Source: an optimization exercise on an open RTL-to-GDS flow (aim: a short achievable clock period and few clock cycles). Production flows keep margins and buffers that such runs may drop. Only simulation tests tie the RTL to the original design; equivalence was not proved. Some runs may be left out. An edit can pass the tests and still lose a function that they never use.

**flow/run.sh**
```bash
#!/bin/bash
# synth_recipe.tcl (not shown) runs the flow's synth.tcl, then flattens the netlist and writes it again
# the make line also repeats each setting of config.mk as NAME=value (left out here)
make -C /OpenROAD-flow-scripts/flow DESIGN_CONFIG=/design/flow/config.mk WORK_HOME=/design/flow/orfs CLKGATE_MAP_FILE= SYNTH_SCRIPT=/design/flow/synth_recipe.tcl finish
```
**flow/config.mk**
```make
export PLATFORM = sky130hd
export DESIGN_NAME = xmega
export DESIGN_NICKNAME = xmega
export VERILOG_FILES = /design/flow/design.v
export SDC_FILE = /design/flow/constraint.sdc
export NUM_CORES = 4
export LEC_CHECK = 0
export CAP_MARGIN = 20
export CORE_MARGIN = 2
export CORE_UTILIZATION = 30
export SLEW_MARGIN = 20
```
**flow/constraint.sdc**
```tcl
create_clock -name core_clock -period 14.0 [get_ports {clk}]
set_input_delay 2.8000 -clock core_clock [delete_from_list [all_inputs] [get_ports {clk}]]
set_output_delay 2.8000 -clock core_clock [all_outputs]
set_load 0.01 [all_outputs]
```
**flow/design.v**
```verilog
`timescale 1ns / 1ps
module xmega_alu # (
		parameter  [10 - 1:0]CORE_TYPE = 10'b0111111111
		)(
	input [15:0]inst,
	input [4:0]rs1a,
	input [15:0]rs1,
	input [4:0]rs2a,
	input [15:0]rs2,
	input [4:0]rda,
	output reg [15:0]rd,
	input [7:0]sreg_in,
	output reg[7:0]sreg_out
);
reg [7:0]TMP;
(* use_dsp48 = "yes" *)
wire [15:0]mul_result_int = rs1 * rs2;
wire flag_h_adc_sub_cp = |{(~rs1[3] & rs2[3]), (rs2[3] & rd[3]), (rd[3] & ~rs1[3])};
wire flag_h_subi_sbci_cpi = |{(~rs1[3] & inst[3]), (inst[3] & rd[3]), (rd[3] & ~rs1[3])};
wire flag_v_add_adc = (&{rs1[7], rs2[7], ~rd[7]}) | (&{~rs1[7], ~rs2[7], rd[7]});
wire flag_v_sub_sbc = (&{rs1[7], ~rs2[7], ~rd[7]}) | (&{~rs1[7], rs2[7], rd[7]});
wire flag_v_subi_sbci_cpi = (&{rs1[7], ~inst[11], ~rd[7]}) | (&{~rs1[1], inst[11], rd[7]});
wire in_addr_1_and_2_equal = rs1a == rs2a;
wire RD_8_IS_ZERO = ~(|rd[7:0]);
wire RD_16_IS_ZERO = ~(|rd);
wire FLAG_S_NEG_INC_DEC_ADD_ADC = rd[7] ^ sreg_out[3];
wire FLAG_S_SUB_SBC_CP_CPC = rd[7] ^ flag_v_sub_sbc;
wire FLAG_S_SUBI_SBCI_CPI = rd[7] ^ flag_v_subi_sbci_cpi;
wire FLAG_S_ADIW_SBIW = rd[15] ^ sreg_out[0];
wire FLAG_S_ADD_ADC = rd[7] ^ flag_v_add_adc;
wire [8:0]RESULT_SUBI_SBCI_CPI = rs1[7:0] - {inst[11:8], inst[3:0]};
wire [8:0]RESULT_ADD_ADC = rs1[7:0] + rs2[7:0];
wire [8:0]RESULT_SUB_SBC = rs1[7:0] - rs2[7:0];
always @ *
begin
	sreg_out = sreg_in;
	rd = 16'h0000;
	casex({CORE_TYPE, inst})
	{10'bxxxx1xxxxx, 	16'b00000001xxxxxxxx},
	{10'bxxxxxxxxx1, 		16'b001011xxxxxxxxxx}: 
	begin
		rd = rs2;
	end
	{10'bxxxx1xxxxx, 	16'b100111xxxxxxxxxx}:
	begin
		rd = mul_result_int;
		sreg_out[0] = rd[15];
		sreg_out[1] = RD_16_IS_ZERO;
	end
	{10'bxxxx1xxxxx, 	16'b00000010xxxxxxxx}:
	begin
		case({rs1[7], rs2[7]})
		2'b00: rd = {mul_result_int[15:8], mul_result_int[7:0]}; 
		2'b10, 2'b01: rd = {~mul_result_int[15:8], mul_result_int[7:0]}; 
		default: rd = {1'b0, 7'h00 - mul_result_int[14:8], mul_result_int[7:0]}; 
		endcase
		sreg_out[0] = rd[15];
		sreg_out[1] = RD_16_IS_ZERO;
	end
	{10'bxxxx1xxxxx, 	16'b000000110xxx0xxx}:
	begin
		rd = {(rs1[7] ? ~mul_result_int[15:8] : mul_result_int[15:8]), mul_result_int[7:0]};
		sreg_out[0] = rd[15];
		sreg_out[1] = RD_16_IS_ZERO;
	end
	{10'bxxxx1xxxxx, 	16'b000000110xxx1xxx}:
	begin
		rd = {mul_result_int[14:0], 1'b0};
		sreg_out[0] = rd[15];
		sreg_out[1] = RD_16_IS_ZERO;
	end
	{10'bxxxx1xxxxx, 	16'b000000111xxx0xxx}:
	begin
		case({rs1[7], rs2[7]})
		2'b00: rd = {mul_result_int[14:8], mul_result_int[7:0], 1'b0}; 
		2'b10, 2'b01: rd = {~mul_result_int[14:8], mul_result_int[7:0], 1'b0}; 
		default: rd = {7'h00 - mul_result_int[14:8], mul_result_int[7:0], 1'b0}; 
		endcase
		sreg_out[0] = rd[15];
		sreg_out[1] = RD_16_IS_ZERO;
	end
	{10'bxxxx1xxxxx, 	16'b000000111xxx1xxx}:
	begin
		rd = {(rs1[7] ? ~mul_result_int[14:8] : mul_result_int[14:8]), mul_result_int[7:0], 1'b0};
		sreg_out[0] = rd[15];
		sreg_out[1] = RD_16_IS_ZERO;
	end
	{10'bxxxxxxxxx1, 		16'b000110xxxxxxxxxx}: 
	begin
		{sreg_out[0], rd[7:0]} = RESULT_SUB_SBC;
		sreg_out[5] = flag_h_adc_sub_cp;
		sreg_out[3] = flag_v_sub_sbc;
		sreg_out[2] = rd[7];
		sreg_out[4] = FLAG_S_SUB_SBC_CP_CPC;
		sreg_out[1] = RD_8_IS_ZERO;
	end
	{10'bxxxxxxxxx1, 		16'b000010xxxxxxxxxx}: 
	begin
		{sreg_out[0], rd[7:0]} = RESULT_SUB_SBC - sreg_in[0];
		sreg_out[5] = flag_h_adc_sub_cp;
		sreg_out[3] = flag_v_sub_sbc;
		sreg_out[2] = rd[7];
		sreg_out[4] = FLAG_S_SUB_SBC_CP_CPC;
		sreg_out[1] = &{~rd[7:0], sreg_in[1]};
	end
	{10'bxxxxxxxxx1, 		16'b000011xxxxxxxxxx}:
	begin
		{sreg_out[0], rd[7:0]} = RESULT_ADD_ADC;
		sreg_out[2] = rd[7];
		sreg_out[1] = RD_8_IS_ZERO;
		if(in_addr_1_and_2_equal)
		begin  
			sreg_out[5] = rs1[3];
			sreg_out[3] = rd[7] ^ sreg_out[0];
			sreg_out[4] = FLAG_S_NEG_INC_DEC_ADD_ADC;
		end
		else
		begin  
			sreg_out[5] = |{(rs1[3] & rs2[3]), (rs2[3] & ~rd[3]), (~rd[3] & rs1[3])};
			sreg_out[3] = flag_v_add_adc;
			sreg_out[4] = FLAG_S_ADD_ADC;
		end
	end
	{10'bxxxxxxxxx1, 		16'b000111xxxxxxxxxx}: 
	begin
		{sreg_out[0], rd[7:0]} = RESULT_ADD_ADC + sreg_in[0];
		sreg_out[2] = rd[7];
		sreg_out[1] = RD_8_IS_ZERO;
		if(in_addr_1_and_2_equal)
		begin  
			sreg_out[5] = rs1[3];
			sreg_out[3] = rd[7] ^ sreg_out[0];
			sreg_out[4] = FLAG_S_NEG_INC_DEC_ADD_ADC;
		end
		else
		begin  
			sreg_out[5] = |{(rs1[3] & rs2[3]), (rs2[3] & rd[3]), (~rd[3] & ~rs1[3])};
			sreg_out[3] = flag_v_add_adc;
			sreg_out[4] = FLAG_S_ADD_ADC;
		end
	end
	{10'bxxxxxxxxx1, 		16'b001000xxxxxxxxxx}:
	begin
		rd[7:0] = rs1[7:0] & rs2[7:0];
		sreg_out[3] = 1'b0;
		sreg_out[2] = rd[7];
		sreg_out[4] = rd[7];
		sreg_out[1] = RD_8_IS_ZERO;
	end
	{10'bxxxxxxxxx1, 		16'b001001xxxxxxxxxx}:
	begin
		rd[7:0] = rs1[7:0] ^ rs2[7:0];
		sreg_out[3] = 1'b0;
		sreg_out[2] = rd[7];
		sreg_out[4] = rd[7];
		sreg_out[1] = RD_8_IS_ZERO;
	end
	{10'bxxxxxxxxx1, 		16'b001010xxxxxxxxxx}:
	begin
		rd[7:0] = rs1[7:0] | rs2[7:0];
		sreg_out[3] = 1'b0;
		sreg_out[2] = rd[7];
		sreg_out[4] = rd[7];
		sreg_out[1] = RD_8_IS_ZERO;
	end
	{10'bxxxxxxxx1x, 		16'b0101xxxxxxxxxxxx}:
	begin
		{sreg_out[0], rd[7:0]} = RESULT_SUBI_SBCI_CPI;
		sreg_out[5] = flag_h_subi_sbci_cpi;
		sreg_out[3] = flag_v_subi_sbci_cpi;
		sreg_out[2] = rd[7];
		sreg_out[4] = FLAG_S_SUBI_SBCI_CPI;
		sreg_out[1] = RD_8_IS_ZERO;
	end
	{10'bxxxxxxxx1x, 		16'b0100xxxxxxxxxxxx}:
	begin
		{sreg_out[0], rd[7:0]} = RESULT_SUBI_SBCI_CPI - sreg_in[0];
		sreg_out[5] = flag_h_subi_sbci_cpi;
		sreg_out[3] = flag_v_subi_sbci_cpi;
		sreg_out[2] = rd[7];
		sreg_out[4] = FLAG_S_SUBI_SBCI_CPI;
		sreg_out[1] = &{~rd[7:0], sreg_in[1]};
	end
	{10'bxxxxxxxx1x, 		16'b0110xxxxxxxxxxxx}:
	begin
		rd[7:0] = rs1 | {inst[11:8], inst[3:0]};
		sreg_out[3] = 1'b0;
		sreg_out[2] = rd[7];
		sreg_out[4] = rd[7];
		sreg_out[1] = RD_8_IS_ZERO;
	end
	{10'bxxxxxxxx1x, 		16'b0111xxxxxxxxxxxx}:
	begin
		rd[7:0] = rs1 & {inst[11:8], inst[3:0]};
		sreg_out[3] = 1'b0;
		sreg_out[2] = rd[7];
		sreg_out[4] = rd[7];
		sreg_out[1] = RD_8_IS_ZERO;
	end
	{10'bxxxxxxxx1x, 		16'b1001010xxxxx0000}:
	begin
		{sreg_out[0], rd[7:0]} = {1'b1, 8'hFF - rs1[7:0]};
		sreg_out[3] = 1'b0;
		sreg_out[2] = rd[7];
		sreg_out[4] = rd[7];
		sreg_out[1] = RD_8_IS_ZERO;
	end
	{10'bxxxxxxxx1x, 		16'b1001010xxxxx0001}:
	begin
		{sreg_out[0], rd[7:0]} = {|rs1[7:0], (8'h00 - rs1[7:0])};
		sreg_out[5] = rd[3] + ~rs1[3];
		sreg_out[3] = &{rd[7], ~rd[6:0]};
		sreg_out[2] = rd[7];
		sreg_out[4] = FLAG_S_NEG_INC_DEC_ADD_ADC;
		sreg_out[1] = RD_8_IS_ZERO;
	end
	{10'bxxxxxxxx1x, 		16'b1001010xxxxx0010}:
	begin
		rd[7:0] = {rs1[3:0] , rs1[7:4]};
	end
	{10'bxxxxxxxx1x, 		16'b1001010xxxxx0011}:
	begin
		{sreg_out[0], rd[7:0]} = rs1[7:0] + 1;
		sreg_out[3] = &{~rd[7], rd[6:0]};
		sreg_out[2] = rd[7];
		sreg_out[4] = FLAG_S_NEG_INC_DEC_ADD_ADC;
		sreg_out[1] = RD_8_IS_ZERO;
	end
	{10'bxxxxxxxx1x, 		16'b1001010xxxxx1010}:
	begin
		{sreg_out[0], rd[7:0]} = rs1[7:0] - 1;
		sreg_out[3] = &{~rd[7], rd[6:0]};
		sreg_out[2] = rd[7];
		sreg_out[4] = FLAG_S_NEG_INC_DEC_ADD_ADC;
		sreg_out[1] = RD_8_IS_ZERO;
	end
	{10'bxxxxxxxx1x, 		16'b1001010xxxxx0101}:
	begin
		{sreg_out[0], rd[7:0]} = {rs1[0], rs1[7], rs1[7:1]};
		sreg_out[3] = 1'b0;
		sreg_out[2] = rd[7];
		sreg_out[4] = rd[7] ^ 1'b0;
		sreg_out[1] = RD_8_IS_ZERO;
	end
	{10'bxxxxxxxxx1, 		16'b1001010xxxxx0110}:
	begin
		{sreg_out[0], rd[7:0]} = {rs1[0], 1'b0, rs1[7:1]};
		sreg_out[5] = rs1[3];
		sreg_out[2] = 1'b0;
		sreg_out[3] = 1'b0 ^ sreg_out[0];
		sreg_out[4] = 1'b0 ^ sreg_out[3];
		sreg_out[1] = RD_8_IS_ZERO;
	end
	{10'bxxxxxxxxx1, 		16'b1001010xxxxx0111}:
	begin
		{sreg_out[0], rd[7:0]} = {rs1[0], sreg_in[0], rs1[7:1]};
		sreg_out[5] = rs1[3];
		sreg_out[2] = 1'b0;
		sreg_out[3] = 1'b0 ^ sreg_out[0];
		sreg_out[4] = 1'b0 ^ sreg_out[3];
		sreg_out[1] = RD_8_IS_ZERO;
	end
	{10'bxxxxxxxxx1, 		16'b000101xxxxxxxxxx}:
	begin
		{sreg_out[0], rd[7:0]} = RESULT_SUB_SBC;
		sreg_out[5] = flag_h_adc_sub_cp;
		sreg_out[3] = flag_v_sub_sbc;
		sreg_out[2] = rd[7];
		sreg_out[4] = FLAG_S_SUB_SBC_CP_CPC;
		sreg_out[1] = RD_8_IS_ZERO;
	end
	{10'bxxxxxxxxx1, 		16'b000001xxxxxxxxxx}:
	begin
		{sreg_out[0], rd[7:0]} = RESULT_SUB_SBC - sreg_in[0];
		sreg_out[5] = flag_h_adc_sub_cp;
		sreg_out[3] = flag_v_sub_sbc;
		sreg_out[2] = rd[7];
		sreg_out[4] = FLAG_S_SUB_SBC_CP_CPC;
		sreg_out[1] = &{~rd[7:0], sreg_in[1]};
	end
	{10'bxxxxxxxx1x, 		16'b0011xxxxxxxxxxxx}:
	begin
		{sreg_out[0], rd[7:0]} = RESULT_SUBI_SBCI_CPI;
		sreg_out[5] = flag_h_subi_sbci_cpi;
		sreg_out[3] = flag_v_subi_sbci_cpi;
		sreg_out[2] = rd[7];
		sreg_out[4] = FLAG_S_SUBI_SBCI_CPI;
		sreg_out[1] = RD_8_IS_ZERO;
	end
	{10'bxxxxxxxx1x, 		16'b10010100xxxx1000}:
	begin
		sreg_out[inst[6:4]] = ~inst[7];
	end
	{10'bxxxxxx1xxx, 		16'b10010110xxxxxxxx}:
	begin
		{sreg_out[0], rd} = rs1 + {inst[7:6], inst[3:0]};
		sreg_out[3] = sreg_out[0];
		sreg_out[2] = rd[15];
		sreg_out[4] = FLAG_S_ADIW_SBIW;
		sreg_out[1] = RD_16_IS_ZERO;
	end
	{10'bxxxxxx1xxx, 		16'b10010111xxxxxxxx}:
	begin
		{sreg_out[0], rd} = rs1 - {inst[7:6], inst[3:0]};
		sreg_out[3] = sreg_out[0];
		sreg_out[2] = rd[15];
		sreg_out[4] = FLAG_S_ADIW_SBIW;
		sreg_out[1] = RD_16_IS_ZERO;
	end
	{10'bxxxxxxxxx1, 		16'b1110xxxxxxxxxxxx}:
	begin
		rd[7:0] = {inst[11:8], inst[3:0]};
	end
	{10'bxxxxxxxx1x, 		16'b1111100xxxxx0xxx}:
	begin
		case(inst[2:0])
		3'h0: rd[7:0] = {rs1[7:1], sreg_in[6]};
		3'h1: rd[7:0] = {rs1[7:2], sreg_in[6], rs1[0]};
		3'h2: rd[7:0] = {rs1[7:3], sreg_in[6], rs1[1:0]};
		3'h3: rd[7:0] = {rs1[7:4], sreg_in[6], rs1[2:0]};
		3'h4: rd[7:0] = {rs1[7:5], sreg_in[6], rs1[3:0]};
		3'h5: rd[7:0] = {rs1[7:6], sreg_in[6], rs1[4:0]};
		3'h6: rd[7:0] = {rs1[7], sreg_in[6], rs1[5:0]};
		3'h7: rd[7:0] = {sreg_in[6], rs1[6:0]};
		endcase
	end
	{10'bxxxxxxxx1x, 		16'b1111101xxxxx0xxx}:
	begin
		sreg_out[6] = rs1[inst[2:0]];
	end
	endcase
end
endmodule
`timescale 1ns / 1ps
module xmega_regs #
	(
	parameter PLATFORM = "XILINX",
	parameter REGISTERED_OUTPUTS = "FALSE"
	)(
	input rst,
	input clk,
	input [4:0]rs1a,
	output reg[15:0]rs1,
	input rs1m,
	input [4:0]rs2a,
	output reg[15:0]rs2,
	input rs2m,
	input [4:0]rda,
	input [15:0]rd,
	input rdw,
	input rdm
	);
generate
if(PLATFORM == "XILINX")
begin
(* ram_style="block" *)
reg [7:0]REGL[0:15];
(* ram_style="block" *)
reg [7:0]REGH[0:15];
wire [3:0]rda_int = rdm ? rda[3:0] : rda[4:1];
wire [3:0]rs1a_int = rs1m ? rs1a[3:0] : rs1a[4:1];
wire [3:0]rs2a_int = rs2m ? rs2a[3:0] : rs2a[4:1];
wire rd_rw_l_int = rdw & ~rdm & ~rda[0];
wire rd_rw_h_int = rdw & ~rdm & rda[0];
always @ (posedge clk)
begin
	case({rdw, rdm, rda[0]})
	3'b100, 3'b110, 3'b111: REGL[rda_int] <= rd[7:0];
	endcase
	case({rdw, rdm, rda[0]})
	3'b101: REGH[rda_int] <= rd[7:0];
	3'b110, 3'b111: REGH[rda_int] <= rd[15:8];
	endcase
end
reg [15:0]REG_1_REG;
reg [15:0]REG_2_REG;
always @ (posedge clk)
begin
	if(REGISTERED_OUTPUTS == "TRUE")
	begin
		REG_1_REG = {REGH[rs1a_int], REGL[rs1a_int]};
		REG_2_REG = {REGH[rs2a_int], REGL[rs2a_int]};
	end
end
always @ *
begin
	if(REGISTERED_OUTPUTS == "TRUE")
	begin
		casex({rs1m, rs1a[0]})
		2'b00: rs1 <= {8'h00, REG_1_REG[7:0]};
		2'b01: rs1 <= {8'h00, REG_1_REG[15:8]};
		2'b1x: rs1 <= REG_1_REG;
		endcase
		casex({rs2m, rs2a[0]})
		2'b00: rs2 <= {8'h00, REG_2_REG[7:0]};
		2'b01: rs2 <= {8'h00, REG_2_REG[15:8]};
		2'b1x: rs2 <= REG_2_REG;
		endcase
	end
	else
	begin
		casex({rs1m, rs1a[0]})
		2'b00: rs1 <= {8'h00, REGL[rs1a_int]};
		2'b01: rs1 <= {8'h00, REGH[rs1a_int]};
		2'b1x: rs1 <= {REGH[rs1a_int], REGL[rs1a_int]};
		endcase
		casex({rs2m, rs2a[0]})
		2'b00: rs2 <= {8'h00, REGL[rs2a_int]};
		2'b01: rs2 <= {8'h00, REGH[rs2a_int]};
		2'b1x: rs2 <= {REGH[rs2a_int], REGL[rs2a_int]};
		endcase
	end
end
end  
else
if(PLATFORM == "LATTICE_ECP5" || PLATFORM == "LATTICE_ECP3" || PLATFORM == "LATTICE_LIFMD" || PLATFORM == "LATTICE_MARCHXO2" || PLATFORM == "LATTICE_MARCHXO3L")
begin 
wire [7:0]REGLD_out;
wire [7:0]REGHD_out;
wire [7:0]REGLR_out;
wire [7:0]REGHR_out;
wire write_to_L = rdw & ((!rdm & !rda[0]) || rdm);
wire write_to_H = rdw &((!rdm & rda[0]) || rdm);
wire write_to_HL = rdw &rdm;
DPR16X4C REG_L_D_4_7(
	.DI3(rd[7]),
	.DI2(rd[6]),
	.DI1(rd[5]),
	.DI0(rd[4]),
	.WAD3(write_to_HL ? rda[3]:rda[4]),
	.WAD2(write_to_HL ? rda[2]:rda[3]),
	.WAD1(write_to_HL ? rda[1]:rda[2]),
	.WAD0(write_to_HL ? rda[0]:rda[1]),
	.WCK(clk),
	.WRE(write_to_L | write_to_HL),
	.RAD3(rs1m ? rs2a[3]:rs1a[4]),
	.RAD2(rs1m ? rs2a[2]:rs1a[3]),
	.RAD1(rs1m ? rs2a[1]:rs1a[2]),
	.RAD0(rs1m ? rs2a[0]:rs1a[1]),
	.DO3(REGLD_out[7]),
	.DO2(REGLD_out[6]),
	.DO1(REGLD_out[5]),
	.DO0(REGLD_out[4])
);
DPR16X4C REG_L_D_0_3(
	.DI3(rd[3]),
	.DI2(rd[2]),
	.DI1(rd[1]),
	.DI0(rd[0]),
	.WAD3(write_to_HL ? rda[3]:rda[4]),
	.WAD2(write_to_HL ? rda[2]:rda[3]),
	.WAD1(write_to_HL ? rda[1]:rda[2]),
	.WAD0(write_to_HL ? rda[0]:rda[1]),
	.WCK(clk),
	.WRE(write_to_L | write_to_HL),
	.RAD3(rs1m ? rs2a[3]:rs1a[4]),
	.RAD2(rs1m ? rs2a[2]:rs1a[3]),
	.RAD1(rs1m ? rs2a[1]:rs1a[2]),
	.RAD0(rs1m ? rs2a[0]:rs1a[1]),
	.DO3(REGLD_out[3]),
	.DO2(REGLD_out[2]),
	.DO1(REGLD_out[1]),
	.DO0(REGLD_out[0])
);
DPR16X4C REG_H_D_4_7(
	.DI3(write_to_HL ? rd[15] : rd[7]),
	.DI2(write_to_HL ? rd[14] : rd[6]),
	.DI1(write_to_HL ? rd[13] : rd[5]),
	.DI0(write_to_HL ? rd[12] : rd[4]),
	.WAD3(write_to_HL ? rda[3]:rda[4]),
	.WAD2(write_to_HL ? rda[2]:rda[3]),
	.WAD1(write_to_HL ? rda[1]:rda[2]),
	.WAD0(write_to_HL ? rda[0]:rda[1]),
	.WCK(clk),
	.WRE(write_to_H | write_to_HL),
	.RAD3(rs1m ? rs2a[3]:rs1a[4]),
	.RAD2(rs1m ? rs2a[2]:rs1a[3]),
	.RAD1(rs1m ? rs2a[1]:rs1a[2]),
	.RAD0(rs1m ? rs2a[0]:rs1a[1]),
	.DO3(REGHD_out[7]),
	.DO2(REGHD_out[6]),
	.DO1(REGHD_out[5]),
	.DO0(REGHD_out[4])
);
DPR16X4C REG_H_D_0_3(
	.DI3(write_to_HL ? rd[11] : rd[3]),
	.DI2(write_to_HL ? rd[10] : rd[2]),
	.DI1(write_to_HL ? rd[9] : rd[1]),
	.DI0(write_to_HL ? rd[8] : rd[0]),
	.WAD3(write_to_HL ? rda[3]:rda[4]),
	.WAD2(write_to_HL ? rda[2]:rda[3]),
	.WAD1(write_to_HL ? rda[1]:rda[2]),
	.WAD0(write_to_HL ? rda[0]:rda[1]),
	.WCK(clk),
	.WRE(write_to_H | write_to_HL),
	.RAD3(rs1m ? rs2a[3]:rs1a[4]),
	.RAD2(rs1m ? rs2a[2]:rs1a[3]),
	.RAD1(rs1m ? rs2a[1]:rs1a[2]),
	.RAD0(rs1m ? rs2a[0]:rs1a[1]),
	.DO3(REGHD_out[3]),
	.DO2(REGHD_out[2]),
	.DO1(REGHD_out[1]),
	.DO0(REGHD_out[0])
);
DPR16X4C REG_L_R_4_7(
	.DI3(rd[7]),
	.DI2(rd[6]),
	.DI1(rd[5]),
	.DI0(rd[4]),
	.WAD3(write_to_HL ? rda[3]:rda[4]),
	.WAD2(write_to_HL ? rda[2]:rda[3]),
	.WAD1(write_to_HL ? rda[1]:rda[2]),
	.WAD0(write_to_HL ? rda[0]:rda[1]),
	.WCK(clk),
	.WRE(write_to_L | write_to_HL),
	.RAD3(rs2m ? rs2a[3]:rs2a[4]),
	.RAD2(rs2m ? rs2a[2]:rs2a[3]),
	.RAD1(rs2m ? rs2a[1]:rs2a[2]),
	.RAD0(rs2m ? rs2a[0]:rs2a[1]),
	.DO3(REGLR_out[7]),
	.DO2(REGLR_out[6]),
	.DO1(REGLR_out[5]),
	.DO0(REGLR_out[4])
);
DPR16X4C REG_L_R_0_3(
	.DI3(rd[3]),
	.DI2(rd[2]),
	.DI1(rd[1]),
	.DI0(rd[0]),
	.WAD3(write_to_HL ? rda[3]:rda[4]),
	.WAD2(write_to_HL ? rda[2]:rda[3]),
	.WAD1(write_to_HL ? rda[1]:rda[2]),
	.WAD0(write_to_HL ? rda[0]:rda[1]),
	.WCK(clk),
	.WRE(write_to_L | write_to_HL),
	.RAD3(rs2m ? rs2a[3]:rs2a[4]),
	.RAD2(rs2m ? rs2a[2]:rs2a[3]),
	.RAD1(rs2m ? rs2a[1]:rs2a[2]),
	.RAD0(rs2m ? rs2a[0]:rs2a[1]),
	.DO3(REGLR_out[3]),
	.DO2(REGLR_out[2]),
	.DO1(REGLR_out[1]),
	.DO0(REGLR_out[0])
);
DPR16X4C REG_H_R_4_7(
	.DI3(write_to_HL ? rd[15] : rd[7]),
	.DI2(write_to_HL ? rd[14] : rd[6]),
	.DI1(write_to_HL ? rd[13] : rd[5]),
	.DI0(write_to_HL ? rd[12] : rd[4]),
	.WAD3(write_to_HL ? rda[3]:rda[4]),
	.WAD2(write_to_HL ? rda[2]:rda[3]),
	.WAD1(write_to_HL ? rda[1]:rda[2]),
	.WAD0(write_to_HL ? rda[0]:rda[1]),
	.WCK(clk),
	.WRE(write_to_H | write_to_HL),
	.RAD3(rs2m ? rs2a[3]:rs2a[4]),
	.RAD2(rs2m ? rs2a[2]:rs2a[3]),
	.RAD1(rs2m ? rs2a[1]:rs2a[2]),
	.RAD0(rs2m ? rs2a[0]:rs2a[1]),
	.DO3(REGHR_out[7]),
	.DO2(REGHR_out[6]),
	.DO1(REGHR_out[5]),
	.DO0(REGHR_out[4])
);
DPR16X4C REG_H_R_0_3(
	.DI3(write_to_HL ? rd[11] : rd[3]),
	.DI2(write_to_HL ? rd[10] : rd[2]),
	.DI1(write_to_HL ? rd[9] : rd[1]),
	.DI0(write_to_HL ? rd[8] : rd[0]),
	.WAD3(write_to_HL ? rda[3]:rda[4]),
	.WAD2(write_to_HL ? rda[2]:rda[3]),
	.WAD1(write_to_HL ? rda[1]:rda[2]),
	.WAD0(write_to_HL ? rda[0]:rda[1]),
	.WCK(clk),
	.WRE(write_to_H | write_to_HL),
	.RAD3(rs2m ? rs2a[3]:rs2a[4]),
	.RAD2(rs2m ? rs2a[2]:rs2a[3]),
	.RAD1(rs2m ? rs2a[1]:rs2a[2]),
	.RAD0(rs2m ? rs2a[0]:rs2a[1]),
	.DO3(REGHR_out[3]),
	.DO2(REGHR_out[2]),
	.DO1(REGHR_out[1]),
	.DO0(REGHR_out[0])
);
always @ *
begin
	case({rs1m, rs1a[0]})
	2'b00: rs1 <= {8'h00, REGLD_out};
	2'b01: rs1 <= {8'h00, REGHD_out};
	default : rs1 <= {REGHD_out, REGLD_out};
	endcase
	case({rs2m, rs2a[0]})
	2'b00: rs2 <= {8'h00, REGLR_out};
	2'b01: rs2 <= {8'h00, REGHR_out};
	default : rs2 <= {REGHR_out, REGLR_out};
	endcase
end
end 
endgenerate
endmodule
`timescale 1ns / 1ps
module xmega #(
	parameter PLATFORM = "XILINX",
	parameter  [10 - 1:0]CORE_TYPE = 10'b0111111111,
	parameter ROM_ADDR_WIDTH = 10,
	parameter RAM_ADDR_WIDTH = 14,
	parameter WATCHDOG_CNT_WIDTH = 0,
	parameter VECTOR_INT_TABLE_SIZE = 0
	)(
	input rst,
	input clk,
	output reg[ROM_ADDR_WIDTH - 1:0]pgm_addr,
	input [15:0]pgm_data,
	output reg [RAM_ADDR_WIDTH - 1:0]data_addr,
	output reg [7:0]data_out,
	output reg data_write,
	input [7:0]data_in,
	output reg data_read,
	output reg [5:0]io_addr,
	output reg [7:0]io_out,
	output reg io_write,
	input [7:0]io_in,
	output reg io_read
    );
reg wdt_rst_out;
wire core_rst;
assign core_rst = rst;
reg [RAM_ADDR_WIDTH - 1:0]data_addr_int;
reg [7:0]data_out_int;
reg data_write_int;
reg [7:0]data_in_int;
reg data_read_int;
reg [5:0]io_addr_int;
reg [7:0]io_out_int;
reg io_write_int;
reg [7:0]io_in_int;
reg io_read_int;
reg [1:0]state_cnt;
reg [7:0]SREG;
reg [RAM_ADDR_WIDTH - 1:0]SP;
reg [7:0]EIND;
reg [7:0]RAMPZ;
reg [7:0]RAMPY;
reg [7:0]RAMPX;
reg [7:0]RAMPD;
reg [7:0]ramp_bits;
reg [ROM_ADDR_WIDTH - 1:0]PC;
wire [7:0]sreg_out;
reg [15:0]pgm_data_registered;
reg [15:0]pgm_data_int;
reg [15:0]pdr_n;  
reg [7:0]ioo_n;  
reg [4:0]rs1a;
reg [4:0]rs2a;
reg [4:0]rda;
reg [15:0]alu_rs1;
reg [15:0]alu_rs2;
wire [15:0]alu_rd;
wire [15:0]reg_rs1;
reg reg_rs1m;
wire [15:0]reg_rs2;
reg reg_rs2m;
reg [15:0]reg_rd;
reg reg_rdw;
reg reg_rdm;
reg skip_next_clock;
reg [7:0]PC_TMP_H;
wire [ROM_ADDR_WIDTH - 1:0]PC_PLUS_ONE = PC + 1;
wire [ROM_ADDR_WIDTH - 1:0]PC_MINUS_ONE = PC - 1;
wire [RAM_ADDR_WIDTH - 1:0]SP_PLUS_ONE = SP + 1;
reg [ROM_ADDR_WIDTH - 1:0]PC_PLUS_RJMP_RCALL;
reg [ROM_ADDR_WIDTH - 1:0]PC_PLUS_COND_BRANCH;
reg cnt_rst;
reg unlock_int_registered_step_2;
wire execute	= (~skip_next_clock & ~cnt_rst);
localparam int_bus_size = (VECTOR_INT_TABLE_SIZE > 127) ? 8 :
							(VECTOR_INT_TABLE_SIZE > 63) ? 7 :
							(VECTOR_INT_TABLE_SIZE > 31) ? 6 :
							(VECTOR_INT_TABLE_SIZE > 15) ? 5 :
							(VECTOR_INT_TABLE_SIZE > 7) ? 4 :
							(VECTOR_INT_TABLE_SIZE > 3) ? 3 :
							(VECTOR_INT_TABLE_SIZE > 1) ? 2 : 1;
wire [int_bus_size - 1 : 0]current_int_vect_request;
reg [int_bus_size - 1 : 0]current_int_vect_registered;
wire int_request;
reg int_registered;
assign int_request = 1'b0;
assign current_int_vect_request = {int_bus_size{1'b0}};
initial begin
end
always @ *
begin
	pgm_data_int <= pgm_data;
	int_registered <= 1'b0;
	if(VECTOR_INT_TABLE_SIZE != 0)
	begin
		case({unlock_int_registered_step_2, int_request, sreg_out[7], state_cnt})
		{3'b011, 2'h0}: 
		begin
			pgm_data_int <= 16'b1001010111111111;
			int_registered <= 1'b1;
		end
		{3'b111, 2'h1}: 
		begin
			pgm_data_int <= {current_int_vect_registered, 1'b0};
			int_registered <= 1'b1;
		end
		endcase
	end
end
always @ (posedge clk)
begin
	if(cnt_rst)
	begin
		if(ROM_ADDR_WIDTH > 16)
		begin
			EIND <= 8'h00;
			RAMPZ <= 8'h00;
			RAMPY <= 8'h00;
			RAMPX <= 8'h00;
			RAMPD <= 8'h00;
		end
	end
	else
	case({data_addr_int[5:0], data_write_int, |data_addr_int[RAM_ADDR_WIDTH - 1:6]})
	{6'h38, 1'b1, 1'b0}: if(ROM_ADDR_WIDTH > 16) RAMPD <= data_in_int;
	{6'h39, 1'b1, 1'b0}: if(ROM_ADDR_WIDTH > 16) RAMPX <= data_in_int;
	{6'h3A, 1'b1, 1'b0}: if(ROM_ADDR_WIDTH > 16) RAMPY <= data_in_int;
	{6'h3B, 1'b1, 1'b0}: if(ROM_ADDR_WIDTH > 16) RAMPZ <= data_in_int;
	{6'h3C, 1'b1, 1'b0}: if(ROM_ADDR_WIDTH > 16) EIND <= data_in_int;
	endcase
	begin
		case({io_addr_int, io_write_int})
		{6'h38, 1'b1}: if(ROM_ADDR_WIDTH > 16) RAMPD <= io_in_int;
		{6'h39, 1'b1}: if(ROM_ADDR_WIDTH > 16) RAMPX <= io_in_int;
		{6'h3A, 1'b1}: if(ROM_ADDR_WIDTH > 16) RAMPY <= io_in_int;
		{6'h3B, 1'b1}: if(ROM_ADDR_WIDTH > 16) RAMPZ <= io_in_int;
		{6'h3C, 1'b1}: if(ROM_ADDR_WIDTH > 16) EIND <= io_in_int;
		endcase
	end
end
always @ *
begin
	alu_rs1 <= reg_rs1;
	alu_rs2 <= reg_rs2;
	data_addr <= 'h000000;
	data_out <= 8'h00;
	data_write <= 1'b0;
	data_read <= 1'b0;
	data_in_int <= data_in;
	case({data_addr_int[5:0], |data_addr_int[RAM_ADDR_WIDTH - 1:6]})
	{6'h38, 1'b0}: if(ROM_ADDR_WIDTH > 16) data_in_int <= RAMPD[7:0];
	{6'h39, 1'b0}: if(ROM_ADDR_WIDTH > 16) data_in_int <= RAMPX[7:0];
	{6'h3A, 1'b0}: if(ROM_ADDR_WIDTH > 16) data_in_int <= RAMPY[7:0];
	{6'h3B, 1'b0}: if(ROM_ADDR_WIDTH > 16) data_in_int <= RAMPZ[7:0];
	{6'h3C, 1'b0}: if(ROM_ADDR_WIDTH > 16) data_in_int <= EIND[7:0];
	{6'h3D, 1'b0}: data_in_int <= SP[7:0];
	{6'h3E, 1'b0}: 
	begin
		if(RAM_ADDR_WIDTH > 8)
			data_in_int <= SP[RAM_ADDR_WIDTH - 1:8];
	end
	{6'h3F, 1'b0}: data_in_int <= SREG;
	default: 
	begin
		data_addr <= data_addr_int;
		data_out <= data_out_int;
		data_write <= data_write_int;
		data_read <= data_read_int;
	end
	endcase
	begin
		io_addr <= 6'h00;
		io_out <= 8'h00;
		io_write <= 1'b0;
		io_read <= 1'b0;
		io_in_int = io_in;
		case(io_addr_int)
		6'h38: if(ROM_ADDR_WIDTH > 16) io_in_int = RAMPD[7:0];
		6'h39: if(ROM_ADDR_WIDTH > 16) io_in_int = RAMPX[7:0];
		6'h3A: if(ROM_ADDR_WIDTH > 16) io_in_int = RAMPY[7:0];
		6'h3B: if(ROM_ADDR_WIDTH > 16) io_in_int = RAMPZ[7:0];
		6'h3C: if(ROM_ADDR_WIDTH > 16) io_in_int = EIND[7:0];
		6'h3D: io_in_int = SP[7:0];
		6'h3E: 
		begin
			if(RAM_ADDR_WIDTH > 8)
				io_in_int = SP[RAM_ADDR_WIDTH - 1:8];
		end
		'h3F: io_in_int = SREG;
		default: 
		begin
			io_addr <= io_addr_int;
			io_out <= io_out_int;
			io_write <= io_write_int;
			io_read <= io_read_int;
		end
		endcase
	end
	casex({execute, state_cnt, CORE_TYPE, pgm_data_registered})
	{1'b1, 2'h0, {10'bxxxxxx1xxx, 		16'b1001000xxxxx0000}},
	{1'b1, 2'h0, {10'bxxxxxxx0xx, 	16'b10100xxxxxxxxxxx}},
	{1'b1, 2'h0, {10'bxxxxxx1xxx, 		16'b1001000xxxxx1111}},
	{1'b1, 2'h0, {10'bxxxxxx1xxx, 		16'b10x0xx0xxxxxxxxx}},
	{1'b1, 2'h0, {10'bxxxxxx1xxx, 		16'b1001000xxxxx1100}},
	{1'b1, 2'h0, {10'bxxxxxx1xxx, 		16'b1001000xxxxx1101}},
	{1'b1, 2'h0, {10'bxxxxxx1xxx, 		16'b1001000xxxxxx001}},
	{1'b1, 2'h0, {10'bxxxxxx1xxx, 		16'b1001000xxxxx1110}},
	{1'b1, 2'h0, {10'bxxxxxx1xxx, 		16'b1001000xxxxxx010}}: reg_rd <= data_in_int;
	{1'b1, 2'h2, {10'bxxxxxx1xxx, 		16'b1001000xxxxx1101}},
	{1'b1, 2'h1, {10'bxxxxxx1xxx, 		16'b1001001xxxxx1101}}: 
	begin
		if(ROM_ADDR_WIDTH > 16)
			{ramp_bits, reg_rd} <= {RAMPX, reg_rs2} + 1;
		else
			reg_rd <= reg_rs2 + 1;
	end
	{1'b1, 2'h2, {10'bxxxxxx1xxx, 		16'b1001000xxxxxx001}},
	{1'b1, 2'h1, {10'bxxxxxx1xxx, 		16'b1001001xxxxxx001}}: 
	begin
		if(ROM_ADDR_WIDTH > 16)
			{ramp_bits, reg_rd} <= {pgm_data_registered[3] ? RAMPY : RAMPZ, reg_rs2} + 1;
		else
			reg_rd <= reg_rs2 + 1;
	end
	{1'b1, 2'h1, {10'bxxxx1xxxxx, 	16'b1001000xxxxx01x1}}: 
	begin
		if(ROM_ADDR_WIDTH > 16)
			{ramp_bits, reg_rd} <= {RAMPZ, reg_rs2} + 1;
		else
			reg_rd <= reg_rs2 + 1;
	end
	{1'b1, 2'h2, {10'bxxxxxx1xxx, 		16'b1001000xxxxx1110}},
	{1'b1, 2'h2, {10'bxxxxxx1xxx, 		16'b1001001xxxxx1110}}: 
	begin
		if(ROM_ADDR_WIDTH > 16)
			{ramp_bits, reg_rd} <= {RAMPX, reg_rs2} - 1;
		else
			reg_rd <= reg_rs2 - 1;
	end
	{1'b1, 2'h2, {10'bxxxxxx1xxx, 		16'b1001000xxxxxx010}},
	{1'b1, 2'h2, {10'bxxxxxx1xxx, 		16'b1001001xxxxxx010}}: 
	begin
		if(ROM_ADDR_WIDTH > 16)
			{ramp_bits, reg_rd} <= {pgm_data_registered[3] ? RAMPY : RAMPZ, reg_rs2} - 1;
		else
			reg_rd <= reg_rs2 - 1;
	end
	{1'b1, 2'h0, {10'bxxxxxxxx1x, 		16'b10110xxxxxxxxxxx}}: reg_rd <= io_in_int;
	{1'b1, 2'h2, {10'bxxxxxx1xxx, 		16'b1001000xxxxx01x0}},
	{1'b1, 2'h2, {10'bxxxxxxx1xx, 		16'b10010101110x1000}}: reg_rd <= reg_rs2[0] ? pgm_data_int[15:8] : pgm_data_int[7:0];
	{1'b1, 2'h2, {10'bxxxx1xxxxx, 	16'b1001000xxxxx01x1}}: reg_rd <= ~reg_rs2[0] ? pgm_data_int[15:8] : pgm_data_int[7:0];
	default: reg_rd <= alu_rd;
	endcase
	casex({execute,  state_cnt, CORE_TYPE, pgm_data_registered})
	{1'b1, 2'h1, {10'bxxxxxx1xxx, 		16'b1001000xxxxx01x0}},
	{1'b1, 2'h1, {10'bxxxx1xxxxx, 	16'b1001000xxxxx01x1}},
	{1'b1, 2'h1, {10'bxxxxxxx1xx, 		16'b10010101110x1000}}: 
	begin
		if(ROM_ADDR_WIDTH > 16)
			pgm_addr <= {RAMPZ, reg_rs2[15:1]};
		else
			pgm_addr <= reg_rs2[15:1];
	end
	default: pgm_addr <= PC;
	endcase
end
always @ (posedge clk or posedge core_rst)
begin
	if(core_rst)
	begin
		cnt_rst <= 1'b1;
		PC <= 'h000000;
		state_cnt <= 2'h0;
		data_write_int <= 1'b0;
		data_read_int <= 1'b0;
		io_write_int <= 1'b0;
		io_read_int <= 1'b0;
		unlock_int_registered_step_2 <= 1'b0;
		skip_next_clock <= 1'b0;
		pdr_n = 16'h0000;
		pgm_data_registered <= 16'h0000;
		current_int_vect_registered <= {int_bus_size{1'b0}};
		rs1a <= 5'h00;
		rs2a <= 5'h00;
		rda <= 5'h00;
		reg_rs1m <= 1'b0;
		reg_rs2m <= 1'b0;
		reg_rdm <= 1'b0;
		reg_rdw <= 1'b0;
		wdt_rst_out <= 1'b0;
		SREG <= 8'h00;
		SP <= {RAM_ADDR_WIDTH{1'b0}};
		io_addr_int <= 6'h00;
		ioo_n = 8'h00;
		io_out_int <= 8'h00;
		data_addr_int <= {RAM_ADDR_WIDTH{1'b0}};
		data_out_int <= 8'h00;
		PC_TMP_H <= 8'h00;
	end
	else
	begin
		pdr_n = pgm_data_registered;
		ioo_n = io_out_int;
		PC <= PC_PLUS_ONE;
		data_write_int <= 1'b0;
		data_read_int <= 1'b0;
		begin
			io_write_int <= 1'b0;
			io_read_int <= 1'b0;
			unlock_int_registered_step_2 <= 1'b0;
		end
		skip_next_clock <= 1'b0;
		if(state_cnt == 2'h0 && !skip_next_clock)
		begin
			pdr_n = pgm_data_int;
		end
		if(cnt_rst)
		begin
			cnt_rst <= 1'b0;
			pdr_n = 16'h0000;
			current_int_vect_registered <= {int_bus_size{1'b0}};
		end
		rs2a <= {pdr_n[9], pdr_n[3:0]};
		rs1a <= pdr_n[8:4];
		rda <= pdr_n[8:4];
		reg_rs1m <= 1'b0;
		reg_rs2m <= 1'b0;
		reg_rdm <= 1'b0;
		reg_rdw <= 1'b0;
		state_cnt <= 2'h0;
		wdt_rst_out <= 1'b0;
		begin
			SREG <= sreg_out;
			if(VECTOR_INT_TABLE_SIZE != 0)
			begin
				if(int_registered && state_cnt == 2'h0)
				begin
					current_int_vect_registered <= current_int_vect_request;
					unlock_int_registered_step_2 <= 1'b1;
				end
			end
			casex({execute, state_cnt, CORE_TYPE, pdr_n})
			{1'b1, 2'h0, {10'bxxxxxxxx1x, 		16'b1001010110101000}}: wdt_rst_out <= 1'b1;
			endcase
			casex({execute, state_cnt, CORE_TYPE, pdr_n})
			{1'b1, 2'h1, {10'bxxxxxxxx1x, 		16'b10111xxxxxxxxxxx}},
			{1'b1, 2'h0, {10'bxxxxxxxx1x, 		16'b10110xxxxxxxxxxx}}: io_addr_int <= {pdr_n[10:9],pdr_n[3:0]};
			{1'b1, 2'h0, {10'bxxxxxxxx1x, 		16'b100110x0xxxxxxxx}},
			{1'b1, 2'h1, {10'bxxxxxxxx1x, 		16'b100110x0xxxxxxxx}},
			{1'b1, 2'h0, {10'bxxxxxxxx1x, 		16'b100110x1xxxxxxxx}}: io_addr_int <= pdr_n[7:3];
			endcase
			casex({execute, state_cnt, CORE_TYPE, pdr_n})
			{1'b1, 2'h1, {10'bxxxxxxxx1x, 		16'b10111xxxxxxxxxxx}}: ioo_n = reg_rs1;
			{1'b1, 2'h1, {10'bxxxxxxxx1x, 		16'b100110x0xxxxxxxx}}:
			begin
				case(pdr_n[2:0])
				3'h0: ioo_n = {io_in[7:1], pdr_n[9]};
				3'h1: ioo_n = {io_in[7:2], pdr_n[9], io_in[0]};
				3'h2: ioo_n = {io_in[7:3], pdr_n[9], io_in[1:0]};
				3'h3: ioo_n = {io_in[7:4], pdr_n[9], io_in[2:0]};
				3'h4: ioo_n = {io_in[7:5], pdr_n[9], io_in[3:0]};
				3'h5: ioo_n = {io_in[7:6], pdr_n[9], io_in[4:0]};
				3'h6: ioo_n = {io_in[7], pdr_n[9], io_in[5:0]};
				3'h7: ioo_n = {pdr_n[9], io_in[6:0]};
				endcase
			end
			endcase
			casex({execute, state_cnt, CORE_TYPE, pdr_n})
			{1'b1, 2'h0, {10'bxxxxxxxx1x, 		16'b10110xxxxxxxxxxx}},
			{1'b1, 2'h1, {10'bxxxxxxxx1x, 		16'b10110xxxxxxxxxxx}},
			{1'b1, 2'h0, {10'bxxxxxxxx1x, 		16'b100110x0xxxxxxxx}},
			{1'b1, 2'h0, {10'bxxxxxxxx1x, 		16'b100110x1xxxxxxxx}}: io_read_int <= 1'b1;
			endcase
			casex({execute, state_cnt, CORE_TYPE, pdr_n})
			{1'b1, 2'h1, {10'bxxxxxxxx1x, 		16'b10111xxxxxxxxxxx}},
			{1'b1, 2'h1, {10'bxxxxxxxx1x, 		16'b100110x0xxxxxxxx}}: io_write_int <= 1'b1;
			endcase
			casex({execute, state_cnt, CORE_TYPE, pdr_n})
			{1'b1, 2'h1, {10'bxxxxx1xxxx, 	16'b1001010xxxxx111x}}:
			begin
				if(int_registered)
					SREG[7] <= 1'b0;
			end
			{1'b1, 2'h1, {10'bxxxxxx1xxx, 		16'b1001001xxxxx0000}}:
			begin
				case(data_addr_int)
				'h3F: SREG <= reg_rs1;  
				endcase
			end
			{1'b1, 2'h3, {10'bxxxxxxxxx1, 		16'b1001010100001000}},
			{1'b1, 2'h3, {10'bxxxxxxxx1x, 		16'b1001010100011000}}:
			begin
				if(pdr_n[4])
					SREG[7] <= 1'b1;
			end
			{1'b1, 2'h1, {10'bxxxxxxxx1x, 		16'b10111xxxxxxxxxxx}}:
			begin
				case({pdr_n[10:9],pdr_n[3:0]})
				6'h3F: SREG <= reg_rs1;  
				endcase
			end
			{1'b1, 2'h1, {10'bxxxxxxxx1x, 		16'b100110x0xxxxxxxx}}:
			begin
				case({pdr_n[10:9],pdr_n[3:0]})
				6'h3F: SREG <= ioo_n;  
				endcase
			end
			endcase
			casex({execute, state_cnt, CORE_TYPE, pdr_n})
			{1'b1, 2'h0, {10'bxxxxxxxxx1, 		16'b1101xxxxxxxxxxxx}},
			{1'b1, 2'h1, {10'bxxxxxxxxx1, 		16'b1101xxxxxxxxxxxx}},
			{1'b1, 2'h0, {10'bxxxxx1xxxx, 	16'b1001010xxxxx111x}},
			{1'b1, 2'h1, {10'bxxxxx1xxxx, 	16'b1001010xxxxx111x}},
			{1'b1, 2'h0, {10'bxxxxxx1xxx, 		16'b10010101000x1001}},
			{1'b1, 2'h1, {10'bxxxxxx1xxx, 		16'b10010101000x1001}},
			{1'b1, 2'h1, {10'bxxxxxx1xxx, 		16'b1001001xxxxx1111}}: SP <= SP - 1;
			{1'b1, 2'h0, {10'bxxxxxxxxx1, 		16'b1001010100001000}},
			{1'b1, 2'h0, {10'bxxxxxxxx1x, 		16'b1001010100011000}},
			{1'b1, 2'h1, {10'bxxxxxxxxx1, 		16'b1001010100001000}},
			{1'b1, 2'h1, {10'bxxxxxxxx1x, 		16'b1001010100011000}},
			{1'b1, 2'h0, {10'bxxxxxx1xxx, 		16'b1001000xxxxx1111}}: SP <= SP_PLUS_ONE;
			{1'b1, 2'h1, {10'bxxxxxx1xxx, 		16'b1001001xxxxx0000}}:
			begin
				case(pgm_data_int)
				16'h003D: SP[7:0] <= reg_rs1;
				16'h003E:
				begin
					if(RAM_ADDR_WIDTH > 8)
						SP[RAM_ADDR_WIDTH - 1:8] <= reg_rs1;  
				end
				endcase
			end
			{1'b1, 2'h1, {10'bxxxxxxxx1x, 		16'b10111xxxxxxxxxxx}}:
			begin
				case({pdr_n[10:9],pdr_n[3:0]})
				6'h3D: SP[7:0] <= reg_rs1;  
				6'h3E: 
				begin
					if(RAM_ADDR_WIDTH > 8)
						SP[RAM_ADDR_WIDTH - 1:8] <= reg_rs1;  
				end
				endcase
			end
			{1'b1, 2'h1, {10'bxxxxxxxx1x, 		16'b100110x0xxxxxxxx}}:
			begin
				case({pdr_n[10:9],pdr_n[3:0]})
				6'h3D: SP[7:0] <= ioo_n;  
				6'h3E: 
				begin
					if(RAM_ADDR_WIDTH > 8)
						SP[RAM_ADDR_WIDTH - 1:8] <= ioo_n;  
				end
				endcase
			end
			endcase
			casex({execute, state_cnt, CORE_TYPE, pdr_n})
			{1'b1, 2'h0, {10'bxxxx1xxxxx, 	16'b00000010xxxxxxxx}}: rs1a[4] <= 1'b1;
			{1'b1, 2'h0, {10'bxxxx1xxxxx, 	16'b000000110xxx1xxx}},
			{1'b1, 2'h0, {10'bxxxx1xxxxx, 	16'b000000111xxx0xxx}},
			{1'b1, 2'h0, {10'bxxxx1xxxxx, 	16'b000000110xxx0xxx}},
			{1'b1, 2'h0, {10'bxxxx1xxxxx, 	16'b000000111xxx1xxx}}: rs1a[4:3] <= 2'b10;
			{1'b1, 2'h0, {10'bxxxxxxxx1x, 		16'b0011xxxxxxxxxxxx}}: rs1a[4] <= 1'b1;
			{1'b1, 2'h0, {10'bxxxxxxxx1x, 		16'b0101xxxxxxxxxxxx}},
			{1'b1, 2'h0, {10'bxxxxxxxx1x, 		16'b0100xxxxxxxxxxxx}},
			{1'b1, 2'h0, {10'bxxxxxxxx1x, 		16'b0110xxxxxxxxxxxx}},
			{1'b1, 2'h0, {10'bxxxxxxxx1x, 		16'b0111xxxxxxxxxxxx}}: rs1a[4] <= 1'b1;
			{1'b1, 2'h0, {10'bxxxxxx1xxx, 		16'b10010110xxxxxxxx}},
			{1'b1, 2'h0, {10'bxxxxxx1xxx, 		16'b10010111xxxxxxxx}}: rs1a[4:2] <= 3'b111;
			{1'b1, 2'h0, {10'bxxxxxx1xxx, 		16'b10010100000x1001}},
			{1'b1, 2'h0, {10'bxxxxxx1xxx, 		16'b10010101000x1001}}: rs1a <= 5'b01111;
			endcase
			casex({execute, state_cnt, CORE_TYPE, pdr_n})
			{1'b1, 2'h0, {10'bxxxxxx1xxx, 		16'b10010110xxxxxxxx}},
			{1'b1, 2'h0, {10'bxxxxxx1xxx, 		16'b10010111xxxxxxxx}},
			{1'b1, 2'h0, {10'bxxxxxx1xxx, 		16'b10010100000x1001}},
			{1'b1, 2'h0, {10'bxxxxxx1xxx, 		16'b10010101000x1001}}: reg_rs1m <= 1'b1;
			endcase
			casex({execute, state_cnt, CORE_TYPE, pdr_n})
			{1'b1, 2'h0, {10'bxxxx1xxxxx, 	16'b00000010xxxxxxxx}}: rs2a[4] <= 1'b1;
			{1'b1, 2'h0, {10'bxxxx1xxxxx, 	16'b000000110xxx1xxx}},
			{1'b1, 2'h0, {10'bxxxx1xxxxx, 	16'b000000111xxx0xxx}},
			{1'b1, 2'h0, {10'bxxxx1xxxxx, 	16'b000000110xxx0xxx}},
			{1'b1, 2'h0, {10'bxxxx1xxxxx, 	16'b000000111xxx1xxx}}: rs2a[4:3] <= 2'b10;
			{1'b1, 2'h0, {10'bxxxxxx1xxx, 		16'b10x0xx0xxxxxxxxx}},
			{1'b1, 2'h0, {10'bxxxxxx1xxx, 		16'b10x0xx1xxxxxxxxx}},
			{1'b1, 2'h0, {10'bxxxxxx1xxx, 		16'b1001000xxxxxx001}},
			{1'b1, 2'h1, {10'bxxxxxx1xxx, 		16'b1001000xxxxxx001}},
			{1'b1, 2'h0, {10'bxxxxxx1xxx, 		16'b1001001xxxxxx001}},
			{1'b1, 2'h1, {10'bxxxxxx1xxx, 		16'b1001001xxxxxx001}},
			{1'b1, 2'h0, {10'bxxxxxx1xxx, 		16'b1001000xxxxxx010}},
			{1'b1, 2'h1, {10'bxxxxxx1xxx, 		16'b1001000xxxxxx010}},
			{1'b1, 2'h0, {10'bxxxxxx1xxx, 		16'b1001001xxxxxx010}},
			{1'b1, 2'h1, {10'bxxxxxx1xxx, 		16'b1001001xxxxxx010}}: rs2a <= {3'b111, ~pdr_n[3]};
			{1'b1, 2'h0, {10'bxxxxxx1xxx, 		16'b1001000xxxxx1100}},
			{1'b1, 2'h1, {10'bxxxxxx1xxx, 		16'b1001000xxxxx1100}},
			{1'b1, 2'h0, {10'bxxxxxx1xxx, 		16'b1001001xxxxx1100}},
			{1'b1, 2'h1, {10'bxxxxxx1xxx, 		16'b1001001xxxxx1100}},
			{1'b1, 2'h0, {10'bxxxxxx1xxx, 		16'b1001000xxxxx1101}},
			{1'b1, 2'h1, {10'bxxxxxx1xxx, 		16'b1001000xxxxx1101}},
			{1'b1, 2'h0, {10'bxxxxxx1xxx, 		16'b1001001xxxxx1101}},
			{1'b1, 2'h1, {10'bxxxxxx1xxx, 		16'b1001001xxxxx1101}},
			{1'b1, 2'h0, {10'bxxxxxx1xxx, 		16'b1001000xxxxx1110}},
			{1'b1, 2'h1, {10'bxxxxxx1xxx, 		16'b1001000xxxxx1110}},
			{1'b1, 2'h0, {10'bxxxxxx1xxx, 		16'b1001001xxxxx1110}},
			{1'b1, 2'h1, {10'bxxxxxx1xxx, 		16'b1001001xxxxx1110}}: rs2a <= 4'b1101;
			{1'b1, 2'h0, {10'bxxxxxx1xxx, 		16'b1001000xxxxx01x0}},
			{1'b1, 2'h1, {10'bxxxxxx1xxx, 		16'b1001000xxxxx01x0}},
			{1'b1, 2'h0, {10'bxxxx1xxxxx, 	16'b1001000xxxxx01x1}},
			{1'b1, 2'h1, {10'bxxxx1xxxxx, 	16'b1001000xxxxx01x1}},
			{1'b1, 2'h0, {10'bxxxxxxx1xx, 		16'b10010101110x1000}},
			{1'b1, 2'h1, {10'bxxxxxxx1xx, 		16'b10010101110x1000}}: rs2a <= 5'b01111;
			endcase
			casex({execute, state_cnt, CORE_TYPE, pdr_n})
			{1'b1, 2'h0, {10'bxxxx1xxxxx, 	16'b00000001xxxxxxxx}},
			{1'b1, 2'h0, {10'bxxxxxx1xxx, 		16'b10x0xx0xxxxxxxxx}},
			{1'b1, 2'h0, {10'bxxxxxx1xxx, 		16'b10x0xx1xxxxxxxxx}},
			{1'b1, 2'h0, {10'bxxxxxx1xxx, 		16'b1001000xxxxxx001}},
			{1'b1, 2'h1, {10'bxxxxxx1xxx, 		16'b1001000xxxxxx001}},
			{1'b1, 2'h0, {10'bxxxxxx1xxx, 		16'b1001001xxxxxx001}},
			{1'b1, 2'h1, {10'bxxxxxx1xxx, 		16'b1001001xxxxxx001}},
			{1'b1, 2'h0, {10'bxxxxxx1xxx, 		16'b1001000xxxxxx010}},
			{1'b1, 2'h1, {10'bxxxxxx1xxx, 		16'b1001000xxxxxx010}},
			{1'b1, 2'h0, {10'bxxxxxx1xxx, 		16'b1001001xxxxxx010}},
			{1'b1, 2'h1, {10'bxxxxxx1xxx, 		16'b1001001xxxxxx010}},
			{1'b1, 2'h0, {10'bxxxxxx1xxx, 		16'b1001000xxxxx1100}},
			{1'b1, 2'h1, {10'bxxxxxx1xxx, 		16'b1001000xxxxx1100}},
			{1'b1, 2'h0, {10'bxxxxxx1xxx, 		16'b1001001xxxxx1100}},
			{1'b1, 2'h1, {10'bxxxxxx1xxx, 		16'b1001001xxxxx1100}},
			{1'b1, 2'h0, {10'bxxxxxx1xxx, 		16'b1001000xxxxx1101}},
			{1'b1, 2'h1, {10'bxxxxxx1xxx, 		16'b1001000xxxxx1101}},
			{1'b1, 2'h0, {10'bxxxxxx1xxx, 		16'b1001001xxxxx1101}},
			{1'b1, 2'h1, {10'bxxxxxx1xxx, 		16'b1001001xxxxx1101}},
			{1'b1, 2'h0, {10'bxxxxxx1xxx, 		16'b1001000xxxxx1110}},
			{1'b1, 2'h1, {10'bxxxxxx1xxx, 		16'b1001000xxxxx1110}},
			{1'b1, 2'h0, {10'bxxxxxx1xxx, 		16'b1001001xxxxx1110}},
			{1'b1, 2'h1, {10'bxxxxxx1xxx, 		16'b1001001xxxxx1110}},
			{1'b1, 2'h0, {10'bxxxxxx1xxx, 		16'b1001000xxxxx01x0}},
			{1'b1, 2'h1, {10'bxxxxxx1xxx, 		16'b1001000xxxxx01x0}},
			{1'b1, 2'h0, {10'bxxxx1xxxxx, 	16'b1001000xxxxx01x1}},
			{1'b1, 2'h1, {10'bxxxx1xxxxx, 	16'b1001000xxxxx01x1}},
			{1'b1, 2'h0, {10'bxxxxxxx1xx, 		16'b10010101110x1000}},
			{1'b1, 2'h1, {10'bxxxxxxx1xx, 		16'b10010101110x1000}}: reg_rs2m <= 1'b1;
			endcase
			casex({execute, state_cnt, CORE_TYPE, pdr_n})
			{1'b1, 2'h0, {10'bxxxxxxxxx1, 		16'b11110xxxxxxxxxxx}}:  
			begin
				if(sreg_out[pdr_n[2:0]] == ~pdr_n[10])
				begin
					skip_next_clock <= 1'b1;
				end
			end
			{1'b1, 2'h1, {10'bxxxxxxxx1x, 		16'b000100xxxxxxxxxx}},
			{1'b1, 2'h2, {10'bxxxxxxxx1x, 		16'b000100xxxxxxxxxx}}:
			begin
				if(reg_rs1 == reg_rs2)
				begin
					casex({CORE_TYPE, pgm_data_int})
					{10'bxxxxxx1xxx, 		16'b1001000xxxxx0000},
					{10'bxxxxxx1xxx, 		16'b1001001xxxxx0000},
					{10'bxxxxx1xxxx, 	16'b1001010xxxxx110x},
					{10'bxxxxx1xxxx, 	16'b1001010xxxxx111x}: ;
					default: skip_next_clock <= 1'b1;
					endcase
				end
			end
			{1'b1, 2'h1, {10'bxxxxxxxx1x, 		16'b111111xxxxxx0xxx}},
			{1'b1, 2'h2, {10'bxxxxxxxx1x, 		16'b111111xxxxxx0xxx}}:
			begin
				if(reg_rs1[pdr_n[2:0]] == pdr_n[9])
				begin
					casex({CORE_TYPE, pgm_data_int})
					{10'bxxxxxx1xxx, 		16'b1001000xxxxx0000},
					{10'bxxxxxx1xxx, 		16'b1001001xxxxx0000},
					{10'bxxxxx1xxxx, 	16'b1001010xxxxx110x},
					{10'bxxxxx1xxxx, 	16'b1001010xxxxx111x}: ;
					default: skip_next_clock <= 1'b1;
					endcase
				end
			end
			{1'b1, 2'h0, {10'bxxxxxxxxx1, 		16'b1100xxxxxxxxxxxx}},
			{1'b1, 2'h1, {10'bxxxxx1xxxx, 	16'b1001010xxxxx110x}},
			{1'b1, 2'h1, {10'bxxxxxx1xxx, 		16'b10010100000x1001}},
			{1'b1, 2'h1, {10'bxxxxxxxxx1, 		16'b1101xxxxxxxxxxxx}},
			{1'b1, 2'h1, {10'bxxxxx1xxxx, 	16'b1001010xxxxx111x}},
			{1'b1, 2'h1, {10'bxxxxxx1xxx, 		16'b10010101000x1001}},
			{1'b1, 2'h3, {10'bxxxxxxxxx1, 		16'b1001010100001000}},
			{1'b1, 2'h3, {10'bxxxxxxxx1x, 		16'b1001010100011000}}:skip_next_clock <= 1'b1;
			endcase
			casex({execute, state_cnt, CORE_TYPE, pdr_n})
			{1'b1, 2'h0, {10'bxxxxxxxxx1, 		16'b1110xxxxxxxxxxxx}}: rda[4] <= 1'b1;
			{1'b1, 2'h0, {10'bxxxx1xxxxx, 	16'b100111xxxxxxxxxx}},
			{1'b1, 2'h0, {10'bxxxx1xxxxx, 	16'b00000010xxxxxxxx}},
			{1'b1, 2'h0, {10'bxxxx1xxxxx, 	16'b000000110xxx1xxx}},
			{1'b1, 2'h0, {10'bxxxx1xxxxx, 	16'b000000111xxx0xxx}},
			{1'b1, 2'h0, {10'bxxxx1xxxxx, 	16'b000000110xxx0xxx}},
			{1'b1, 2'h0, {10'bxxxx1xxxxx, 	16'b000000111xxx1xxx}},
			{1'b1, 2'h1, {10'bxxxxxxx1xx, 		16'b10010101110x1000}}: rda <= 5'h00;
			{1'b1, 2'h0, {10'bxxxxxxxx1x, 		16'b0101xxxxxxxxxxxx}},
			{1'b1, 2'h0, {10'bxxxxxxxx1x, 		16'b0100xxxxxxxxxxxx}},
			{1'b1, 2'h0, {10'bxxxxxxxx1x, 		16'b0110xxxxxxxxxxxx}},
			{1'b1, 2'h0, {10'bxxxxxxxx1x, 		16'b0111xxxxxxxxxxxx}}: rda[4] <= 1'b1;
			{1'b1, 2'h0, {10'bxxxxxx1xxx, 		16'b10010110xxxxxxxx}},
			{1'b1, 2'h0, {10'bxxxxxx1xxx, 		16'b10010111xxxxxxxx}}:rda[4:2] <= 3'b111;
			{1'b1, 2'h1, {10'bxxxxxx1xxx, 		16'b1001000xxxxxx001}},
			{1'b1, 2'h0, {10'bxxxxxx1xxx, 		16'b1001001xxxxxx001}},
			{1'b1, 2'h1, {10'bxxxxxx1xxx, 		16'b1001000xxxxxx010}},
			{1'b1, 2'h1, {10'bxxxxxx1xxx, 		16'b1001001xxxxxx010}}: rda <= {3'b111, ~pdr_n[3]};
			{1'b1, 2'h1, {10'bxxxxxx1xxx, 		16'b1001000xxxxx1101}},
			{1'b1, 2'h0, {10'bxxxxxx1xxx, 		16'b1001001xxxxx1101}},
			{1'b1, 2'h1, {10'bxxxxxx1xxx, 		16'b1001000xxxxx1110}},
			{1'b1, 2'h1, {10'bxxxxxx1xxx, 		16'b1001001xxxxx1110}}: rda <= 4'b1101;
			{1'b1, 2'h0, {10'bxxxx1xxxxx, 	16'b1001000xxxxx01x1}}: rda <= 5'b01111;
			endcase
			casex({execute, state_cnt, CORE_TYPE, pdr_n})
			{1'b1, 2'h0, {10'bxxxx1xxxxx, 	16'b00000001xxxxxxxx}},
			{1'b1, 2'h0, {10'bxxxx1xxxxx, 	16'b100111xxxxxxxxxx}},
			{1'b1, 2'h0, {10'bxxxx1xxxxx, 	16'b00000010xxxxxxxx}},
			{1'b1, 2'h0, {10'bxxxx1xxxxx, 	16'b000000110xxx1xxx}},
			{1'b1, 2'h0, {10'bxxxx1xxxxx, 	16'b000000111xxx0xxx}},
			{1'b1, 2'h0, {10'bxxxx1xxxxx, 	16'b000000110xxx0xxx}},
			{1'b1, 2'h0, {10'bxxxx1xxxxx, 	16'b000000111xxx1xxx}},
			{1'b1, 2'h0, {10'bxxxxxx1xxx, 		16'b10010110xxxxxxxx}},
			{1'b1, 2'h0, {10'bxxxxxx1xxx, 		16'b10010111xxxxxxxx}},
			{1'b1, 2'h1, {10'bxxxxxx1xxx, 		16'b1001000xxxxxx001}},
			{1'b1, 2'h0, {10'bxxxxxx1xxx, 		16'b1001001xxxxxx001}},
			{1'b1, 2'h1, {10'bxxxxxx1xxx, 		16'b1001000xxxxxx010}},
			{1'b1, 2'h1, {10'bxxxxxx1xxx, 		16'b1001001xxxxxx010}},
			{1'b1, 2'h1, {10'bxxxxxx1xxx, 		16'b1001000xxxxx1101}},
			{1'b1, 2'h0, {10'bxxxxxx1xxx, 		16'b1001001xxxxx1101}},
			{1'b1, 2'h1, {10'bxxxxxx1xxx, 		16'b1001000xxxxx1110}},
			{1'b1, 2'h1, {10'bxxxxxx1xxx, 		16'b1001001xxxxx1110}},
			{1'b1, 2'h0, {10'bxxxx1xxxxx, 	16'b1001000xxxxx01x1}}: reg_rdm <= 1'b1;
			endcase
			casex({execute, state_cnt, CORE_TYPE, pdr_n})
			{1'b1, 2'h0, {10'bxxxxxxxxx1, 		16'b1110xxxxxxxxxxxx}},
			{1'b1, 2'h0, {10'bxxxx1xxxxx, 	16'b00000001xxxxxxxx}},
			{1'b1, 2'h0, {10'bxxxx1xxxxx, 	16'b100111xxxxxxxxxx}},
			{1'b1, 2'h0, {10'bxxxx1xxxxx, 	16'b00000010xxxxxxxx}},
			{1'b1, 2'h0, {10'bxxxx1xxxxx, 	16'b000000110xxx1xxx}},
			{1'b1, 2'h0, {10'bxxxx1xxxxx, 	16'b000000111xxx0xxx}},
			{1'b1, 2'h0, {10'bxxxx1xxxxx, 	16'b000000110xxx0xxx}},
			{1'b1, 2'h0, {10'bxxxx1xxxxx, 	16'b000000111xxx1xxx}},
			{1'b1, 2'h0, {10'bxxxxxxxx1x, 		16'b1001010xxxxx0011}},
			{1'b1, 2'h0, {10'bxxxxxxxx1x, 		16'b1001010xxxxx1010}},
			{1'b1, 2'h0, {10'bxxxxxxxx1x, 		16'b1001010xxxxx0101}},
			{1'b1, 2'h0, {10'bxxxxxxxxx1, 		16'b1001010xxxxx0110}},
			{1'b1, 2'h0, {10'bxxxxxxxxx1, 		16'b1001010xxxxx0111}},
			{1'b1, 2'h0, {10'bxxxxxxxxx1, 		16'b000110xxxxxxxxxx}},
			{1'b1, 2'h0, {10'bxxxxxxxxx1, 		16'b000010xxxxxxxxxx}},
			{1'b1, 2'h0, {10'bxxxxxxxxx1, 		16'b000011xxxxxxxxxx}},
			{1'b1, 2'h0, {10'bxxxxxxxxx1, 		16'b000111xxxxxxxxxx}},
			{1'b1, 2'h0, {10'bxxxxxxxx1x, 		16'b1001010xxxxx0010}},
			{1'b1, 2'h0, {10'bxxxxxxxxx1, 		16'b001000xxxxxxxxxx}},
			{1'b1, 2'h0, {10'bxxxxxxxxx1, 		16'b001001xxxxxxxxxx}},
			{1'b1, 2'h0, {10'bxxxxxxxxx1, 		16'b001010xxxxxxxxxx}},
			{1'b1, 2'h0, {10'bxxxxxxxxx1, 		16'b001011xxxxxxxxxx}},
			{1'b1, 2'h0, {10'bxxxxxxxx1x, 		16'b1111100xxxxx0xxx}},
			{1'b1, 2'h0, {10'bxxxxxxxx1x, 		16'b0101xxxxxxxxxxxx}},
			{1'b1, 2'h0, {10'bxxxxxxxx1x, 		16'b0100xxxxxxxxxxxx}},
			{1'b1, 2'h0, {10'bxxxxxxxx1x, 		16'b0110xxxxxxxxxxxx}},
			{1'b1, 2'h0, {10'bxxxxxxxx1x, 		16'b0111xxxxxxxxxxxx}},
			{1'b1, 2'h0, {10'bxxxxxxxx1x, 		16'b1001010xxxxx0000}},
			{1'b1, 2'h0, {10'bxxxxxxxx1x, 		16'b1001010xxxxx0001}},
			{1'b1, 2'h0, {10'bxxxxxx1xxx, 		16'b10010110xxxxxxxx}},
			{1'b1, 2'h0, {10'bxxxxxx1xxx, 		16'b10010111xxxxxxxx}},
			{1'b1, 2'h1, {10'bxxxxxx1xxx, 		16'b1001000xxxxx1111}},
			{1'b1, 2'h2, {10'bxxxxxx1xxx, 		16'b1001000xxxxx0000}},
			{1'b1, 2'h1, {10'bxxxxxxx0xx, 	16'b10100xxxxxxxxxxx}},
			{1'b1, 2'h2, {10'bxxxxxx1xxx, 		16'b10x0xx0xxxxxxxxx}},
			{1'b1, 2'h1, {10'bxxxxxx1xxx, 		16'b1001000xxxxxx001}},
			{1'b1, 2'h2, {10'bxxxxxx1xxx, 		16'b1001000xxxxxx001}},
			{1'b1, 2'h0, {10'bxxxxxx1xxx, 		16'b1001001xxxxxx001}},
			{1'b1, 2'h1, {10'bxxxxxx1xxx, 		16'b1001000xxxxxx010}},
			{1'b1, 2'h2, {10'bxxxxxx1xxx, 		16'b1001000xxxxxx010}},
			{1'b1, 2'h1, {10'bxxxxxx1xxx, 		16'b1001001xxxxxx010}},
			{1'b1, 2'h2, {10'bxxxxxx1xxx, 		16'b1001000xxxxx1100}},
			{1'b1, 2'h1, {10'bxxxxxx1xxx, 		16'b1001000xxxxx1101}},
			{1'b1, 2'h2, {10'bxxxxxx1xxx, 		16'b1001000xxxxx1101}},
			{1'b1, 2'h0, {10'bxxxxxx1xxx, 		16'b1001001xxxxx1101}},
			{1'b1, 2'h1, {10'bxxxxxx1xxx, 		16'b1001000xxxxx1110}},
			{1'b1, 2'h2, {10'bxxxxxx1xxx, 		16'b1001000xxxxx1110}},
			{1'b1, 2'h1, {10'bxxxxxx1xxx, 		16'b1001001xxxxx1110}},
			{1'b1, 2'h1, {10'bxxxxxxxx1x, 		16'b10110xxxxxxxxxxx}},
			{1'b1, 2'h1, {10'bxxxxxx1xxx, 		16'b1001000xxxxx01x0}},
			{1'b1, 2'h0, {10'bxxxx1xxxxx, 	16'b1001000xxxxx01x1}},
			{1'b1, 2'h1, {10'bxxxx1xxxxx, 	16'b1001000xxxxx01x1}},
			{1'b1, 2'h1, {10'bxxxxxxx1xx, 		16'b10010101110x1000}}: reg_rdw <= 1'b1;
			endcase
			casex({execute, state_cnt, CORE_TYPE, pdr_n})
			{1'b1, 2'h0, {10'bxxxxxxxxx1, 		16'b1101xxxxxxxxxxxx}},
			{1'b1, 2'h1, {10'bxxxxxxxxx1, 		16'b1101xxxxxxxxxxxx}},
			{1'b1, 2'h0, {10'bxxxxx1xxxx, 	16'b1001010xxxxx111x}},
			{1'b1, 2'h1, {10'bxxxxx1xxxx, 	16'b1001010xxxxx111x}},
			{1'b1, 2'h0, {10'bxxxxxx1xxx, 		16'b10010101000x1001}},
			{1'b1, 2'h1, {10'bxxxxxx1xxx, 		16'b10010101000x1001}},
			{1'b1, 2'h1, {10'bxxxxxx1xxx, 		16'b1001001xxxxx1111}}: data_addr_int <= SP;
			{1'b1, 2'h0, {10'bxxxxxxxxx1, 		16'b1001010100001000}},
			{1'b1, 2'h0, {10'bxxxxxxxx1x, 		16'b1001010100011000}},
			{1'b1, 2'h1, {10'bxxxxxxxxx1, 		16'b1001010100001000}},
			{1'b1, 2'h1, {10'bxxxxxxxx1x, 		16'b1001010100011000}}: data_addr_int <= SP_PLUS_ONE;
			{1'b1, 2'h2, {10'bxxxxxxxxx1, 		16'b1001010100001000}},
			{1'b1, 2'h2, {10'bxxxxxxxx1x, 		16'b1001010100011000}}: data_addr_int <= SP;
			{1'b1, 2'h0, {10'bxxxxxx1xxx, 		16'b1001000xxxxx1111}}: data_addr_int <= SP_PLUS_ONE;
			{1'b1, 2'h1, {10'bxxxxxx1xxx, 		16'b1001000xxxxx1111}}: data_addr_int <= SP;
			{1'b1, 2'h1, {10'bxxxxxx1xxx, 		16'b1001000xxxxx0000}}: 
			begin
				if(ROM_ADDR_WIDTH > 16) 
					data_addr_int <= {RAMPD, pgm_data_int};
				else
					data_addr_int <= pgm_data_int;
			end
			{1'b1, 2'h2, {10'bxxxxxx1xxx, 		16'b1001000xxxxx0000}}: data_addr_int <= data_addr_int;
			{1'b1, 2'h0, {10'bxxxxxxx0xx, 	16'b10100xxxxxxxxxxx}}: data_addr_int <= {pdr_n[10:8], pdr_n[3:0]};
			{1'b1, 2'h1, {10'bxxxxxxx0xx, 	16'b10100xxxxxxxxxxx}}: data_addr_int <= data_addr_int;
			{1'b1, 2'h1, {10'bxxxxxx1xxx, 		16'b1001001xxxxx0000}}: 
			begin
				if(ROM_ADDR_WIDTH > 16) 
					data_addr_int <= {RAMPD, pgm_data_int};
				else
					data_addr_int <= pgm_data_int;
			end
			{1'b1, 2'h0, {10'bxxxxxxx0xx, 	16'b10101xxxxxxxxxxx}}: data_addr_int <= {pdr_n[10:8], pdr_n[3:0]};
			{1'b1, 2'h1, {10'bxxxxxx1xxx, 		16'b10x0xx0xxxxxxxxx}}:  
			begin
				if(ROM_ADDR_WIDTH > 16) 
					data_addr_int <= {pdr_n[3] ? RAMPY : RAMPZ, reg_rs2} + {pdr_n[13], pdr_n[11:10], pdr_n[2:0]};
				else
					data_addr_int <= reg_rs2 + {pdr_n[13], pdr_n[11:10], pdr_n[2:0]};
			end
			{1'b1, 2'h2, {10'bxxxxxx1xxx, 		16'b10x0xx0xxxxxxxxx}}: data_addr_int <= data_addr_int;
			{1'b1, 2'h1, {10'bxxxxxx1xxx, 		16'b10x0xx1xxxxxxxxx}}: 
			begin
				if(ROM_ADDR_WIDTH > 16) 
					data_addr_int <= {pdr_n[3] ? RAMPY : RAMPZ, reg_rs2} + {pdr_n[13], pdr_n[11:10], pdr_n[2:0]};
				else
					data_addr_int <= reg_rs2 + {pdr_n[13], pdr_n[11:10], pdr_n[2:0]};
			end
			{1'b1, 2'h1, {10'bxxxxxx1xxx, 		16'b1001000xxxxxx001}}: 
			begin
				if(ROM_ADDR_WIDTH > 16) 
					data_addr_int <= {pdr_n[3] ? RAMPY : RAMPZ, reg_rs2};
				else
					data_addr_int <= reg_rs2;
			end
			{1'b1, 2'h2, {10'bxxxxxx1xxx, 		16'b1001000xxxxxx001}}: data_addr_int <= data_addr_int;
			{1'b1, 2'h1, {10'bxxxxxx1xxx, 		16'b1001001xxxxxx001}}: 
			begin
				if(ROM_ADDR_WIDTH > 16) 
					data_addr_int <= {pdr_n[3] ? RAMPY : RAMPZ, reg_rs2};
				else
					data_addr_int <= reg_rs2;
			end
			{1'b1, 2'h1, {10'bxxxxxx1xxx, 		16'b1001000xxxxxx010}}: 
			begin
				if(ROM_ADDR_WIDTH > 16) 
					data_addr_int <= {pdr_n[3] ? RAMPY : RAMPZ, reg_rs2} - 1;
				else
					data_addr_int <= reg_rs2 - 1;
			end
			{1'b1, 2'h2, {10'bxxxxxx1xxx, 		16'b1001000xxxxxx010}}: data_addr_int <= data_addr_int;
			{1'b1, 2'h1, {10'bxxxxxx1xxx, 		16'b1001001xxxxxx010}}: 
			begin
				if(ROM_ADDR_WIDTH > 16) 
					data_addr_int <= {pdr_n[3] ? RAMPY : RAMPZ, reg_rs2} - 1;
				else
					data_addr_int <= reg_rs2 - 1;
			end
			{1'b1, 2'h2, {10'bxxxxxx1xxx, 		16'b1001001xxxxxx010}}: data_addr_int <= data_addr_int;
			{1'b1, 2'h1, {10'bxxxxxx1xxx, 		16'b1001000xxxxx1100}}: 
			begin
				if(ROM_ADDR_WIDTH > 16) 
					data_addr_int <= {RAMPX, reg_rs2};
				else
					data_addr_int <= reg_rs2;
			end
			{1'b1, 2'h2, {10'bxxxxxx1xxx, 		16'b1001000xxxxx1100}}: data_addr_int <= data_addr_int;
			{1'b1, 2'h1, {10'bxxxxxx1xxx, 		16'b1001001xxxxx1100}}: 
			begin
				if(ROM_ADDR_WIDTH > 16) 
					data_addr_int <= {RAMPX, reg_rs2};
				else
					data_addr_int <= reg_rs2;
			end
			{1'b1, 2'h1, {10'bxxxxxx1xxx, 		16'b1001000xxxxx1101}}: 
			begin
				if(ROM_ADDR_WIDTH > 16) 
					data_addr_int <= {RAMPX, reg_rs2};
				else
					data_addr_int <= reg_rs2;
			end
			{1'b1, 2'h2, {10'bxxxxxx1xxx, 		16'b1001000xxxxx1101}}: data_addr_int <= data_addr_int;
			{1'b1, 2'h1, {10'bxxxxxx1xxx, 		16'b1001001xxxxx1101}}: 
			begin
				if(ROM_ADDR_WIDTH > 16) 
					data_addr_int <= {RAMPX, reg_rs2};
				else
					data_addr_int <= reg_rs2;
			end
			{1'b1, 2'h1, {10'bxxxxxx1xxx, 		16'b1001000xxxxx1110}}: 
			begin
				if(ROM_ADDR_WIDTH > 16) 
					data_addr_int <= {RAMPX, reg_rs2} - 1;
				else
					data_addr_int <= reg_rs2 - 1;
			end
			{1'b1, 2'h2, {10'bxxxxxx1xxx, 		16'b1001000xxxxx1110}}: data_addr_int <= data_addr_int;
			{1'b1, 2'h1, {10'bxxxxxx1xxx, 		16'b1001001xxxxx1110}}: 
			begin
				if(ROM_ADDR_WIDTH > 16) 
					data_addr_int <= {RAMPX, reg_rs2} - 1;
				else
					data_addr_int <= reg_rs2 - 1;
			end
			{1'b1, 2'h2, {10'bxxxxxx1xxx, 		16'b1001001xxxxx1110}}: data_addr_int <= data_addr_int;
			endcase
			casex({execute, state_cnt, CORE_TYPE, pdr_n})
			{1'b1, 2'h0, {10'bxxxxxxxxx1, 		16'b1101xxxxxxxxxxxx}}: data_out_int <= PC;
			{1'b1, 2'h1, {10'bxxxxxxxxx1, 		16'b1101xxxxxxxxxxxx}}: data_out_int <= PC[ROM_ADDR_WIDTH - 1:8];
			{1'b1, 2'h0, {10'bxxxxx1xxxx, 	16'b1001010xxxxx111x}}: 
			begin
				data_out_int <= PC_PLUS_ONE;
				if(int_registered)
					data_out_int <= PC_MINUS_ONE;
			end
			{1'b1, 2'h1, {10'bxxxxx1xxxx, 	16'b1001010xxxxx111x}}:data_out_int <= PC_TMP_H;
			{1'b1, 2'h0, {10'bxxxxxx1xxx, 		16'b10010101000x1001}}: data_out_int <= PC;
			{1'b1, 2'h1, {10'bxxxxxx1xxx, 		16'b10010101000x1001}}: data_out_int <= PC_TMP_H;
			{1'b1, 2'h1, {10'bxxxxxx1xxx, 		16'b1001001xxxxx1111}},
			{1'b1, 2'h1, {10'bxxxxxx1xxx, 		16'b1001001xxxxx0000}},
			{1'b1, 2'h0, {10'bxxxxxxx0xx, 	16'b10101xxxxxxxxxxx}},
			{1'b1, 2'h1, {10'bxxxxxx1xxx, 		16'b10x0xx1xxxxxxxxx}},
			{1'b1, 2'h1, {10'bxxxxxx1xxx, 		16'b1001001xxxxxx001}},
			{1'b1, 2'h2, {10'bxxxxxx1xxx, 		16'b1001001xxxxxx010}},
			{1'b1, 2'h1, {10'bxxxxxx1xxx, 		16'b1001001xxxxx1100}},
			{1'b1, 2'h1, {10'bxxxxxx1xxx, 		16'b1001001xxxxx1101}},
			{1'b1, 2'h2, {10'bxxxxxx1xxx, 		16'b1001001xxxxx1110}}: data_out_int <= reg_rs1;
			endcase
			casex({execute, state_cnt, CORE_TYPE, pdr_n})
			{1'b1, 2'h0, {10'bxxxxxxxxx1, 		16'b1101xxxxxxxxxxxx}},
			{1'b1, 2'h1, {10'bxxxxxxxxx1, 		16'b1101xxxxxxxxxxxx}},
			{1'b1, 2'h0, {10'bxxxxx1xxxx, 	16'b1001010xxxxx111x}},
			{1'b1, 2'h1, {10'bxxxxx1xxxx, 	16'b1001010xxxxx111x}},
			{1'b1, 2'h0, {10'bxxxxxx1xxx, 		16'b10010101000x1001}},
			{1'b1, 2'h1, {10'bxxxxxx1xxx, 		16'b10010101000x1001}},
			{1'b1, 2'h1, {10'bxxxxxx1xxx, 		16'b1001001xxxxx1111}}: data_write_int <= 1'b1;
			{1'b1, 2'h0, {10'bxxxxxxx0xx, 	16'b10101xxxxxxxxxxx}},
			{1'b1, 2'h1, {10'bxxxxxx1xxx, 		16'b10x0xx1xxxxxxxxx}},
			{1'b1, 2'h1, {10'bxxxxxx1xxx, 		16'b1001001xxxxxx001}},
			{1'b1, 2'h2, {10'bxxxxxx1xxx, 		16'b1001001xxxxxx010}},
			{1'b1, 2'h1, {10'bxxxxxx1xxx, 		16'b1001001xxxxx1100}},
			{1'b1, 2'h1, {10'bxxxxxx1xxx, 		16'b1001001xxxxx1101}},
			{1'b1, 2'h2, {10'bxxxxxx1xxx, 		16'b1001001xxxxx1110}},
			{1'b1, 2'h1, {10'bxxxxxx1xxx, 		16'b1001001xxxxx0000}}: data_write_int <= 1'b1;
			endcase
			casex({execute, state_cnt, CORE_TYPE, pdr_n})
			{1'b1, 2'h1, {10'bxxxxxxxxx1, 		16'b1001010100001000}},
			{1'b1, 2'h1, {10'bxxxxxxxx1x, 		16'b1001010100011000}},
			{1'b1, 2'h2, {10'bxxxxxxxxx1, 		16'b1001010100001000}},
			{1'b1, 2'h2, {10'bxxxxxxxx1x, 		16'b1001010100011000}},
			{1'b1, 2'h1, {10'bxxxxxx1xxx, 		16'b1001000xxxxx1111}}: data_read_int <= 1'b1;
			{1'b1, 2'h1, {10'bxxxxxxx0xx, 	16'b10100xxxxxxxxxxx}},
			{1'b1, 2'h2, {10'bxxxxxx1xxx, 		16'b10x0xx0xxxxxxxxx}},
			{1'b1, 2'h2, {10'bxxxxxx1xxx, 		16'b1001000xxxxxx001}},
			{1'b1, 2'h2, {10'bxxxxxx1xxx, 		16'b1001000xxxxxx010}},
			{1'b1, 2'h2, {10'bxxxxxx1xxx, 		16'b1001000xxxxx1100}},
			{1'b1, 2'h2, {10'bxxxxxx1xxx, 		16'b1001000xxxxx1101}},
			{1'b1, 2'h2, {10'bxxxxxx1xxx, 		16'b1001000xxxxx1110}},
			{1'b1, 2'h2, {10'bxxxxxx1xxx, 		16'b1001000xxxxx0000}}: data_read_int <= 1'b1;
			endcase
			casex({execute, state_cnt, CORE_TYPE, pdr_n})
			{1'b1, 2'h0, {10'bxxxxx1xxxx, 	16'b1001010xxxxx110x}},
			{1'b1, 2'h0, {10'bxxxxxx1xxx, 		16'b10010100000x1001}},
			{1'b1, 2'h0, {10'bxxxxxxxxx1, 		16'b1101xxxxxxxxxxxx}},
			{1'b1, 2'h0, {10'bxxxxx1xxxx, 	16'b1001010xxxxx111x}},
			{1'b1, 2'h0, {10'bxxxxxx1xxx, 		16'b10010101000x1001}},
			{1'b1, 2'h0, {10'bxxxxxx1xxx, 		16'b1001001xxxxx1111}},
			{1'b1, 2'h0, {10'bxxxxxxxxx1, 		16'b1001010100001000}},
			{1'b1, 2'h0, {10'bxxxxxxxx1x, 		16'b1001010100011000}},
			{1'b1, 2'h0, {10'bxxxxxx1xxx, 		16'b1001000xxxxx1111}},
			{1'b1, 2'h0, {10'bxxxxxxxx1x, 		16'b000100xxxxxxxxxx}},
			{1'b1, 2'h0, {10'bxxxxxxxx1x, 		16'b111111xxxxxx0xxx}},
			{1'b1, 2'h0, {10'bxxxxxx1xxx, 		16'b1001000xxxxx0000}},
			{1'b1, 2'h0, {10'bxxxxxxx0xx, 	16'b10100xxxxxxxxxxx}},
			{1'b1, 2'h0, {10'bxxxxxx1xxx, 		16'b1001001xxxxx0000}},
			{1'b1, 2'h0, {10'bxxxxxx1xxx, 		16'b10x0xx0xxxxxxxxx}},
			{1'b1, 2'h0, {10'bxxxxxx1xxx, 		16'b10x0xx1xxxxxxxxx}},
			{1'b1, 2'h0, {10'bxxxxxx1xxx, 		16'b1001000xxxxxx001}},
			{1'b1, 2'h0, {10'bxxxxxx1xxx, 		16'b1001001xxxxxx001}},
			{1'b1, 2'h0, {10'bxxxxxx1xxx, 		16'b1001000xxxxxx010}},
			{1'b1, 2'h0, {10'bxxxxxx1xxx, 		16'b1001001xxxxxx010}},
			{1'b1, 2'h0, {10'bxxxxxx1xxx, 		16'b1001000xxxxx1100}},
			{1'b1, 2'h0, {10'bxxxxxx1xxx, 		16'b1001001xxxxx1100}},
			{1'b1, 2'h0, {10'bxxxxxx1xxx, 		16'b1001000xxxxx1101}},
			{1'b1, 2'h0, {10'bxxxxxx1xxx, 		16'b1001001xxxxx1101}},
			{1'b1, 2'h0, {10'bxxxxxx1xxx, 		16'b1001000xxxxx1110}},
			{1'b1, 2'h0, {10'bxxxxxx1xxx, 		16'b1001001xxxxx1110}},
			{1'b1, 2'h0, {10'bxxxxxxxx1x, 		16'b10111xxxxxxxxxxx}},
			{1'b1, 2'h0, {10'bxxxxxxxx1x, 		16'b10110xxxxxxxxxxx}},
			{1'b1, 2'h0, {10'bxxxxxxxx1x, 		16'b100110x0xxxxxxxx}},
			{1'b1, 2'h0, {10'bxxxxxxxx1x, 		16'b100110x1xxxxxxxx}},
			{1'b1, 2'h0, {10'bxxxxxx1xxx, 		16'b1001000xxxxx01x0}},
			{1'b1, 2'h0, {10'bxxxx1xxxxx, 	16'b1001000xxxxx01x1}},
			{1'b1, 2'h0, {10'bxxxxxxx1xx, 		16'b10010101110x1000}}: state_cnt <= 2'h1;
			{1'b1, 2'h1, {10'bxxxxxxxxx1, 		16'b1001010100001000}},
			{1'b1, 2'h1, {10'bxxxxxxxx1x, 		16'b1001010100011000}}:state_cnt <= 2'h2;
			{1'b1, 2'h1, {10'bxxxxxxxx1x, 		16'b000100xxxxxxxxxx}}:
			begin
				casex({reg_rs1 == reg_rs2, {CORE_TYPE, pgm_data_int}})
				{1'b1, {10'bxxxxxx1xxx, 		16'b1001000xxxxx0000}},
				{1'b1, {10'bxxxxxx1xxx, 		16'b1001001xxxxx0000}},
				{1'b1, {10'bxxxxx1xxxx, 	16'b1001010xxxxx110x}},
				{1'b1, {10'bxxxxx1xxxx, 	16'b1001010xxxxx111x}}: state_cnt <= 2'h2;
				endcase
			end
			{1'b1, 2'h1, {10'bxxxxxxxx1x, 		16'b111111xxxxxx0xxx}}:
			begin
				casex({reg_rs1[pdr_n[2:0]] == pdr_n[9], {CORE_TYPE, pgm_data_int}})
				{1'b1, {10'bxxxxxx1xxx, 		16'b1001000xxxxx0000}},
				{1'b1, {10'bxxxxxx1xxx, 		16'b1001001xxxxx0000}},
				{1'b1, {10'bxxxxx1xxxx, 	16'b1001010xxxxx110x}},
				{1'b1, {10'bxxxxx1xxxx, 	16'b1001010xxxxx111x}}: state_cnt <= 2'h2;
				endcase
			end
			{1'b1, 2'h1, {10'bxxxxxxxx1x, 		16'b100110x1xxxxxxxx}}:
			begin
				casex({io_in_int[pdr_n[2:0]] == pdr_n[9], {CORE_TYPE, pgm_data_int}})
				{1'b1, {10'bxxxxxx1xxx, 		16'b1001000xxxxx0000}},
				{1'b1, {10'bxxxxxx1xxx, 		16'b1001001xxxxx0000}},
				{1'b1, {10'bxxxxx1xxxx, 	16'b1001010xxxxx110x}},
				{1'b1, {10'bxxxxx1xxxx, 	16'b1001010xxxxx111x}}: state_cnt <= 2'h2;
				endcase
			end
			{1'b1, 2'h1, {10'bxxxxxx1xxx, 		16'b1001000xxxxx0000}},
			{1'b1, 2'h1, {10'bxxxxxx1xxx, 		16'b10x0xx0xxxxxxxxx}},
			{1'b1, 2'h1, {10'bxxxxxx1xxx, 		16'b1001000xxxxxx001}},
			{1'b1, 2'h1, {10'bxxxxxx1xxx, 		16'b1001000xxxxxx010}},
			{1'b1, 2'h1, {10'bxxxxxx1xxx, 		16'b1001001xxxxxx010}},
			{1'b1, 2'h1, {10'bxxxxxx1xxx, 		16'b1001000xxxxx1100}},
			{1'b1, 2'h1, {10'bxxxxxx1xxx, 		16'b1001000xxxxx1101}},
			{1'b1, 2'h1, {10'bxxxxxx1xxx, 		16'b1001000xxxxx1110}},
			{1'b1, 2'h1, {10'bxxxxxx1xxx, 		16'b1001001xxxxx1110}},
			{1'b1, 2'h1, {10'bxxxxxx1xxx, 		16'b1001000xxxxx01x0}},
			{1'b1, 2'h1, {10'bxxxx1xxxxx, 	16'b1001000xxxxx01x1}},
			{1'b1, 2'h1, {10'bxxxxxxx1xx, 		16'b10010101110x1000}}: state_cnt <= 2'h2;
			{1'b1, 2'h2, {10'bxxxxxxxxx1, 		16'b1001010100001000}},
			{1'b1, 2'h2, {10'bxxxxxxxx1x, 		16'b1001010100011000}}: state_cnt <= 2'h3;
			endcase
			casex({execute, state_cnt, CORE_TYPE, pdr_n})
			{1'b1, 2'h0, {10'bxxxxx1xxxx, 	16'b1001010xxxxx111x}}: 
			begin
				PC_TMP_H <= PC_PLUS_ONE[ROM_ADDR_WIDTH - 1:8];
				if(int_registered)
					PC_TMP_H <= PC_MINUS_ONE[ROM_ADDR_WIDTH - 1:8];
			end
			{1'b1, 2'h0, {10'bxxxxxx1xxx, 		16'b10010101000x1001}}: PC_TMP_H <= PC[ROM_ADDR_WIDTH - 1:8];
			{1'b1, 2'h2, {10'bxxxxxxxxx1, 		16'b1001010100001000}},
			{1'b1, 2'h2, {10'bxxxxxxxx1x, 		16'b1001010100011000}}: PC_TMP_H <= data_in_int;
			endcase
			casex({execute, state_cnt, CORE_TYPE, pdr_n})
			{1'b1, 2'h0, {10'bxxxxxxxxx1, 		16'b1100xxxxxxxxxxxx}}: PC <= PC + {{4{pdr_n[11]}}, pdr_n[11:0]};
			{1'b1, 2'h0, {10'bxxxxxxxxx1, 		16'b11110xxxxxxxxxxx}}:  
			begin
				if(sreg_out[pdr_n[2:0]] == ~pdr_n[10])
				begin
					PC <= PC + {{ROM_ADDR_WIDTH - 6{pdr_n[9]}}, pdr_n[8:3]};
				end
			end
			{1'b1, 2'h1, {10'bxxxxx1xxxx, 	16'b1001010xxxxx110x}}: PC <= {pdr_n[8:4], pdr_n[0], pgm_data_int};
			{1'b1, 2'h1, {10'bxxxxxx1xxx, 		16'b10010100000x1001}}: PC <= reg_rs1;
			{1'b1, 2'h0, {10'bxxxxxxxxx1, 		16'b1101xxxxxxxxxxxx}}:  PC <= PC;
			{1'b1, 2'h1, {10'bxxxxxxxxx1, 		16'b1101xxxxxxxxxxxx}}: PC <= PC + {{4{pdr_n[11]}}, pdr_n[11:0]};
			{1'b1, 2'h1, {10'bxxxxx1xxxx, 	16'b1001010xxxxx111x}}: PC <= {pdr_n[8:4], pdr_n[0], pgm_data_int};
			{1'b1, 2'h1, {10'bxxxxxx1xxx, 		16'b10010101000x1001}}: PC <= reg_rs1;
			{1'b1, 2'h0, {10'bxxxxxx1xxx, 		16'b1001001xxxxx1111}},
			{1'b1, 2'h0, {10'bxxxxxxxxx1, 		16'b1001010100001000}},
			{1'b1, 2'h0, {10'bxxxxxxxx1x, 		16'b1001010100011000}},
			{1'b1, 2'h1, {10'bxxxxxxxxx1, 		16'b1001010100001000}},
			{1'b1, 2'h1, {10'bxxxxxxxx1x, 		16'b1001010100011000}},
			{1'b1, 2'h2, {10'bxxxxxxxxx1, 		16'b1001010100001000}},
			{1'b1, 2'h2, {10'bxxxxxxxx1x, 		16'b1001010100011000}}: PC <= PC;
			{1'b1, 2'h3, {10'bxxxxxxxxx1, 		16'b1001010100001000}},
			{1'b1, 2'h3, {10'bxxxxxxxx1x, 		16'b1001010100011000}}: PC <= {PC_TMP_H, data_in_int};
			{1'b1, 2'h0, {10'bxxxxxxxx1x, 		16'b000100xxxxxxxxxx}},
			{1'b1, 2'h0, {10'bxxxxxxxx1x, 		16'b111111xxxxxx0xxx}},
			{1'b1, 2'h0, {10'bxxxxxx1xxx, 		16'b1001000xxxxx1111}},
			{1'b1, 2'h1, {10'bxxxxxx1xxx, 		16'b1001000xxxxx0000}},
			{1'b1, 2'h0, {10'bxxxxxxx0xx, 	16'b10100xxxxxxxxxxx}},
			{1'b1, 2'h0, {10'bxxxxxx1xxx, 		16'b10x0xx0xxxxxxxxx}},
			{1'b1, 2'h1, {10'bxxxxxx1xxx, 		16'b10x0xx0xxxxxxxxx}},
			{1'b1, 2'h0, {10'bxxxxxx1xxx, 		16'b10x0xx1xxxxxxxxx}},
			{1'b1, 2'h0, {10'bxxxxxx1xxx, 		16'b1001000xxxxxx001}},
			{1'b1, 2'h1, {10'bxxxxxx1xxx, 		16'b1001000xxxxxx001}},
			{1'b1, 2'h0, {10'bxxxxxx1xxx, 		16'b1001001xxxxxx001}},
			{1'b1, 2'h0, {10'bxxxxxx1xxx, 		16'b1001000xxxxxx010}},
			{1'b1, 2'h1, {10'bxxxxxx1xxx, 		16'b1001000xxxxxx010}},
			{1'b1, 2'h0, {10'bxxxxxx1xxx, 		16'b1001001xxxxxx010}},
			{1'b1, 2'h1, {10'bxxxxxx1xxx, 		16'b1001001xxxxxx010}},
			{1'b1, 2'h0, {10'bxxxxxx1xxx, 		16'b1001000xxxxx1100}},
			{1'b1, 2'h1, {10'bxxxxxx1xxx, 		16'b1001000xxxxx1100}},
			{1'b1, 2'h0, {10'bxxxxxx1xxx, 		16'b1001001xxxxx1100}},
			{1'b1, 2'h0, {10'bxxxxxx1xxx, 		16'b1001000xxxxx1101}},
			{1'b1, 2'h1, {10'bxxxxxx1xxx, 		16'b1001000xxxxx1101}},
			{1'b1, 2'h0, {10'bxxxxxx1xxx, 		16'b1001001xxxxx1101}},
			{1'b1, 2'h0, {10'bxxxxxx1xxx, 		16'b1001000xxxxx1110}},
			{1'b1, 2'h1, {10'bxxxxxx1xxx, 		16'b1001000xxxxx1110}},
			{1'b1, 2'h0, {10'bxxxxxx1xxx, 		16'b1001001xxxxx1110}},
			{1'b1, 2'h1, {10'bxxxxxx1xxx, 		16'b1001001xxxxx1110}},
			{1'b1, 2'h0, {10'bxxxxxxxx1x, 		16'b10111xxxxxxxxxxx}},
			{1'b1, 2'h0, {10'bxxxxxxxx1x, 		16'b10110xxxxxxxxxxx}},
			{1'b1, 2'h0, {10'bxxxxxxxx1x, 		16'b100110x0xxxxxxxx}},
			{1'b1, 2'h0, {10'bxxxxxx1xxx, 		16'b1001000xxxxx01x0}},
			{1'b1, 2'h1, {10'bxxxxxx1xxx, 		16'b1001000xxxxx01x0}},
			{1'b1, 2'h0, {10'bxxxx1xxxxx, 	16'b1001000xxxxx01x1}},
			{1'b1, 2'h1, {10'bxxxx1xxxxx, 	16'b1001000xxxxx01x1}},
			{1'b1, 2'h0, {10'bxxxxxxx1xx, 		16'b10010101110x1000}},
			{1'b1, 2'h1, {10'bxxxxxxx1xx, 		16'b10010101110x1000}}: PC <= PC;
			endcase
		end
		pgm_data_registered <= pdr_n;
		io_out_int <= ioo_n;
	end
end
xmega_alu #(
	.CORE_TYPE(CORE_TYPE)
)xmega_alu_inst(
	.inst(pgm_data_registered),
	.rs1a(rs1a),
	.rs1(alu_rs1),
	.rs2a(rs2a),
	.rs2(alu_rs2),
	.rda(rda),
	.rd(alu_rd),
	.sreg_in(SREG),
	.sreg_out(sreg_out)
);
xmega_regs #(
	.PLATFORM(PLATFORM)
)xmega_regs_inst(
	.rst(core_rst),
	.clk(clk),
	.rs1a(rs1a),
	.rs1(reg_rs1),
	.rs1m(reg_rs1m),
	.rs2a(rs2a),
	.rs2(reg_rs2),
	.rs2m(reg_rs2m),
	.rda(rda),
	.rd(reg_rd),
	.rdw(reg_rdw),
	.rdm(reg_rdm)
);
endmodule
```
Figure 1. Routing view (run 1).
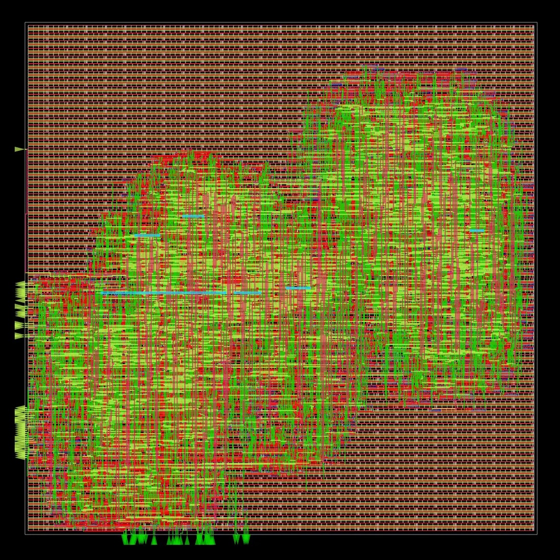
WL final: 203,000 µm
met3 WL: 27,300 µm
via count: 42,000
top layer in use: met5

Figure 2. Wires at chosen ports, followed through buffers (run 1).
Scale: 1 px per µm.
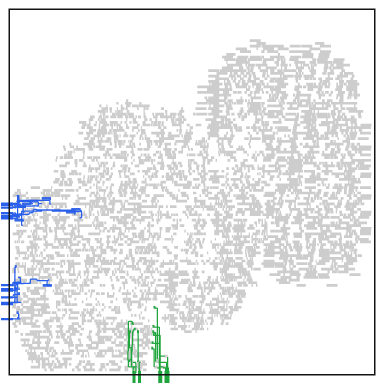
Blue stands for `data_addr`, bits 14, direction output, edge left, end cells 14, wire 602 µm. Green stands for `pgm_addr`, bits 10, direction output, edge bottom, end cells 10, wire 497 µm.

Figure 3. Placed cells, one color a class (run 1).
Scale: 1.5 px per µm. Fill, decap, tap and diode cells in gray.
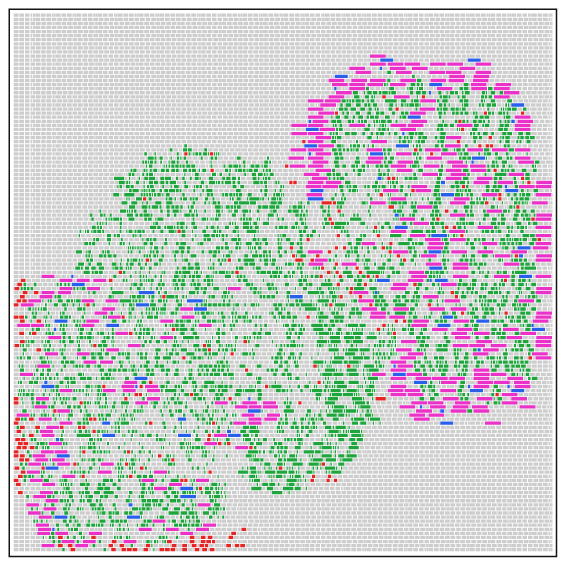
Red stands for remaining buffers and delay cells, cells 252. Magenta stands for registers, cells 375. Green stands for remaining logic cells, cells 3,918. Blue stands for clock drivers and dummy loads, cells 85.

[run 1: flip-flops by register name, indices dropped and copies added (netlist names), 2 cells and up]
name / flops
pgm_data_registered: 16
io_out_int: 8
SP: 14
data_addr_int: 14
PC: 10
io_addr_int: 6
rda: 5
rs1a: 5
PC_TMP_H: 8
rs2a: 5
xmega_regs_inst.genblk1.REGL: 128
SREG: 8
xmega_regs_inst.genblk1.REGH: 128
state_cnt: 2
data_out_int: 8
[run 1: worst paths after layout]
check / slack [ns] / to / from
setup / recovery: 1.14 / PC[8] / rs2a[1]
hold / removal: 0.50 / PC_TMP_H[4] / PC_TMP_H[4]
setup reg to reg: 1.14 / PC[8] / rs2a[1]
hold reg to reg: 0.50 / PC_TMP_H[4] / PC_TMP_H[4]
max in group asynchronous: 10.26 / rs1a[2] / rst
min in group asynchronous: 2.45 / io_read_int / rst
[run 1: cells by family after synthesis]
logic type      after synthesis
simple gates               1525
compound gates             1452
buf+inv                     591
flops                       375
mux                         289
fa+ha+maj                   235
xor+xnor                    172
other cells                   1
[run 1: cell usage in the layout (no fill, tap or decap), drive strengths merged, types with 147 or more instances in the layout]
| master | instances |
|---|---|
| a21oi | 262 |
| buf | 169 |
| inv | 236 |
| edfxtp | 256 |
| nand2 | 376 |
| o21ai | 324 |
| nor2 | 455 |
| ha | 147 |
| mux2i | 221 |
[run 1: worst register-to-register path: cells and delay by family (launching register included)]
kind                       cells  cell delay [ns]
xor gates and xnor gates       3             1.07
DFF                            1             0.66
AOI/OAI and AO/OA             15             4.77
buffers and inverters          8             2.01
and+or+nand+nor                4             0.84
adders and majority gates      8             3.20
muxes                          1             0.13
[run 1: metrics by stage]
stage	instance area (µm²)	std cells
2_1_floorplan	38900	4640
3_3_place_gp	41700	6283
3_5_place_dp	41700	6284
4_1_cts	43200	6369
5_1_grt	43200	6373
6_report	43300	6375
[run 1: layer usage]
layer	global-route usage	vias up	wire (µm)
li1	-	17300	-
met1	0.374	20300	75700
met2	0.433	3464	83400
met3	0.0879	914	27300
met4	0.194	12	16400
met5	0.00109	-	159
==> metrics.md, run 1 <==
| Metric | Value |
|---|---|
| Status | timing/DRC/antenna clean |
| Crit-path max cell delay | around 0.66 ns |
| #MultiIn Comb | ~3,700 |
| Post-synth top area share | 0.198 |
| I/O pin count | 84 |
| Initial antenna violation count | 10 |
| First-pass GRT wire length | roughly 290,000 µm |
| Synth cell types | around 120 |
| Synth Register Bits | between 300 and 400 |
| Synthesized area per cell | 8.37 µm² |
| Detailed placement HPWL | ~150,000 µm |
| Die area | between 100,000 and 150,000 µm² |
| Top post-synthesis cells by area | edfxtp_1 20%, dfrtp_1 7.6%, mux2i_1 5.6%, ha_1 4.7%, fa_1 4.5% |
| Share of layout cells above drive strength 1 | 0.0922 |
| Worst-Skew Late Latency | 0.68 ns |
| GP Congestion | 1.04 |
| Synth top cells by count | 454 x nor2_1, 373 x nand2_1, 312 x o21ai_0 |
| Die Y | 364 µm |
| Final hold slack | about 0.5 ns |
| Fillers | roughly 13,000 |
| Post-route core utilization | 0.335 |
| Nets | just under 5,000 |
| Hold violation count in the final report | 0 |
| Worst Reg-to-Reg Cells | 39 |
| Post-cts sizing count | 0 |
| WP buf/inv | 8 |
| Syn. warnings | 3 |
| Tap Cells | between 1,500 and 2,000 |
| Family with the most delay on the worst path | compound AO/OA/AOI/OAI gates |
| Worst-margin pin slew | about 1.3 ns |
| Multi-input combinational area share | 0.596 |
| CP Depth | 39 |
| Final worst slack | 1.14 ns |
| Unrepaired setup endpoints after global routing | no |
| NonClk Buf Share | 0.0494 |
| Min cycle time layout | between 10 and 15 ns |
| Post-Synth Simple-Gate Area | 0.190 |
| Htree depth | 2 |
| CP Data Arrival Time | 13.38 ns |
| # rows | between 100 and 150 |
| Post-synthesis adder-cell area fraction | 0.0927 |
| 1st-iter DRT viols | between 7,000 and 8,000 |
| Overflow after GRT | 0 |
| Setup_tns | 0 ns |
| Fmax | between 70 and 80 MHz |
| Area used by multi-input combinational logic | between 20,000 and 30,000 µm² |
| Vias in the first global route | just under 40,000 |
| # clk buffers | between 50 and 60 |
| Post-synthesis share of cell area spent on xor and xnor gates | 0.0411 |
| Plain + repair buffers | ~250 |
| Worst Setup Start Kind | register |
| Req. time, crit path | 14.52 ns |
| Inverters | between 200 and 250 |
| Clk sinks | ~380 |
| Root Driver | clkbuf_16 |
| Seq area share | 0.247 |
| Post-synthesis sequential area ratio | 0.275 |
| Synthesized Nets | between 4,000 and 5,000 |
Figure 4. Signal wires by layer (run 1).
Scale: 1.5 px per µm. Two of the layers only.
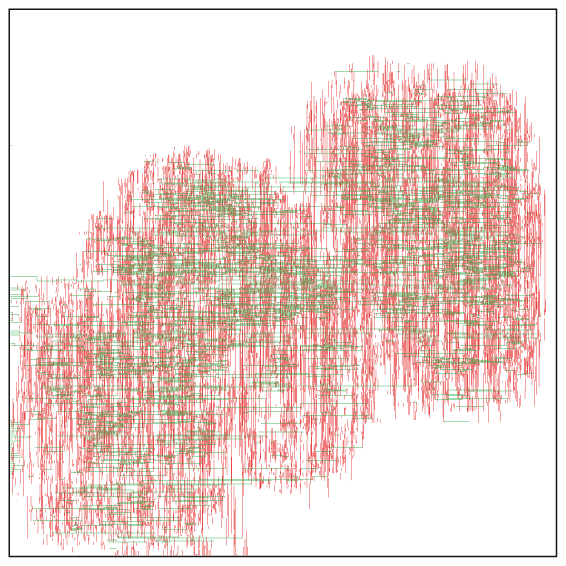

==> run 2: a larger rewrite; changed files in full <==
removed: flow/run.sh
==> flow/design.v <==
`timescale 1ns / 1ps
module xmega_alu # (
		parameter  [10 - 1:0]CORE_TYPE = 10'b0111111111
		)(
	input [15:0]inst,
	input [4:0]rs1a,
	input [15:0]rs1,
	input [4:0]rs2a,
	input [15:0]rs2,
	input [4:0]rda,
	output reg [15:0]rd,
	input [7:0]sreg_in,
	input [15:0]mul_in,
	output reg[7:0]sreg_out
);
reg [7:0]TMP;
wire [15:0]mul_result_int = mul_in;
wire flag_h_adc_sub_cp = |{(~rs1[3] & rs2[3]), (rs2[3] & rd[3]), (rd[3] & ~rs1[3])};
wire flag_h_subi_sbci_cpi = |{(~rs1[3] & inst[3]), (inst[3] & rd[3]), (rd[3] & ~rs1[3])};
wire flag_v_add_adc = (&{rs1[7], rs2[7], ~rd[7]}) | (&{~rs1[7], ~rs2[7], rd[7]});
wire flag_v_sub_sbc = (&{rs1[7], ~rs2[7], ~rd[7]}) | (&{~rs1[7], rs2[7], rd[7]});
wire flag_v_subi_sbci_cpi = (&{rs1[7], ~inst[11], ~rd[7]}) | (&{~rs1[1], inst[11], rd[7]});
wire in_addr_1_and_2_equal = rs1a == rs2a;
wire RD_8_IS_ZERO = ~(|rd[7:0]);
wire RD_16_IS_ZERO = ~(|rd);
wire FLAG_S_NEG_INC_DEC_ADD_ADC = rd[7] ^ sreg_out[3];
wire FLAG_S_SUB_SBC_CP_CPC = rd[7] ^ flag_v_sub_sbc;
wire FLAG_S_SUBI_SBCI_CPI = rd[7] ^ flag_v_subi_sbci_cpi;
wire FLAG_S_ADIW_SBIW = rd[15] ^ sreg_out[0];
wire FLAG_S_ADD_ADC = rd[7] ^ flag_v_add_adc;
wire [8:0]RESULT_SUBI_SBCI_CPI = rs1[7:0] - {inst[11:8], inst[3:0]};
wire [8:0]RESULT_ADD_ADC = rs1[7:0] + rs2[7:0];
wire [8:0]RESULT_SUB_SBC = rs1[7:0] - rs2[7:0];
always @ *
begin
	sreg_out = sreg_in;
	rd = 16'h0000;
	casex({CORE_TYPE, inst})
	{10'bxxxx1xxxxx, 	16'b00000001xxxxxxxx},
	{10'bxxxxxxxxx1, 		16'b001011xxxxxxxxxx}: 
	begin
		rd = rs2;
	end
	{10'bxxxx1xxxxx, 	16'b100111xxxxxxxxxx}:
	begin
		rd = mul_result_int;
		sreg_out[0] = rd[15];
		sreg_out[1] = RD_16_IS_ZERO;
	end
	{10'bxxxx1xxxxx, 	16'b00000010xxxxxxxx}:
	begin
		case({rs1[7], rs2[7]})
		2'b00: rd = {mul_result_int[15:8], mul_result_int[7:0]}; 
		2'b10, 2'b01: rd = {~mul_result_int[15:8], mul_result_int[7:0]}; 
		default: rd = {1'b0, 7'h00 - mul_result_int[14:8], mul_result_int[7:0]}; 
		endcase
		sreg_out[0] = rd[15];
		sreg_out[1] = RD_16_IS_ZERO;
	end
	{10'bxxxx1xxxxx, 	16'b000000110xxx0xxx}:
	begin
		rd = {(rs1[7] ? ~mul_result_int[15:8] : mul_result_int[15:8]), mul_result_int[7:0]};
		sreg_out[0] = rd[15];
		sreg_out[1] = RD_16_IS_ZERO;
	end
	{10'bxxxx1xxxxx, 	16'b000000110xxx1xxx}:
	begin
		rd = {mul_result_int[14:0], 1'b0};
		sreg_out[0] = rd[15];
		sreg_out[1] = RD_16_IS_ZERO;
	end
	{10'bxxxx1xxxxx, 	16'b000000111xxx0xxx}:
	begin
		case({rs1[7], rs2[7]})
		2'b00: rd = {mul_result_int[14:8], mul_result_int[7:0], 1'b0}; 
		2'b10, 2'b01: rd = {~mul_result_int[14:8], mul_result_int[7:0], 1'b0}; 
		default: rd = {7'h00 - mul_result_int[14:8], mul_result_int[7:0], 1'b0}; 
		endcase
		sreg_out[0] = rd[15];
		sreg_out[1] = RD_16_IS_ZERO;
	end
	{10'bxxxx1xxxxx, 	16'b000000111xxx1xxx}:
	begin
		rd = {(rs1[7] ? ~mul_result_int[14:8] : mul_result_int[14:8]), mul_result_int[7:0], 1'b0};
		sreg_out[0] = rd[15];
		sreg_out[1] = RD_16_IS_ZERO;
	end
	{10'bxxxxxxxxx1, 		16'b000110xxxxxxxxxx}: 
	begin
		{sreg_out[0], rd[7:0]} = RESULT_SUB_SBC;
		sreg_out[5] = flag_h_adc_sub_cp;
		sreg_out[3] = flag_v_sub_sbc;
		sreg_out[2] = rd[7];
		sreg_out[4] = FLAG_S_SUB_SBC_CP_CPC;
		sreg_out[1] = RD_8_IS_ZERO;
	end
	{10'bxxxxxxxxx1, 		16'b000010xxxxxxxxxx}: 
	begin
		{sreg_out[0], rd[7:0]} = RESULT_SUB_SBC - sreg_in[0];
		sreg_out[5] = flag_h_adc_sub_cp;
		sreg_out[3] = flag_v_sub_sbc;
		sreg_out[2] = rd[7];
		sreg_out[4] = FLAG_S_SUB_SBC_CP_CPC;
		sreg_out[1] = &{~rd[7:0], sreg_in[1]};
	end
	{10'bxxxxxxxxx1, 		16'b000011xxxxxxxxxx}:
	begin
		{sreg_out[0], rd[7:0]} = RESULT_ADD_ADC;
		sreg_out[2] = rd[7];
		sreg_out[1] = RD_8_IS_ZERO;
		if(in_addr_1_and_2_equal)
		begin  
			sreg_out[5] = rs1[3];
			sreg_out[3] = rd[7] ^ sreg_out[0];
			sreg_out[4] = FLAG_S_NEG_INC_DEC_ADD_ADC;
		end
		else
		begin  
			sreg_out[5] = |{(rs1[3] & rs2[3]), (rs2[3] & ~rd[3]), (~rd[3] & rs1[3])};
			sreg_out[3] = flag_v_add_adc;
			sreg_out[4] = FLAG_S_ADD_ADC;
		end
	end
	{10'bxxxxxxxxx1, 		16'b000111xxxxxxxxxx}: 
	begin
		{sreg_out[0], rd[7:0]} = RESULT_ADD_ADC + sreg_in[0];
		sreg_out[2] = rd[7];
		sreg_out[1] = RD_8_IS_ZERO;
		if(in_addr_1_and_2_equal)
		begin  
			sreg_out[5] = rs1[3];
			sreg_out[3] = rd[7] ^ sreg_out[0];
			sreg_out[4] = FLAG_S_NEG_INC_DEC_ADD_ADC;
		end
		else
		begin  
			sreg_out[5] = |{(rs1[3] & rs2[3]), (rs2[3] & rd[3]), (~rd[3] & ~rs1[3])};
			sreg_out[3] = flag_v_add_adc;
			sreg_out[4] = FLAG_S_ADD_ADC;
		end
	end
	{10'bxxxxxxxxx1, 		16'b001000xxxxxxxxxx}:
	begin
		rd[7:0] = rs1[7:0] & rs2[7:0];
		sreg_out[3] = 1'b0;
		sreg_out[2] = rd[7];
		sreg_out[4] = rd[7];
		sreg_out[1] = RD_8_IS_ZERO;
	end
	{10'bxxxxxxxxx1, 		16'b001001xxxxxxxxxx}:
	begin
		rd[7:0] = rs1[7:0] ^ rs2[7:0];
		sreg_out[3] = 1'b0;
		sreg_out[2] = rd[7];
		sreg_out[4] = rd[7];
		sreg_out[1] = RD_8_IS_ZERO;
	end
	{10'bxxxxxxxxx1, 		16'b001010xxxxxxxxxx}:
	begin
		rd[7:0] = rs1[7:0] | rs2[7:0];
		sreg_out[3] = 1'b0;
		sreg_out[2] = rd[7];
		sreg_out[4] = rd[7];
		sreg_out[1] = RD_8_IS_ZERO;
	end
	{10'bxxxxxxxx1x, 		16'b0101xxxxxxxxxxxx}:
	begin
		{sreg_out[0], rd[7:0]} = RESULT_SUBI_SBCI_CPI;
		sreg_out[5] = flag_h_subi_sbci_cpi;
		sreg_out[3] = flag_v_subi_sbci_cpi;
		sreg_out[2] = rd[7];
		sreg_out[4] = FLAG_S_SUBI_SBCI_CPI;
		sreg_out[1] = RD_8_IS_ZERO;
	end
	{10'bxxxxxxxx1x, 		16'b0100xxxxxxxxxxxx}:
	begin
		{sreg_out[0], rd[7:0]} = RESULT_SUBI_SBCI_CPI - sreg_in[0];
		sreg_out[5] = flag_h_subi_sbci_cpi;
		sreg_out[3] = flag_v_subi_sbci_cpi;
		sreg_out[2] = rd[7];
		sreg_out[4] = FLAG_S_SUBI_SBCI_CPI;
		sreg_out[1] = &{~rd[7:0], sreg_in[1]};
	end
	{10'bxxxxxxxx1x, 		16'b0110xxxxxxxxxxxx}:
	begin
		rd[7:0] = rs1 | {inst[11:8], inst[3:0]};
		sreg_out[3] = 1'b0;
		sreg_out[2] = rd[7];
		sreg_out[4] = rd[7];
		sreg_out[1] = RD_8_IS_ZERO;
	end
	{10'bxxxxxxxx1x, 		16'b0111xxxxxxxxxxxx}:
	begin
		rd[7:0] = rs1 & {inst[11:8], inst[3:0]};
		sreg_out[3] = 1'b0;
		sreg_out[2] = rd[7];
		sreg_out[4] = rd[7];
		sreg_out[1] = RD_8_IS_ZERO;
	end
	{10'bxxxxxxxx1x, 		16'b1001010xxxxx0000}:
	begin
		{sreg_out[0], rd[7:0]} = {1'b1, 8'hFF - rs1[7:0]};
		sreg_out[3] = 1'b0;
		sreg_out[2] = rd[7];
		sreg_out[4] = rd[7];
		sreg_out[1] = RD_8_IS_ZERO;
	end
	{10'bxxxxxxxx1x, 		16'b1001010xxxxx0001}:
	begin
		{sreg_out[0], rd[7:0]} = {|rs1[7:0], (8'h00 - rs1[7:0])};
		sreg_out[5] = rd[3] + ~rs1[3];
		sreg_out[3] = &{rd[7], ~rd[6:0]};
		sreg_out[2] = rd[7];
		sreg_out[4] = FLAG_S_NEG_INC_DEC_ADD_ADC;
		sreg_out[1] = RD_8_IS_ZERO;
	end
	{10'bxxxxxxxx1x, 		16'b1001010xxxxx0010}:
	begin
		rd[7:0] = {rs1[3:0] , rs1[7:4]};
	end
	{10'bxxxxxxxx1x, 		16'b1001010xxxxx0011}:
	begin
		{sreg_out[0], rd[7:0]} = rs1[7:0] + 1;
		sreg_out[3] = &{~rd[7], rd[6:0]};
		sreg_out[2] = rd[7];
		sreg_out[4] = FLAG_S_NEG_INC_DEC_ADD_ADC;
		sreg_out[1] = RD_8_IS_ZERO;
	end
	{10'bxxxxxxxx1x, 		16'b1001010xxxxx1010}:
	begin
		{sreg_out[0], rd[7:0]} = rs1[7:0] - 1;
		sreg_out[3] = &{~rd[7], rd[6:0]};
		sreg_out[2] = rd[7];
		sreg_out[4] = FLAG_S_NEG_INC_DEC_ADD_ADC;
		sreg_out[1] = RD_8_IS_ZERO;
	end
	{10'bxxxxxxxx1x, 		16'b1001010xxxxx0101}:
	begin
		{sreg_out[0], rd[7:0]} = {rs1[0], rs1[7], rs1[7:1]};
		sreg_out[3] = 1'b0;
		sreg_out[2] = rd[7];
		sreg_out[4] = rd[7] ^ 1'b0;
		sreg_out[1] = RD_8_IS_ZERO;
	end
	{10'bxxxxxxxxx1, 		16'b1001010xxxxx0110}:
	begin
		{sreg_out[0], rd[7:0]} = {rs1[0], 1'b0, rs1[7:1]};
		sreg_out[5] = rs1[3];
		sreg_out[2] = 1'b0;
		sreg_out[3] = 1'b0 ^ sreg_out[0];
		sreg_out[4] = 1'b0 ^ sreg_out[3];
		sreg_out[1] = RD_8_IS_ZERO;
	end
	{10'bxxxxxxxxx1, 		16'b1001010xxxxx0111}:
	begin
		{sreg_out[0], rd[7:0]} = {rs1[0], sreg_in[0], rs1[7:1]};
		sreg_out[5] = rs1[3];
		sreg_out[2] = 1'b0;
		sreg_out[3] = 1'b0 ^ sreg_out[0];
		sreg_out[4] = 1'b0 ^ sreg_out[3];
		sreg_out[1] = RD_8_IS_ZERO;
	end
	{10'bxxxxxxxxx1, 		16'b000101xxxxxxxxxx}:
	begin
		{sreg_out[0], rd[7:0]} = RESULT_SUB_SBC;
		sreg_out[5] = flag_h_adc_sub_cp;
		sreg_out[3] = flag_v_sub_sbc;
		sreg_out[2] = rd[7];
		sreg_out[4] = FLAG_S_SUB_SBC_CP_CPC;
		sreg_out[1] = RD_8_IS_ZERO;
	end
	{10'bxxxxxxxxx1, 		16'b000001xxxxxxxxxx}:
	begin
		{sreg_out[0], rd[7:0]} = RESULT_SUB_SBC - sreg_in[0];
		sreg_out[5] = flag_h_adc_sub_cp;
		sreg_out[3] = flag_v_sub_sbc;
		sreg_out[2] = rd[7];
		sreg_out[4] = FLAG_S_SUB_SBC_CP_CPC;
		sreg_out[1] = &{~rd[7:0], sreg_in[1]};
	end
	{10'bxxxxxxxx1x, 		16'b0011xxxxxxxxxxxx}:
	begin
		{sreg_out[0], rd[7:0]} = RESULT_SUBI_SBCI_CPI;
		sreg_out[5] = flag_h_subi_sbci_cpi;
		sreg_out[3] = flag_v_subi_sbci_cpi;
		sreg_out[2] = rd[7];
		sreg_out[4] = FLAG_S_SUBI_SBCI_CPI;
		sreg_out[1] = RD_8_IS_ZERO;
	end
	{10'bxxxxxxxx1x, 		16'b10010100xxxx1000}:
	begin
		sreg_out[inst[6:4]] = ~inst[7];
	end
	{10'bxxxxxx1xxx, 		16'b10010110xxxxxxxx}:
	begin
		{sreg_out[0], rd} = rs1 + {inst[7:6], inst[3:0]};
		sreg_out[3] = sreg_out[0];
		sreg_out[2] = rd[15];
		sreg_out[4] = FLAG_S_ADIW_SBIW;
		sreg_out[1] = RD_16_IS_ZERO;
	end
	{10'bxxxxxx1xxx, 		16'b10010111xxxxxxxx}:
	begin
		{sreg_out[0], rd} = rs1 - {inst[7:6], inst[3:0]};
		sreg_out[3] = sreg_out[0];
		sreg_out[2] = rd[15];
		sreg_out[4] = FLAG_S_ADIW_SBIW;
		sreg_out[1] = RD_16_IS_ZERO;
	end
	{10'bxxxxxxxxx1, 		16'b1110xxxxxxxxxxxx}:
	begin
		rd[7:0] = {inst[11:8], inst[3:0]};
	end
	{10'bxxxxxxxx1x, 		16'b1111100xxxxx0xxx}:
	begin
		case(inst[2:0])
		3'h0: rd[7:0] = {rs1[7:1], sreg_in[6]};
		3'h1: rd[7:0] = {rs1[7:2], sreg_in[6], rs1[0]};
		3'h2: rd[7:0] = {rs1[7:3], sreg_in[6], rs1[1:0]};
		3'h3: rd[7:0] = {rs1[7:4], sreg_in[6], rs1[2:0]};
		3'h4: rd[7:0] = {rs1[7:5], sreg_in[6], rs1[3:0]};
		3'h5: rd[7:0] = {rs1[7:6], sreg_in[6], rs1[4:0]};
		3'h6: rd[7:0] = {rs1[7], sreg_in[6], rs1[5:0]};
		3'h7: rd[7:0] = {sreg_in[6], rs1[6:0]};
		endcase
	end
	{10'bxxxxxxxx1x, 		16'b1111101xxxxx0xxx}:
	begin
		sreg_out[6] = rs1[inst[2:0]];
	end
	endcase
end
endmodule
`timescale 1ns / 1ps
module xmega_regs #
	(
	parameter PLATFORM = "XILINX",
	parameter REGISTERED_OUTPUTS = "FALSE"
	)(
	input rst,
	input clk,
	input [4:0]rs1a,
	output reg[15:0]rs1,
	input rs1m,
	input [4:0]rs2a,
	output reg[15:0]rs2,
	input rs2m,
	input [4:0]rda,
	input [15:0]rd,
	input rdw,
	input rdm
	);
generate
if(PLATFORM == "XILINX")
begin
(* ram_style="block" *)
reg [7:0]REGL[0:15];
(* ram_style="block" *)
reg [7:0]REGH[0:15];
wire [3:0]rda_int = rdm ? rda[3:0] : rda[4:1];
wire [3:0]rs1a_int = rs1m ? rs1a[3:0] : rs1a[4:1];
wire [3:0]rs2a_int = rs2m ? rs2a[3:0] : rs2a[4:1];
wire rd_rw_l_int = rdw & ~rdm & ~rda[0];
wire rd_rw_h_int = rdw & ~rdm & rda[0];
always @ (posedge clk)
begin
	case({rdw, rdm, rda[0]})
	3'b100, 3'b110, 3'b111: REGL[rda_int] <= rd[7:0];
	endcase
	case({rdw, rdm, rda[0]})
	3'b101: REGH[rda_int] <= rd[7:0];
	3'b110, 3'b111: REGH[rda_int] <= rd[15:8];
	endcase
end
reg [15:0]REG_1_REG;
reg [15:0]REG_2_REG;
always @ (posedge clk)
begin
	if(REGISTERED_OUTPUTS == "TRUE")
	begin
		REG_1_REG = {REGH[rs1a_int], REGL[rs1a_int]};
		REG_2_REG = {REGH[rs2a_int], REGL[rs2a_int]};
	end
end
always @ *
begin
	if(REGISTERED_OUTPUTS == "TRUE")
	begin
		casex({rs1m, rs1a[0]})
		2'b00: rs1 <= {8'h00, REG_1_REG[7:0]};
		2'b01: rs1 <= {8'h00, REG_1_REG[15:8]};
		2'b1x: rs1 <= REG_1_REG;
		endcase
		casex({rs2m, rs2a[0]})
		2'b00: rs2 <= {8'h00, REG_2_REG[7:0]};
		2'b01: rs2 <= {8'h00, REG_2_REG[15:8]};
		2'b1x: rs2 <= REG_2_REG;
		endcase
	end
	else
	begin
		casex({rs1m, rs1a[0]})
		2'b00: rs1 <= {8'h00, REGL[rs1a_int]};
		2'b01: rs1 <= {8'h00, REGH[rs1a_int]};
		2'b1x: rs1 <= {REGH[rs1a_int], REGL[rs1a_int]};
		endcase
		casex({rs2m, rs2a[0]})
		2'b00: rs2 <= {8'h00, REGL[rs2a_int]};
		2'b01: rs2 <= {8'h00, REGH[rs2a_int]};
		2'b1x: rs2 <= {REGH[rs2a_int], REGL[rs2a_int]};
		endcase
	end
end
end  
else
if(PLATFORM == "LATTICE_ECP5" || PLATFORM == "LATTICE_ECP3" || PLATFORM == "LATTICE_LIFMD" || PLATFORM == "LATTICE_MARCHXO2" || PLATFORM == "LATTICE_MARCHXO3L")
begin 
wire [7:0]REGLD_out;
wire [7:0]REGHD_out;
wire [7:0]REGLR_out;
wire [7:0]REGHR_out;
wire write_to_L = rdw & ((!rdm & !rda[0]) || rdm);
wire write_to_H = rdw &((!rdm & rda[0]) || rdm);
wire write_to_HL = rdw &rdm;
DPR16X4C REG_L_D_4_7(
	.DI3(rd[7]),
	.DI2(rd[6]),
	.DI1(rd[5]),
	.DI0(rd[4]),
	.WAD3(write_to_HL ? rda[3]:rda[4]),
	.WAD2(write_to_HL ? rda[2]:rda[3]),
	.WAD1(write_to_HL ? rda[1]:rda[2]),
	.WAD0(write_to_HL ? rda[0]:rda[1]),
	.WCK(clk),
	.WRE(write_to_L | write_to_HL),
	.RAD3(rs1m ? rs2a[3]:rs1a[4]),
	.RAD2(rs1m ? rs2a[2]:rs1a[3]),
	.RAD1(rs1m ? rs2a[1]:rs1a[2]),
	.RAD0(rs1m ? rs2a[0]:rs1a[1]),
	.DO3(REGLD_out[7]),
	.DO2(REGLD_out[6]),
	.DO1(REGLD_out[5]),
	.DO0(REGLD_out[4])
);
DPR16X4C REG_L_D_0_3(
	.DI3(rd[3]),
	.DI2(rd[2]),
	.DI1(rd[1]),
	.DI0(rd[0]),
	.WAD3(write_to_HL ? rda[3]:rda[4]),
	.WAD2(write_to_HL ? rda[2]:rda[3]),
	.WAD1(write_to_HL ? rda[1]:rda[2]),
	.WAD0(write_to_HL ? rda[0]:rda[1]),
	.WCK(clk),
	.WRE(write_to_L | write_to_HL),
	.RAD3(rs1m ? rs2a[3]:rs1a[4]),
	.RAD2(rs1m ? rs2a[2]:rs1a[3]),
	.RAD1(rs1m ? rs2a[1]:rs1a[2]),
	.RAD0(rs1m ? rs2a[0]:rs1a[1]),
	.DO3(REGLD_out[3]),
	.DO2(REGLD_out[2]),
	.DO1(REGLD_out[1]),
	.DO0(REGLD_out[0])
);
DPR16X4C REG_H_D_4_7(
	.DI3(write_to_HL ? rd[15] : rd[7]),
	.DI2(write_to_HL ? rd[14] : rd[6]),
	.DI1(write_to_HL ? rd[13] : rd[5]),
	.DI0(write_to_HL ? rd[12] : rd[4]),
	.WAD3(write_to_HL ? rda[3]:rda[4]),
	.WAD2(write_to_HL ? rda[2]:rda[3]),
	.WAD1(write_to_HL ? rda[1]:rda[2]),
	.WAD0(write_to_HL ? rda[0]:rda[1]),
	.WCK(clk),
	.WRE(write_to_H | write_to_HL),
	.RAD3(rs1m ? rs2a[3]:rs1a[4]),
	.RAD2(rs1m ? rs2a[2]:rs1a[3]),
	.RAD1(rs1m ? rs2a[1]:rs1a[2]),
	.RAD0(rs1m ? rs2a[0]:rs1a[1]),
	.DO3(REGHD_out[7]),
	.DO2(REGHD_out[6]),
	.DO1(REGHD_out[5]),
	.DO0(REGHD_out[4])
);
DPR16X4C REG_H_D_0_3(
	.DI3(write_to_HL ? rd[11] : rd[3]),
	.DI2(write_to_HL ? rd[10] : rd[2]),
	.DI1(write_to_HL ? rd[9] : rd[1]),
	.DI0(write_to_HL ? rd[8] : rd[0]),
	.WAD3(write_to_HL ? rda[3]:rda[4]),
	.WAD2(write_to_HL ? rda[2]:rda[3]),
	.WAD1(write_to_HL ? rda[1]:rda[2]),
	.WAD0(write_to_HL ? rda[0]:rda[1]),
	.WCK(clk),
	.WRE(write_to_H | write_to_HL),
	.RAD3(rs1m ? rs2a[3]:rs1a[4]),
	.RAD2(rs1m ? rs2a[2]:rs1a[3]),
	.RAD1(rs1m ? rs2a[1]:rs1a[2]),
	.RAD0(rs1m ? rs2a[0]:rs1a[1]),
	.DO3(REGHD_out[3]),
	.DO2(REGHD_out[2]),
	.DO1(REGHD_out[1]),
	.DO0(REGHD_out[0])
);
DPR16X4C REG_L_R_4_7(
	.DI3(rd[7]),
	.DI2(rd[6]),
	.DI1(rd[5]),
	.DI0(rd[4]),
	.WAD3(write_to_HL ? rda[3]:rda[4]),
	.WAD2(write_to_HL ? rda[2]:rda[3]),
	.WAD1(write_to_HL ? rda[1]:rda[2]),
	.WAD0(write_to_HL ? rda[0]:rda[1]),
	.WCK(clk),
	.WRE(write_to_L | write_to_HL),
	.RAD3(rs2m ? rs2a[3]:rs2a[4]),
	.RAD2(rs2m ? rs2a[2]:rs2a[3]),
	.RAD1(rs2m ? rs2a[1]:rs2a[2]),
	.RAD0(rs2m ? rs2a[0]:rs2a[1]),
	.DO3(REGLR_out[7]),
	.DO2(REGLR_out[6]),
	.DO1(REGLR_out[5]),
	.DO0(REGLR_out[4])
);
DPR16X4C REG_L_R_0_3(
	.DI3(rd[3]),
	.DI2(rd[2]),
	.DI1(rd[1]),
	.DI0(rd[0]),
	.WAD3(write_to_HL ? rda[3]:rda[4]),
	.WAD2(write_to_HL ? rda[2]:rda[3]),
	.WAD1(write_to_HL ? rda[1]:rda[2]),
	.WAD0(write_to_HL ? rda[0]:rda[1]),
	.WCK(clk),
	.WRE(write_to_L | write_to_HL),
	.RAD3(rs2m ? rs2a[3]:rs2a[4]),
	.RAD2(rs2m ? rs2a[2]:rs2a[3]),
	.RAD1(rs2m ? rs2a[1]:rs2a[2]),
	.RAD0(rs2m ? rs2a[0]:rs2a[1]),
	.DO3(REGLR_out[3]),
	.DO2(REGLR_out[2]),
	.DO1(REGLR_out[1]),
	.DO0(REGLR_out[0])
);
DPR16X4C REG_H_R_4_7(
	.DI3(write_to_HL ? rd[15] : rd[7]),
	.DI2(write_to_HL ? rd[14] : rd[6]),
	.DI1(write_to_HL ? rd[13] : rd[5]),
	.DI0(write_to_HL ? rd[12] : rd[4]),
	.WAD3(write_to_HL ? rda[3]:rda[4]),
	.WAD2(write_to_HL ? rda[2]:rda[3]),
	.WAD1(write_to_HL ? rda[1]:rda[2]),
	.WAD0(write_to_HL ? rda[0]:rda[1]),
	.WCK(clk),
	.WRE(write_to_H | write_to_HL),
	.RAD3(rs2m ? rs2a[3]:rs2a[4]),
	.RAD2(rs2m ? rs2a[2]:rs2a[3]),
	.RAD1(rs2m ? rs2a[1]:rs2a[2]),
	.RAD0(rs2m ? rs2a[0]:rs2a[1]),
	.DO3(REGHR_out[7]),
	.DO2(REGHR_out[6]),
	.DO1(REGHR_out[5]),
	.DO0(REGHR_out[4])
);
DPR16X4C REG_H_R_0_3(
	.DI3(write_to_HL ? rd[11] : rd[3]),
	.DI2(write_to_HL ? rd[10] : rd[2]),
	.DI1(write_to_HL ? rd[9] : rd[1]),
	.DI0(write_to_HL ? rd[8] : rd[0]),
	.WAD3(write_to_HL ? rda[3]:rda[4]),
	.WAD2(write_to_HL ? rda[2]:rda[3]),
	.WAD1(write_to_HL ? rda[1]:rda[2]),
	.WAD0(write_to_HL ? rda[0]:rda[1]),
	.WCK(clk),
	.WRE(write_to_H | write_to_HL),
	.RAD3(rs2m ? rs2a[3]:rs2a[4]),
	.RAD2(rs2m ? rs2a[2]:rs2a[3]),
	.RAD1(rs2m ? rs2a[1]:rs2a[2]),
	.RAD0(rs2m ? rs2a[0]:rs2a[1]),
	.DO3(REGHR_out[3]),
	.DO2(REGHR_out[2]),
	.DO1(REGHR_out[1]),
	.DO0(REGHR_out[0])
);
always @ *
begin
	case({rs1m, rs1a[0]})
	2'b00: rs1 <= {8'h00, REGLD_out};
	2'b01: rs1 <= {8'h00, REGHD_out};
	default : rs1 <= {REGHD_out, REGLD_out};
	endcase
	case({rs2m, rs2a[0]})
	2'b00: rs2 <= {8'h00, REGLR_out};
	2'b01: rs2 <= {8'h00, REGHR_out};
	default : rs2 <= {REGHR_out, REGLR_out};
	endcase
end
end 
endgenerate
endmodule
`timescale 1ns / 1ps
module xmega #(
	parameter PLATFORM = "XILINX",
	parameter  [10 - 1:0]CORE_TYPE = 10'b0111111111,
	parameter ROM_ADDR_WIDTH = 10,
	parameter RAM_ADDR_WIDTH = 14,
	parameter WATCHDOG_CNT_WIDTH = 0,
	parameter VECTOR_INT_TABLE_SIZE = 0
	)(
	input rst,
	input clk,
	output reg[ROM_ADDR_WIDTH - 1:0]pgm_addr,
	input [15:0]pgm_data,
	output reg [RAM_ADDR_WIDTH - 1:0]data_addr,
	output reg [7:0]data_out,
	output reg data_write,
	input [7:0]data_in,
	output reg data_read,
	output reg [5:0]io_addr,
	output reg [7:0]io_out,
	output reg io_write,
	input [7:0]io_in,
	output reg io_read
    );
localparam AW = ROM_ADDR_WIDTH;
localparam DW = RAM_ADDR_WIDTH;
reg [AW-1:0] pa;	 
reg [AW-1:0] pa1;	 
reg [AW-1:0] ea;	 
reg first;		 
reg rsync;		 
reg xv;			 
reg [15:0] xi;		 
reg [1:0] xs;		 
reg [AW-1:0] xpc1;	 
reg [AW-1:0] xtgt;	 
reg [AW-1:0] xret;	 
reg [4:0] ra, rb, wa;	 
reg [31:0] ra_oh, rb_oh;	 
reg [15:0] ra_ph, rb_ph;	 
reg xioset;		 
reg [7:0] SREG;
reg [DW-1:0] SP;
reg [7:0] mul_a, mul_b;
reg [7:0] ret_hi;
reg lpm_sel;		 
reg [4:0] lpm_rd;
reg m_rdreq;		 
reg m_v;		 
reg [4:0] m_r;
reg w_v;		 
reg [4:0] w_r;
reg w_pgm;		 
reg w_hi;		 
reg [7:0] R [0:31];
wire [15:0] w = pgm_data;
wire d_ldi   = (w[15:12] == 4'b1110);
wire d_imm   = (w[15:12] == 4'b0011) | (w[15:14] == 2'b01) | d_ldi;
wire d_muls  = (w[15:8] == 8'b00000010);
wire d_mulsu = (w[15:8] == 8'b00000011);
wire d_mul   = (w[15:10] == 6'b100111);
wire d_movw  = (w[15:8] == 8'b00000001);
wire d_adiw  = (w[15:9] == 7'b1001011);
wire d_rjmp  = (w[15:12] == 4'b1100);
wire d_rcall = (w[15:12] == 4'b1101);
wire d_br    = (w[15:11] == 5'b11110);
wire d_ldssts = (w[15:10] == 6'b100100) & (w[3:0] == 4'b0000);
wire d_jmpcall = (w[15:9] == 7'b1001010) & (w[3:2] == 2'b11);
wire d_2w    = d_ldssts | d_jmpcall;
wire d_in    = (w[15:11] == 5'b10110);
wire d_cbi   = (w[15:10] == 6'b100110) & ~w[8];
wire d_lpmz  = (w[15:9] == 7'b1001000) & (w[3:2] == 2'b01);
wire d_lpm0  = (w[15:5] == 11'b10010101110) & (w[3:0] == 4'b1000);
wire d_ret   = (w[15:5] == 11'b10010101000) & (w[3:0] == 4'b1000);
wire d_icall = (w[15:5] == 11'b10010101000) & (w[3:0] == 4'b1001);
wire d_redir = d_rjmp | d_rcall | (d_br & w[9]);
wire [AW-1:0] d_off = d_br ? {{(AW-6){w[9]}}, w[8:3]} : w[AW-1:0];
wire [AW-1:0] dtgt = pa1 + d_off;
wire [5:0] d_ioa = d_in ? {w[10:9], w[3:0]} : {1'b0, w[7:3]};
wire d_io_bus = d_cbi | (d_ioa[5:3] != 3'b111);
reg [4:0] d_ra, d_rb, d_wa;
always @*
begin
	d_ra = w[8:4];
	d_rb = {w[9], w[3:0]};
	d_wa = w[8:4];
	if(d_imm) begin d_ra = {1'b1, w[7:4]}; d_wa = {1'b1, w[7:4]}; end
	if(d_muls) begin d_ra = {1'b1, w[7:4]}; d_rb = {1'b1, w[3:0]}; end
	if(d_mulsu) begin d_ra = {2'b10, w[6:4]}; d_rb = {2'b10, w[2:0]}; end
	if(d_movw) begin d_rb = {w[3:0], 1'b0}; d_wa = {w[7:4], 1'b0}; end
	if(d_adiw) begin d_ra = {2'b11, w[5:4], 1'b0}; d_wa = {2'b11, w[5:4], 1'b0}; end
	if(d_muls | d_mulsu | d_mul | d_lpm0) d_wa = 5'd0;
end
wire x_2op_we = ((xi[15:13] == 3'b000) & xi[11]) | (xi[15:12] == 4'b0010);
wire x_2op    = ((xi[15:12] == 4'b0000) & (xi[11:10] != 2'b00)) | (xi[15:12] == 4'b0001) | (xi[15:12] == 4'b0010);
wire x_imm_we = (xi[15:14] == 2'b01) | (xi[15:12] == 4'b1110);
wire x_ldi    = (xi[15:12] == 4'b1110);
wire x_1op    = (xi[15:9] == 7'b1001010);
wire x_1op_we = x_1op & ((~xi[3] & (xi[2:0] != 3'b100)) | (xi[3:0] == 4'b1010));
wire x_bld    = (xi[15:9] == 7'b1111100) & ~xi[3];
wire x_we8    = x_2op_we | x_imm_we | x_1op_we | x_bld;
wire x_movw   = (xi[15:8] == 8'h01);
wire x_mulf   = (xi[15:9] == 7'b0000001) | (xi[15:10] == 6'b100111);
wire x_adiw   = (xi[15:9] == 7'b1001011);
wire x_ptrm   = (xi[3:2] == 2'b11 & xi[1:0] != 2'b11) | (xi[2:0] == 3'b001) | (xi[2:0] == 3'b010);
wire x_ldp    = (xi[15:9] == 7'b1001000) & x_ptrm;
wire x_stp    = (xi[15:9] == 7'b1001001) & x_ptrm;
wire x_ldd    = (xi[15:14] == 2'b10) & ~xi[12] & ~xi[9];
wire x_std    = (xi[15:14] == 2'b10) & ~xi[12] & xi[9];
wire x_push   = (xi[15:9] == 7'b1001001) & (xi[3:0] == 4'b1111);
wire x_pop    = (xi[15:9] == 7'b1001000) & (xi[3:0] == 4'b1111);
wire x_lds    = (xi[15:9] == 7'b1001000) & (xi[3:0] == 4'b0000);
wire x_sts    = (xi[15:9] == 7'b1001001) & (xi[3:0] == 4'b0000);
wire x_lpmz   = (xi[15:9] == 7'b1001000) & (xi[3:2] == 2'b01);
wire x_lpm0   = (xi[15:5] == 11'b10010101110) & (xi[3:0] == 4'b1000);
wire x_lpm    = x_lpmz | x_lpm0;
wire x_rjmp   = (xi[15:12] == 4'b1100);
wire x_rcall  = (xi[15:12] == 4'b1101);
wire x_br     = (xi[15:11] == 5'b11110);
wire x_jmp    = (xi[15:9] == 7'b1001010) & (xi[3:1] == 3'b110);
wire x_call   = (xi[15:9] == 7'b1001010) & (xi[3:1] == 3'b111);
wire x_ijmp   = (xi[15:5] == 11'b10010100000) & (xi[3:0] == 4'b1001);
wire x_icall  = (xi[15:5] == 11'b10010101000) & (xi[3:0] == 4'b1001);
wire x_ret    = (xi[15:5] == 11'b10010101000) & (xi[3:0] == 4'b1000);
wire x_cpse   = (xi[15:10] == 6'b000100);
wire x_sbrx   = (xi[15:10] == 6'b111111) & ~xi[3];
wire x_in     = (xi[15:11] == 5'b10110);
wire x_out    = (xi[15:11] == 5'b10111);
wire x_cbi    = (xi[15:10] == 6'b100110) & ~xi[8];
wire x_skipi  = x_cpse | x_sbrx;
wire x_w2     = x_lds | x_sts | x_jmp | x_call;
wire [5:0] x_ioa = {xi[10:9], xi[3:0]};
wire [3:0] x_pidx = (x_ldp | x_stp) ? ((xi[3:2] == 2'b11) ? 4'd13 : (xi[3] ? 4'd14 : 4'd15)) :
                    (x_ldd | x_std) ? (xi[3] ? 4'd14 : 4'd15) : 4'd15;
wire x_puse = x_ldp | x_stp | x_ldd | x_std | x_lpmz | x_lpm0 | x_ijmp | x_icall;
wire [1:0] x_lastst = x_ret ? 2'd3 :
                      (x_mulf | x_rcall | x_icall | x_call | x_lpm | ((x_in | x_cbi) & ~xioset)) ? 2'd1 : 2'd0;
wire x_last = (xs == x_lastst);
wire x_rause = ~(x_rjmp | x_rcall | x_br | x_jmp | x_call | x_ijmp | x_icall | x_ret |
                 x_lpm0 | x_movw | x_cbi | (xi == 16'h0000) | (x_1op & xi[3] & (xi[3:0] != 4'b1010)));
wire x_rapair = x_adiw;
wire x_rbuse = x_2op | x_mulf;
wire x_rbpair = x_movw;
wire x_wapair = x_movw | x_mulf;
wire [4:0] lpm_rd_x = x_lpm0 ? 5'd0 : xi[8:4];
wire hz_m = (x_rause & (m_r == ra)) | (x_rapair & (m_r[4:1] == ra[4:1])) |
            (x_rbuse & (m_r == rb)) | (x_rbpair & (m_r[4:1] == rb[4:1])) |
            (x_wapair & (m_r[4:1] == wa[4:1])) | (x_lpm & (m_r == lpm_rd_x)) |
            (x_puse & (m_r[4:1] == x_pidx));
wire hz_w = (x_rause & (w_r == ra)) | (x_rapair & (w_r[4:1] == ra[4:1])) |
            (x_rbuse & (w_r == rb)) | (x_rbpair & (w_r[4:1] == rb[4:1])) |
            (x_wapair & (w_r[4:1] == wa[4:1])) | (x_lpm & (w_r == lpm_rd_x)) |
            (x_puse & (w_r[4:1] == x_pidx));
wire haz = (m_v & hz_m) | (w_v & hz_w);
reg [7:0] A_lo, A_hi, B_lo, B_hi;
integer k;
always @*
begin
	A_lo = 8'h00; A_hi = 8'h00; B_lo = 8'h00; B_hi = 8'h00;
	for(k = 0; k < 32; k = k + 1)
	begin
		A_lo = A_lo | ({8{ra_oh[k]}} & R[k]);
		B_lo = B_lo | ({8{rb_oh[k]}} & R[k]);
	end
	for(k = 0; k < 16; k = k + 1)
	begin
		A_hi = A_hi | ({8{ra_ph[k]}} & R[2*k+1]);
		B_hi = B_hi | ({8{rb_ph[k]}} & R[2*k+1]);
	end
end
wire [15:0] Xp = {R[27], R[26]};
wire [15:0] Yp = {R[29], R[28]};
wire [15:0] Zp = {R[31], R[30]};
wire [15:0] ptr = (x_pidx == 4'd13) ? Xp : (x_pidx == 4'd14) ? Yp : Zp;
wire [15:0] ptr_inc = ptr + 16'd1;
wire [15:0] ptr_dec = ptr - 16'd1;
wire [15:0] ptr_q = ptr + {10'd0, xi[13], xi[11:10], xi[2:0]};
wire [DW-1:0] SP_inc = SP + 1'b1;
wire [DW-1:0] SP_dec = SP - 1'b1;
wire [15:0] alu_rd;
wire [7:0] sreg_out;
wire [15:0] mul_p = mul_a * mul_b;
xmega_alu #(
	.CORE_TYPE(CORE_TYPE)
)xmega_alu_inst(
	.inst(xi),
	.rs1a(ra),
	.rs1({A_hi, A_lo}),
	.rs2a(rb),
	.rs2({B_hi, B_lo}),
	.rda(wa),
	.rd(alu_rd),
	.sreg_in(SREG),
	.mul_in(mul_p),
	.sreg_out(sreg_out)
);
wire pvalid = rsync | ~first;
wire dv0 = pvalid & (pa == ea);
wire x_needw = xv & x_w2 & (xs == 2'd0);
wire xgo = xv & ~haz & (~(x_needw | x_skipi) | dv0);
wire xacc = ~xv | (xgo & x_last);
wire br_taken = (SREG[xi[2:0]] == ~xi[10]);
wire skip_cond = x_cpse ? (A_lo == B_lo) : (A_lo[xi[2:0]] == xi[9]);
wire skip = xgo & x_skipi & skip_cond;
wire xr_br = xgo & x_br & (xi[9] ? ~br_taken : br_taken);
wire xr_z  = xgo & (x_ijmp | (x_icall & (xs == 2'd0)));
wire xr_jc = xgo & (x_jmp | (x_call & (xs == 2'd0)));
wire xr_ret = xgo & x_ret & (xs == 2'd3);
wire xredir = xr_br | xr_z | xr_jc | xr_ret;
wire [AW-1:0] xtarget = xr_br ? (xi[9] ? xpc1 : xtgt) :
                        xr_z ? Zp[AW-1:0] :
                        xr_jc ? w[AW-1:0] : {ret_hi[AW-9:0], data_in};
wire dv = pvalid & (xredir ? (xr_br & (pa == xtarget)) : (pa == ea));
wire dcons = dv & xacc & ~x_needw & ~skip;
wire w2c = xgo & x_needw;
wire [AW-1:0] fa = pgm_addr;
wire [AW-1:0] fa_inc = fa + 1'b1;
wire lpm_fetch = xgo & x_lpm & (xs == 2'd0);
reg [AW-1:0] ea_n;
reg eq_n;
always @*
begin
	if(dcons) begin ea_n = d_redir ? dtgt : pa1; eq_n = (fa == pa1); end
	else if(skip) begin ea_n = pa1; eq_n = (fa == pa1); end
	else if(w2c & ~xredir) begin ea_n = pa1; eq_n = (fa == pa1); end
	else if(xredir) begin ea_n = xtarget; eq_n = 1'b0; end
	else begin ea_n = ea; eq_n = (fa == ea); end
end
wire d_ioset = ~(xv & (x_out | x_cbi));
wire d_n1 = ~(d_muls | d_mulsu | d_mul | d_rcall | d_icall | d_lpmz | d_lpm0 | d_ret | ((d_in | d_cbi) & ~d_ioset));
wire [1:0] xs_n = xs + {1'b0, xgo};
wire acc_pred = dcons ? d_n1 : (xacc | (xs_n == x_lastst));
always @(posedge clk)
	rsync <= rst;
wire [7:0] in_val = (x_ioa == 6'h3F) ? SREG :
                    (x_ioa == 6'h3D) ? SP[7:0] :
                    (x_ioa == 6'h3E) ? {{(16-DW){1'b0}}, SP[DW-1:8]} : io_in;
reg [7:0] cbi_val;
always @*
begin
	cbi_val = io_in;
	cbi_val[xi[2:0]] = xi[9];
end
reg x8_we, x16_we;
reg [4:0] x8_a;
reg [3:0] x16_p;
reg [7:0] x8_d;
reg [15:0] x16_d;
always @*
begin
	x8_we = 1'b0; x16_we = 1'b0;
	x8_a = wa; x16_p = wa[4:1];
	x8_d = alu_rd[7:0]; x16_d = alu_rd;
	if(xgo)
	begin
		if(x_we8) x8_we = 1'b1;
		if(x_in & x_last) begin x8_we = 1'b1; x8_d = in_val; end
		if(x_movw | x_adiw | (x_mulf & xs == 2'd1)) x16_we = 1'b1;
		if((x_ldp | x_stp) & (xi[1:0] == 2'b01 | xi[1:0] == 2'b10))
		begin
			x16_we = 1'b1; x16_p = x_pidx;
			x16_d = xi[0] ? ptr_inc : ptr_dec;
		end
		if(x_lpmz & xi[0] & xs == 2'd0)
		begin
			x16_we = 1'b1; x16_p = 4'd15; x16_d = ptr_inc;
		end
	end
end
wire [7:0] w_d = w_pgm ? (w_hi ? pgm_data[15:8] : pgm_data[7:0]) : data_in;
integer i;
always @(posedge clk)
begin
	for(i = 0; i < 32; i = i + 1)
	begin
		if(w_v && w_r == i) R[i] <= w_d;
		else if(x8_we && x8_a == i) R[i] <= x8_d;
		else if(x16_we && x16_p == i[4:1]) R[i] <= i[0] ? x16_d[15:8] : x16_d[7:0];
	end
end
always @(posedge clk or posedge rst)
begin
	if(rst)
	begin
		pgm_addr <= {AW{1'b0}};
		pa <= {AW{1'b0}};
		pa1 <= {{(AW-1){1'b0}}, 1'b1};
		ea <= {AW{1'b0}};
		first <= 1'b1;
		xv <= 1'b0;
		xi <= 16'h0000;
		xs <= 2'd0;
		xpc1 <= {AW{1'b0}};
		xtgt <= {AW{1'b0}};
		xret <= {AW{1'b0}};
		ra <= 5'd0; rb <= 5'd0; wa <= 5'd0;
		ra_oh <= 32'd1; rb_oh <= 32'd1; ra_ph <= 16'd1; rb_ph <= 16'd1;
		xioset <= 1'b0;
		SREG <= 8'h00;
		SP <= {DW{1'b0}};
		mul_a <= 8'h00; mul_b <= 8'h00;
		ret_hi <= 8'h00;
		lpm_sel <= 1'b0;
		lpm_rd <= 5'd0;
		m_rdreq <= 1'b0; m_v <= 1'b0; m_r <= 5'd0;
		w_v <= 1'b0; w_r <= 5'd0; w_pgm <= 1'b0; w_hi <= 1'b0;
		data_addr <= {DW{1'b0}};
		data_out <= 8'h00;
		data_write <= 1'b0;
		data_read <= 1'b0;
		io_addr <= 6'h00;
		io_out <= 8'h00;
		io_write <= 1'b0;
		io_read <= 1'b0;
	end
	else
	begin
		first <= 1'b0;
		ea <= ea_n;
		if(lpm_fetch) pgm_addr <= Zp[AW:1];
		else if(dcons & d_redir) pgm_addr <= dtgt;
		else if(eq_n & acc_pred) pgm_addr <= fa_inc;
		else pgm_addr <= ea_n;
		pa <= pgm_addr;
		pa1 <= fa_inc;
		data_write <= 1'b0;
		m_rdreq <= 1'b0;
		m_v <= 1'b0;
		data_read <= m_rdreq;
		w_v <= m_v;
		w_r <= m_r;
		w_pgm <= 1'b0;
		io_write <= 1'b0;
		io_read <= 1'b0;
		if(xv & (x_in | x_cbi) & xioset & ~xgo)
			io_read <= io_read;
		if(xgo)
		begin
			xs <= x_last ? 2'd0 : xs + 2'd1;
			if(x_last)
			begin
				SREG <= sreg_out;
				if(x_out && x_ioa == 6'h3F) SREG <= A_lo;
			end
			if(x_out)
			begin
				if(x_ioa == 6'h3D) SP[7:0] <= A_lo;
				if(x_ioa == 6'h3E) SP[DW-1:8] <= A_lo[DW-9:0];
				if(x_ioa[5:3] != 3'b111)
				begin
					io_addr <= x_ioa;
					io_out <= A_lo;
					io_write <= 1'b1;
				end
			end
			if((x_in | x_cbi) & ~xioset & (xs == 2'd0))
			begin
				io_addr <= x_in ? x_ioa : {1'b0, xi[7:3]};
				io_read <= x_cbi | (x_ioa[5:3] != 3'b111);
			end
			if(x_cbi & x_last)
			begin
				io_out <= cbi_val;
				io_write <= 1'b1;
			end
			if(x_mulf)
			begin
				mul_a <= A_lo;
				mul_b <= B_lo;
			end
			if(x_push)
			begin
				data_addr <= SP; data_out <= A_lo; data_write <= 1'b1; SP <= SP_dec;
			end
			if(x_pop)
			begin
				data_addr <= SP_inc; SP <= SP_inc;
				m_rdreq <= 1'b1; m_v <= 1'b1; m_r <= xi[8:4];
			end
			if(x_ldp | x_ldd | x_lds)
			begin
				data_addr <= x_lds ? w[DW-1:0] : x_ldd ? ptr_q[DW-1:0] : (xi[1:0] == 2'b10) ? ptr_dec[DW-1:0] : ptr[DW-1:0];
				m_rdreq <= 1'b1; m_v <= 1'b1; m_r <= xi[8:4];
			end
			if(x_stp | x_std | x_sts)
			begin
				data_addr <= x_sts ? w[DW-1:0] : x_std ? ptr_q[DW-1:0] : (xi[1:0] == 2'b10) ? ptr_dec[DW-1:0] : ptr[DW-1:0];
				data_out <= A_lo;
				data_write <= 1'b1;
			end
			if(x_rcall | x_icall | x_call)
			begin
				data_addr <= SP; SP <= SP_dec; data_write <= 1'b1;
				if(xs == 2'd0)
				begin
					data_out <= x_call ? pa1[7:0] : xret[7:0];
					if(x_call) xret <= pa1;
				end
				else
					data_out <= {{(16-AW){1'b0}}, xret[AW-1:8]};
			end
			if(x_ret)
			begin
				if(xs[1] == 1'b0)
				begin
					data_addr <= SP_inc; SP <= SP_inc; m_rdreq <= 1'b1;
				end
				if(xs == 2'd2) ret_hi <= data_in;
			end
			if(x_lpm)
			begin
				if(xs == 2'd0)
				begin
					lpm_sel <= Zp[0];
					lpm_rd <= lpm_rd_x;
				end
				else
				begin
					w_v <= 1'b1; w_r <= lpm_rd; w_pgm <= 1'b1; w_hi <= lpm_sel;
				end
			end
		end
		if(dcons)
		begin
			xv <= 1'b1;
			xi <= w;
			xs <= 2'd0;
			xpc1 <= pa1;
			xtgt <= dtgt;
			xret <= pa1;
			ra <= d_ra; rb <= d_rb; wa <= d_wa;
			ra_oh <= 32'd1 << d_ra; rb_oh <= 32'd1 << d_rb;
			ra_ph <= 16'd1 << d_ra[4:1]; rb_ph <= 16'd1 << d_rb[4:1];
			xioset <= 1'b0;
			if((d_in | d_cbi) & d_ioset)
			begin
				xioset <= 1'b1;
				io_addr <= d_ioa;
				io_read <= d_io_bus;
			end
		end
		else if(xacc)
			xv <= 1'b0;
	end
end
endmodule
==> flow/flow/run.sh <==
#!/bin/bash
# Standard layout (standard.sh: ORFS synthesis through finish) with a larger
# setup-slack margin for ORFS's timing repair, so that repair keeps improving paths
# that already meet the design's clock period. The SDC and every other setting are
# the standard ones. Each tool's output is in orfs/logs/; make's output in flow_make.log.
set -uo pipefail
MARGIN=$(cat flow/margin.txt 2>/dev/null || echo 8)
bash standard.sh SETUP_SLACK_MARGIN=$MARGIN finish > flow_make.log 2>&1
rc=$?
tail -50 flow_make.log
exit $rc
==> flow/flow/margin.txt <==
9
==> flow/standard.sh <==
#!/bin/bash
# synth_recipe.tcl (not shown) runs the flow's synth.tcl, then flattens the netlist and writes it again
# the make line also repeats each setting of config.mk as NAME=value (left out here)
make -C /OpenROAD-flow-scripts/flow DESIGN_CONFIG=/design/flow/config.mk WORK_HOME=/design/flow/orfs CLKGATE_MAP_FILE= SYNTH_SCRIPT=/design/flow/synth_recipe.tcl "${@:-finish}"
==> flow/config.mk <==
export PLATFORM = sky130hd
export DESIGN_NAME = xmega
export DESIGN_NICKNAME = xmega
export VERILOG_FILES = /design/flow/design.v
export SDC_FILE = /design/flow/constraint.sdc
export NUM_CORES = 4
export LEC_CHECK = 0
export CAP_MARGIN = 30
export CORE_MARGIN = 2
export CORE_UTILIZATION = 30
export SLEW_MARGIN = 30
Figure 5. Signal wires by layer (run 2).
Scale: 1.5 px per µm. Two of the layers only.
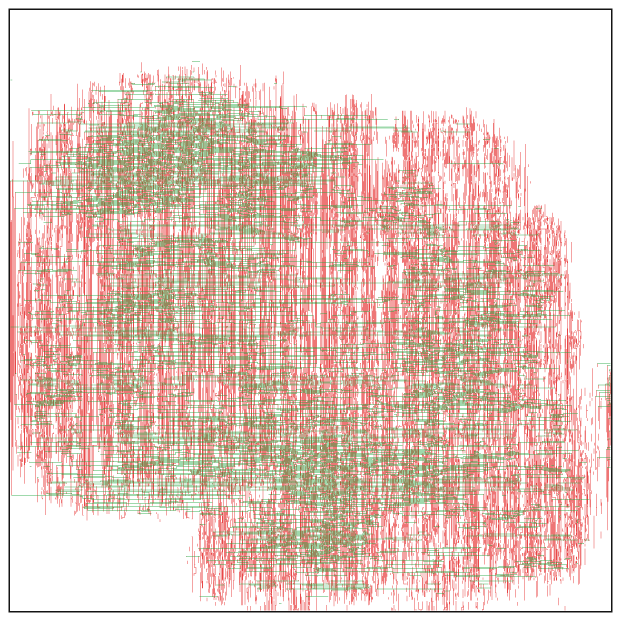
Green stands for M3, wire length 51.3 mm. Red stands for M2, wire length 134 mm.

Figure 6. Register map, names as in the netlist (run 2).
Scale: 1 px per µm. Other sequential cells in the stronger gray, the rest of the logic in the fainter gray.
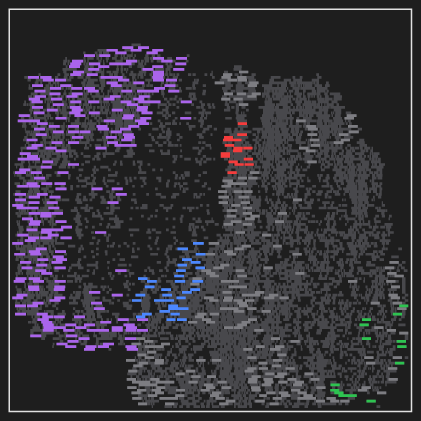
Blue stands for `ra_oh`, flops 32. Green stands for `data_addr`, flops 14, where bottom right. Red stands for `rb_ph`, flops 16. Purple stands for `R`, flops 256.

==> run 2 against run 1 <==
Flip-flop and latch count increased by 185. Critical endpoint is now R[29][2]. Design area up 55%.
==> metrics.md, run 2 <==
| Metric | Value |
|---|---|
| Req. time, crit path | around 14 ns |
| Root Driver | clkbuf_16 |
| Synth Register Bits | 560 |
| Top post-synthesis cells by area | edfxtp_1 16%, dfrtp_1 16%, nand2_1 5.5%, a21oi_1 5.2%, a22oi_1 4.9% |
| WL final | between 300,000 and 400,000 µm |
| Post-synth top area share | 0.163 |
| Via count | 58,900 |
| Setup crit end | R[29][2] |
| Most frequent cells in the layout | 535 x nor2_1, 535 x nand2_1, 474 x buf_4 |
| Post-route core utilization | 0.428 |
| Design Area, Final | 66,900 µm² |
| Fmax | roughly 160 MHz |
| R2r startpoint | mul_a[1] |
| Detailed placement HPWL | ~220,000 µm |
| Worst Reg-to-Reg Cells | 25 |
| Clk sinks | 560 |
| Min cycle time layout | 6.10 ns |
| Family with the most delay on the worst path | adder cells |
| Status | timing/DRC/antenna clean |
| Post-synthesis sequential area ratio | 0.324 |
| Hold violation count in the final report | 0 |
| # rows | ~150 |
| Initial antenna violation count | 26 |
| Top flop regs | R (256), ra_oh (32), rb_oh (32) |
| Share of layout cells above drive strength 1 | 0.312 |
| Setup_tns | 0 ns |
| Nets | between 6,000 and 7,000 |
| Die Y | 401 µm |
| Skew final | a little over 0.05 ns |
| Worst-Skew Late Latency | 0.73 ns |
| 1st-iter DRT viols | 10,300 |
| GP Congestion | 1.12 |
| Synth top cells by count | 695 x nand2_1, 571 x nor2_1, 494 x a21oi_1 |
| WP buf/inv | 7 |
| I/O pin count | 84 |
| Htree depth | 3 |
| CP Depth | 25 |
| Final worst slack | roughly 8 ns |
| Area after DPL | 51,000 µm² |
| Synth cell types | 105 |
| Synthesized area per cell | about 8.1 µm² |
| Unrepaired setup endpoints after global routing | yes |
| Max FFs per register | 256 |
| First-pass GRT wire length | between 400,000 and 500,000 µm |
| Worst Setup Start Kind | register |
| DP Cell Count | 7,689 |
| CP Data Arrival Time | 6.51 ns |
| Syn. warnings | 3 |
Testbench counts for the RTL of run 2, summed over its fixed seeds: cycles 111,572.
-- run 2: cell families (layout without fill, tap and decap cells) --
family	after synthesis	count (layout)	share of synthesized area
AND/OR/NAND/NOR	2073	2094	0.204
AO/OA/AOI/OAI	1913	1917	0.267
buffers and inverters	653	1183	0.0530
flip-flops	560	560	0.324
multiplexers	246	246	0.0540
XOR/XNOR	227	227	0.0421
adder cells (fa/ha/maj)	183	183	0.0554
other	1	37	0.0000795
-- run 2: worst min path at each step --
stage / slack [ns] / end / from
global placement: 0.36 / data_read / m_rdreq
global route: 0.39 / data_read / m_rdreq
detailed placement: 0.34 / data_read / m_rdreq
CTS: 0.37 / data_read / m_rdreq
finish: 0.37 / data_read / m_rdreq
floorplan: 0.33 / data_read / m_rdreq
-- run 2: final cells by class --
cell class	instances	area, µm²
timing repair buffer	895	10000
sequential	560	15400
clock inverter	37	439
tap	2058	2570
antenna	36	90.1
multi-input combinational	4668	35700
inverter	161	678
clock buffer	90	2020
fill	14900	89300
-- run 2: routing by layer --
layer,track usage,wire length (µm),up-vias
met5,0.0128,861,-
met4,0.274,33600,32
met3,0.168,51300,1703
met2,0.553,134000,5570
met1,0.486,122000,28700
li1,-,-,22900
-- run 2: timing repair --
item / in CTS / in global routing
hold endpoints to repair: 0 / 0
buffers inserted: 387 / 189
pin swaps: 180 / 280
resized for setup: 926 / 691
setup endpoints to repair: 782 / 722
gates cloned: 50 / 26
Figure 7. Wires at chosen ports, followed through buffers (run 2).
Scale: 1 px per µm.
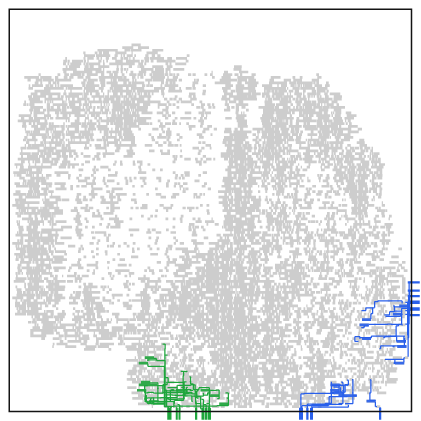

==> run 2 -> run 3 <==
==> flow/run.sh (new file) <==
#!/bin/bash
# synth_recipe.tcl (not shown) runs the flow's synth.tcl, then flattens the netlist and writes it again
# the make line also repeats each setting of config.mk as NAME=value (left out here)
make -C /OpenROAD-flow-scripts/flow DESIGN_CONFIG=/design/flow/config.mk WORK_HOME=/design/flow/orfs CLKGATE_MAP_FILE= SYNTH_SCRIPT=/design/flow/synth_recipe.tcl finish
removed: flow/flow/run.sh
removed: flow/flow/margin.txt
removed: flow/standard.sh
Figure 8. Wires at chosen ports, followed through buffers (run 3).
Scale: 1 px per µm.
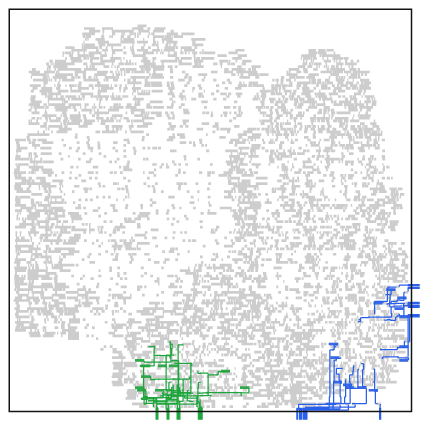
Blue stands for `data_addr`, bits 14, direction output, edge 7 right, 7 bottom, end cells 14, wire 1,080 µm. Green stands for `pgm_addr`, bits 10, direction output, edge bottom, end cells 10, wire 1,220 µm.

==> run 3 against run 2 <==
Die area did not move. Clock skew fell by 0.019 ns. Design area fell by 21%. Final cell count fell by 7.9%. Worst setup slack got worse by 1.7 ns. Routed wire length fell by 9.0%. Clock-buffer cell count rose by 5. Largest cell class unchanged.
==> metrics.md, run 3 <==
| Metric | Value |
|---|---|
| Pre-antenna DRT Iters | 6 |
| Place WS | 6.27 ns |
| Synth Register Bits | 560 |
| Period utilization | 0.559 |
| Area after DPL | a little over 50,000 µm² |
| Most used cell, CP | buf_4 |
| Post-synthesis sequential area ratio | 0.324 |
| Area used by multi-input combinational logic | around 30,000 µm² |
| CTS tree | yes |
| Share of layout cells above drive strength 1 | 0.0868 |
| Design Area, Final | approximately 53,000 µm² |
| Crit path max fanout | just over 60 |
| Min cycle time layout | 7.83 ns |
| Hold buffer count at CTS | 0 |
| GP Congestion | roughly 1.1 |
| Slew Viols, Final | 0 |
| First-pass GRT wire length | between 400,000 and 500,000 µm |
| Post-DRT Antenna Nets | 0 |
| Most common cell after layout, fill and taps aside | nand2_1 |
| Setup_tns | 0 ns |
| Clock tree buffer depth | 3 |
| Vias in the first global route | roughly 48,000 |
| Post-synth top area share | 0.163 |
| CTS buffer count | a little over 70 |
| Post-route core utilization | 0.340 |
| Vias per cell | about 6.7 |
| Crit-path max cell delay | between 0.6 and 0.7 ns |
| I/O pin count | 84 |
| Nets | 5,931 |
| Most frequent cells in the layout | 693 x nand2_1, 561 x nor2_1, 487 x a21oi_1 |
| Cells after Synth | around 5,900 |
| 1st-iter DRT viols | roughly 9,000 |
| Worst-margin pin slew | about 1.1 ns |
| Req. time, crit path | between 10 and 15 ns |
| CP Data Arrival Time | about 8.4 ns |
| Total GRT Usage | 0.373 |
| Root Driver | clkbuf_16 |
| Fmax | between 100 and 150 MHz |
| Worst Path Class, Setup | register to register |
| Max FFs per register | 256 |
| Initial antenna violation count | 17 |
| Worst Setup Start Kind | register |
| Status | timing/DRC/antenna clean |
| Layout area overhead | 12.4% |
| Worst path cell trace | buf_4 > inv_1 > ha_1 > nor2_1 > o22ai_1 > a21o_1 > nor3_1 > o41ai_1 > a2111o_1 > or2_2 > buf_4 > inv_2 > buf_4 > ha_1 > xnor2_1 > o21a_1 > o31ai_1 > nor4bb_1 > a41oi_1 > a21oi_1 > a41oi_1 > nor2_2 > a221o_1 |
| Final hold slack | ~0.35 ns |
| Synth area leader | edfxtp_1 |
| Synthesized area per cell | between 8 and 9 µm² |
| Port buffer count | 83 |
| Synth top cells by count | 695 x nand2_1, 571 x nor2_1, 494 x a21oi_1 |
| Worst Hold Class | register to register |
| Chip width | between 400 and 500 µm |
| Relative slew slack | 0.241 |
| Top post-synthesis cells by area | edfxtp_1 16%, dfrtp_1 16%, nand2_1 5.5%, a21oi_1 5.2%, a22oi_1 4.9% |
| EDFF count, synth | about 260 |
| Max-Cap Viols | 0 |
| Via count | about 53,000 |
| Largest net degree at the start of global routing | 214 |
| Worst-Skew Late Latency | just over 0.7 ns |
| # rows | about 150 |
| CP max stage cell | a41oi_1 |
| Syn. warnings | 3 |
| Synthesized Nets | 6,073 |
| Ys flop type | dfrtp_1 |
| Htree depth | 3 |
| DRC viols | 0 |
| Setup Buffers After CTS | 0 |
| Overflow after GRT | 0 |
| Clk sinks | 560 |
| Post-cts sizing count | 0 |
| Detailed placement HPWL | about 230,000 µm |
| Sequential cell area | 15,300 µm² |
| Worst setup EP type | register |
| Initial core utilization | 0.302 |
| Asr flop ratio synth | 0.541 |
| Die Y | roughly 400 µm |
| Fillers | 16,400 |
| Cell area after synthesis | approximately 47,000 µm² |
| Largest Register | R |
| Top flop regs | R (256), ra_oh (32), rb_oh (32) |
| Core Region | 156,000 µm² |
| Unrepaired setup endpoints after global routing | no |
| Hold violation count in the final report | 0 |
| Count leader, synth | nand2_1 |
| Final setup violation count | 0 |
| Final worst slack | a little over 6 ns |
| Die area | approximately 160,000 µm² |
| Synth cell types | approximately 110 |
| CTS clk-pin slew, worst paths | about 0.060 ns |
| Skew final | 0.0313 ns |
Figure 9. Routing view (run 3).
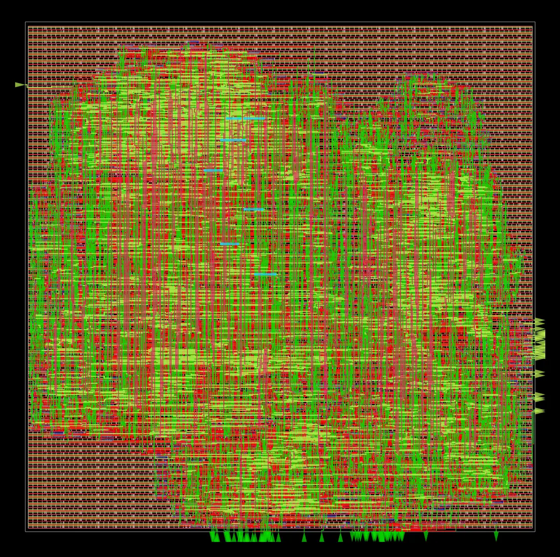
M1 wire length: 123,000 µm
met3 WL: 35,300 µm
WL final: 311,000 µm
wire per inst: 39.7 µm

==> run 3: layer usage <==
layer	share of wire	GRT usage
met5	0.00032	0
met4	0.077	0.233
met3	0.11	0.100
met2	0.41	0.540
met1	0.40	0.492
==> run 3: cell type report <==
type | count | share of cell area
Sequential cell | 560 | 0.288
Inverter | 161 | 0.0115
Clock buffer | 95 | 0.0374
Clock inverter | 36 | 0.0108
Tap cell | 2058 | 0.0485
Timing Repair Buffer | 276 | 0.0435
Multi-Input combinational cell | 4643 | 0.560
Antenna cell | 4 | 0.000189
==> run 3: cell families (layout without fill, tap and decap cells) <==
logic type               after synthesis  count (layout)  share of synthesized area
flip-flops                           560             560                      0.324
AO/OA/AOI/OAI                       1913            1913                      0.267
AND/OR/NAND/NOR                     2073            2073                      0.204
buffers and inverters                653             568                     0.0530
adder cells (fa/ha/maj)              183             183                     0.0554
other                                  1               5                  0.0000795
XOR/XNOR                             227             227                     0.0421
multiplexers                         246             246                     0.0540
==> run 3: path summary, 6_finish.rpt <==
check / start / endpoint / slack [ns] / cells after the start
hold / removal: m_rdreq / data_read / 0.35 / 0
max in group asynchronous: rst / ra_oh[31] / 9.97 / 3
setup reg to reg: xi[0] / pgm_addr[0] / 6.17 / 23
setup / recovery: xi[0] / pgm_addr[0] / 6.17 / 23
min in group asynchronous: rst / data_out[7] / 2.69 / 2
hold reg to reg: m_rdreq / data_read / 0.35 / 0
==> run 3: through the flow <==
step / instances
finish: 7833
detailed placement: 7695
global placement: 7692
global route: 7829
CTS: 7826
floorplan: 5856
==> run 3: worst max-delay path, delay by kind of cell, from the launching register on <==
family          cells  cell delay [ns]
compound gates     10             3.15
buf+inv             5             1.80
simple gates        5             1.51
fa+ha+maj           2             0.69
flops               1             0.33
xor+xnor            1             0.18
Figure 10. Register map, names as in the netlist (run 3).
Scale: 1 px per µm. Other sequential cells in the stronger gray, the rest of the logic in the fainter gray.
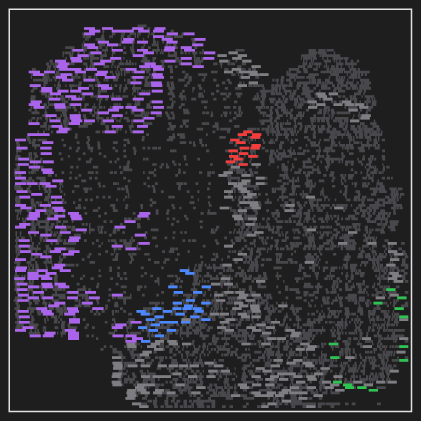

--- run 4 (changed files replaced; the others as in run 3) ---
==> flow/design.v <==
`timescale 1ns / 1ps
module xmega_alu # (
		parameter  [10 - 1:0]CORE_TYPE = 10'b0111111111
		)(
	input [15:0]inst,
	input [4:0]rs1a,
	input [15:0]rs1,
	input [4:0]rs2a,
	input [15:0]rs2,
	input [4:0]rda,
	output reg [15:0]rd,
	input [7:0]sreg_in,
	input [15:0]mul_in,
	output reg[7:0]sreg_out
);
reg [7:0]TMP;
wire [15:0]mul_result_int = mul_in;
wire flag_h_adc_sub_cp = |{(~rs1[3] & rs2[3]), (rs2[3] & rd[3]), (rd[3] & ~rs1[3])};
wire flag_h_subi_sbci_cpi = |{(~rs1[3] & inst[3]), (inst[3] & rd[3]), (rd[3] & ~rs1[3])};
wire flag_v_add_adc = (&{rs1[7], rs2[7], ~rd[7]}) | (&{~rs1[7], ~rs2[7], rd[7]});
wire flag_v_sub_sbc = (&{rs1[7], ~rs2[7], ~rd[7]}) | (&{~rs1[7], rs2[7], rd[7]});
wire flag_v_subi_sbci_cpi = (&{rs1[7], ~inst[11], ~rd[7]}) | (&{~rs1[1], inst[11], rd[7]});
wire in_addr_1_and_2_equal = rs1a == rs2a;
wire RD_8_IS_ZERO = ~(|rd[7:0]);
wire RD_16_IS_ZERO = ~(|rd);
wire FLAG_S_NEG_INC_DEC_ADD_ADC = rd[7] ^ sreg_out[3];
wire FLAG_S_SUB_SBC_CP_CPC = rd[7] ^ flag_v_sub_sbc;
wire FLAG_S_SUBI_SBCI_CPI = rd[7] ^ flag_v_subi_sbci_cpi;
wire FLAG_S_ADIW_SBIW = rd[15] ^ sreg_out[0];
wire FLAG_S_ADD_ADC = rd[7] ^ flag_v_add_adc;
wire [8:0]RESULT_SUBI_SBCI_CPI = rs1[7:0] - {inst[11:8], inst[3:0]};
wire [8:0]RESULT_ADD_ADC = rs1[7:0] + rs2[7:0];
wire [8:0]RESULT_SUB_SBC = rs1[7:0] - rs2[7:0];
always @ *
begin
	sreg_out = sreg_in;
	rd = 16'h0000;
	casex({CORE_TYPE, inst})
	{10'bxxxx1xxxxx, 	16'b00000001xxxxxxxx},
	{10'bxxxxxxxxx1, 		16'b001011xxxxxxxxxx}: 
	begin
		rd = rs2;
	end
	{10'bxxxx1xxxxx, 	16'b100111xxxxxxxxxx}:
	begin
		rd = mul_result_int;
		sreg_out[0] = rd[15];
		sreg_out[1] = RD_16_IS_ZERO;
	end
	{10'bxxxx1xxxxx, 	16'b00000010xxxxxxxx}:
	begin
		case({rs1[7], rs2[7]})
		2'b00: rd = {mul_result_int[15:8], mul_result_int[7:0]}; 
		2'b10, 2'b01: rd = {~mul_result_int[15:8], mul_result_int[7:0]}; 
		default: rd = {1'b0, 7'h00 - mul_result_int[14:8], mul_result_int[7:0]}; 
		endcase
		sreg_out[0] = rd[15];
		sreg_out[1] = RD_16_IS_ZERO;
	end
	{10'bxxxx1xxxxx, 	16'b000000110xxx0xxx}:
	begin
		rd = {(rs1[7] ? ~mul_result_int[15:8] : mul_result_int[15:8]), mul_result_int[7:0]};
		sreg_out[0] = rd[15];
		sreg_out[1] = RD_16_IS_ZERO;
	end
	{10'bxxxx1xxxxx, 	16'b000000110xxx1xxx}:
	begin
		rd = {mul_result_int[14:0], 1'b0};
		sreg_out[0] = rd[15];
		sreg_out[1] = RD_16_IS_ZERO;
	end
	{10'bxxxx1xxxxx, 	16'b000000111xxx0xxx}:
	begin
		case({rs1[7], rs2[7]})
		2'b00: rd = {mul_result_int[14:8], mul_result_int[7:0], 1'b0}; 
		2'b10, 2'b01: rd = {~mul_result_int[14:8], mul_result_int[7:0], 1'b0}; 
		default: rd = {7'h00 - mul_result_int[14:8], mul_result_int[7:0], 1'b0}; 
		endcase
		sreg_out[0] = rd[15];
		sreg_out[1] = RD_16_IS_ZERO;
	end
	{10'bxxxx1xxxxx, 	16'b000000111xxx1xxx}:
	begin
		rd = {(rs1[7] ? ~mul_result_int[14:8] : mul_result_int[14:8]), mul_result_int[7:0], 1'b0};
		sreg_out[0] = rd[15];
		sreg_out[1] = RD_16_IS_ZERO;
	end
	{10'bxxxxxxxxx1, 		16'b000110xxxxxxxxxx}: 
	begin
		{sreg_out[0], rd[7:0]} = RESULT_SUB_SBC;
		sreg_out[5] = flag_h_adc_sub_cp;
		sreg_out[3] = flag_v_sub_sbc;
		sreg_out[2] = rd[7];
		sreg_out[4] = FLAG_S_SUB_SBC_CP_CPC;
		sreg_out[1] = RD_8_IS_ZERO;
	end
	{10'bxxxxxxxxx1, 		16'b000010xxxxxxxxxx}: 
	begin
		{sreg_out[0], rd[7:0]} = RESULT_SUB_SBC - sreg_in[0];
		sreg_out[5] = flag_h_adc_sub_cp;
		sreg_out[3] = flag_v_sub_sbc;
		sreg_out[2] = rd[7];
		sreg_out[4] = FLAG_S_SUB_SBC_CP_CPC;
		sreg_out[1] = &{~rd[7:0], sreg_in[1]};
	end
	{10'bxxxxxxxxx1, 		16'b000011xxxxxxxxxx}:
	begin
		{sreg_out[0], rd[7:0]} = RESULT_ADD_ADC;
		sreg_out[2] = rd[7];
		sreg_out[1] = RD_8_IS_ZERO;
		if(in_addr_1_and_2_equal)
		begin  
			sreg_out[5] = rs1[3];
			sreg_out[3] = rd[7] ^ sreg_out[0];
			sreg_out[4] = FLAG_S_NEG_INC_DEC_ADD_ADC;
		end
		else
		begin  
			sreg_out[5] = |{(rs1[3] & rs2[3]), (rs2[3] & ~rd[3]), (~rd[3] & rs1[3])};
			sreg_out[3] = flag_v_add_adc;
			sreg_out[4] = FLAG_S_ADD_ADC;
		end
	end
	{10'bxxxxxxxxx1, 		16'b000111xxxxxxxxxx}: 
	begin
		{sreg_out[0], rd[7:0]} = RESULT_ADD_ADC + sreg_in[0];
		sreg_out[2] = rd[7];
		sreg_out[1] = RD_8_IS_ZERO;
		if(in_addr_1_and_2_equal)
		begin  
			sreg_out[5] = rs1[3];
			sreg_out[3] = rd[7] ^ sreg_out[0];
			sreg_out[4] = FLAG_S_NEG_INC_DEC_ADD_ADC;
		end
		else
		begin  
			sreg_out[5] = |{(rs1[3] & rs2[3]), (rs2[3] & rd[3]), (~rd[3] & ~rs1[3])};
			sreg_out[3] = flag_v_add_adc;
			sreg_out[4] = FLAG_S_ADD_ADC;
		end
	end
	{10'bxxxxxxxxx1, 		16'b001000xxxxxxxxxx}:
	begin
		rd[7:0] = rs1[7:0] & rs2[7:0];
		sreg_out[3] = 1'b0;
		sreg_out[2] = rd[7];
		sreg_out[4] = rd[7];
		sreg_out[1] = RD_8_IS_ZERO;
	end
	{10'bxxxxxxxxx1, 		16'b001001xxxxxxxxxx}:
	begin
		rd[7:0] = rs1[7:0] ^ rs2[7:0];
		sreg_out[3] = 1'b0;
		sreg_out[2] = rd[7];
		sreg_out[4] = rd[7];
		sreg_out[1] = RD_8_IS_ZERO;
	end
	{10'bxxxxxxxxx1, 		16'b001010xxxxxxxxxx}:
	begin
		rd[7:0] = rs1[7:0] | rs2[7:0];
		sreg_out[3] = 1'b0;
		sreg_out[2] = rd[7];
		sreg_out[4] = rd[7];
		sreg_out[1] = RD_8_IS_ZERO;
	end
	{10'bxxxxxxxx1x, 		16'b0101xxxxxxxxxxxx}:
	begin
		{sreg_out[0], rd[7:0]} = RESULT_SUBI_SBCI_CPI;
		sreg_out[5] = flag_h_subi_sbci_cpi;
		sreg_out[3] = flag_v_subi_sbci_cpi;
		sreg_out[2] = rd[7];
		sreg_out[4] = FLAG_S_SUBI_SBCI_CPI;
		sreg_out[1] = RD_8_IS_ZERO;
	end
	{10'bxxxxxxxx1x, 		16'b0100xxxxxxxxxxxx}:
	begin
		{sreg_out[0], rd[7:0]} = RESULT_SUBI_SBCI_CPI - sreg_in[0];
		sreg_out[5] = flag_h_subi_sbci_cpi;
		sreg_out[3] = flag_v_subi_sbci_cpi;
		sreg_out[2] = rd[7];
		sreg_out[4] = FLAG_S_SUBI_SBCI_CPI;
		sreg_out[1] = &{~rd[7:0], sreg_in[1]};
	end
	{10'bxxxxxxxx1x, 		16'b0110xxxxxxxxxxxx}:
	begin
		rd[7:0] = rs1 | {inst[11:8], inst[3:0]};
		sreg_out[3] = 1'b0;
		sreg_out[2] = rd[7];
		sreg_out[4] = rd[7];
		sreg_out[1] = RD_8_IS_ZERO;
	end
	{10'bxxxxxxxx1x, 		16'b0111xxxxxxxxxxxx}:
	begin
		rd[7:0] = rs1 & {inst[11:8], inst[3:0]};
		sreg_out[3] = 1'b0;
		sreg_out[2] = rd[7];
		sreg_out[4] = rd[7];
		sreg_out[1] = RD_8_IS_ZERO;
	end
	{10'bxxxxxxxx1x, 		16'b1001010xxxxx0000}:
	begin
		{sreg_out[0], rd[7:0]} = {1'b1, 8'hFF - rs1[7:0]};
		sreg_out[3] = 1'b0;
		sreg_out[2] = rd[7];
		sreg_out[4] = rd[7];
		sreg_out[1] = RD_8_IS_ZERO;
	end
	{10'bxxxxxxxx1x, 		16'b1001010xxxxx0001}:
	begin
		{sreg_out[0], rd[7:0]} = {|rs1[7:0], (8'h00 - rs1[7:0])};
		sreg_out[5] = rd[3] + ~rs1[3];
		sreg_out[3] = &{rd[7], ~rd[6:0]};
		sreg_out[2] = rd[7];
		sreg_out[4] = FLAG_S_NEG_INC_DEC_ADD_ADC;
		sreg_out[1] = RD_8_IS_ZERO;
	end
	{10'bxxxxxxxx1x, 		16'b1001010xxxxx0010}:
	begin
		rd[7:0] = {rs1[3:0] , rs1[7:4]};
	end
	{10'bxxxxxxxx1x, 		16'b1001010xxxxx0011}:
	begin
		{sreg_out[0], rd[7:0]} = rs1[7:0] + 1;
		sreg_out[3] = &{~rd[7], rd[6:0]};
		sreg_out[2] = rd[7];
		sreg_out[4] = FLAG_S_NEG_INC_DEC_ADD_ADC;
		sreg_out[1] = RD_8_IS_ZERO;
	end
	{10'bxxxxxxxx1x, 		16'b1001010xxxxx1010}:
	begin
		{sreg_out[0], rd[7:0]} = rs1[7:0] - 1;
		sreg_out[3] = &{~rd[7], rd[6:0]};
		sreg_out[2] = rd[7];
		sreg_out[4] = FLAG_S_NEG_INC_DEC_ADD_ADC;
		sreg_out[1] = RD_8_IS_ZERO;
	end
	{10'bxxxxxxxx1x, 		16'b1001010xxxxx0101}:
	begin
		{sreg_out[0], rd[7:0]} = {rs1[0], rs1[7], rs1[7:1]};
		sreg_out[3] = 1'b0;
		sreg_out[2] = rd[7];
		sreg_out[4] = rd[7] ^ 1'b0;
		sreg_out[1] = RD_8_IS_ZERO;
	end
	{10'bxxxxxxxxx1, 		16'b1001010xxxxx0110}:
	begin
		{sreg_out[0], rd[7:0]} = {rs1[0], 1'b0, rs1[7:1]};
		sreg_out[5] = rs1[3];
		sreg_out[2] = 1'b0;
		sreg_out[3] = 1'b0 ^ sreg_out[0];
		sreg_out[4] = 1'b0 ^ sreg_out[3];
		sreg_out[1] = RD_8_IS_ZERO;
	end
	{10'bxxxxxxxxx1, 		16'b1001010xxxxx0111}:
	begin
		{sreg_out[0], rd[7:0]} = {rs1[0], sreg_in[0], rs1[7:1]};
		sreg_out[5] = rs1[3];
		sreg_out[2] = 1'b0;
		sreg_out[3] = 1'b0 ^ sreg_out[0];
		sreg_out[4] = 1'b0 ^ sreg_out[3];
		sreg_out[1] = RD_8_IS_ZERO;
	end
	{10'bxxxxxxxxx1, 		16'b000101xxxxxxxxxx}:
	begin
		{sreg_out[0], rd[7:0]} = RESULT_SUB_SBC;
		sreg_out[5] = flag_h_adc_sub_cp;
		sreg_out[3] = flag_v_sub_sbc;
		sreg_out[2] = rd[7];
		sreg_out[4] = FLAG_S_SUB_SBC_CP_CPC;
		sreg_out[1] = RD_8_IS_ZERO;
	end
	{10'bxxxxxxxxx1, 		16'b000001xxxxxxxxxx}:
	begin
		{sreg_out[0], rd[7:0]} = RESULT_SUB_SBC - sreg_in[0];
		sreg_out[5] = flag_h_adc_sub_cp;
		sreg_out[3] = flag_v_sub_sbc;
		sreg_out[2] = rd[7];
		sreg_out[4] = FLAG_S_SUB_SBC_CP_CPC;
		sreg_out[1] = &{~rd[7:0], sreg_in[1]};
	end
	{10'bxxxxxxxx1x, 		16'b0011xxxxxxxxxxxx}:
	begin
		{sreg_out[0], rd[7:0]} = RESULT_SUBI_SBCI_CPI;
		sreg_out[5] = flag_h_subi_sbci_cpi;
		sreg_out[3] = flag_v_subi_sbci_cpi;
		sreg_out[2] = rd[7];
		sreg_out[4] = FLAG_S_SUBI_SBCI_CPI;
		sreg_out[1] = RD_8_IS_ZERO;
	end
	{10'bxxxxxxxx1x, 		16'b10010100xxxx1000}:
	begin
		sreg_out[inst[6:4]] = ~inst[7];
	end
	{10'bxxxxxx1xxx, 		16'b10010110xxxxxxxx}:
	begin
		{sreg_out[0], rd} = rs1 + {inst[7:6], inst[3:0]};
		sreg_out[3] = sreg_out[0];
		sreg_out[2] = rd[15];
		sreg_out[4] = FLAG_S_ADIW_SBIW;
		sreg_out[1] = RD_16_IS_ZERO;
	end
	{10'bxxxxxx1xxx, 		16'b10010111xxxxxxxx}:
	begin
		{sreg_out[0], rd} = rs1 - {inst[7:6], inst[3:0]};
		sreg_out[3] = sreg_out[0];
		sreg_out[2] = rd[15];
		sreg_out[4] = FLAG_S_ADIW_SBIW;
		sreg_out[1] = RD_16_IS_ZERO;
	end
	{10'bxxxxxxxxx1, 		16'b1110xxxxxxxxxxxx}:
	begin
		rd[7:0] = {inst[11:8], inst[3:0]};
	end
	{10'bxxxxxxxx1x, 		16'b1111100xxxxx0xxx}:
	begin
		case(inst[2:0])
		3'h0: rd[7:0] = {rs1[7:1], sreg_in[6]};
		3'h1: rd[7:0] = {rs1[7:2], sreg_in[6], rs1[0]};
		3'h2: rd[7:0] = {rs1[7:3], sreg_in[6], rs1[1:0]};
		3'h3: rd[7:0] = {rs1[7:4], sreg_in[6], rs1[2:0]};
		3'h4: rd[7:0] = {rs1[7:5], sreg_in[6], rs1[3:0]};
		3'h5: rd[7:0] = {rs1[7:6], sreg_in[6], rs1[4:0]};
		3'h6: rd[7:0] = {rs1[7], sreg_in[6], rs1[5:0]};
		3'h7: rd[7:0] = {sreg_in[6], rs1[6:0]};
		endcase
	end
	{10'bxxxxxxxx1x, 		16'b1111101xxxxx0xxx}:
	begin
		sreg_out[6] = rs1[inst[2:0]];
	end
	endcase
end
endmodule
`timescale 1ns / 1ps
module xmega_dec (
	input [15:0] i,
	output c_2op_we,	 
	output c_2op,		 
	output c_imm_we,	 
	output c_1op,		 
	output c_1op_we,	 
	output c_bld,
	output c_we8,
	output c_movw,
	output c_mulf,		 
	output c_adiw,		 
	output c_ldp,		 
	output c_stp,
	output c_ldd,		 
	output c_std,
	output c_push,
	output c_pop,
	output c_lds,
	output c_sts,
	output c_lpmz,		 
	output c_lpm0,		 
	output c_rjmp,
	output c_rcall,
	output c_br,
	output c_jmp,
	output c_call,
	output c_ijmp,
	output c_icall,
	output c_ret,
	output c_cpse,
	output c_sbrx,		 
	output c_in,
	output c_out,
	output c_cbi,		 
	output c_2w,		 
	output [3:0] c_pidx	 
);
wire ptrm = ((i[3:2] == 2'b11) & (i[1:0] != 2'b11)) | (i[2:0] == 3'b001) | (i[2:0] == 3'b010);
assign c_2op_we = ((i[15:13] == 3'b000) & i[11]) | (i[15:12] == 4'b0010);
assign c_2op    = ((i[15:12] == 4'b0000) & (i[11:10] != 2'b00)) | (i[15:12] == 4'b0001) | (i[15:12] == 4'b0010);
assign c_imm_we = (i[15:14] == 2'b01) | (i[15:12] == 4'b1110);
assign c_1op    = (i[15:9] == 7'b1001010);
assign c_1op_we = c_1op & ((~i[3] & (i[2:0] != 3'b100)) | (i[3:0] == 4'b1010));
assign c_bld    = (i[15:9] == 7'b1111100) & ~i[3];
assign c_we8    = c_2op_we | c_imm_we | c_1op_we | c_bld;
assign c_movw   = (i[15:8] == 8'h01);
assign c_mulf   = (i[15:9] == 7'b0000001) | (i[15:10] == 6'b100111);
assign c_adiw   = (i[15:9] == 7'b1001011);
assign c_ldp    = (i[15:9] == 7'b1001000) & ptrm;
assign c_stp    = (i[15:9] == 7'b1001001) & ptrm;
assign c_ldd    = (i[15:14] == 2'b10) & ~i[12] & ~i[9];
assign c_std    = (i[15:14] == 2'b10) & ~i[12] & i[9];
assign c_push   = (i[15:9] == 7'b1001001) & (i[3:0] == 4'b1111);
assign c_pop    = (i[15:9] == 7'b1001000) & (i[3:0] == 4'b1111);
assign c_lds    = (i[15:9] == 7'b1001000) & (i[3:0] == 4'b0000);
assign c_sts    = (i[15:9] == 7'b1001001) & (i[3:0] == 4'b0000);
assign c_lpmz   = (i[15:9] == 7'b1001000) & (i[3:2] == 2'b01);
assign c_lpm0   = (i[15:5] == 11'b10010101110) & (i[3:0] == 4'b1000);
assign c_rjmp   = (i[15:12] == 4'b1100);
assign c_rcall  = (i[15:12] == 4'b1101);
assign c_br     = (i[15:11] == 5'b11110);
assign c_jmp    = (i[15:9] == 7'b1001010) & (i[3:1] == 3'b110);
assign c_call   = (i[15:9] == 7'b1001010) & (i[3:1] == 3'b111);
assign c_ijmp   = (i[15:5] == 11'b10010100000) & (i[3:0] == 4'b1001);
assign c_icall  = (i[15:5] == 11'b10010101000) & (i[3:0] == 4'b1001);
assign c_ret    = (i[15:5] == 11'b10010101000) & (i[3:0] == 4'b1000);
assign c_cpse   = (i[15:10] == 6'b000100);
assign c_sbrx   = (i[15:10] == 6'b111111) & ~i[3];
assign c_in     = (i[15:11] == 5'b10110);
assign c_out    = (i[15:11] == 5'b10111);
assign c_cbi    = (i[15:10] == 6'b100110) & ~i[8];
assign c_2w     = c_lds | c_sts | c_jmp | c_call;
assign c_pidx   = (c_ldp | c_stp) ? ((i[3:2] == 2'b11) ? 4'd13 : (i[3] ? 4'd14 : 4'd15)) :
                  (c_ldd | c_std) ? (i[3] ? 4'd14 : 4'd15) : 4'd15;
endmodule
`timescale 1ns / 1ps
module xmega #(
	parameter PLATFORM = "XILINX",
	parameter  [10 - 1:0]CORE_TYPE = 10'b0111111111,
	parameter ROM_ADDR_WIDTH = 10,
	parameter RAM_ADDR_WIDTH = 14,
	parameter WATCHDOG_CNT_WIDTH = 0,
	parameter VECTOR_INT_TABLE_SIZE = 0
	)(
	input rst,
	input clk,
	output reg[ROM_ADDR_WIDTH - 1:0]pgm_addr,
	input [15:0]pgm_data,
	output reg [RAM_ADDR_WIDTH - 1:0]data_addr,
	output reg [7:0]data_out,
	output reg data_write,
	input [7:0]data_in,
	output reg data_read,
	output reg [5:0]io_addr,
	output reg [7:0]io_out,
	output reg io_write,
	input [7:0]io_in,
	output reg io_read
    );
localparam AW = ROM_ADDR_WIDTH;
localparam DW = RAM_ADDR_WIDTH;
reg [AW-1:0] pa;	 
reg [AW-1:0] pa1;	 
reg [AW-1:0] ea;	 
reg first;		 
reg rsync;		 
reg rv;
reg [15:0] ri;
reg [AW-1:0] rpc1;	 
reg [AW-1:0] rtgt;	 
reg [4:0] ra, rb, wa;
reg [31:0] ra_oh, rb_oh;
reg [15:0] ra_ph, rb_ph;
reg r_dredir;		 
reg [15:0] rw2;		 
reg rw2v;
reg xv;
reg [15:0] xi;
reg [1:0] xs;
reg [AW-1:0] xpc1, xtgt, xret;
reg [4:0] xwa;
reg xeq;		 
reg [15:0] xw2;
reg [7:0] opA_lo, opA_hi, opB_lo, opB_hi;
reg xioset;		 
reg [7:0] SREG;
reg [DW-1:0] SP;
reg [15:0] mul_p;
reg [7:0] ret_hi;
reg lpm_sel;
reg [4:0] lpm_rd;
reg m_rdreq;		 
reg m_v;		 
reg [4:0] m_r;
reg w_v;		 
reg [4:0] w_r;
reg w_pgm;		 
reg w_hi;
reg [7:0] R [0:31];
wire [15:0] w = pgm_data;
wire d_2op_we, d_2op, d_imm_we, d_1op, d_1op_we, d_bld, d_we8, d_movw, d_mulf, d_adiw, d_ldp, d_stp, d_ldd, d_std,
     d_push, d_pop, d_lds, d_sts, d_lpmz, d_lpm0, d_rjmp, d_rcall, d_br, d_jmp, d_call, d_ijmp, d_icall, d_ret,
     d_cpse, d_sbrx, d_in, d_out, d_cbi, d_2w;
wire [3:0] d_pidx;
xmega_dec dec_d(.i(w), .c_2op_we(d_2op_we), .c_2op(d_2op), .c_imm_we(d_imm_we), .c_1op(d_1op), .c_1op_we(d_1op_we),
	.c_bld(d_bld), .c_we8(d_we8), .c_movw(d_movw), .c_mulf(d_mulf), .c_adiw(d_adiw), .c_ldp(d_ldp), .c_stp(d_stp),
	.c_ldd(d_ldd), .c_std(d_std), .c_push(d_push), .c_pop(d_pop), .c_lds(d_lds), .c_sts(d_sts), .c_lpmz(d_lpmz),
	.c_lpm0(d_lpm0), .c_rjmp(d_rjmp), .c_rcall(d_rcall), .c_br(d_br), .c_jmp(d_jmp), .c_call(d_call), .c_ijmp(d_ijmp),
	.c_icall(d_icall), .c_ret(d_ret), .c_cpse(d_cpse), .c_sbrx(d_sbrx), .c_in(d_in), .c_out(d_out), .c_cbi(d_cbi),
	.c_2w(d_2w), .c_pidx(d_pidx));
wire r_2op_we, r_2op, r_imm_we, r_1op, r_1op_we, r_bld, r_we8, r_movw, r_mulf, r_adiw, r_ldp, r_stp, r_ldd, r_std,
     r_push, r_pop, r_lds, r_sts, r_lpmz, r_lpm0, r_rjmp, r_rcall, r_br, r_jmp, r_call, r_ijmp, r_icall, r_ret,
     r_cpse, r_sbrx, r_in, r_out, r_cbi, r_2w;
wire [3:0] r_pidx;
xmega_dec dec_r(.i(ri), .c_2op_we(r_2op_we), .c_2op(r_2op), .c_imm_we(r_imm_we), .c_1op(r_1op), .c_1op_we(r_1op_we),
	.c_bld(r_bld), .c_we8(r_we8), .c_movw(r_movw), .c_mulf(r_mulf), .c_adiw(r_adiw), .c_ldp(r_ldp), .c_stp(r_stp),
	.c_ldd(r_ldd), .c_std(r_std), .c_push(r_push), .c_pop(r_pop), .c_lds(r_lds), .c_sts(r_sts), .c_lpmz(r_lpmz),
	.c_lpm0(r_lpm0), .c_rjmp(r_rjmp), .c_rcall(r_rcall), .c_br(r_br), .c_jmp(r_jmp), .c_call(r_call), .c_ijmp(r_ijmp),
	.c_icall(r_icall), .c_ret(r_ret), .c_cpse(r_cpse), .c_sbrx(r_sbrx), .c_in(r_in), .c_out(r_out), .c_cbi(r_cbi),
	.c_2w(r_2w), .c_pidx(r_pidx));
wire x_2op_we, x_2op, x_imm_we, x_1op, x_1op_we, x_bld, x_we8, x_movw, x_mulf, x_adiw, x_ldp, x_stp, x_ldd, x_std,
     x_push, x_pop, x_lds, x_sts, x_lpmz, x_lpm0, x_rjmp, x_rcall, x_br, x_jmp, x_call, x_ijmp, x_icall, x_ret,
     x_cpse, x_sbrx, x_in, x_out, x_cbi, x_2w;
wire [3:0] x_pidx;
xmega_dec dec_x(.i(xi), .c_2op_we(x_2op_we), .c_2op(x_2op), .c_imm_we(x_imm_we), .c_1op(x_1op), .c_1op_we(x_1op_we),
	.c_bld(x_bld), .c_we8(x_we8), .c_movw(x_movw), .c_mulf(x_mulf), .c_adiw(x_adiw), .c_ldp(x_ldp), .c_stp(x_stp),
	.c_ldd(x_ldd), .c_std(x_std), .c_push(x_push), .c_pop(x_pop), .c_lds(x_lds), .c_sts(x_sts), .c_lpmz(x_lpmz),
	.c_lpm0(x_lpm0), .c_rjmp(x_rjmp), .c_rcall(x_rcall), .c_br(x_br), .c_jmp(x_jmp), .c_call(x_call), .c_ijmp(x_ijmp),
	.c_icall(x_icall), .c_ret(x_ret), .c_cpse(x_cpse), .c_sbrx(x_sbrx), .c_in(x_in), .c_out(x_out), .c_cbi(x_cbi),
	.c_2w(x_2w), .c_pidx(x_pidx));
wire d_muls  = (w[15:8] == 8'b00000010);
wire d_mulsu = (w[15:8] == 8'b00000011);
wire d_imm   = (w[15:12] == 4'b0011) | d_imm_we;
wire d_redir = d_rjmp | d_rcall | (d_br & w[9]);
wire d_ptr   = d_ldp | d_stp | d_ldd | d_std | d_lpmz | d_lpm0 | d_ijmp | d_icall;
wire [AW-1:0] d_off = d_br ? {{(AW-6){w[9]}}, w[8:3]} : w[AW-1:0];
wire [AW-1:0] dtgt = pa1 + d_off;
reg [4:0] d_ra, d_rb, d_wa;
always @*
begin
	d_ra = w[8:4];
	d_rb = {w[9], w[3:0]};
	d_wa = w[8:4];
	if(d_imm) begin d_ra = {1'b1, w[7:4]}; d_wa = {1'b1, w[7:4]}; end
	if(d_muls) begin d_ra = {1'b1, w[7:4]}; d_rb = {1'b1, w[3:0]}; end
	if(d_mulsu) begin d_ra = {2'b10, w[6:4]}; d_rb = {2'b10, w[2:0]}; end
	if(d_movw) begin d_rb = {w[3:0], 1'b0}; d_wa = {w[7:4], 1'b0}; end
	if(d_adiw) begin d_ra = {2'b11, w[5:4], 1'b0}; d_wa = {2'b11, w[5:4], 1'b0}; end
	if(d_ptr) d_rb = {d_pidx, 1'b0};
	if(d_mulf | d_lpm0) d_wa = 5'd0;
end
wire [5:0] x_ioa = {xi[10:9], xi[3:0]};
wire [1:0] x_lastst = x_ret ? 2'd3 :
                      (x_mulf | x_rcall | x_icall | x_call | x_lpmz | x_lpm0 | ((x_in | x_cbi) & ~xioset)) ? 2'd1 : 2'd0;
wire x_last = (xs == x_lastst);
wire xacc = ~xv | x_last;
wire [15:0] ptr = {opB_hi, opB_lo};
wire [15:0] ptr_inc = ptr + 16'd1;
wire [15:0] ptr_dec = ptr - 16'd1;
wire [15:0] ptr_q = ptr + {10'd0, xi[13], xi[11:10], xi[2:0]};
wire [DW-1:0] SP_inc = SP + 1'b1;
wire [DW-1:0] SP_dec = SP - 1'b1;
wire [15:0] alu_rd;
wire [7:0] sreg_out;
xmega_alu #(
	.CORE_TYPE(CORE_TYPE)
)xmega_alu_inst(
	.inst(xi),
	.rs1a(5'd0),
	.rs1({opA_hi, opA_lo}),
	.rs2a({4'd0, ~xeq}),
	.rs2({opB_hi, opB_lo}),
	.rda(xwa),
	.rd(alu_rd),
	.sreg_in(SREG),
	.mul_in(mul_p),
	.sreg_out(sreg_out)
);
wire [7:0] in_val = (x_ioa == 6'h3F) ? SREG :
                    (x_ioa == 6'h3D) ? SP[7:0] :
                    (x_ioa == 6'h3E) ? {{(16-DW){1'b0}}, SP[DW-1:8]} : io_in;
reg [7:0] cbi_val;
always @*
begin
	cbi_val = io_in;
	cbi_val[xi[2:0]] = xi[9];
end
reg x8_we, x16_we;
reg [4:0] x8_a;
reg [3:0] x16_p;
reg [7:0] x8_d;
reg [15:0] x16_d;
always @*
begin
	x8_we = 1'b0; x16_we = 1'b0;
	x8_a = xwa; x16_p = xwa[4:1];
	x8_d = alu_rd[7:0]; x16_d = alu_rd;
	if(xv)
	begin
		if(x_we8) x8_we = 1'b1;
		if(x_in & x_last) begin x8_we = 1'b1; x8_d = in_val; end
		if(x_movw | x_adiw | (x_mulf & xs == 2'd1)) x16_we = 1'b1;
		if((x_ldp | x_stp) & (xi[1:0] == 2'b01 | xi[1:0] == 2'b10))
		begin
			x16_we = 1'b1; x16_p = x_pidx;
			x16_d = xi[0] ? ptr_inc : ptr_dec;
		end
		if(x_lpmz & xi[0] & xs == 2'd0)
		begin
			x16_we = 1'b1; x16_p = 4'd15; x16_d = ptr_inc;
		end
	end
end
wire [7:0] w_d = w_pgm ? (w_hi ? pgm_data[15:8] : pgm_data[7:0]) : data_in;
wire br_taken = (SREG[xi[2:0]] == ~xi[10]);
wire skip_cond = x_cpse ? (opA_lo == opB_lo) : (opA_lo[xi[2:0]] == xi[9]);
wire skip = xv & (x_cpse | x_sbrx) & skip_cond;
wire squash = skip & rv & ~r_2w & ~r_dredir;	 
wire xr_skip = skip & ~squash;			 
wire xr_br = xv & x_br & (xi[9] ? ~br_taken : br_taken);
wire xr_z  = xv & (x_ijmp | (x_icall & (xs == 2'd0)));
wire xr_ret = xv & x_ret & (xs == 2'd3);
wire xredir = xr_br | xr_z | xr_ret | xr_skip;
wire [AW-1:0] xpc2 = xpc1 + 1'b1;
wire [AW-1:0] xtarget = xr_skip ? xpc2 :
                        xr_br ? (xi[9] ? xpc1 : xtgt) :
                        xr_z ? ptr[AW-1:0] : {ret_hi[AW-9:0], data_in};
reg [7:0] fA_lo, fA_hi, fB_lo, fB_hi;
integer k;
always @*
begin
	fA_lo = 8'h00; fA_hi = 8'h00; fB_lo = 8'h00; fB_hi = 8'h00;
	for(k = 0; k < 32; k = k + 1)
	begin
		fA_lo = fA_lo | ({8{ra_oh[k]}} & R[k]);
		fB_lo = fB_lo | ({8{rb_oh[k]}} & R[k]);
	end
	for(k = 0; k < 16; k = k + 1)
	begin
		fA_hi = fA_hi | ({8{ra_ph[k]}} & R[2*k+1]);
		fB_hi = fB_hi | ({8{rb_ph[k]}} & R[2*k+1]);
	end
end
wire [4:0] ra_h = {ra[4:1], 1'b1};
wire [4:0] rb_h = {rb[4:1], 1'b1};
wire [7:0] rA_lo = (x8_we && x8_a == ra) ? x8_d : (x16_we && x16_p == ra[4:1]) ? (ra[0] ? x16_d[15:8] : x16_d[7:0]) :
                   (w_v && w_r == ra) ? w_d : fA_lo;
wire [7:0] rA_hi = (x8_we && x8_a == ra_h) ? x8_d : (x16_we && x16_p == ra[4:1]) ? x16_d[15:8] :
                   (w_v && w_r == ra_h) ? w_d : fA_hi;
wire [7:0] rB_lo = (x8_we && x8_a == rb) ? x8_d : (x16_we && x16_p == rb[4:1]) ? (rb[0] ? x16_d[15:8] : x16_d[7:0]) :
                   (w_v && w_r == rb) ? w_d : fB_lo;
wire [7:0] rB_hi = (x8_we && x8_a == rb_h) ? x8_d : (x16_we && x16_p == rb[4:1]) ? x16_d[15:8] :
                   (w_v && w_r == rb_h) ? w_d : fB_hi;
wire r_ptr = r_ldp | r_stp | r_ldd | r_std | r_lpmz | r_lpm0 | r_ijmp | r_icall;
wire r_rause = ~(r_rjmp | r_rcall | r_br | r_jmp | r_call | r_ijmp | r_icall | r_ret |
                 r_lpm0 | r_movw | r_cbi | (ri == 16'h0000) | (r_1op & ri[3] & (ri[3:0] != 4'b1010)));
wire r_rbuse = r_2op | r_mulf;
wire r_rbpair = r_movw | r_ptr;
wire r_wapair = r_movw | r_mulf;
wire x_ldnow = xv & (x_ldp | x_ldd | x_lds | x_pop);
wire x_lpm1 = xv & (x_lpmz | x_lpm0) & (xs == 2'd1);
wire [4:0] x_ldrd = xi[8:4];
wire rhaz = (x_ldnow & ((r_rause & ((x_ldrd) == ra)) | (r_adiw & ((x_ldrd) >> 1 == ra[4:1])) | (r_rbuse & ((x_ldrd) == rb)) | (r_rbpair & ((x_ldrd) >> 1 == rb[4:1])) | (r_wapair & ((x_ldrd) >> 1 == wa[4:1])) | (r_lpm0 & ((x_ldrd) == 5'd0)))) | (x_lpm1 & ((r_rause & ((lpm_rd) == ra)) | (r_adiw & ((lpm_rd) >> 1 == ra[4:1])) | (r_rbuse & ((lpm_rd) == rb)) | (r_rbpair & ((lpm_rd) >> 1 == rb[4:1])) | (r_wapair & ((lpm_rd) >> 1 == wa[4:1])) | (r_lpm0 & ((lpm_rd) == 5'd0)))) | (m_v & ((r_rause & ((m_r) == ra)) | (r_adiw & ((m_r) >> 1 == ra[4:1])) | (r_rbuse & ((m_r) == rb)) | (r_rbpair & ((m_r) >> 1 == rb[4:1])) | (r_wapair & ((m_r) >> 1 == wa[4:1])) | (r_lpm0 & ((m_r) == 5'd0))));
wire r_needw2 = rv & r_2w & ~rw2v;
wire rgo = rv & ~rhaz & ~r_needw2;
wire xcons = rgo & xacc & ~skip & ~xredir;
wire r_jc = r_jmp | r_call;
wire pvalid = rsync | ~first;
wire dv0 = pvalid & (pa == ea);
wire rfree = ~rv | xcons | squash;
wire dcons = dv0 & rfree & ~r_needw2 & ~xredir;
wire w2cap = dv0 & r_needw2 & ~xredir;
wire [AW-1:0] fa = pgm_addr;
wire [AW-1:0] fa_inc = fa + 1'b1;
wire lpm_fetch = xv & (x_lpmz | x_lpm0) & (xs == 2'd0);
reg [AW-1:0] ea_n;
reg eq_n;
always @*
begin
	if(xredir) begin ea_n = xtarget; eq_n = 1'b0; end
	else if(dcons) begin ea_n = d_redir ? dtgt : pa1; eq_n = (fa == pa1); end
	else if(w2cap) begin ea_n = r_jc ? w[AW-1:0] : pa1; eq_n = (fa == pa1); end
	else begin ea_n = ea; eq_n = (fa == ea); end
end
wire r_n1 = ~(r_mulf | r_rcall | r_icall | r_call | r_lpmz | r_lpm0 | r_ret);
wire [1:0] xs_n = xs + 2'd1;
wire x_free_n = xcons ? r_n1 : (~xv | x_last | (xs_n == x_lastst));
wire r_valid_n = dcons | (rv & ~xcons & ~squash & ~xredir);
wire r_w2_n = (dcons & d_2w) | (r_needw2 & ~w2cap & ~xredir);
wire acc_pred = r_w2_n | ~r_valid_n | x_free_n;
always @(posedge clk)
	rsync <= rst;
integer i;
always @(posedge clk)
begin
	for(i = 0; i < 32; i = i + 1)
	begin
		if(w_v && w_r == i) R[i] <= w_d;
		else if(x8_we && x8_a == i) R[i] <= x8_d;
		else if(x16_we && x16_p == i[4:1]) R[i] <= i[0] ? x16_d[15:8] : x16_d[7:0];
	end
end
wire io_conflict = xv & (x_out | x_cbi);
wire [5:0] r_ioa = r_in ? {ri[10:9], ri[3:0]} : {1'b0, ri[7:3]};
always @(posedge clk or posedge rst)
begin
	if(rst)
	begin
		pgm_addr <= {AW{1'b0}};
		pa <= {AW{1'b0}};
		pa1 <= {{(AW-1){1'b0}}, 1'b1};
		ea <= {AW{1'b0}};
		first <= 1'b1;
		rv <= 1'b0;
		ri <= 16'h0000;
		rpc1 <= {AW{1'b0}};
		rtgt <= {AW{1'b0}};
		ra <= 5'd0; rb <= 5'd0; wa <= 5'd0;
		ra_oh <= 32'd1; rb_oh <= 32'd1; ra_ph <= 16'd1; rb_ph <= 16'd1;
		r_dredir <= 1'b0;
		rw2 <= 16'h0000;
		rw2v <= 1'b0;
		xv <= 1'b0;
		xi <= 16'h0000;
		xs <= 2'd0;
		xpc1 <= {AW{1'b0}};
		xtgt <= {AW{1'b0}};
		xret <= {AW{1'b0}};
		xwa <= 5'd0;
		xeq <= 1'b0;
		xw2 <= 16'h0000;
		opA_lo <= 8'h00; opA_hi <= 8'h00; opB_lo <= 8'h00; opB_hi <= 8'h00;
		xioset <= 1'b0;
		SREG <= 8'h00;
		SP <= {DW{1'b0}};
		mul_p <= 16'h0000;
		ret_hi <= 8'h00;
		lpm_sel <= 1'b0;
		lpm_rd <= 5'd0;
		m_rdreq <= 1'b0; m_v <= 1'b0; m_r <= 5'd0;
		w_v <= 1'b0; w_r <= 5'd0; w_pgm <= 1'b0; w_hi <= 1'b0;
		data_addr <= {DW{1'b0}};
		data_out <= 8'h00;
		data_write <= 1'b0;
		data_read <= 1'b0;
		io_addr <= 6'h00;
		io_out <= 8'h00;
		io_write <= 1'b0;
		io_read <= 1'b0;
	end
	else
	begin
		first <= 1'b0;
		ea <= ea_n;
		if(lpm_fetch) pgm_addr <= ptr[AW:1];
		else if(xredir) pgm_addr <= xtarget;
		else if(dcons & d_redir) pgm_addr <= dtgt;
		else if(w2cap & r_jc) pgm_addr <= w[AW-1:0];
		else if(eq_n & acc_pred) pgm_addr <= fa_inc;
		else pgm_addr <= ea_n;
		pa <= pgm_addr;
		pa1 <= fa_inc;
		data_write <= 1'b0;
		m_rdreq <= 1'b0;
		m_v <= 1'b0;
		data_read <= m_rdreq;
		w_v <= m_v;
		w_r <= m_r;
		w_pgm <= 1'b0;
		io_write <= 1'b0;
		io_read <= 1'b0;
		if(xv)
		begin
			xs <= x_last ? 2'd0 : xs + 2'd1;
			if(x_last)
			begin
				SREG <= sreg_out;
				if(x_out && x_ioa == 6'h3F) SREG <= opA_lo;
			end
			if(x_out)
			begin
				if(x_ioa == 6'h3D) SP[7:0] <= opA_lo;
				if(x_ioa == 6'h3E) SP[DW-1:8] <= opA_lo[DW-9:0];
				if(x_ioa[5:3] != 3'b111)
				begin
					io_addr <= x_ioa;
					io_out <= opA_lo;
					io_write <= 1'b1;
				end
			end
			if((x_in | x_cbi) & ~xioset & (xs == 2'd0))
			begin
				io_addr <= x_in ? x_ioa : {1'b0, xi[7:3]};
				io_read <= x_cbi | (x_ioa[5:3] != 3'b111);
			end
			if(x_cbi & x_last)
			begin
				io_out <= cbi_val;
				io_write <= 1'b1;
			end
			if(x_mulf & (xs == 2'd0))
				mul_p <= opA_lo * opB_lo;
			if(x_push)
			begin
				data_addr <= SP; data_out <= opA_lo; data_write <= 1'b1; SP <= SP_dec;
			end
			if(x_pop)
			begin
				data_addr <= SP_inc; SP <= SP_inc;
				m_rdreq <= 1'b1; m_v <= 1'b1; m_r <= xi[8:4];
			end
			if(x_ldp | x_ldd | x_lds)
			begin
				data_addr <= x_lds ? xw2[DW-1:0] : x_ldd ? ptr_q[DW-1:0] : (xi[1:0] == 2'b10) ? ptr_dec[DW-1:0] : ptr[DW-1:0];
				m_rdreq <= 1'b1; m_v <= 1'b1; m_r <= xi[8:4];
			end
			if(x_stp | x_std | x_sts)
			begin
				data_addr <= x_sts ? xw2[DW-1:0] : x_std ? ptr_q[DW-1:0] : (xi[1:0] == 2'b10) ? ptr_dec[DW-1:0] : ptr[DW-1:0];
				data_out <= opA_lo;
				data_write <= 1'b1;
			end
			if(x_rcall | x_icall | x_call)
			begin
				data_addr <= SP; SP <= SP_dec; data_write <= 1'b1;
				if(xs == 2'd0)
					data_out <= xret[7:0];
				else
					data_out <= {{(16-AW){1'b0}}, xret[AW-1:8]};
			end
			if(x_ret)
			begin
				if(xs[1] == 1'b0)
				begin
					data_addr <= SP_inc; SP <= SP_inc; m_rdreq <= 1'b1;
				end
				if(xs == 2'd2) ret_hi <= data_in;
			end
			if(x_lpmz | x_lpm0)
			begin
				if(xs == 2'd0)
				begin
					lpm_sel <= ptr[0];
					lpm_rd <= x_lpm0 ? 5'd0 : xi[8:4];
				end
				else
				begin
					w_v <= 1'b1; w_r <= lpm_rd; w_pgm <= 1'b1; w_hi <= lpm_sel;
				end
			end
		end
		if(xcons)
		begin
			xv <= 1'b1;
			xi <= ri;
			xs <= 2'd0;
			xpc1 <= rpc1;
			xtgt <= rtgt;
			xret <= r_call ? rpc1 + 1'b1 : rpc1;
			xwa <= wa;
			xeq <= (ra == rb);
			xw2 <= rw2;
			opA_lo <= rA_lo; opA_hi <= rA_hi;
			opB_lo <= rB_lo; opB_hi <= rB_hi;
			xioset <= 1'b0;
			if((r_in | r_cbi) & ~io_conflict)
			begin
				xioset <= 1'b1;
				io_addr <= r_ioa;
				io_read <= r_cbi | (r_ioa[5:3] != 3'b111);
			end
		end
		else if(xacc)
			xv <= 1'b0;
		if(w2cap)
		begin
			rw2 <= w;
			rw2v <= 1'b1;
		end
		if(dcons)
		begin
			rv <= 1'b1;
			ri <= w;
			rpc1 <= pa1;
			rtgt <= dtgt;
			ra <= d_ra; rb <= d_rb; wa <= d_wa;
			ra_oh <= 32'd1 << d_ra; rb_oh <= 32'd1 << d_rb;
			ra_ph <= 16'd1 << d_ra[4:1]; rb_ph <= 16'd1 << d_rb[4:1];
			r_dredir <= d_redir;
			rw2v <= 1'b0;
		end
		else if(xcons | squash | xredir)
		begin
			rv <= 1'b0;
			rw2v <= 1'b0;
		end
	end
end
endmodule
Figure 11. Register map, names as in the netlist (run 4).
Scale: 1 px per µm. Other sequential cells in the stronger gray, the rest of the logic in the fainter gray.
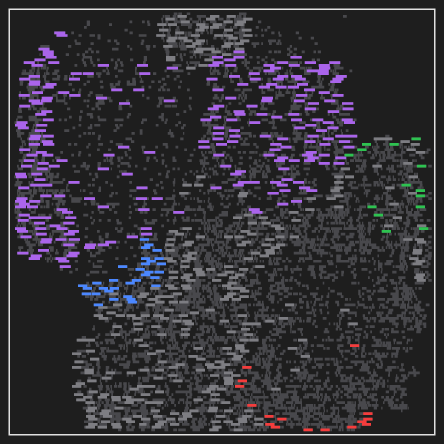
Blue stands for `ra_oh`, flops 32. Purple stands for `R`, flops 256. Red stands for `mul_p`, flops 16. Green stands for `data_addr`, flops 14, where right middle.
Another 347 sequential cells are not colored.

Figure 12. Signal wires by layer (run 4).
Scale: 1.5 px per µm. Two of the layers only.
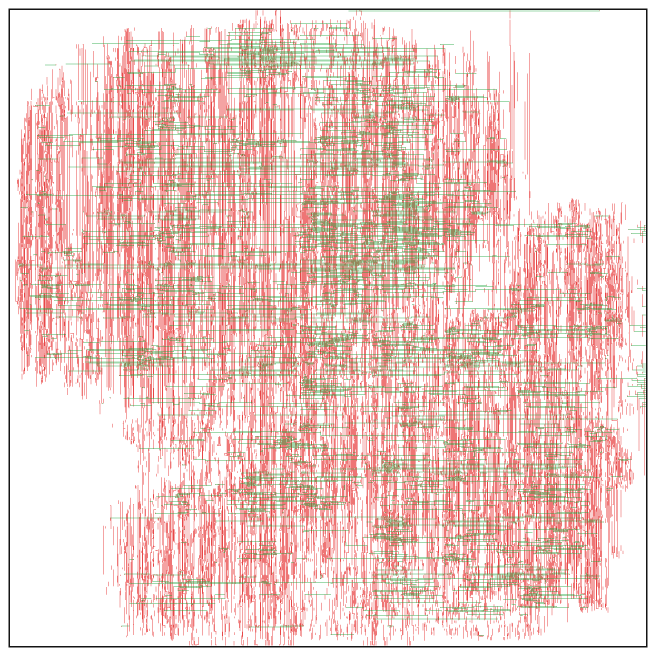
Red stands for M2, wire length 138 mm. Green stands for M3, wire length 36.7 mm.

==> run 4 against run 3 <==
Still clean. Hold slack improved by 0.0054 ns.
==> metrics.md, run 4 <==
| Metric | Value |
|---|---|
| Status | timing/DRC/antenna clean |
| Design Area, Final | ~60,000 µm² |
| Largest net degree at the start of global routing | between 150 and 200 |
| Worst Setup Start Kind | input pin |
| Inverters | roughly 160 |
| Hold violation count in the final report | 0 |
| NonClk Buf Share | 0.0464 |
| Worst-Skew Late Latency | just under 0.8 ns |
| Ys flop type | dfrtp_1 |
| Pre-antenna DRT Iters | 9 |
| Core Region | 176,000 µm² |
| I/O pin count | between 80 and 90 |
| Vias per cell | roughly 6.5 |
| Final hold slack | 0.359 ns |
| Dominant kind of cell | multi-input gates |
| Share of layout cells above drive strength 1 | 0.113 |
| Initial antenna violation count | 43 |
| Place WS | between 6 and 7 ns |
| Synthesized Nets | between 6,000 and 7,000 |
| CP max stage cell | clkdlybuf4s50_1 |
| Max-Cap Viols | 0 |
| Setup Buffers After CTS | 0 |
| Synth area leader | dfrtp_1 |
| Seq area share | 0.299 |
| Via count | 55,200 |
| Worst path cell trace | clkdlybuf4s50_1 > nand2_1 > nor3_2 > mux2_2 > ha_1 > fa_1 > a21o_1 > a21oi_1 > o21bai_1 > a21oi_1 > o21bai_1 > a21oi_1 > xnor2_1 > a211o_1 > a31o_1 > nor3_1 > o31ai_2 |
| Top post-synthesis cells by area | dfrtp_1 19%, edfxtp_1 15%, mux2i_1 6.5%, nand2_1 4.6%, o21ai_0 3.7% |
| CP Data Arrival Time | around 7.8 ns |
| Seq_cells | 665 |
| Total GRT Usage | 0.360 |
| Worst setup EP type | register |
| Count leader, synth | nand2_1 |
| Htree depth | 3 |
| Most common cell after layout, fill and taps aside | nand2_1 |
| Top flop regs | R (256), ra_oh (32), rb_oh (32) |
| EDFF count, synth | approximately 260 |
| Cell area after synthesis | between 50,000 and 60,000 µm² |
| 1st-iter DRT viols | about 8,000 |
| Post-synthesis sequential area ratio | 0.339 |
| Tap Cells | between 2,000 and 2,500 |
| Fillers | around 18,000 |
| Asr flop ratio synth | 0.614 |
| DRC viols | 0 |
| Req. time, crit path | 14.61 ns |
| Syn. warnings | 3 |
| CTS buffer count | 87 |
| Sequential cell area | about 18,000 µm² |
| Worst-margin pin slew | between 1 and 1.5 ns |
| Initial core utilization | 0.301 |
| Synth top cells by count | 646 x nand2_1, 496 x nor2_1, 413 x clkbuf_1 |
| Nets | just over 6,000 |
| Root Driver | clkbuf_16 |
| Synth Register Bits | about 670 |
| Cells after Synth | roughly 6,000 |
| Chip width | 424 µm |
| Hold buffer count at CTS | 0 |
| Unrepaired setup endpoints after global routing | no |
| # clk buffers | between 100 and 150 |
| Vias in the first global route | roughly 51,000 |
| Die Y | 424 µm |
| First-pass GRT wire length | roughly 450,000 µm |
| CTS clk-pin slew, worst paths | approximately 0.060 ns |
| WL final | 334,000 µm |
| # rows | between 150 and 200 |
| Worst Path Class, Setup | input pin to register |
| Crit path max fanout | 10 |
| Post-DRT Antenna Nets | 0 |
| Period utilization | 0.511 |
| Wire per inst | a little under 40 µm |
| Max FFs per register | 256 |
| Clock tree buffer depth | 3 |
Testbench counts for the RTL of run 4, summed over its fixed seeds: cycles 115,283.
-- run 4: cell count changes after synthesis, sizes merged, moves of 29 or more --
cell,before,now
mux2i,194,342
a22oi,308,182
buf,52,172
a21oi,495,379
dfrtp,297,402
mux2,50,127
nor2,585,508
a22o,62,134
nand2,697,647
a221oi,88,131
nand3,182,145
nor4,56,92
or3,25,60
and2,57,28
-- run 4: final timing paths --
kind,slack (ns),depth (start not counted),start,to
worst max-delay path,6.85,17,pgm_data[15],pgm_addr[8]
worst min-delay path,0.36,0,m_rdreq,data_read
worst max register to register,6.92,14,opB_lo[4],rb_oh[5]
worst min register to register,0.36,0,m_rdreq,data_read
max in group asynchronous,9.55,6,rst,io_out[5]
min in group asynchronous,2.38,2,rst,xpc1[5]
-- run 4: routing by layer --
| metal | up-vias | GRT usage | share of wire |
|---|---|---|---|
| li1 | 22700 | - | - |
| met1 | 27700 | 0.477 | 0.41 |
| met2 | 3857 | 0.524 | 0.42 |
| met3 | 914 | 0.0985 | 0.11 |
| met4 | 26 | 0.206 | 0.069 |
| met5 | - | 0 | 0.00050 |
-- run 4: critical path, delay by kind of cell --
family | cells | cell delay (ns)
mux | 1 | 0.42
buf+inv | 1 | 1.01
compound gates | 9 | 1.64
fa+ha+maj | 2 | 0.64
xor+xnor | 1 | 0.13
simple gates | 3 | 1.11
-- run 4: kinds of logic (layout without fill, tap and decap cells) --
logic type / Yosys count / after routing / share of synthesized area
AND/OR/NAND/NOR: 2005 / 2005 / 0.184
AO/OA/AOI/OAI: 1847 / 1847 / 0.237
buffers and inverters: 744 / 646 / 0.0566
flip-flops: 665 / 665 / 0.339
multiplexers: 471 / 471 / 0.0926
XOR/XNOR: 252 / 252 / 0.0417
adder cells (fa/ha/maj): 182 / 182 / 0.0491
other: 1 / 22 / 0.0000709
-- run 4: per-stage QoR --
stage | utilization | cells
2_1_floorplan | - | 6167
3_3_place_gp | 0.322 | 8235
3_5_place_dp | 0.323 | 8240
4_1_cts | 0.340 | 8404
5_1_grt | 0.341 | 8411
6_report | 0.341 | 8430
Figure 13. Wires at chosen ports, followed through buffers (run 4).
Scale: 1 px per µm.
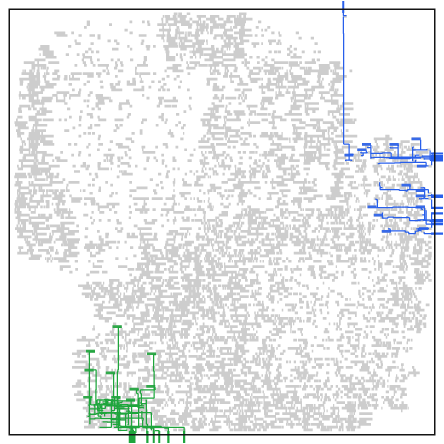

==> run 4 -> run 5 <==
--- a/flow/design.v
+++ b/flow/design.v
@@ -452,5 +452,5 @@
 reg xv;
 reg [15:0] xi;
-reg [1:0] xs;
+reg [2:0] xs;
 reg [AW-1:0] xpc1, xtgt, xret;
 reg [4:0] xwa;
@@ -462,5 +462,6 @@
 reg [DW-1:0] SP;
 reg [15:0] mul_p;
-reg [7:0] ret_hi;
+reg [7:0] ret_hi, ret_lo;
+reg [AW-1:0] ras0, ras1;	 
 reg lpm_sel;
 reg [4:0] lpm_rd;
@@ -507,8 +508,8 @@
 wire d_mulsu = (w[15:8] == 8'b00000011);
 wire d_imm   = (w[15:12] == 4'b0011) | d_imm_we;
-wire d_redir = d_rjmp | d_rcall | (d_br & w[9]);
+wire d_redir = d_rjmp | d_rcall | (d_br & w[9]) | d_ret;
 wire d_ptr   = d_ldp | d_stp | d_ldd | d_std | d_lpmz | d_lpm0 | d_ijmp | d_icall;
 wire [AW-1:0] d_off = d_br ? {{(AW-6){w[9]}}, w[8:3]} : w[AW-1:0];
-wire [AW-1:0] dtgt = pa1 + d_off;
+wire [AW-1:0] dtgt = d_ret ? ras0 : pa1 + d_off;
 reg [4:0] d_ra, d_rb, d_wa;
 always @*
@@ -526,6 +527,6 @@
 end
 wire [5:0] x_ioa = {xi[10:9], xi[3:0]};
-wire [1:0] x_lastst = x_ret ? 2'd3 :
-                      (x_mulf | x_rcall | x_icall | x_call | x_lpmz | x_lpm0 | ((x_in | x_cbi) & ~xioset)) ? 2'd1 : 2'd0;
+wire [2:0] x_lastst = x_ret ? 3'd4 :
+                      (x_mulf | x_rcall | x_icall | x_call | x_lpmz | x_lpm0 | ((x_in | x_cbi) & ~xioset)) ? 3'd1 : 3'd0;
 wire x_last = (xs == x_lastst);
 wire xacc = ~xv | x_last;
@@ -575,5 +576,5 @@
 		if(x_we8) x8_we = 1'b1;
 		if(x_in & x_last) begin x8_we = 1'b1; x8_d = in_val; end
-		if(x_movw | x_adiw | (x_mulf & xs == 2'd1)) x16_we = 1'b1;
+		if(x_movw | x_adiw | (x_mulf & xs == 3'd1)) x16_we = 1'b1;
 		if((x_ldp | x_stp) & (xi[1:0] == 2'b01 | xi[1:0] == 2'b10))
 		begin
@@ -581,5 +582,5 @@
 			x16_d = xi[0] ? ptr_inc : ptr_dec;
 		end
-		if(x_lpmz & xi[0] & xs == 2'd0)
+		if(x_lpmz & xi[0] & xs == 3'd0)
 		begin
 			x16_we = 1'b1; x16_p = 4'd15; x16_d = ptr_inc;
@@ -594,11 +595,12 @@
 wire xr_skip = skip & ~squash;			 
 wire xr_br = xv & x_br & (xi[9] ? ~br_taken : br_taken);
-wire xr_z  = xv & (x_ijmp | (x_icall & (xs == 2'd0)));
-wire xr_ret = xv & x_ret & (xs == 2'd3);
+wire xr_z  = xv & (x_ijmp | (x_icall & (xs == 3'd0)));
+wire [AW-1:0] ret_pc = {ret_hi[AW-9:0], ret_lo};
+wire xr_ret = xv & x_ret & (xs == 3'd4) & (ret_pc != xtgt);
 wire xredir = xr_br | xr_z | xr_ret | xr_skip;
 wire [AW-1:0] xpc2 = xpc1 + 1'b1;
 wire [AW-1:0] xtarget = xr_skip ? xpc2 :
                         xr_br ? (xi[9] ? xpc1 : xtgt) :
-                        xr_z ? ptr[AW-1:0] : {ret_hi[AW-9:0], data_in};
+                        xr_z ? ptr[AW-1:0] : ret_pc;
 reg [7:0] fA_lo, fA_hi, fB_lo, fB_hi;
 integer k;
@@ -634,19 +636,20 @@
 wire r_wapair = r_movw | r_mulf;
 wire x_ldnow = xv & (x_ldp | x_ldd | x_lds | x_pop);
-wire x_lpm1 = xv & (x_lpmz | x_lpm0) & (xs == 2'd1);
+wire x_lpm1 = xv & (x_lpmz | x_lpm0) & (xs == 3'd1);
 wire [4:0] x_ldrd = xi[8:4];
 wire rhaz = (x_ldnow & ((r_rause & ((x_ldrd) == ra)) | (r_adiw & ((x_ldrd) >> 1 == ra[4:1])) | (r_rbuse & ((x_ldrd) == rb)) | (r_rbpair & ((x_ldrd) >> 1 == rb[4:1])) | (r_wapair & ((x_ldrd) >> 1 == wa[4:1])) | (r_lpm0 & ((x_ldrd) == 5'd0)))) | (x_lpm1 & ((r_rause & ((lpm_rd) == ra)) | (r_adiw & ((lpm_rd) >> 1 == ra[4:1])) | (r_rbuse & ((lpm_rd) == rb)) | (r_rbpair & ((lpm_rd) >> 1 == rb[4:1])) | (r_wapair & ((lpm_rd) >> 1 == wa[4:1])) | (r_lpm0 & ((lpm_rd) == 5'd0)))) | (m_v & ((r_rause & ((m_r) == ra)) | (r_adiw & ((m_r) >> 1 == ra[4:1])) | (r_rbuse & ((m_r) == rb)) | (r_rbpair & ((m_r) >> 1 == rb[4:1])) | (r_wapair & ((m_r) >> 1 == wa[4:1])) | (r_lpm0 & ((m_r) == 5'd0))));
 wire r_needw2 = rv & r_2w & ~rw2v;
 wire rgo = rv & ~rhaz & ~r_needw2;
-wire xcons = rgo & xacc & ~skip & ~xredir;
+wire xen = rgo & xacc;			 
+wire xcons = xen & ~skip & ~xredir;	 
 wire r_jc = r_jmp | r_call;
 wire pvalid = rsync | ~first;
 wire dv0 = pvalid & (pa == ea);
-wire rfree = ~rv | xcons | squash;
-wire dcons = dv0 & rfree & ~r_needw2 & ~xredir;
+wire ren = dv0 & ~r_needw2 & (~rv | (xacc & ~rhaz));	 
+wire dcons = ren & ~xredir;				 
 wire w2cap = dv0 & r_needw2 & ~xredir;
 wire [AW-1:0] fa = pgm_addr;
 wire [AW-1:0] fa_inc = fa + 1'b1;
-wire lpm_fetch = xv & (x_lpmz | x_lpm0) & (xs == 2'd0);
+wire lpm_fetch = xv & (x_lpmz | x_lpm0) & (xs == 3'd0);
 reg [AW-1:0] ea_n;
 reg eq_n;
@@ -659,5 +662,5 @@
 end
 wire r_n1 = ~(r_mulf | r_rcall | r_icall | r_call | r_lpmz | r_lpm0 | r_ret);
-wire [1:0] xs_n = xs + 2'd1;
+wire [2:0] xs_n = xs + 3'd1;
 wire x_free_n = xcons ? r_n1 : (~xv | x_last | (xs_n == x_lastst));
 wire r_valid_n = dcons | (rv & ~xcons & ~squash & ~xredir);
@@ -676,5 +679,6 @@
 	end
 end
-wire io_conflict = xv & (x_out | x_cbi);
+wire io_conflict = xv & ((x_out & (x_ioa[5:3] != 3'b111)) | x_cbi);
+wire r_iobus = r_cbi | (r_ioa[5:3] != 3'b111);
 wire [5:0] r_ioa = r_in ? {ri[10:9], ri[3:0]} : {1'b0, ri[7:3]};
 always @(posedge clk or posedge rst)
@@ -698,5 +702,7 @@
 		xv <= 1'b0;
 		xi <= 16'h0000;
-		xs <= 2'd0;
+		xs <= 3'd0;
+		ras0 <= {AW{1'b0}}; ras1 <= {AW{1'b0}};
+		ret_lo <= 8'h00;
 		xpc1 <= {AW{1'b0}};
 		xtgt <= {AW{1'b0}};
@@ -747,5 +753,5 @@
 		if(xv)
 		begin
-			xs <= x_last ? 2'd0 : xs + 2'd1;
+			xs <= x_last ? 3'd0 : xs + 3'd1;
 			if(x_last)
 			begin
@@ -764,5 +770,5 @@
 				end
 			end
-			if((x_in | x_cbi) & ~xioset & (xs == 2'd0))
+			if((x_in | x_cbi) & ~xioset & (xs == 3'd0))
 			begin
 				io_addr <= x_in ? x_ioa : {1'b0, xi[7:3]};
@@ -774,5 +780,5 @@
 				io_write <= 1'b1;
 			end
-			if(x_mulf & (xs == 2'd0))
+			if(x_mulf & (xs == 3'd0))
 				mul_p <= opA_lo * opB_lo;
 			if(x_push)
@@ -799,6 +805,9 @@
 			begin
 				data_addr <= SP; SP <= SP_dec; data_write <= 1'b1;
-				if(xs == 2'd0)
+				if(xs == 3'd0)
+				begin
 					data_out <= xret[7:0];
+					ras0 <= xret; ras1 <= ras0;
+				end
 				else
 					data_out <= {{(16-AW){1'b0}}, xret[AW-1:8]};
@@ -806,13 +815,15 @@
 			if(x_ret)
 			begin
-				if(xs[1] == 1'b0)
+				if(xs[2:1] == 2'b00)
 				begin
 					data_addr <= SP_inc; SP <= SP_inc; m_rdreq <= 1'b1;
 				end
-				if(xs == 2'd2) ret_hi <= data_in;
+				if(xs == 3'd0) ras0 <= ras1;
+				if(xs == 3'd2) ret_hi <= data_in;
+				if(xs == 3'd3) ret_lo <= data_in;
 			end
 			if(x_lpmz | x_lpm0)
 			begin
-				if(xs == 2'd0)
+				if(xs == 3'd0)
 				begin
 					lpm_sel <= ptr[0];
@@ -825,9 +836,9 @@
 			end
 		end
-		if(xcons)
+		if(xen)
 		begin
-			xv <= 1'b1;
+			xv <= xcons;
 			xi <= ri;
-			xs <= 2'd0;
+			xs <= 3'd0;
 			xpc1 <= rpc1;
 			xtgt <= rtgt;
@@ -839,9 +850,10 @@
 			opB_lo <= rB_lo; opB_hi <= rB_hi;
 			xioset <= 1'b0;
-			if((r_in | r_cbi) & ~io_conflict)
-			begin
+			if((r_in | r_cbi) & ~(io_conflict & r_iobus))
 				xioset <= 1'b1;
+			if((r_in | r_cbi) & r_iobus & ~io_conflict)
+			begin
 				io_addr <= r_ioa;
-				io_read <= r_cbi | (r_ioa[5:3] != 3'b111);
+				io_read <= 1'b1;
 			end
 		end
@@ -853,7 +865,7 @@
 			rw2v <= 1'b1;
 		end
-		if(dcons)
+		if(ren)
 		begin
-			rv <= 1'b1;
+			rv <= dcons;
 			ri <= w;
 			rpc1 <= pa1;
==> flow/flow/run.sh (new file) <==
#!/bin/bash
# Standard layout (standard.sh: ORFS synthesis through finish) with a larger
# setup-slack margin for ORFS's timing repair, so that repair keeps improving paths
# that already meet the design's clock period. The SDC and every other setting are
# the standard ones. Each tool's output is in orfs/logs/; make's output in flow_make.log.
set -uo pipefail
MARGIN=$(cat flow/margin.txt 2>/dev/null || echo 8)
bash standard.sh SETUP_SLACK_MARGIN=$MARGIN finish > flow_make.log 2>&1
rc=$?
tail -50 flow_make.log
exit $rc
==> flow/flow/margin.txt (new file) <==
9
==> flow/standard.sh (new file) <==
#!/bin/bash
# synth_recipe.tcl (not shown) runs the flow's synth.tcl, then flattens the netlist and writes it again
# the make line also repeats each setting of config.mk as NAME=value (left out here)
make -C /OpenROAD-flow-scripts/flow DESIGN_CONFIG=/design/flow/config.mk WORK_HOME=/design/flow/orfs CLKGATE_MAP_FILE= SYNTH_SCRIPT=/design/flow/synth_recipe.tcl "${@:-finish}"
removed: flow/run.sh
Figure 14. Wires at chosen ports, followed through buffers (run 5).
Scale: 1 px per µm.
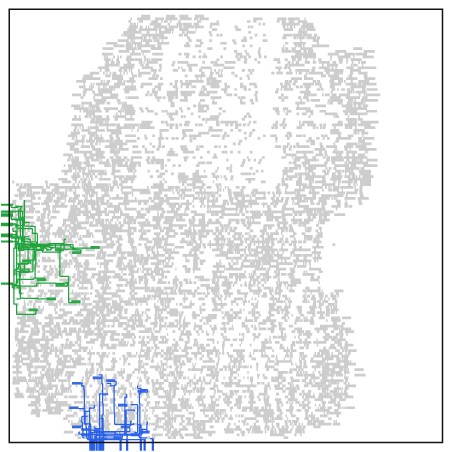
Green stands for `pgm_addr`, bits 10, direction output, edge left, end cells 10, wire 1,510 µm. Blue stands for `data_addr`, bits 14, direction output, edge bottom, end cells 14, wire 1,040 µm.

Figure 15. Placed cells, one color a class (run 5).
Scale: 1.5 px per µm. Fill, decap, tap and diode cells in gray.
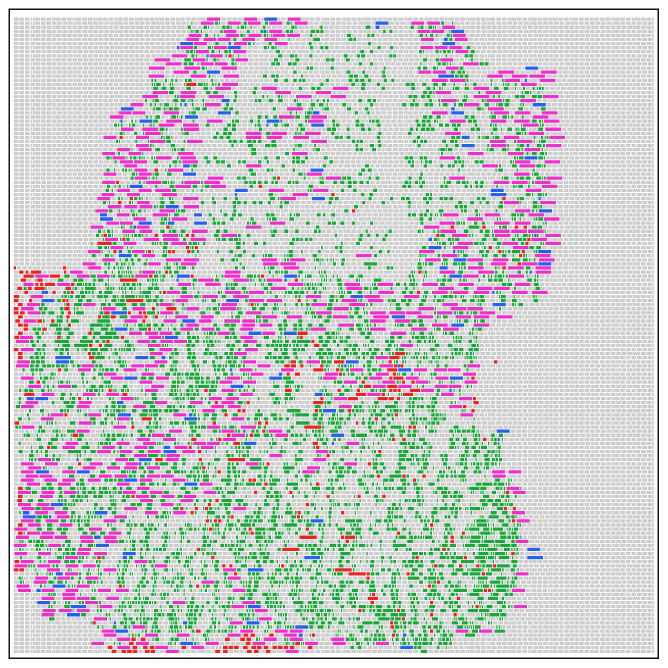
Green stands for remaining logic cells, cells 5,060. Blue stands for clock drivers and dummy loads, cells 154. Red stands for remaining buffers and delay cells, cells 360. Magenta stands for registers, cells 694.

==> run 5 against run 4 <==
Still clean on timing, DRC and antenna. Global-route usage fell by 4.5 points. Hold slack improved by 0.013 ns. Die area rose by 3.7%. Design area rose by 5.1%. Critical path type unchanged. Highest routed layer unchanged.
==> metrics.md, run 5 <==
| Metric | Value |
|---|---|
| Final worst slack | 8.85 ns |
| Setup_tns | 0 ns |
| Top flop regs | R (256), ra_oh (32), rb_oh (32) |
| 1st-iter DRT viols | 9,221 |
| Period utilization | 0.368 |
| Most common cell after layout, fill and taps aside | nand2_1 |
| Core Region | around 180,000 µm² |
| Cells after Synth | between 6,000 and 7,000 |
| CTS tree | yes |
| Layout area overhead | 14.7% |
| Worst path cell trace | buf_12 > nor2b_1 > nand4_1 > buf_6 > buf_6 > buf_6 > mux2_4 > ha_4 > a21oi_4 > o21bai_4 > a2111oi_4 > nor3_2 > xor2_1 > buf_4 > a21oi_4 > o311ai_4 > nor3_2 > o41ai_2 |
| Overflow after GRT | 0 |
| CTS buffer count | 84 |
| WL final | 307,000 µm |
| CP Depth | 18 |
| Hold violation count in the final report | 0 |
| R2r startpoint | opB_lo[1] |
| Status | timing/DRC/antenna clean |
| Synth Register Bits | roughly 690 |
| Htree depth | 3 |
| DRC viols | 0 |
| Wire per inst | around 36 µm |
| Die Y | 432 µm |
| Post-DRT Antenna Nets | 0 |
| Initial antenna violation count | 16 |
| Final setup violation count | 0 |
| Synth area leader | dfrtp_1 |
| Crit-path max cell delay | approximately 0.36 ns |
| Post-route core utilization | 0.347 |
| Crit path launch | pgm_data[11] |
| Relative slew slack | 0.148 |
| Worst-margin pin slew | between 1 and 1.5 ns |
| Die area | between 150,000 and 200,000 µm² |
| Detailed placement HPWL | 219,000 µm |
| Root Driver | clkbuf_16 |
| Clk sinks | roughly 690 |
| Crit path max fanout | 5 |
| Worst R2R End | opA_lo[4] |
| Worst Path Class, Setup | input pin to register |
| Count leader, synth | nand2_1 |
| Share of layout cells above drive strength 1 | 0.141 |
| Flop2flop setup slack | roughly 9 ns |
| Asr flop ratio synth | 0.630 |
| WP buf/inv | 5 |
| I/O pin count | between 80 and 90 |
| Place WS | between 6 and 7 ns |
| CP max stage cell | a2111oi_4 |
| Clock tree buffer depth | 3 |
| Worst Setup Start Kind | input pin |
| Via count | 56,700 |
| Total GRT Usage | 0.315 |
| Most frequent cells in the layout | 676 x nand2_1, 499 x nor2_1, 421 x dfrtp_1 |
| EDFF count, synth | 256 |
| Worst setup EP type | register |
| Synth top cells by count | 682 x nand2_1, 512 x nor2_1, 431 x dfrtp_1 |
| Worst-Skew Late Latency | 0.74 ns |
| Post-synth top area share | 0.196 |
| Skew final | 0.0451 ns |
| Initial core utilization | 0.303 |
Testbench counts for the RTL of run 5, summed over its fixed seeds: cycles 113,243.
==> run 5: cell types whose count changed in the layout (fill, tap and decap cells not counted), sizes merged, moves of 16 or more <==
cell,previous run,this run
buf,242,274
nand2,647,686
nor4,92,56
nand3,145,196
dfrtp,402,431
diode,21,5
or3,60,29
mux2,127,168
clkdlybuf4s50,83,67
==> run 5: logic make-up (layout without fill, tap and decap cells) <==
kind of cell,after synthesis,after routing,synth area share
xor gates and xnor gates,247,247,0.0394
DFF,694,694,0.340
AOI/OAI and AO/OA,1879,1880,0.234
buffers and inverters,761,677,0.0577
adders and majority gates,184,184,0.0478
and+or+nand+nor,2055,2057,0.181
muxes,526,528,0.101
other,1,6,0.0000683
==> run 5: repair_timing <==
item                       in CTS  in global routing
gates resized for setup       236                115
cloned                          9                  4
setup endpoints to repair     714                641
setup buffers                  79                 32
pin swaps                      47                 53
==> run 5: worst min-delay path by stage <==
stage,endpoint,depth (start not counted)
after global placement,data_read,0
after global routing,data_read,0
after detailed placement,data_read,0
after floorplan,data_read,0
after CTS,data_read,0
final,data_read,0
==> run 5: area by class of cell <==
class / instances / area [µm²] / area share
diodes: 5 / 12.5 / 0.000199
clock buffers: 110 / 2330 / 0.0370
well taps: 2370 / 2970 / 0.0471
flip-flops and latches: 694 / 18700 / 0.296
repair buffers: 360 / 3490 / 0.0555
clock inverters: 44 / 509 / 0.00809
multi-input cells: 4897 / 34300 / 0.544
inverters: 163 / 714 / 0.0113
==> run 5: per-stage QoR <==
step / cell area, µm² / hold WS, ns / std cells
2_1_floorplan: 55100 / 0.331 / 6347
3_3_place_gp: 57700 / 0.350 / 8358
3_5_place_dp: 57700 / 0.344 / 8359
4_1_cts: 62100 / 0.370 / 8601
5_1_grt: 63000 / 0.384 / 8639
6_report: 63000 / 0.372 / 8643
==> run 5: worst reg2reg max path: cells and delay by family (launching register included) <==
kind,cells,cell delay (ns)
compound gates,5,1.39
fa+ha+maj,1,0.56
buf+inv,4,0.93
flops,1,0.39
mux,1,0.32
simple gates,2,1.32
==> run 5: per-layer routing <==
metal / track usage / wire length [µm]
met1: 0.418 / 122000
met2: 0.451 / 124000
met3: 0.102 / 39100
met4: 0.174 / 21800
met5: 0.00416 / 196
Figure 16. Register map, names as in the netlist (run 5).
Scale: 1 px per µm. Other sequential cells in the stronger gray, the rest of the logic in the fainter gray.
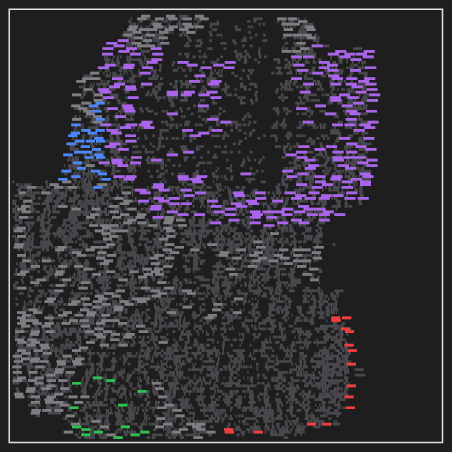

## Run 6: large edit since run 5, in outline
flow/design.v: 886 -> 799 lines; modules unchanged: 1
  xmega_alu2: new, 202 lines
  xmega_add: new, 21 lines
  xmega_addc: new, 24 lines
  xmega: edited, 475 -> 473 lines
  removed: xmega_alu
==> module xmega_addc as of run 6 <==
module xmega_addc #(parameter N = 8) (
	input [N-1:0] a,
	input [N-1:0] b,
	input ci,
	output [N-1:0] s,
	output co
);
	wire [N-1:0] p0 = a ^ b;
	reg [N:0] g, p;
	integer d, k;
	always @*
	begin
		g = {a & b, ci};
		p = {p0, 1'b0};
		for(d = 1; d <= N; d = d * 2)
			for(k = N; k >= d; k = k - 1)
			begin
				g[k] = g[k] | (p[k] & g[k-d]);
				p[k] = p[k] & p[k-d];
			end
	end
	assign s = p0 ^ g[N-1:0];
	assign co = g[N];
endmodule
==> module xmega_add as of run 6 <==
module xmega_add #(parameter N = 10) (
	input [N-1:0] a,
	input [N-1:0] b,
	output [N-1:0] s
);
	wire [N-1:0] p0 = a ^ b;
	reg [N-1:0] g, p;
	integer d, k;
	always @*
	begin
		g = a & b;
		p = p0;
		for(d = 1; d < N; d = d * 2)
			for(k = N - 1; k >= d; k = k - 1)
			begin
				g[k] = g[k] | (p[k] & g[k-d]);
				p[k] = p[k] & p[k-d];
			end
	end
	assign s = p0 ^ {g[N-2:0], 1'b0};
endmodule
Figure 17. Register map, names as in the netlist (run 6).
Scale: 1 px per µm. Other sequential cells in the stronger gray, the rest of the logic in the fainter gray.
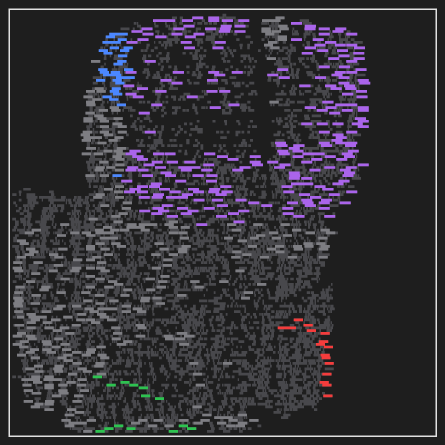
Red stands for `mul_p`, flops 16, where bottom right. Blue stands for `ra_oh`, flops 32, where top left. Green stands for `data_addr`, flops 14. Purple stands for `R`, flops 256.

==> run 6 against run 5 <==
Sequential share of layout area is 1.1 points higher. Core utilization is 0.24 points lower. Worst setup slack better by 0.10 ns. Non-clock buffer count is 43 lower. Flip-flop and latch count stayed put. Register-to-register slack hardly changed. Via count is 0.31% higher. Critical path type is now register to register. Final cell count is 0.49% higher. First-iteration DRC count is 0.56% lower.
==> metrics.md, run 6 <==
| Metric | Value |
|---|---|
| Status | timing/DRC/antenna clean |
| Relative slew slack | 0.162 |
| CP Data Arrival Time | approximately 5.4 ns |
| Worst-Skew Late Latency | 0.75 ns |
| Ys flop type | dfrtp_1 |
| Worst Hold Class | register to register |
| CTS clk-pin slew, worst paths | roughly 0.060 ns |
| WL final | ~300,000 µm |
| Family with the most delay on the worst path | simple AND/OR/NAND/NOR gates |
| Setup_tns | 0 ns |
| Synth cell types | 120 |
| Req. time, crit path | approximately 14 ns |
| Period utilization | 0.361 |
| Sequential cell area | 18,700 µm² |
| DRC viols | 0 |
| Port buffer count | 83 |
| Cells after Synth | 6,441 |
| Crit path max fanout | 33 |
| Initial core utilization | 0.302 |
| CTS tree | yes |
| Die Y | ~430 µm |
| Max FFs per register | approximately 260 |
| Hold violation count in the final report | 0 |
| Worst-margin pin slew | between 1 and 1.5 ns |
| Max-Cap Viols | 0 |
| Syn. warnings | 5 |
| Area used by multi-input combinational logic | roughly 33,000 µm² |
| Wire per inst | about 34 µm |
| Top post-synthesis cells by area | dfrtp_1 20%, edfxtp_1 14%, nand2_1 6.6%, o21ai_0 5.5%, mux2i_1 4.3% |
| # rows | ~150 |
| Slew Viols, Final | 0 |
| Largest net degree at the start of global routing | 163 |
| Share of layout cells above drive strength 1 | 0.119 |
| Worst Path Class, Setup | register to register |
| Synthesized area per cell | 8.27 µm² |
| Synthesized Nets | around 6,600 |
| Fillers | between 15,000 and 20,000 |
| Post-synthesis sequential area ratio | 0.350 |
| Post-route core utilization | 0.345 |
| Synth Register Bits | approximately 700 |
| Die area | ~180,000 µm² |
| Synth top cells by count | 942 x nand2_1, 583 x o21ai_0, 493 x nor2_1 |
| Detailed placement HPWL | approximately 210,000 µm |
| CTS buffer count | between 80 and 90 |
| Asr flop ratio synth | 0.630 |
| Root Driver | clkbuf_16 |
| Worst path cell trace | buf_12 > nor2b_1 > nand3_1 > o21ai_2 > nand3_1 > a31oi_1 > a31oi_1 > nor2_1 > nor2_1 > nand2_2 |
| Count leader, synth | nand2_1 |
| Via count | between 50,000 and 60,000 |
| Largest Register | R |
| Clk sinks | slightly below 700 |
| Layout area overhead | 14.1% |
| Most frequent cells in the layout | 930 x nand2_1, 565 x o21ai_0, 474 x nor2_1 |
| Initial antenna violation count | 27 |
| Total GRT Usage | 0.314 |
| Post-synth top area share | 0.202 |
| Vias in the first global route | about 52,000 |
| CP max stage cell | a31oi_1 |
| Final setup violation count | 0 |
| Crit-path max cell delay | approximately 0.75 ns |
Testbench counts for the RTL of run 6, summed over its fixed seeds: cycles 113,243.
Figure 18. Wires at chosen ports, followed through buffers (run 6).
Scale: 1 px per µm.
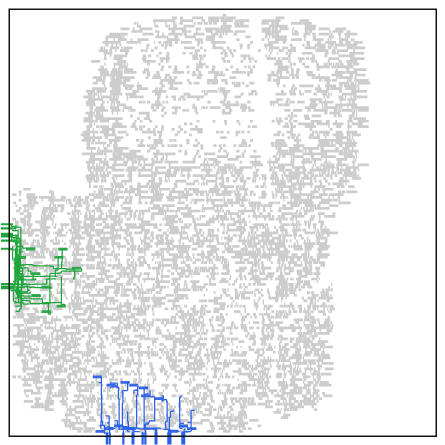
Green stands for `pgm_addr`, bits 10, direction output, edge left, end cells 10, wire 1,280 µm. Blue stands for `data_addr`, bits 14, direction output, edge bottom, end cells 14, wire 768 µm.

-- run 6: cells by family (layout without fill, tap and decap cells) --
kind of cell               Yosys count  after routing  synth area share
AOI/OAI and AO/OA                 2091           2092             0.257
xor gates and xnor gates           224            224            0.0368
adders and majority gates          177            177            0.0472
buffers and inverters              739            630            0.0570
DFF                                694            694             0.350
muxes                              303            303            0.0595
other                                1             12         0.0000704
and+or+nand+nor                   2212           2213             0.192
-- run 6: layout make-up --
cell class                 instances  area share
antenna                           11    0.000453
clock buffer                     115      0.0406
clock inverter                    37     0.00628
inverter                         161      0.0111
multi-input combinational       5010       0.538
sequential                       694       0.307
tap                             2340      0.0482
timing repair buffer             317      0.0481
-- run 6: final timing paths --
check                      slack (ns)  startpoint     endpoint  cells after the start
setup reg to reg                 8.95       xi[9]     R[26][7]                     10
min in group asynchronous        2.59         rst  pgm_addr[5]                      2
hold reg to reg                  0.35     m_rdreq    data_read                      0
setup / recovery                 8.95       xi[9]     R[26][7]                     10
max in group asynchronous        9.44         rst    ra_oh[28]                      4
hold / removal                   0.35     m_rdreq    data_read                      0
-- run 6: through the flow --
step	setup slack (ns)	instances	hold slack, ns	area [µm²]
floorplan	5.30	6441	0.331	53400
global placement	7.40	8450	0.333	56100
detailed placement	7.35	8454	0.337	56300
CTS	8.95	8640	0.348	60000
global route	8.78	8676	0.367	60800
finish	8.95	8685	0.346	60800
-- run 6: repair_timing --
item,in CTS,in global routing
setup endpoints to repair,590,576
buffers inserted,31,28
resized for setup,188,129
gates cloned,3,4
pin swaps,19,17
-- run 6: metal layers --
layer  routed length [µm]  part of all wire  vias up  track usage
met2               118000              0.40     4627        0.441
met3                40700              0.14     1141        0.110
met1               113000              0.38    27700        0.404
met4                24800             0.083       25        0.200
li1                     -                 -    23400            -
met5                  402            0.0014        -       0.0103
-- run 6: worst register-to-register path, delay by kind of cell, from the launching register on --
family | cells | cell delay [ns]
buffers and inverters | 1 | 0.28
DFF | 1 | 0.51
AOI/OAI and AO/OA | 3 | 1.63
and+or+nand+nor | 6 | 2.26
Figure 19. Routing view (run 6).
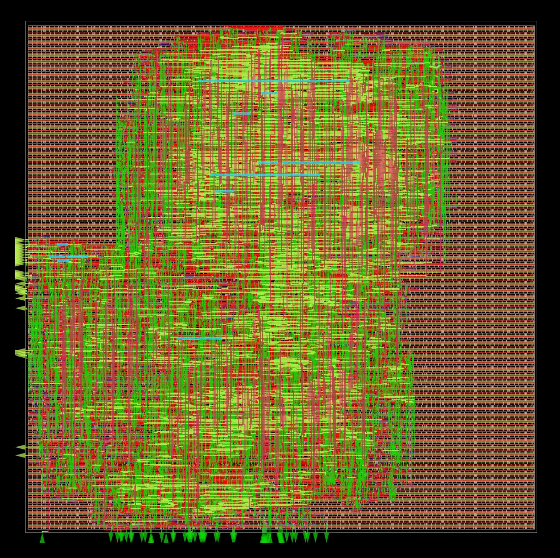

==> run 6 -> run 7 <==
--- a/flow/design.v
+++ b/flow/design.v
@@ -355,4 +355,8 @@
 reg first;		 
 reg rsync;		 
+reg pa_pred;		 
+reg [3:0] bv;
+reg [AW-1:0] btag0, btag1, btag2, btag3, btgt0, btgt1, btgt2, btgt3;
+reg [1:0] bptr;
 reg rv;
 reg [15:0] ri;
@@ -565,4 +569,9 @@
 wire [AW-1:0] fa_inc = fa + 1'b1;
 wire lpm_fetch = xv & (x_lpmz | x_lpm0) & (xs == 3'd0);
+wire [3:0] bhit = bv & {btag3 == fa, btag2 == fa, btag1 == fa, btag0 == fa};
+wire btb_hit = |bhit;
+wire [AW-1:0] btb_t = ({AW{bhit[0]}} & btgt0) | ({AW{bhit[1]}} & btgt1) | ({AW{bhit[2]}} & btgt2) | ({AW{bhit[3]}} & btgt3);
+wire d_jump = dcons & d_redir & ~pa_pred;	 
+wire btb_ins = d_jump & ~d_ret;
 reg [AW-1:0] ea_n;
 reg eq_n;
@@ -570,5 +579,5 @@
 begin
 	if(xredir) begin ea_n = xtarget; eq_n = 1'b0; end
-	else if(dcons) begin ea_n = d_redir ? dtgt : pa1; eq_n = (fa == pa1); end
+	else if(dcons) begin ea_n = d_redir ? dtgt : pa1; eq_n = d_redir ? pa_pred : (fa == pa1); end
 	else if(w2cap) begin ea_n = r_jc ? w[AW-1:0] : pa1; eq_n = (fa == pa1); end
 	else begin ea_n = ea; eq_n = (fa == ea); end
@@ -600,4 +609,8 @@
 	begin
 		pgm_addr <= {AW{1'b0}};
+		pa_pred <= 1'b0;
+		bv <= 4'd0; bptr <= 2'd0;
+		btag0 <= {AW{1'b0}}; btag1 <= {AW{1'b0}}; btag2 <= {AW{1'b0}}; btag3 <= {AW{1'b0}};
+		btgt0 <= {AW{1'b0}}; btgt1 <= {AW{1'b0}}; btgt2 <= {AW{1'b0}}; btgt3 <= {AW{1'b0}};
 		pa <= {AW{1'b0}};
 		pa1 <= {{(AW-1){1'b0}}, 1'b1};
@@ -647,10 +660,26 @@
 		first <= 1'b0;
 		ea <= ea_n;
+		pa_pred <= 1'b0;
 		if(lpm_fetch) pgm_addr <= ptr[AW:1];
 		else if(xredir) pgm_addr <= xtarget;
-		else if(dcons & d_redir) pgm_addr <= dtgt;
+		else if(d_jump) pgm_addr <= dtgt;
 		else if(w2cap & r_jc) pgm_addr <= w[AW-1:0];
-		else if(eq_n & acc_pred) pgm_addr <= fa_inc;
+		else if(eq_n & acc_pred)
+		begin
+			pgm_addr <= btb_hit ? btb_t : fa_inc;
+			pa_pred <= btb_hit;
+		end
 		else pgm_addr <= ea_n;
+		if(btb_ins)
+		begin
+			bv[bptr] <= 1'b1;
+			bptr <= bptr + 2'd1;
+			case(bptr)
+			2'd0: begin btag0 <= pa; btgt0 <= dtgt; end
+			2'd1: begin btag1 <= pa; btgt1 <= dtgt; end
+			2'd2: begin btag2 <= pa; btgt2 <= dtgt; end
+			default: begin btag3 <= pa; btgt3 <= dtgt; end
+			endcase
+		end
 		pa <= pgm_addr;
 		pa1 <= fa_inc;
==> flow/flow/margin.txt (replaced) <==
10
Figure 20. Routing view (run 7).
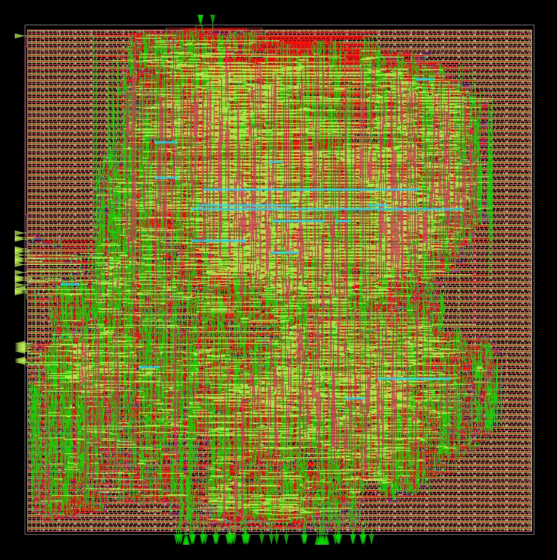
via count: 65,900
routed wire length on met2: 152,000 µm
WL final: 384,000 µm
wire per inst: 38.8 µm

Figure 21. Wires at chosen ports, followed through buffers (run 7).
Scale: 1 px per µm.
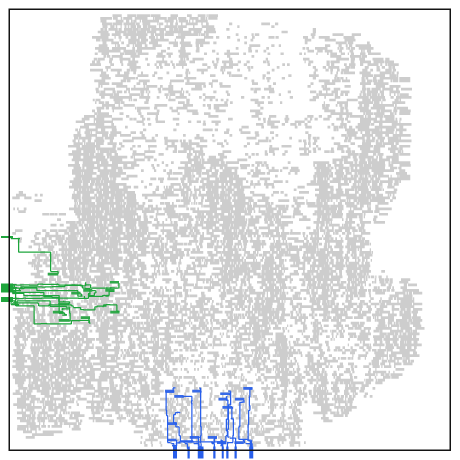
Green stands for `pgm_addr`, bits 10, direction output, edge left, end cells 10, wire 1,090 µm. Blue stands for `data_addr`, bits 14, direction output, edge bottom, end cells 14, wire 734 µm.

==> run 7 against run 6 <==
Still clean. Design area rose by 34%. Non-clock buffer count grew 813. Die area is 6.7% higher. Register-to-register slack improved by 0.24 ns. Clock skew rose by 0.0080 ns. Clock-buffer cell count rose by 7. Worst setup slack gained 0.24 ns. Hold slack better by 0.019 ns. Critical path type unchanged. Synthesized cell count rose by 3.4%. Area after synthesis up 6.8%. Flip-flop and latch count increased by 87.
==> metrics.md, run 7 <==
| Metric | Value |
|---|---|
| WHS Path Cells | 0 |
| Max FFs per register | 256 |
| Port buffer count | 83 |
| Worst Hold Class | register to register |
| Skew final | 0.0647 ns |
| Nets | approximately 7,500 |
| CTS clk-pin slew, worst paths | around 0.07 ns |
| Min cycle time layout | 4.81 ns |
| Unrepaired setup endpoints after global routing | yes |
| Status | timing/DRC/antenna clean |
| Die Y | 440 µm |
| Hold_sp | m_rdreq |
| Asr flop ratio synth | 0.671 |
| Crit path max fanout | 31 |
| CTS tree | yes |
| Crit-path max cell delay | ~0.39 ns |
| Post-synth top area share | 0.228 |
| Htree depth | 3 |
| WP buf/inv | 4 |
| Worst setup EP type | register |
| Worst-Skew Late Latency | roughly 0.8 ns |
| Design Area, Final | roughly 80,000 µm² |
| Synthesized area per cell | ~8.5 µm² |
| Largest net degree at the start of global routing | 118 |
| Area after DPL | 60,800 µm² |
| Worst R2R End | R[28][7] |
| Chip width | 440 µm |
| Overflow after GRT | 0 |
| Fmax | between 200 and 250 MHz |
| Detailed placement HPWL | between 200,000 and 250,000 µm |
| Worst Path Class, Setup | register to register |
| Final hold slack | 0.365 ns |
| GP Congestion | around 1.1 |
| Ys flop type | dfrtp_1 |
| Die area | approximately 190,000 µm² |
| CTS buffer count | approximately 90 |
| First-pass GRT wire length | about 500,000 µm |
| Syn. warnings | 5 |
| Req. time, crit path | around 15 ns |
| Initial core utilization | 0.302 |
| Cell area after synthesis | ~57,000 µm² |
| Root Driver | clkbuf_16 |
| DRC viols | 0 |
| Post-synthesis sequential area ratio | 0.366 |
| Most common cell after layout, fill and taps aside | nand2_1 |
| Count leader, synth | nand2_1 |
| 1st-iter DRT viols | between 10,000 and 15,000 |
| Pre-antenna DRT Iters | 9 |
| EDFF count, synth | roughly 260 |
| Most used cell, CP | a21oi_2 |
| CP max stage cell | a221o_1 |
| Family with the most delay on the worst path | compound AO/OA/AOI/OAI gates |
| Fin cells | between 9,000 and 10,000 |
| Largest Register | R |
| Period utilization | 0.344 |
| Worst path cell trace | buf_6 > clkinv_4 > nand3_1 > nor3_2 > ha_1 > mux2i_1 > ha_1 > o21ai_1 > nand2b_1 > a21oi_2 > a21oi_2 > xor2_2 > a221o_1 > a211oi_4 > nor2_4 > a21o_4 > buf_12 > buf_16 > mux2_4 > nor2_4 > a21oi_2 |
| Vias per cell | 6.66 |
| Final setup violation count | 0 |
| Cells after Synth | between 6,000 and 7,000 |
| Share of layout cells above drive strength 1 | 0.329 |
Testbench counts for the RTL of run 7, summed over its fixed seeds: cycles 108,977.
run 7: logic make-up after synthesis:
kind of cell	after synthesis	synth area share
flip-flops	781	0.366
AND/OR/NAND/NOR	2175	0.176
multiplexers	432	0.0821
other	1	0.0000659
XOR/XNOR	273	0.0420
AO/OA/AOI/OAI	2068	0.237
adder cells (fa/ha/maj)	183	0.0455
buffers and inverters	744	0.0510
run 7: what timing repair did:
item                                   in CTS  in global routing
pin swaps                                 351                314
endpoints found under the hold margin       0                  0
buffers inserted                          527                183
cloned                                    107                 44
setup endpoints to repair                1176               1096
gates resized for setup                  1651                752
hold buffers                                0                  0
run 7: worst max-delay path by stage:
| stage | from | endpoint | slack [ns] | cells past startpoint |
|---|---|---|---|---|
| floorplan | rst | SP[0] | 4.08 | 1 |
| global placement | pgm_data[14] | btgt1[9] | 6.37 | 11 |
| detailed placement | pgm_data[14] | btag1[7] | 6.32 | 11 |
| CTS | xi[14] | R[20][7] | 9.26 | 23 |
| global route | xi[14] | opB_lo[6] | 9.07 | 25 |
| finish | xi[2] | R[28][7] | 9.19 | 21 |
run 7: metal layers:
layer  track usage  up-vias  routed length [µm]
met2         0.510     5643              152000
li1              -    26000                   -
met4         0.221       33               30500
met5       0.00844        -                 794
met3         0.158     1527               56600
met1         0.476    32700              144000
run 7: through the flow:
| step | setup WS [ns] | utilization |
|---|---|---|
| after floorplan | 4.08 | - |
| after global placement | 6.37 | 0.322 |
| after detailed placement | 6.32 | 0.323 |
| after CTS | 9.26 | 0.404 |
| after global routing | 9.07 | 0.434 |
| final | 9.19 | 0.434 |
run 7: final cells by class:
class / count / area [µm²]
fillers: 17800 / 107000
multi-input cells: 5163 / 39700
flip-flops and latches: 781 / 20900
repair buffers: 1130 / 13900
well taps: 2495 / 3120
clock buffers: 122 / 2590
clock inverters: 48 / 711
inverters: 146 / 667
diodes: 13 / 32.5
repair inverters: 1 / 5.00

==> notes/layouts.md <==
Pictures saved along the way, in no particular order.

Placed cells, one color a class.
(a)
Scale: 1.5 px per µm. Fill, decap, tap and diode cells in gray.
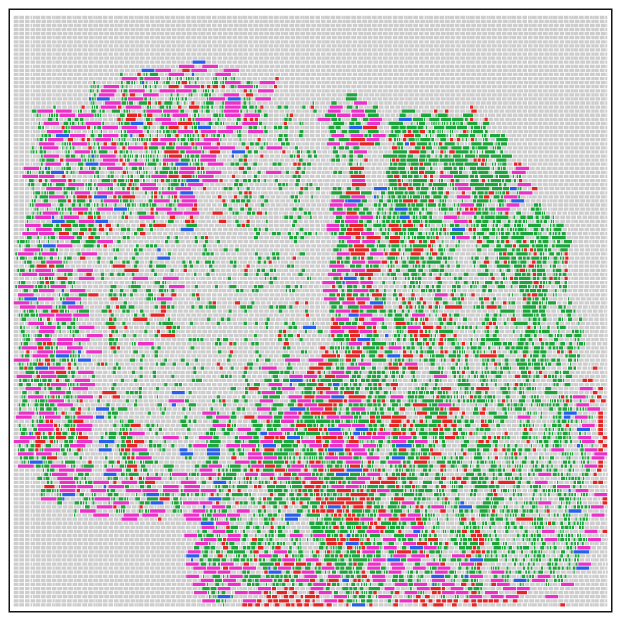
(b)
Scale: 1.5 px per µm. Fill, decap, tap and diode cells in gray.
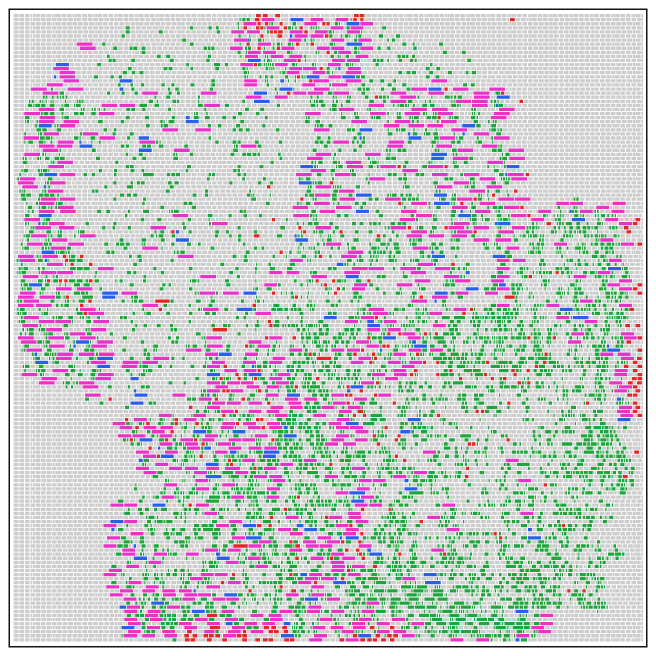
(c)
Scale: 1 px per µm. Fill, decap, tap and diode cells in gray.
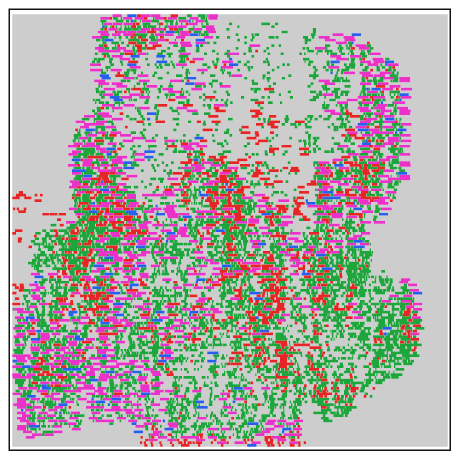
(d)
Scale: 1.5 px per µm. Fill, decap, tap and diode cells in gray.
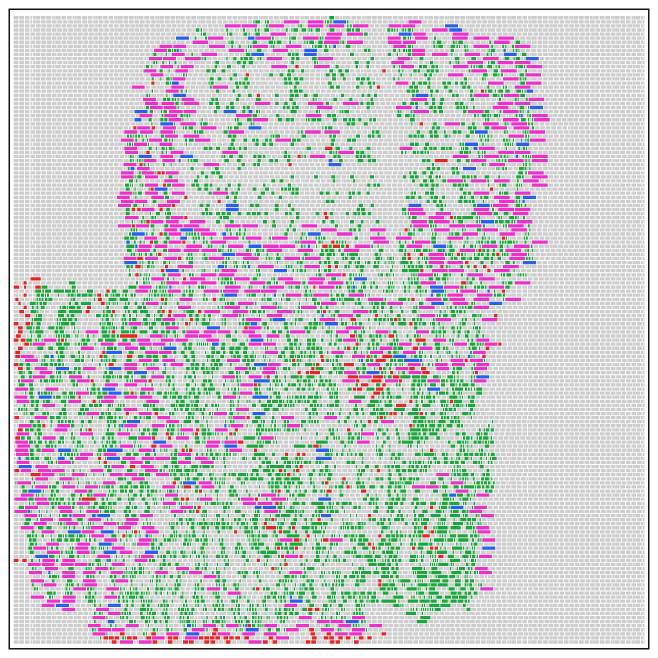
- fewest sequential cells: (a)
(c) is run 7.
(d) is run 6.
(b) is run 4.
(a) is run 2.

Key to (d):
Magenta stands for registers, cells 694. Green stands for remaining logic cells, cells 5,171. Red stands for remaining buffers and delay cells, cells 317. Blue stands for clock drivers and dummy loads, cells 152.


## Gallery

Signal wires by layer.
Plate I
Scale: 1.5 px per µm. Two of the layers only.
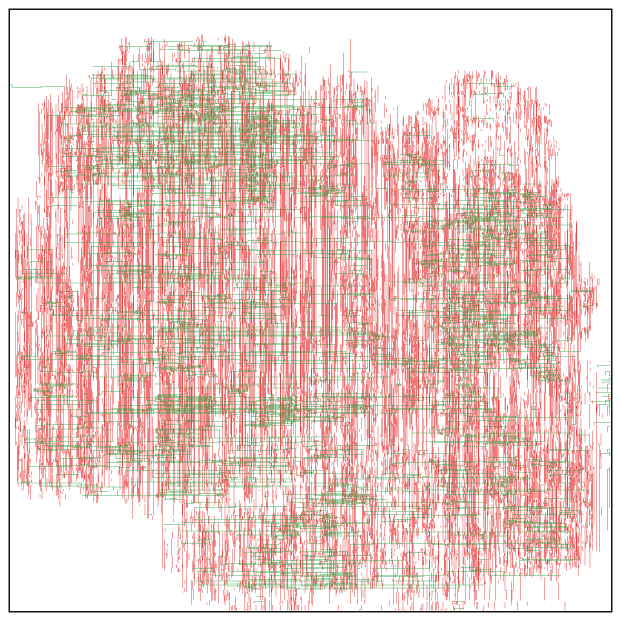
Plate II
Scale: 1 px per µm. Two of the layers only.
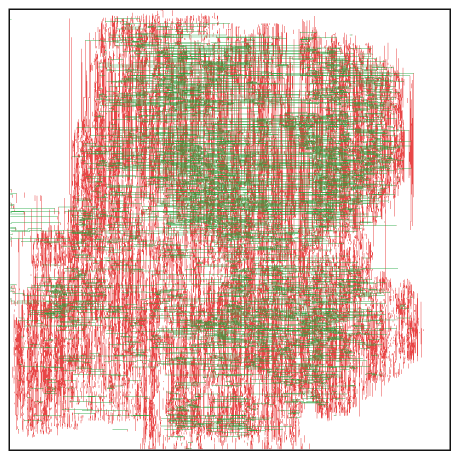
Plate III
Scale: 1.5 px per µm. Two of the layers only.
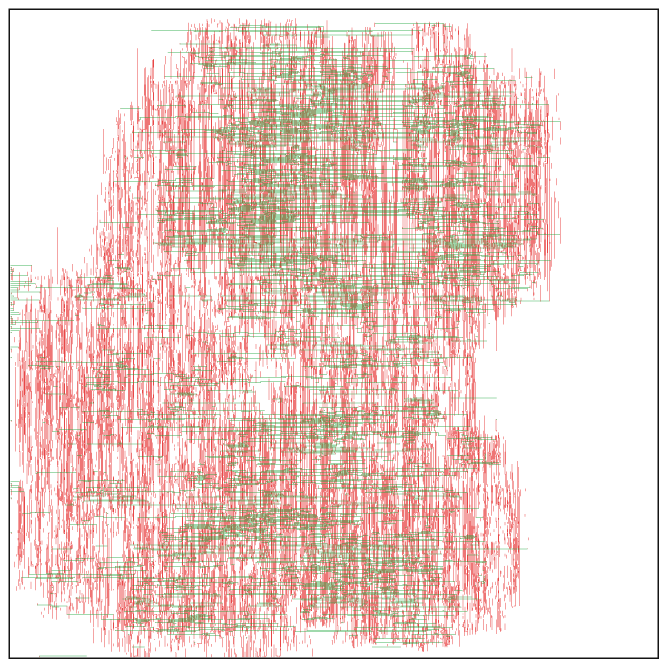
Plate I is run 3.
Plate III is run 5.
Plate II is run 7.
- most wire: Plate II

Key to Plate II:
Green stands for M3, wire length 56.6 mm. Red stands for M2, wire length 152 mm.

what the ideal ports hide:
The flow's constraints put no driver on any port. The routed layouts listed below were extracted and timed again, unchanged, in two steps. Step 1: set_driving_cell puts a clkbuf_16 on clk and a buf_2 on each other input, an assumption about the parent block. Step 2 adds t to the input delays and takes it off the output delays; t is the mean of the earliest and latest rising clock arrival at the registers after step 1. Input paths then give back, and output paths get back, about the clock's delay inside the block. a / b / c = ideal / step 1 / step 2; a / b = the first two.
run | t (ns) | setup WS [ns] | pins driven straight from the clock port
run 1 | 0.715 | 1.141 / 1.141 / 1.141 | 1
run 2 | 0.799 | 7.904 / 7.904 / 7.770 | 1
run 3 | 0.780 | 6.167 / 6.167 / 6.167 | 1
run 4 | 0.817 | 6.850 / 6.894 / 6.078 | 1
run 5 | 0.810 | 8.846 / 8.874 / 8.064 | 1
run 6 | 0.816 | 8.947 / 8.947 / 8.311 | 1
run 7 | 0.857 | 9.191 / 9.191 / 8.524 | 1
After both steps setup and hold are still met in every run listed. For run 5, which loses most, drivers alone change the setup slack by +0.028 ns; drivers and shift together by -0.782 ns.
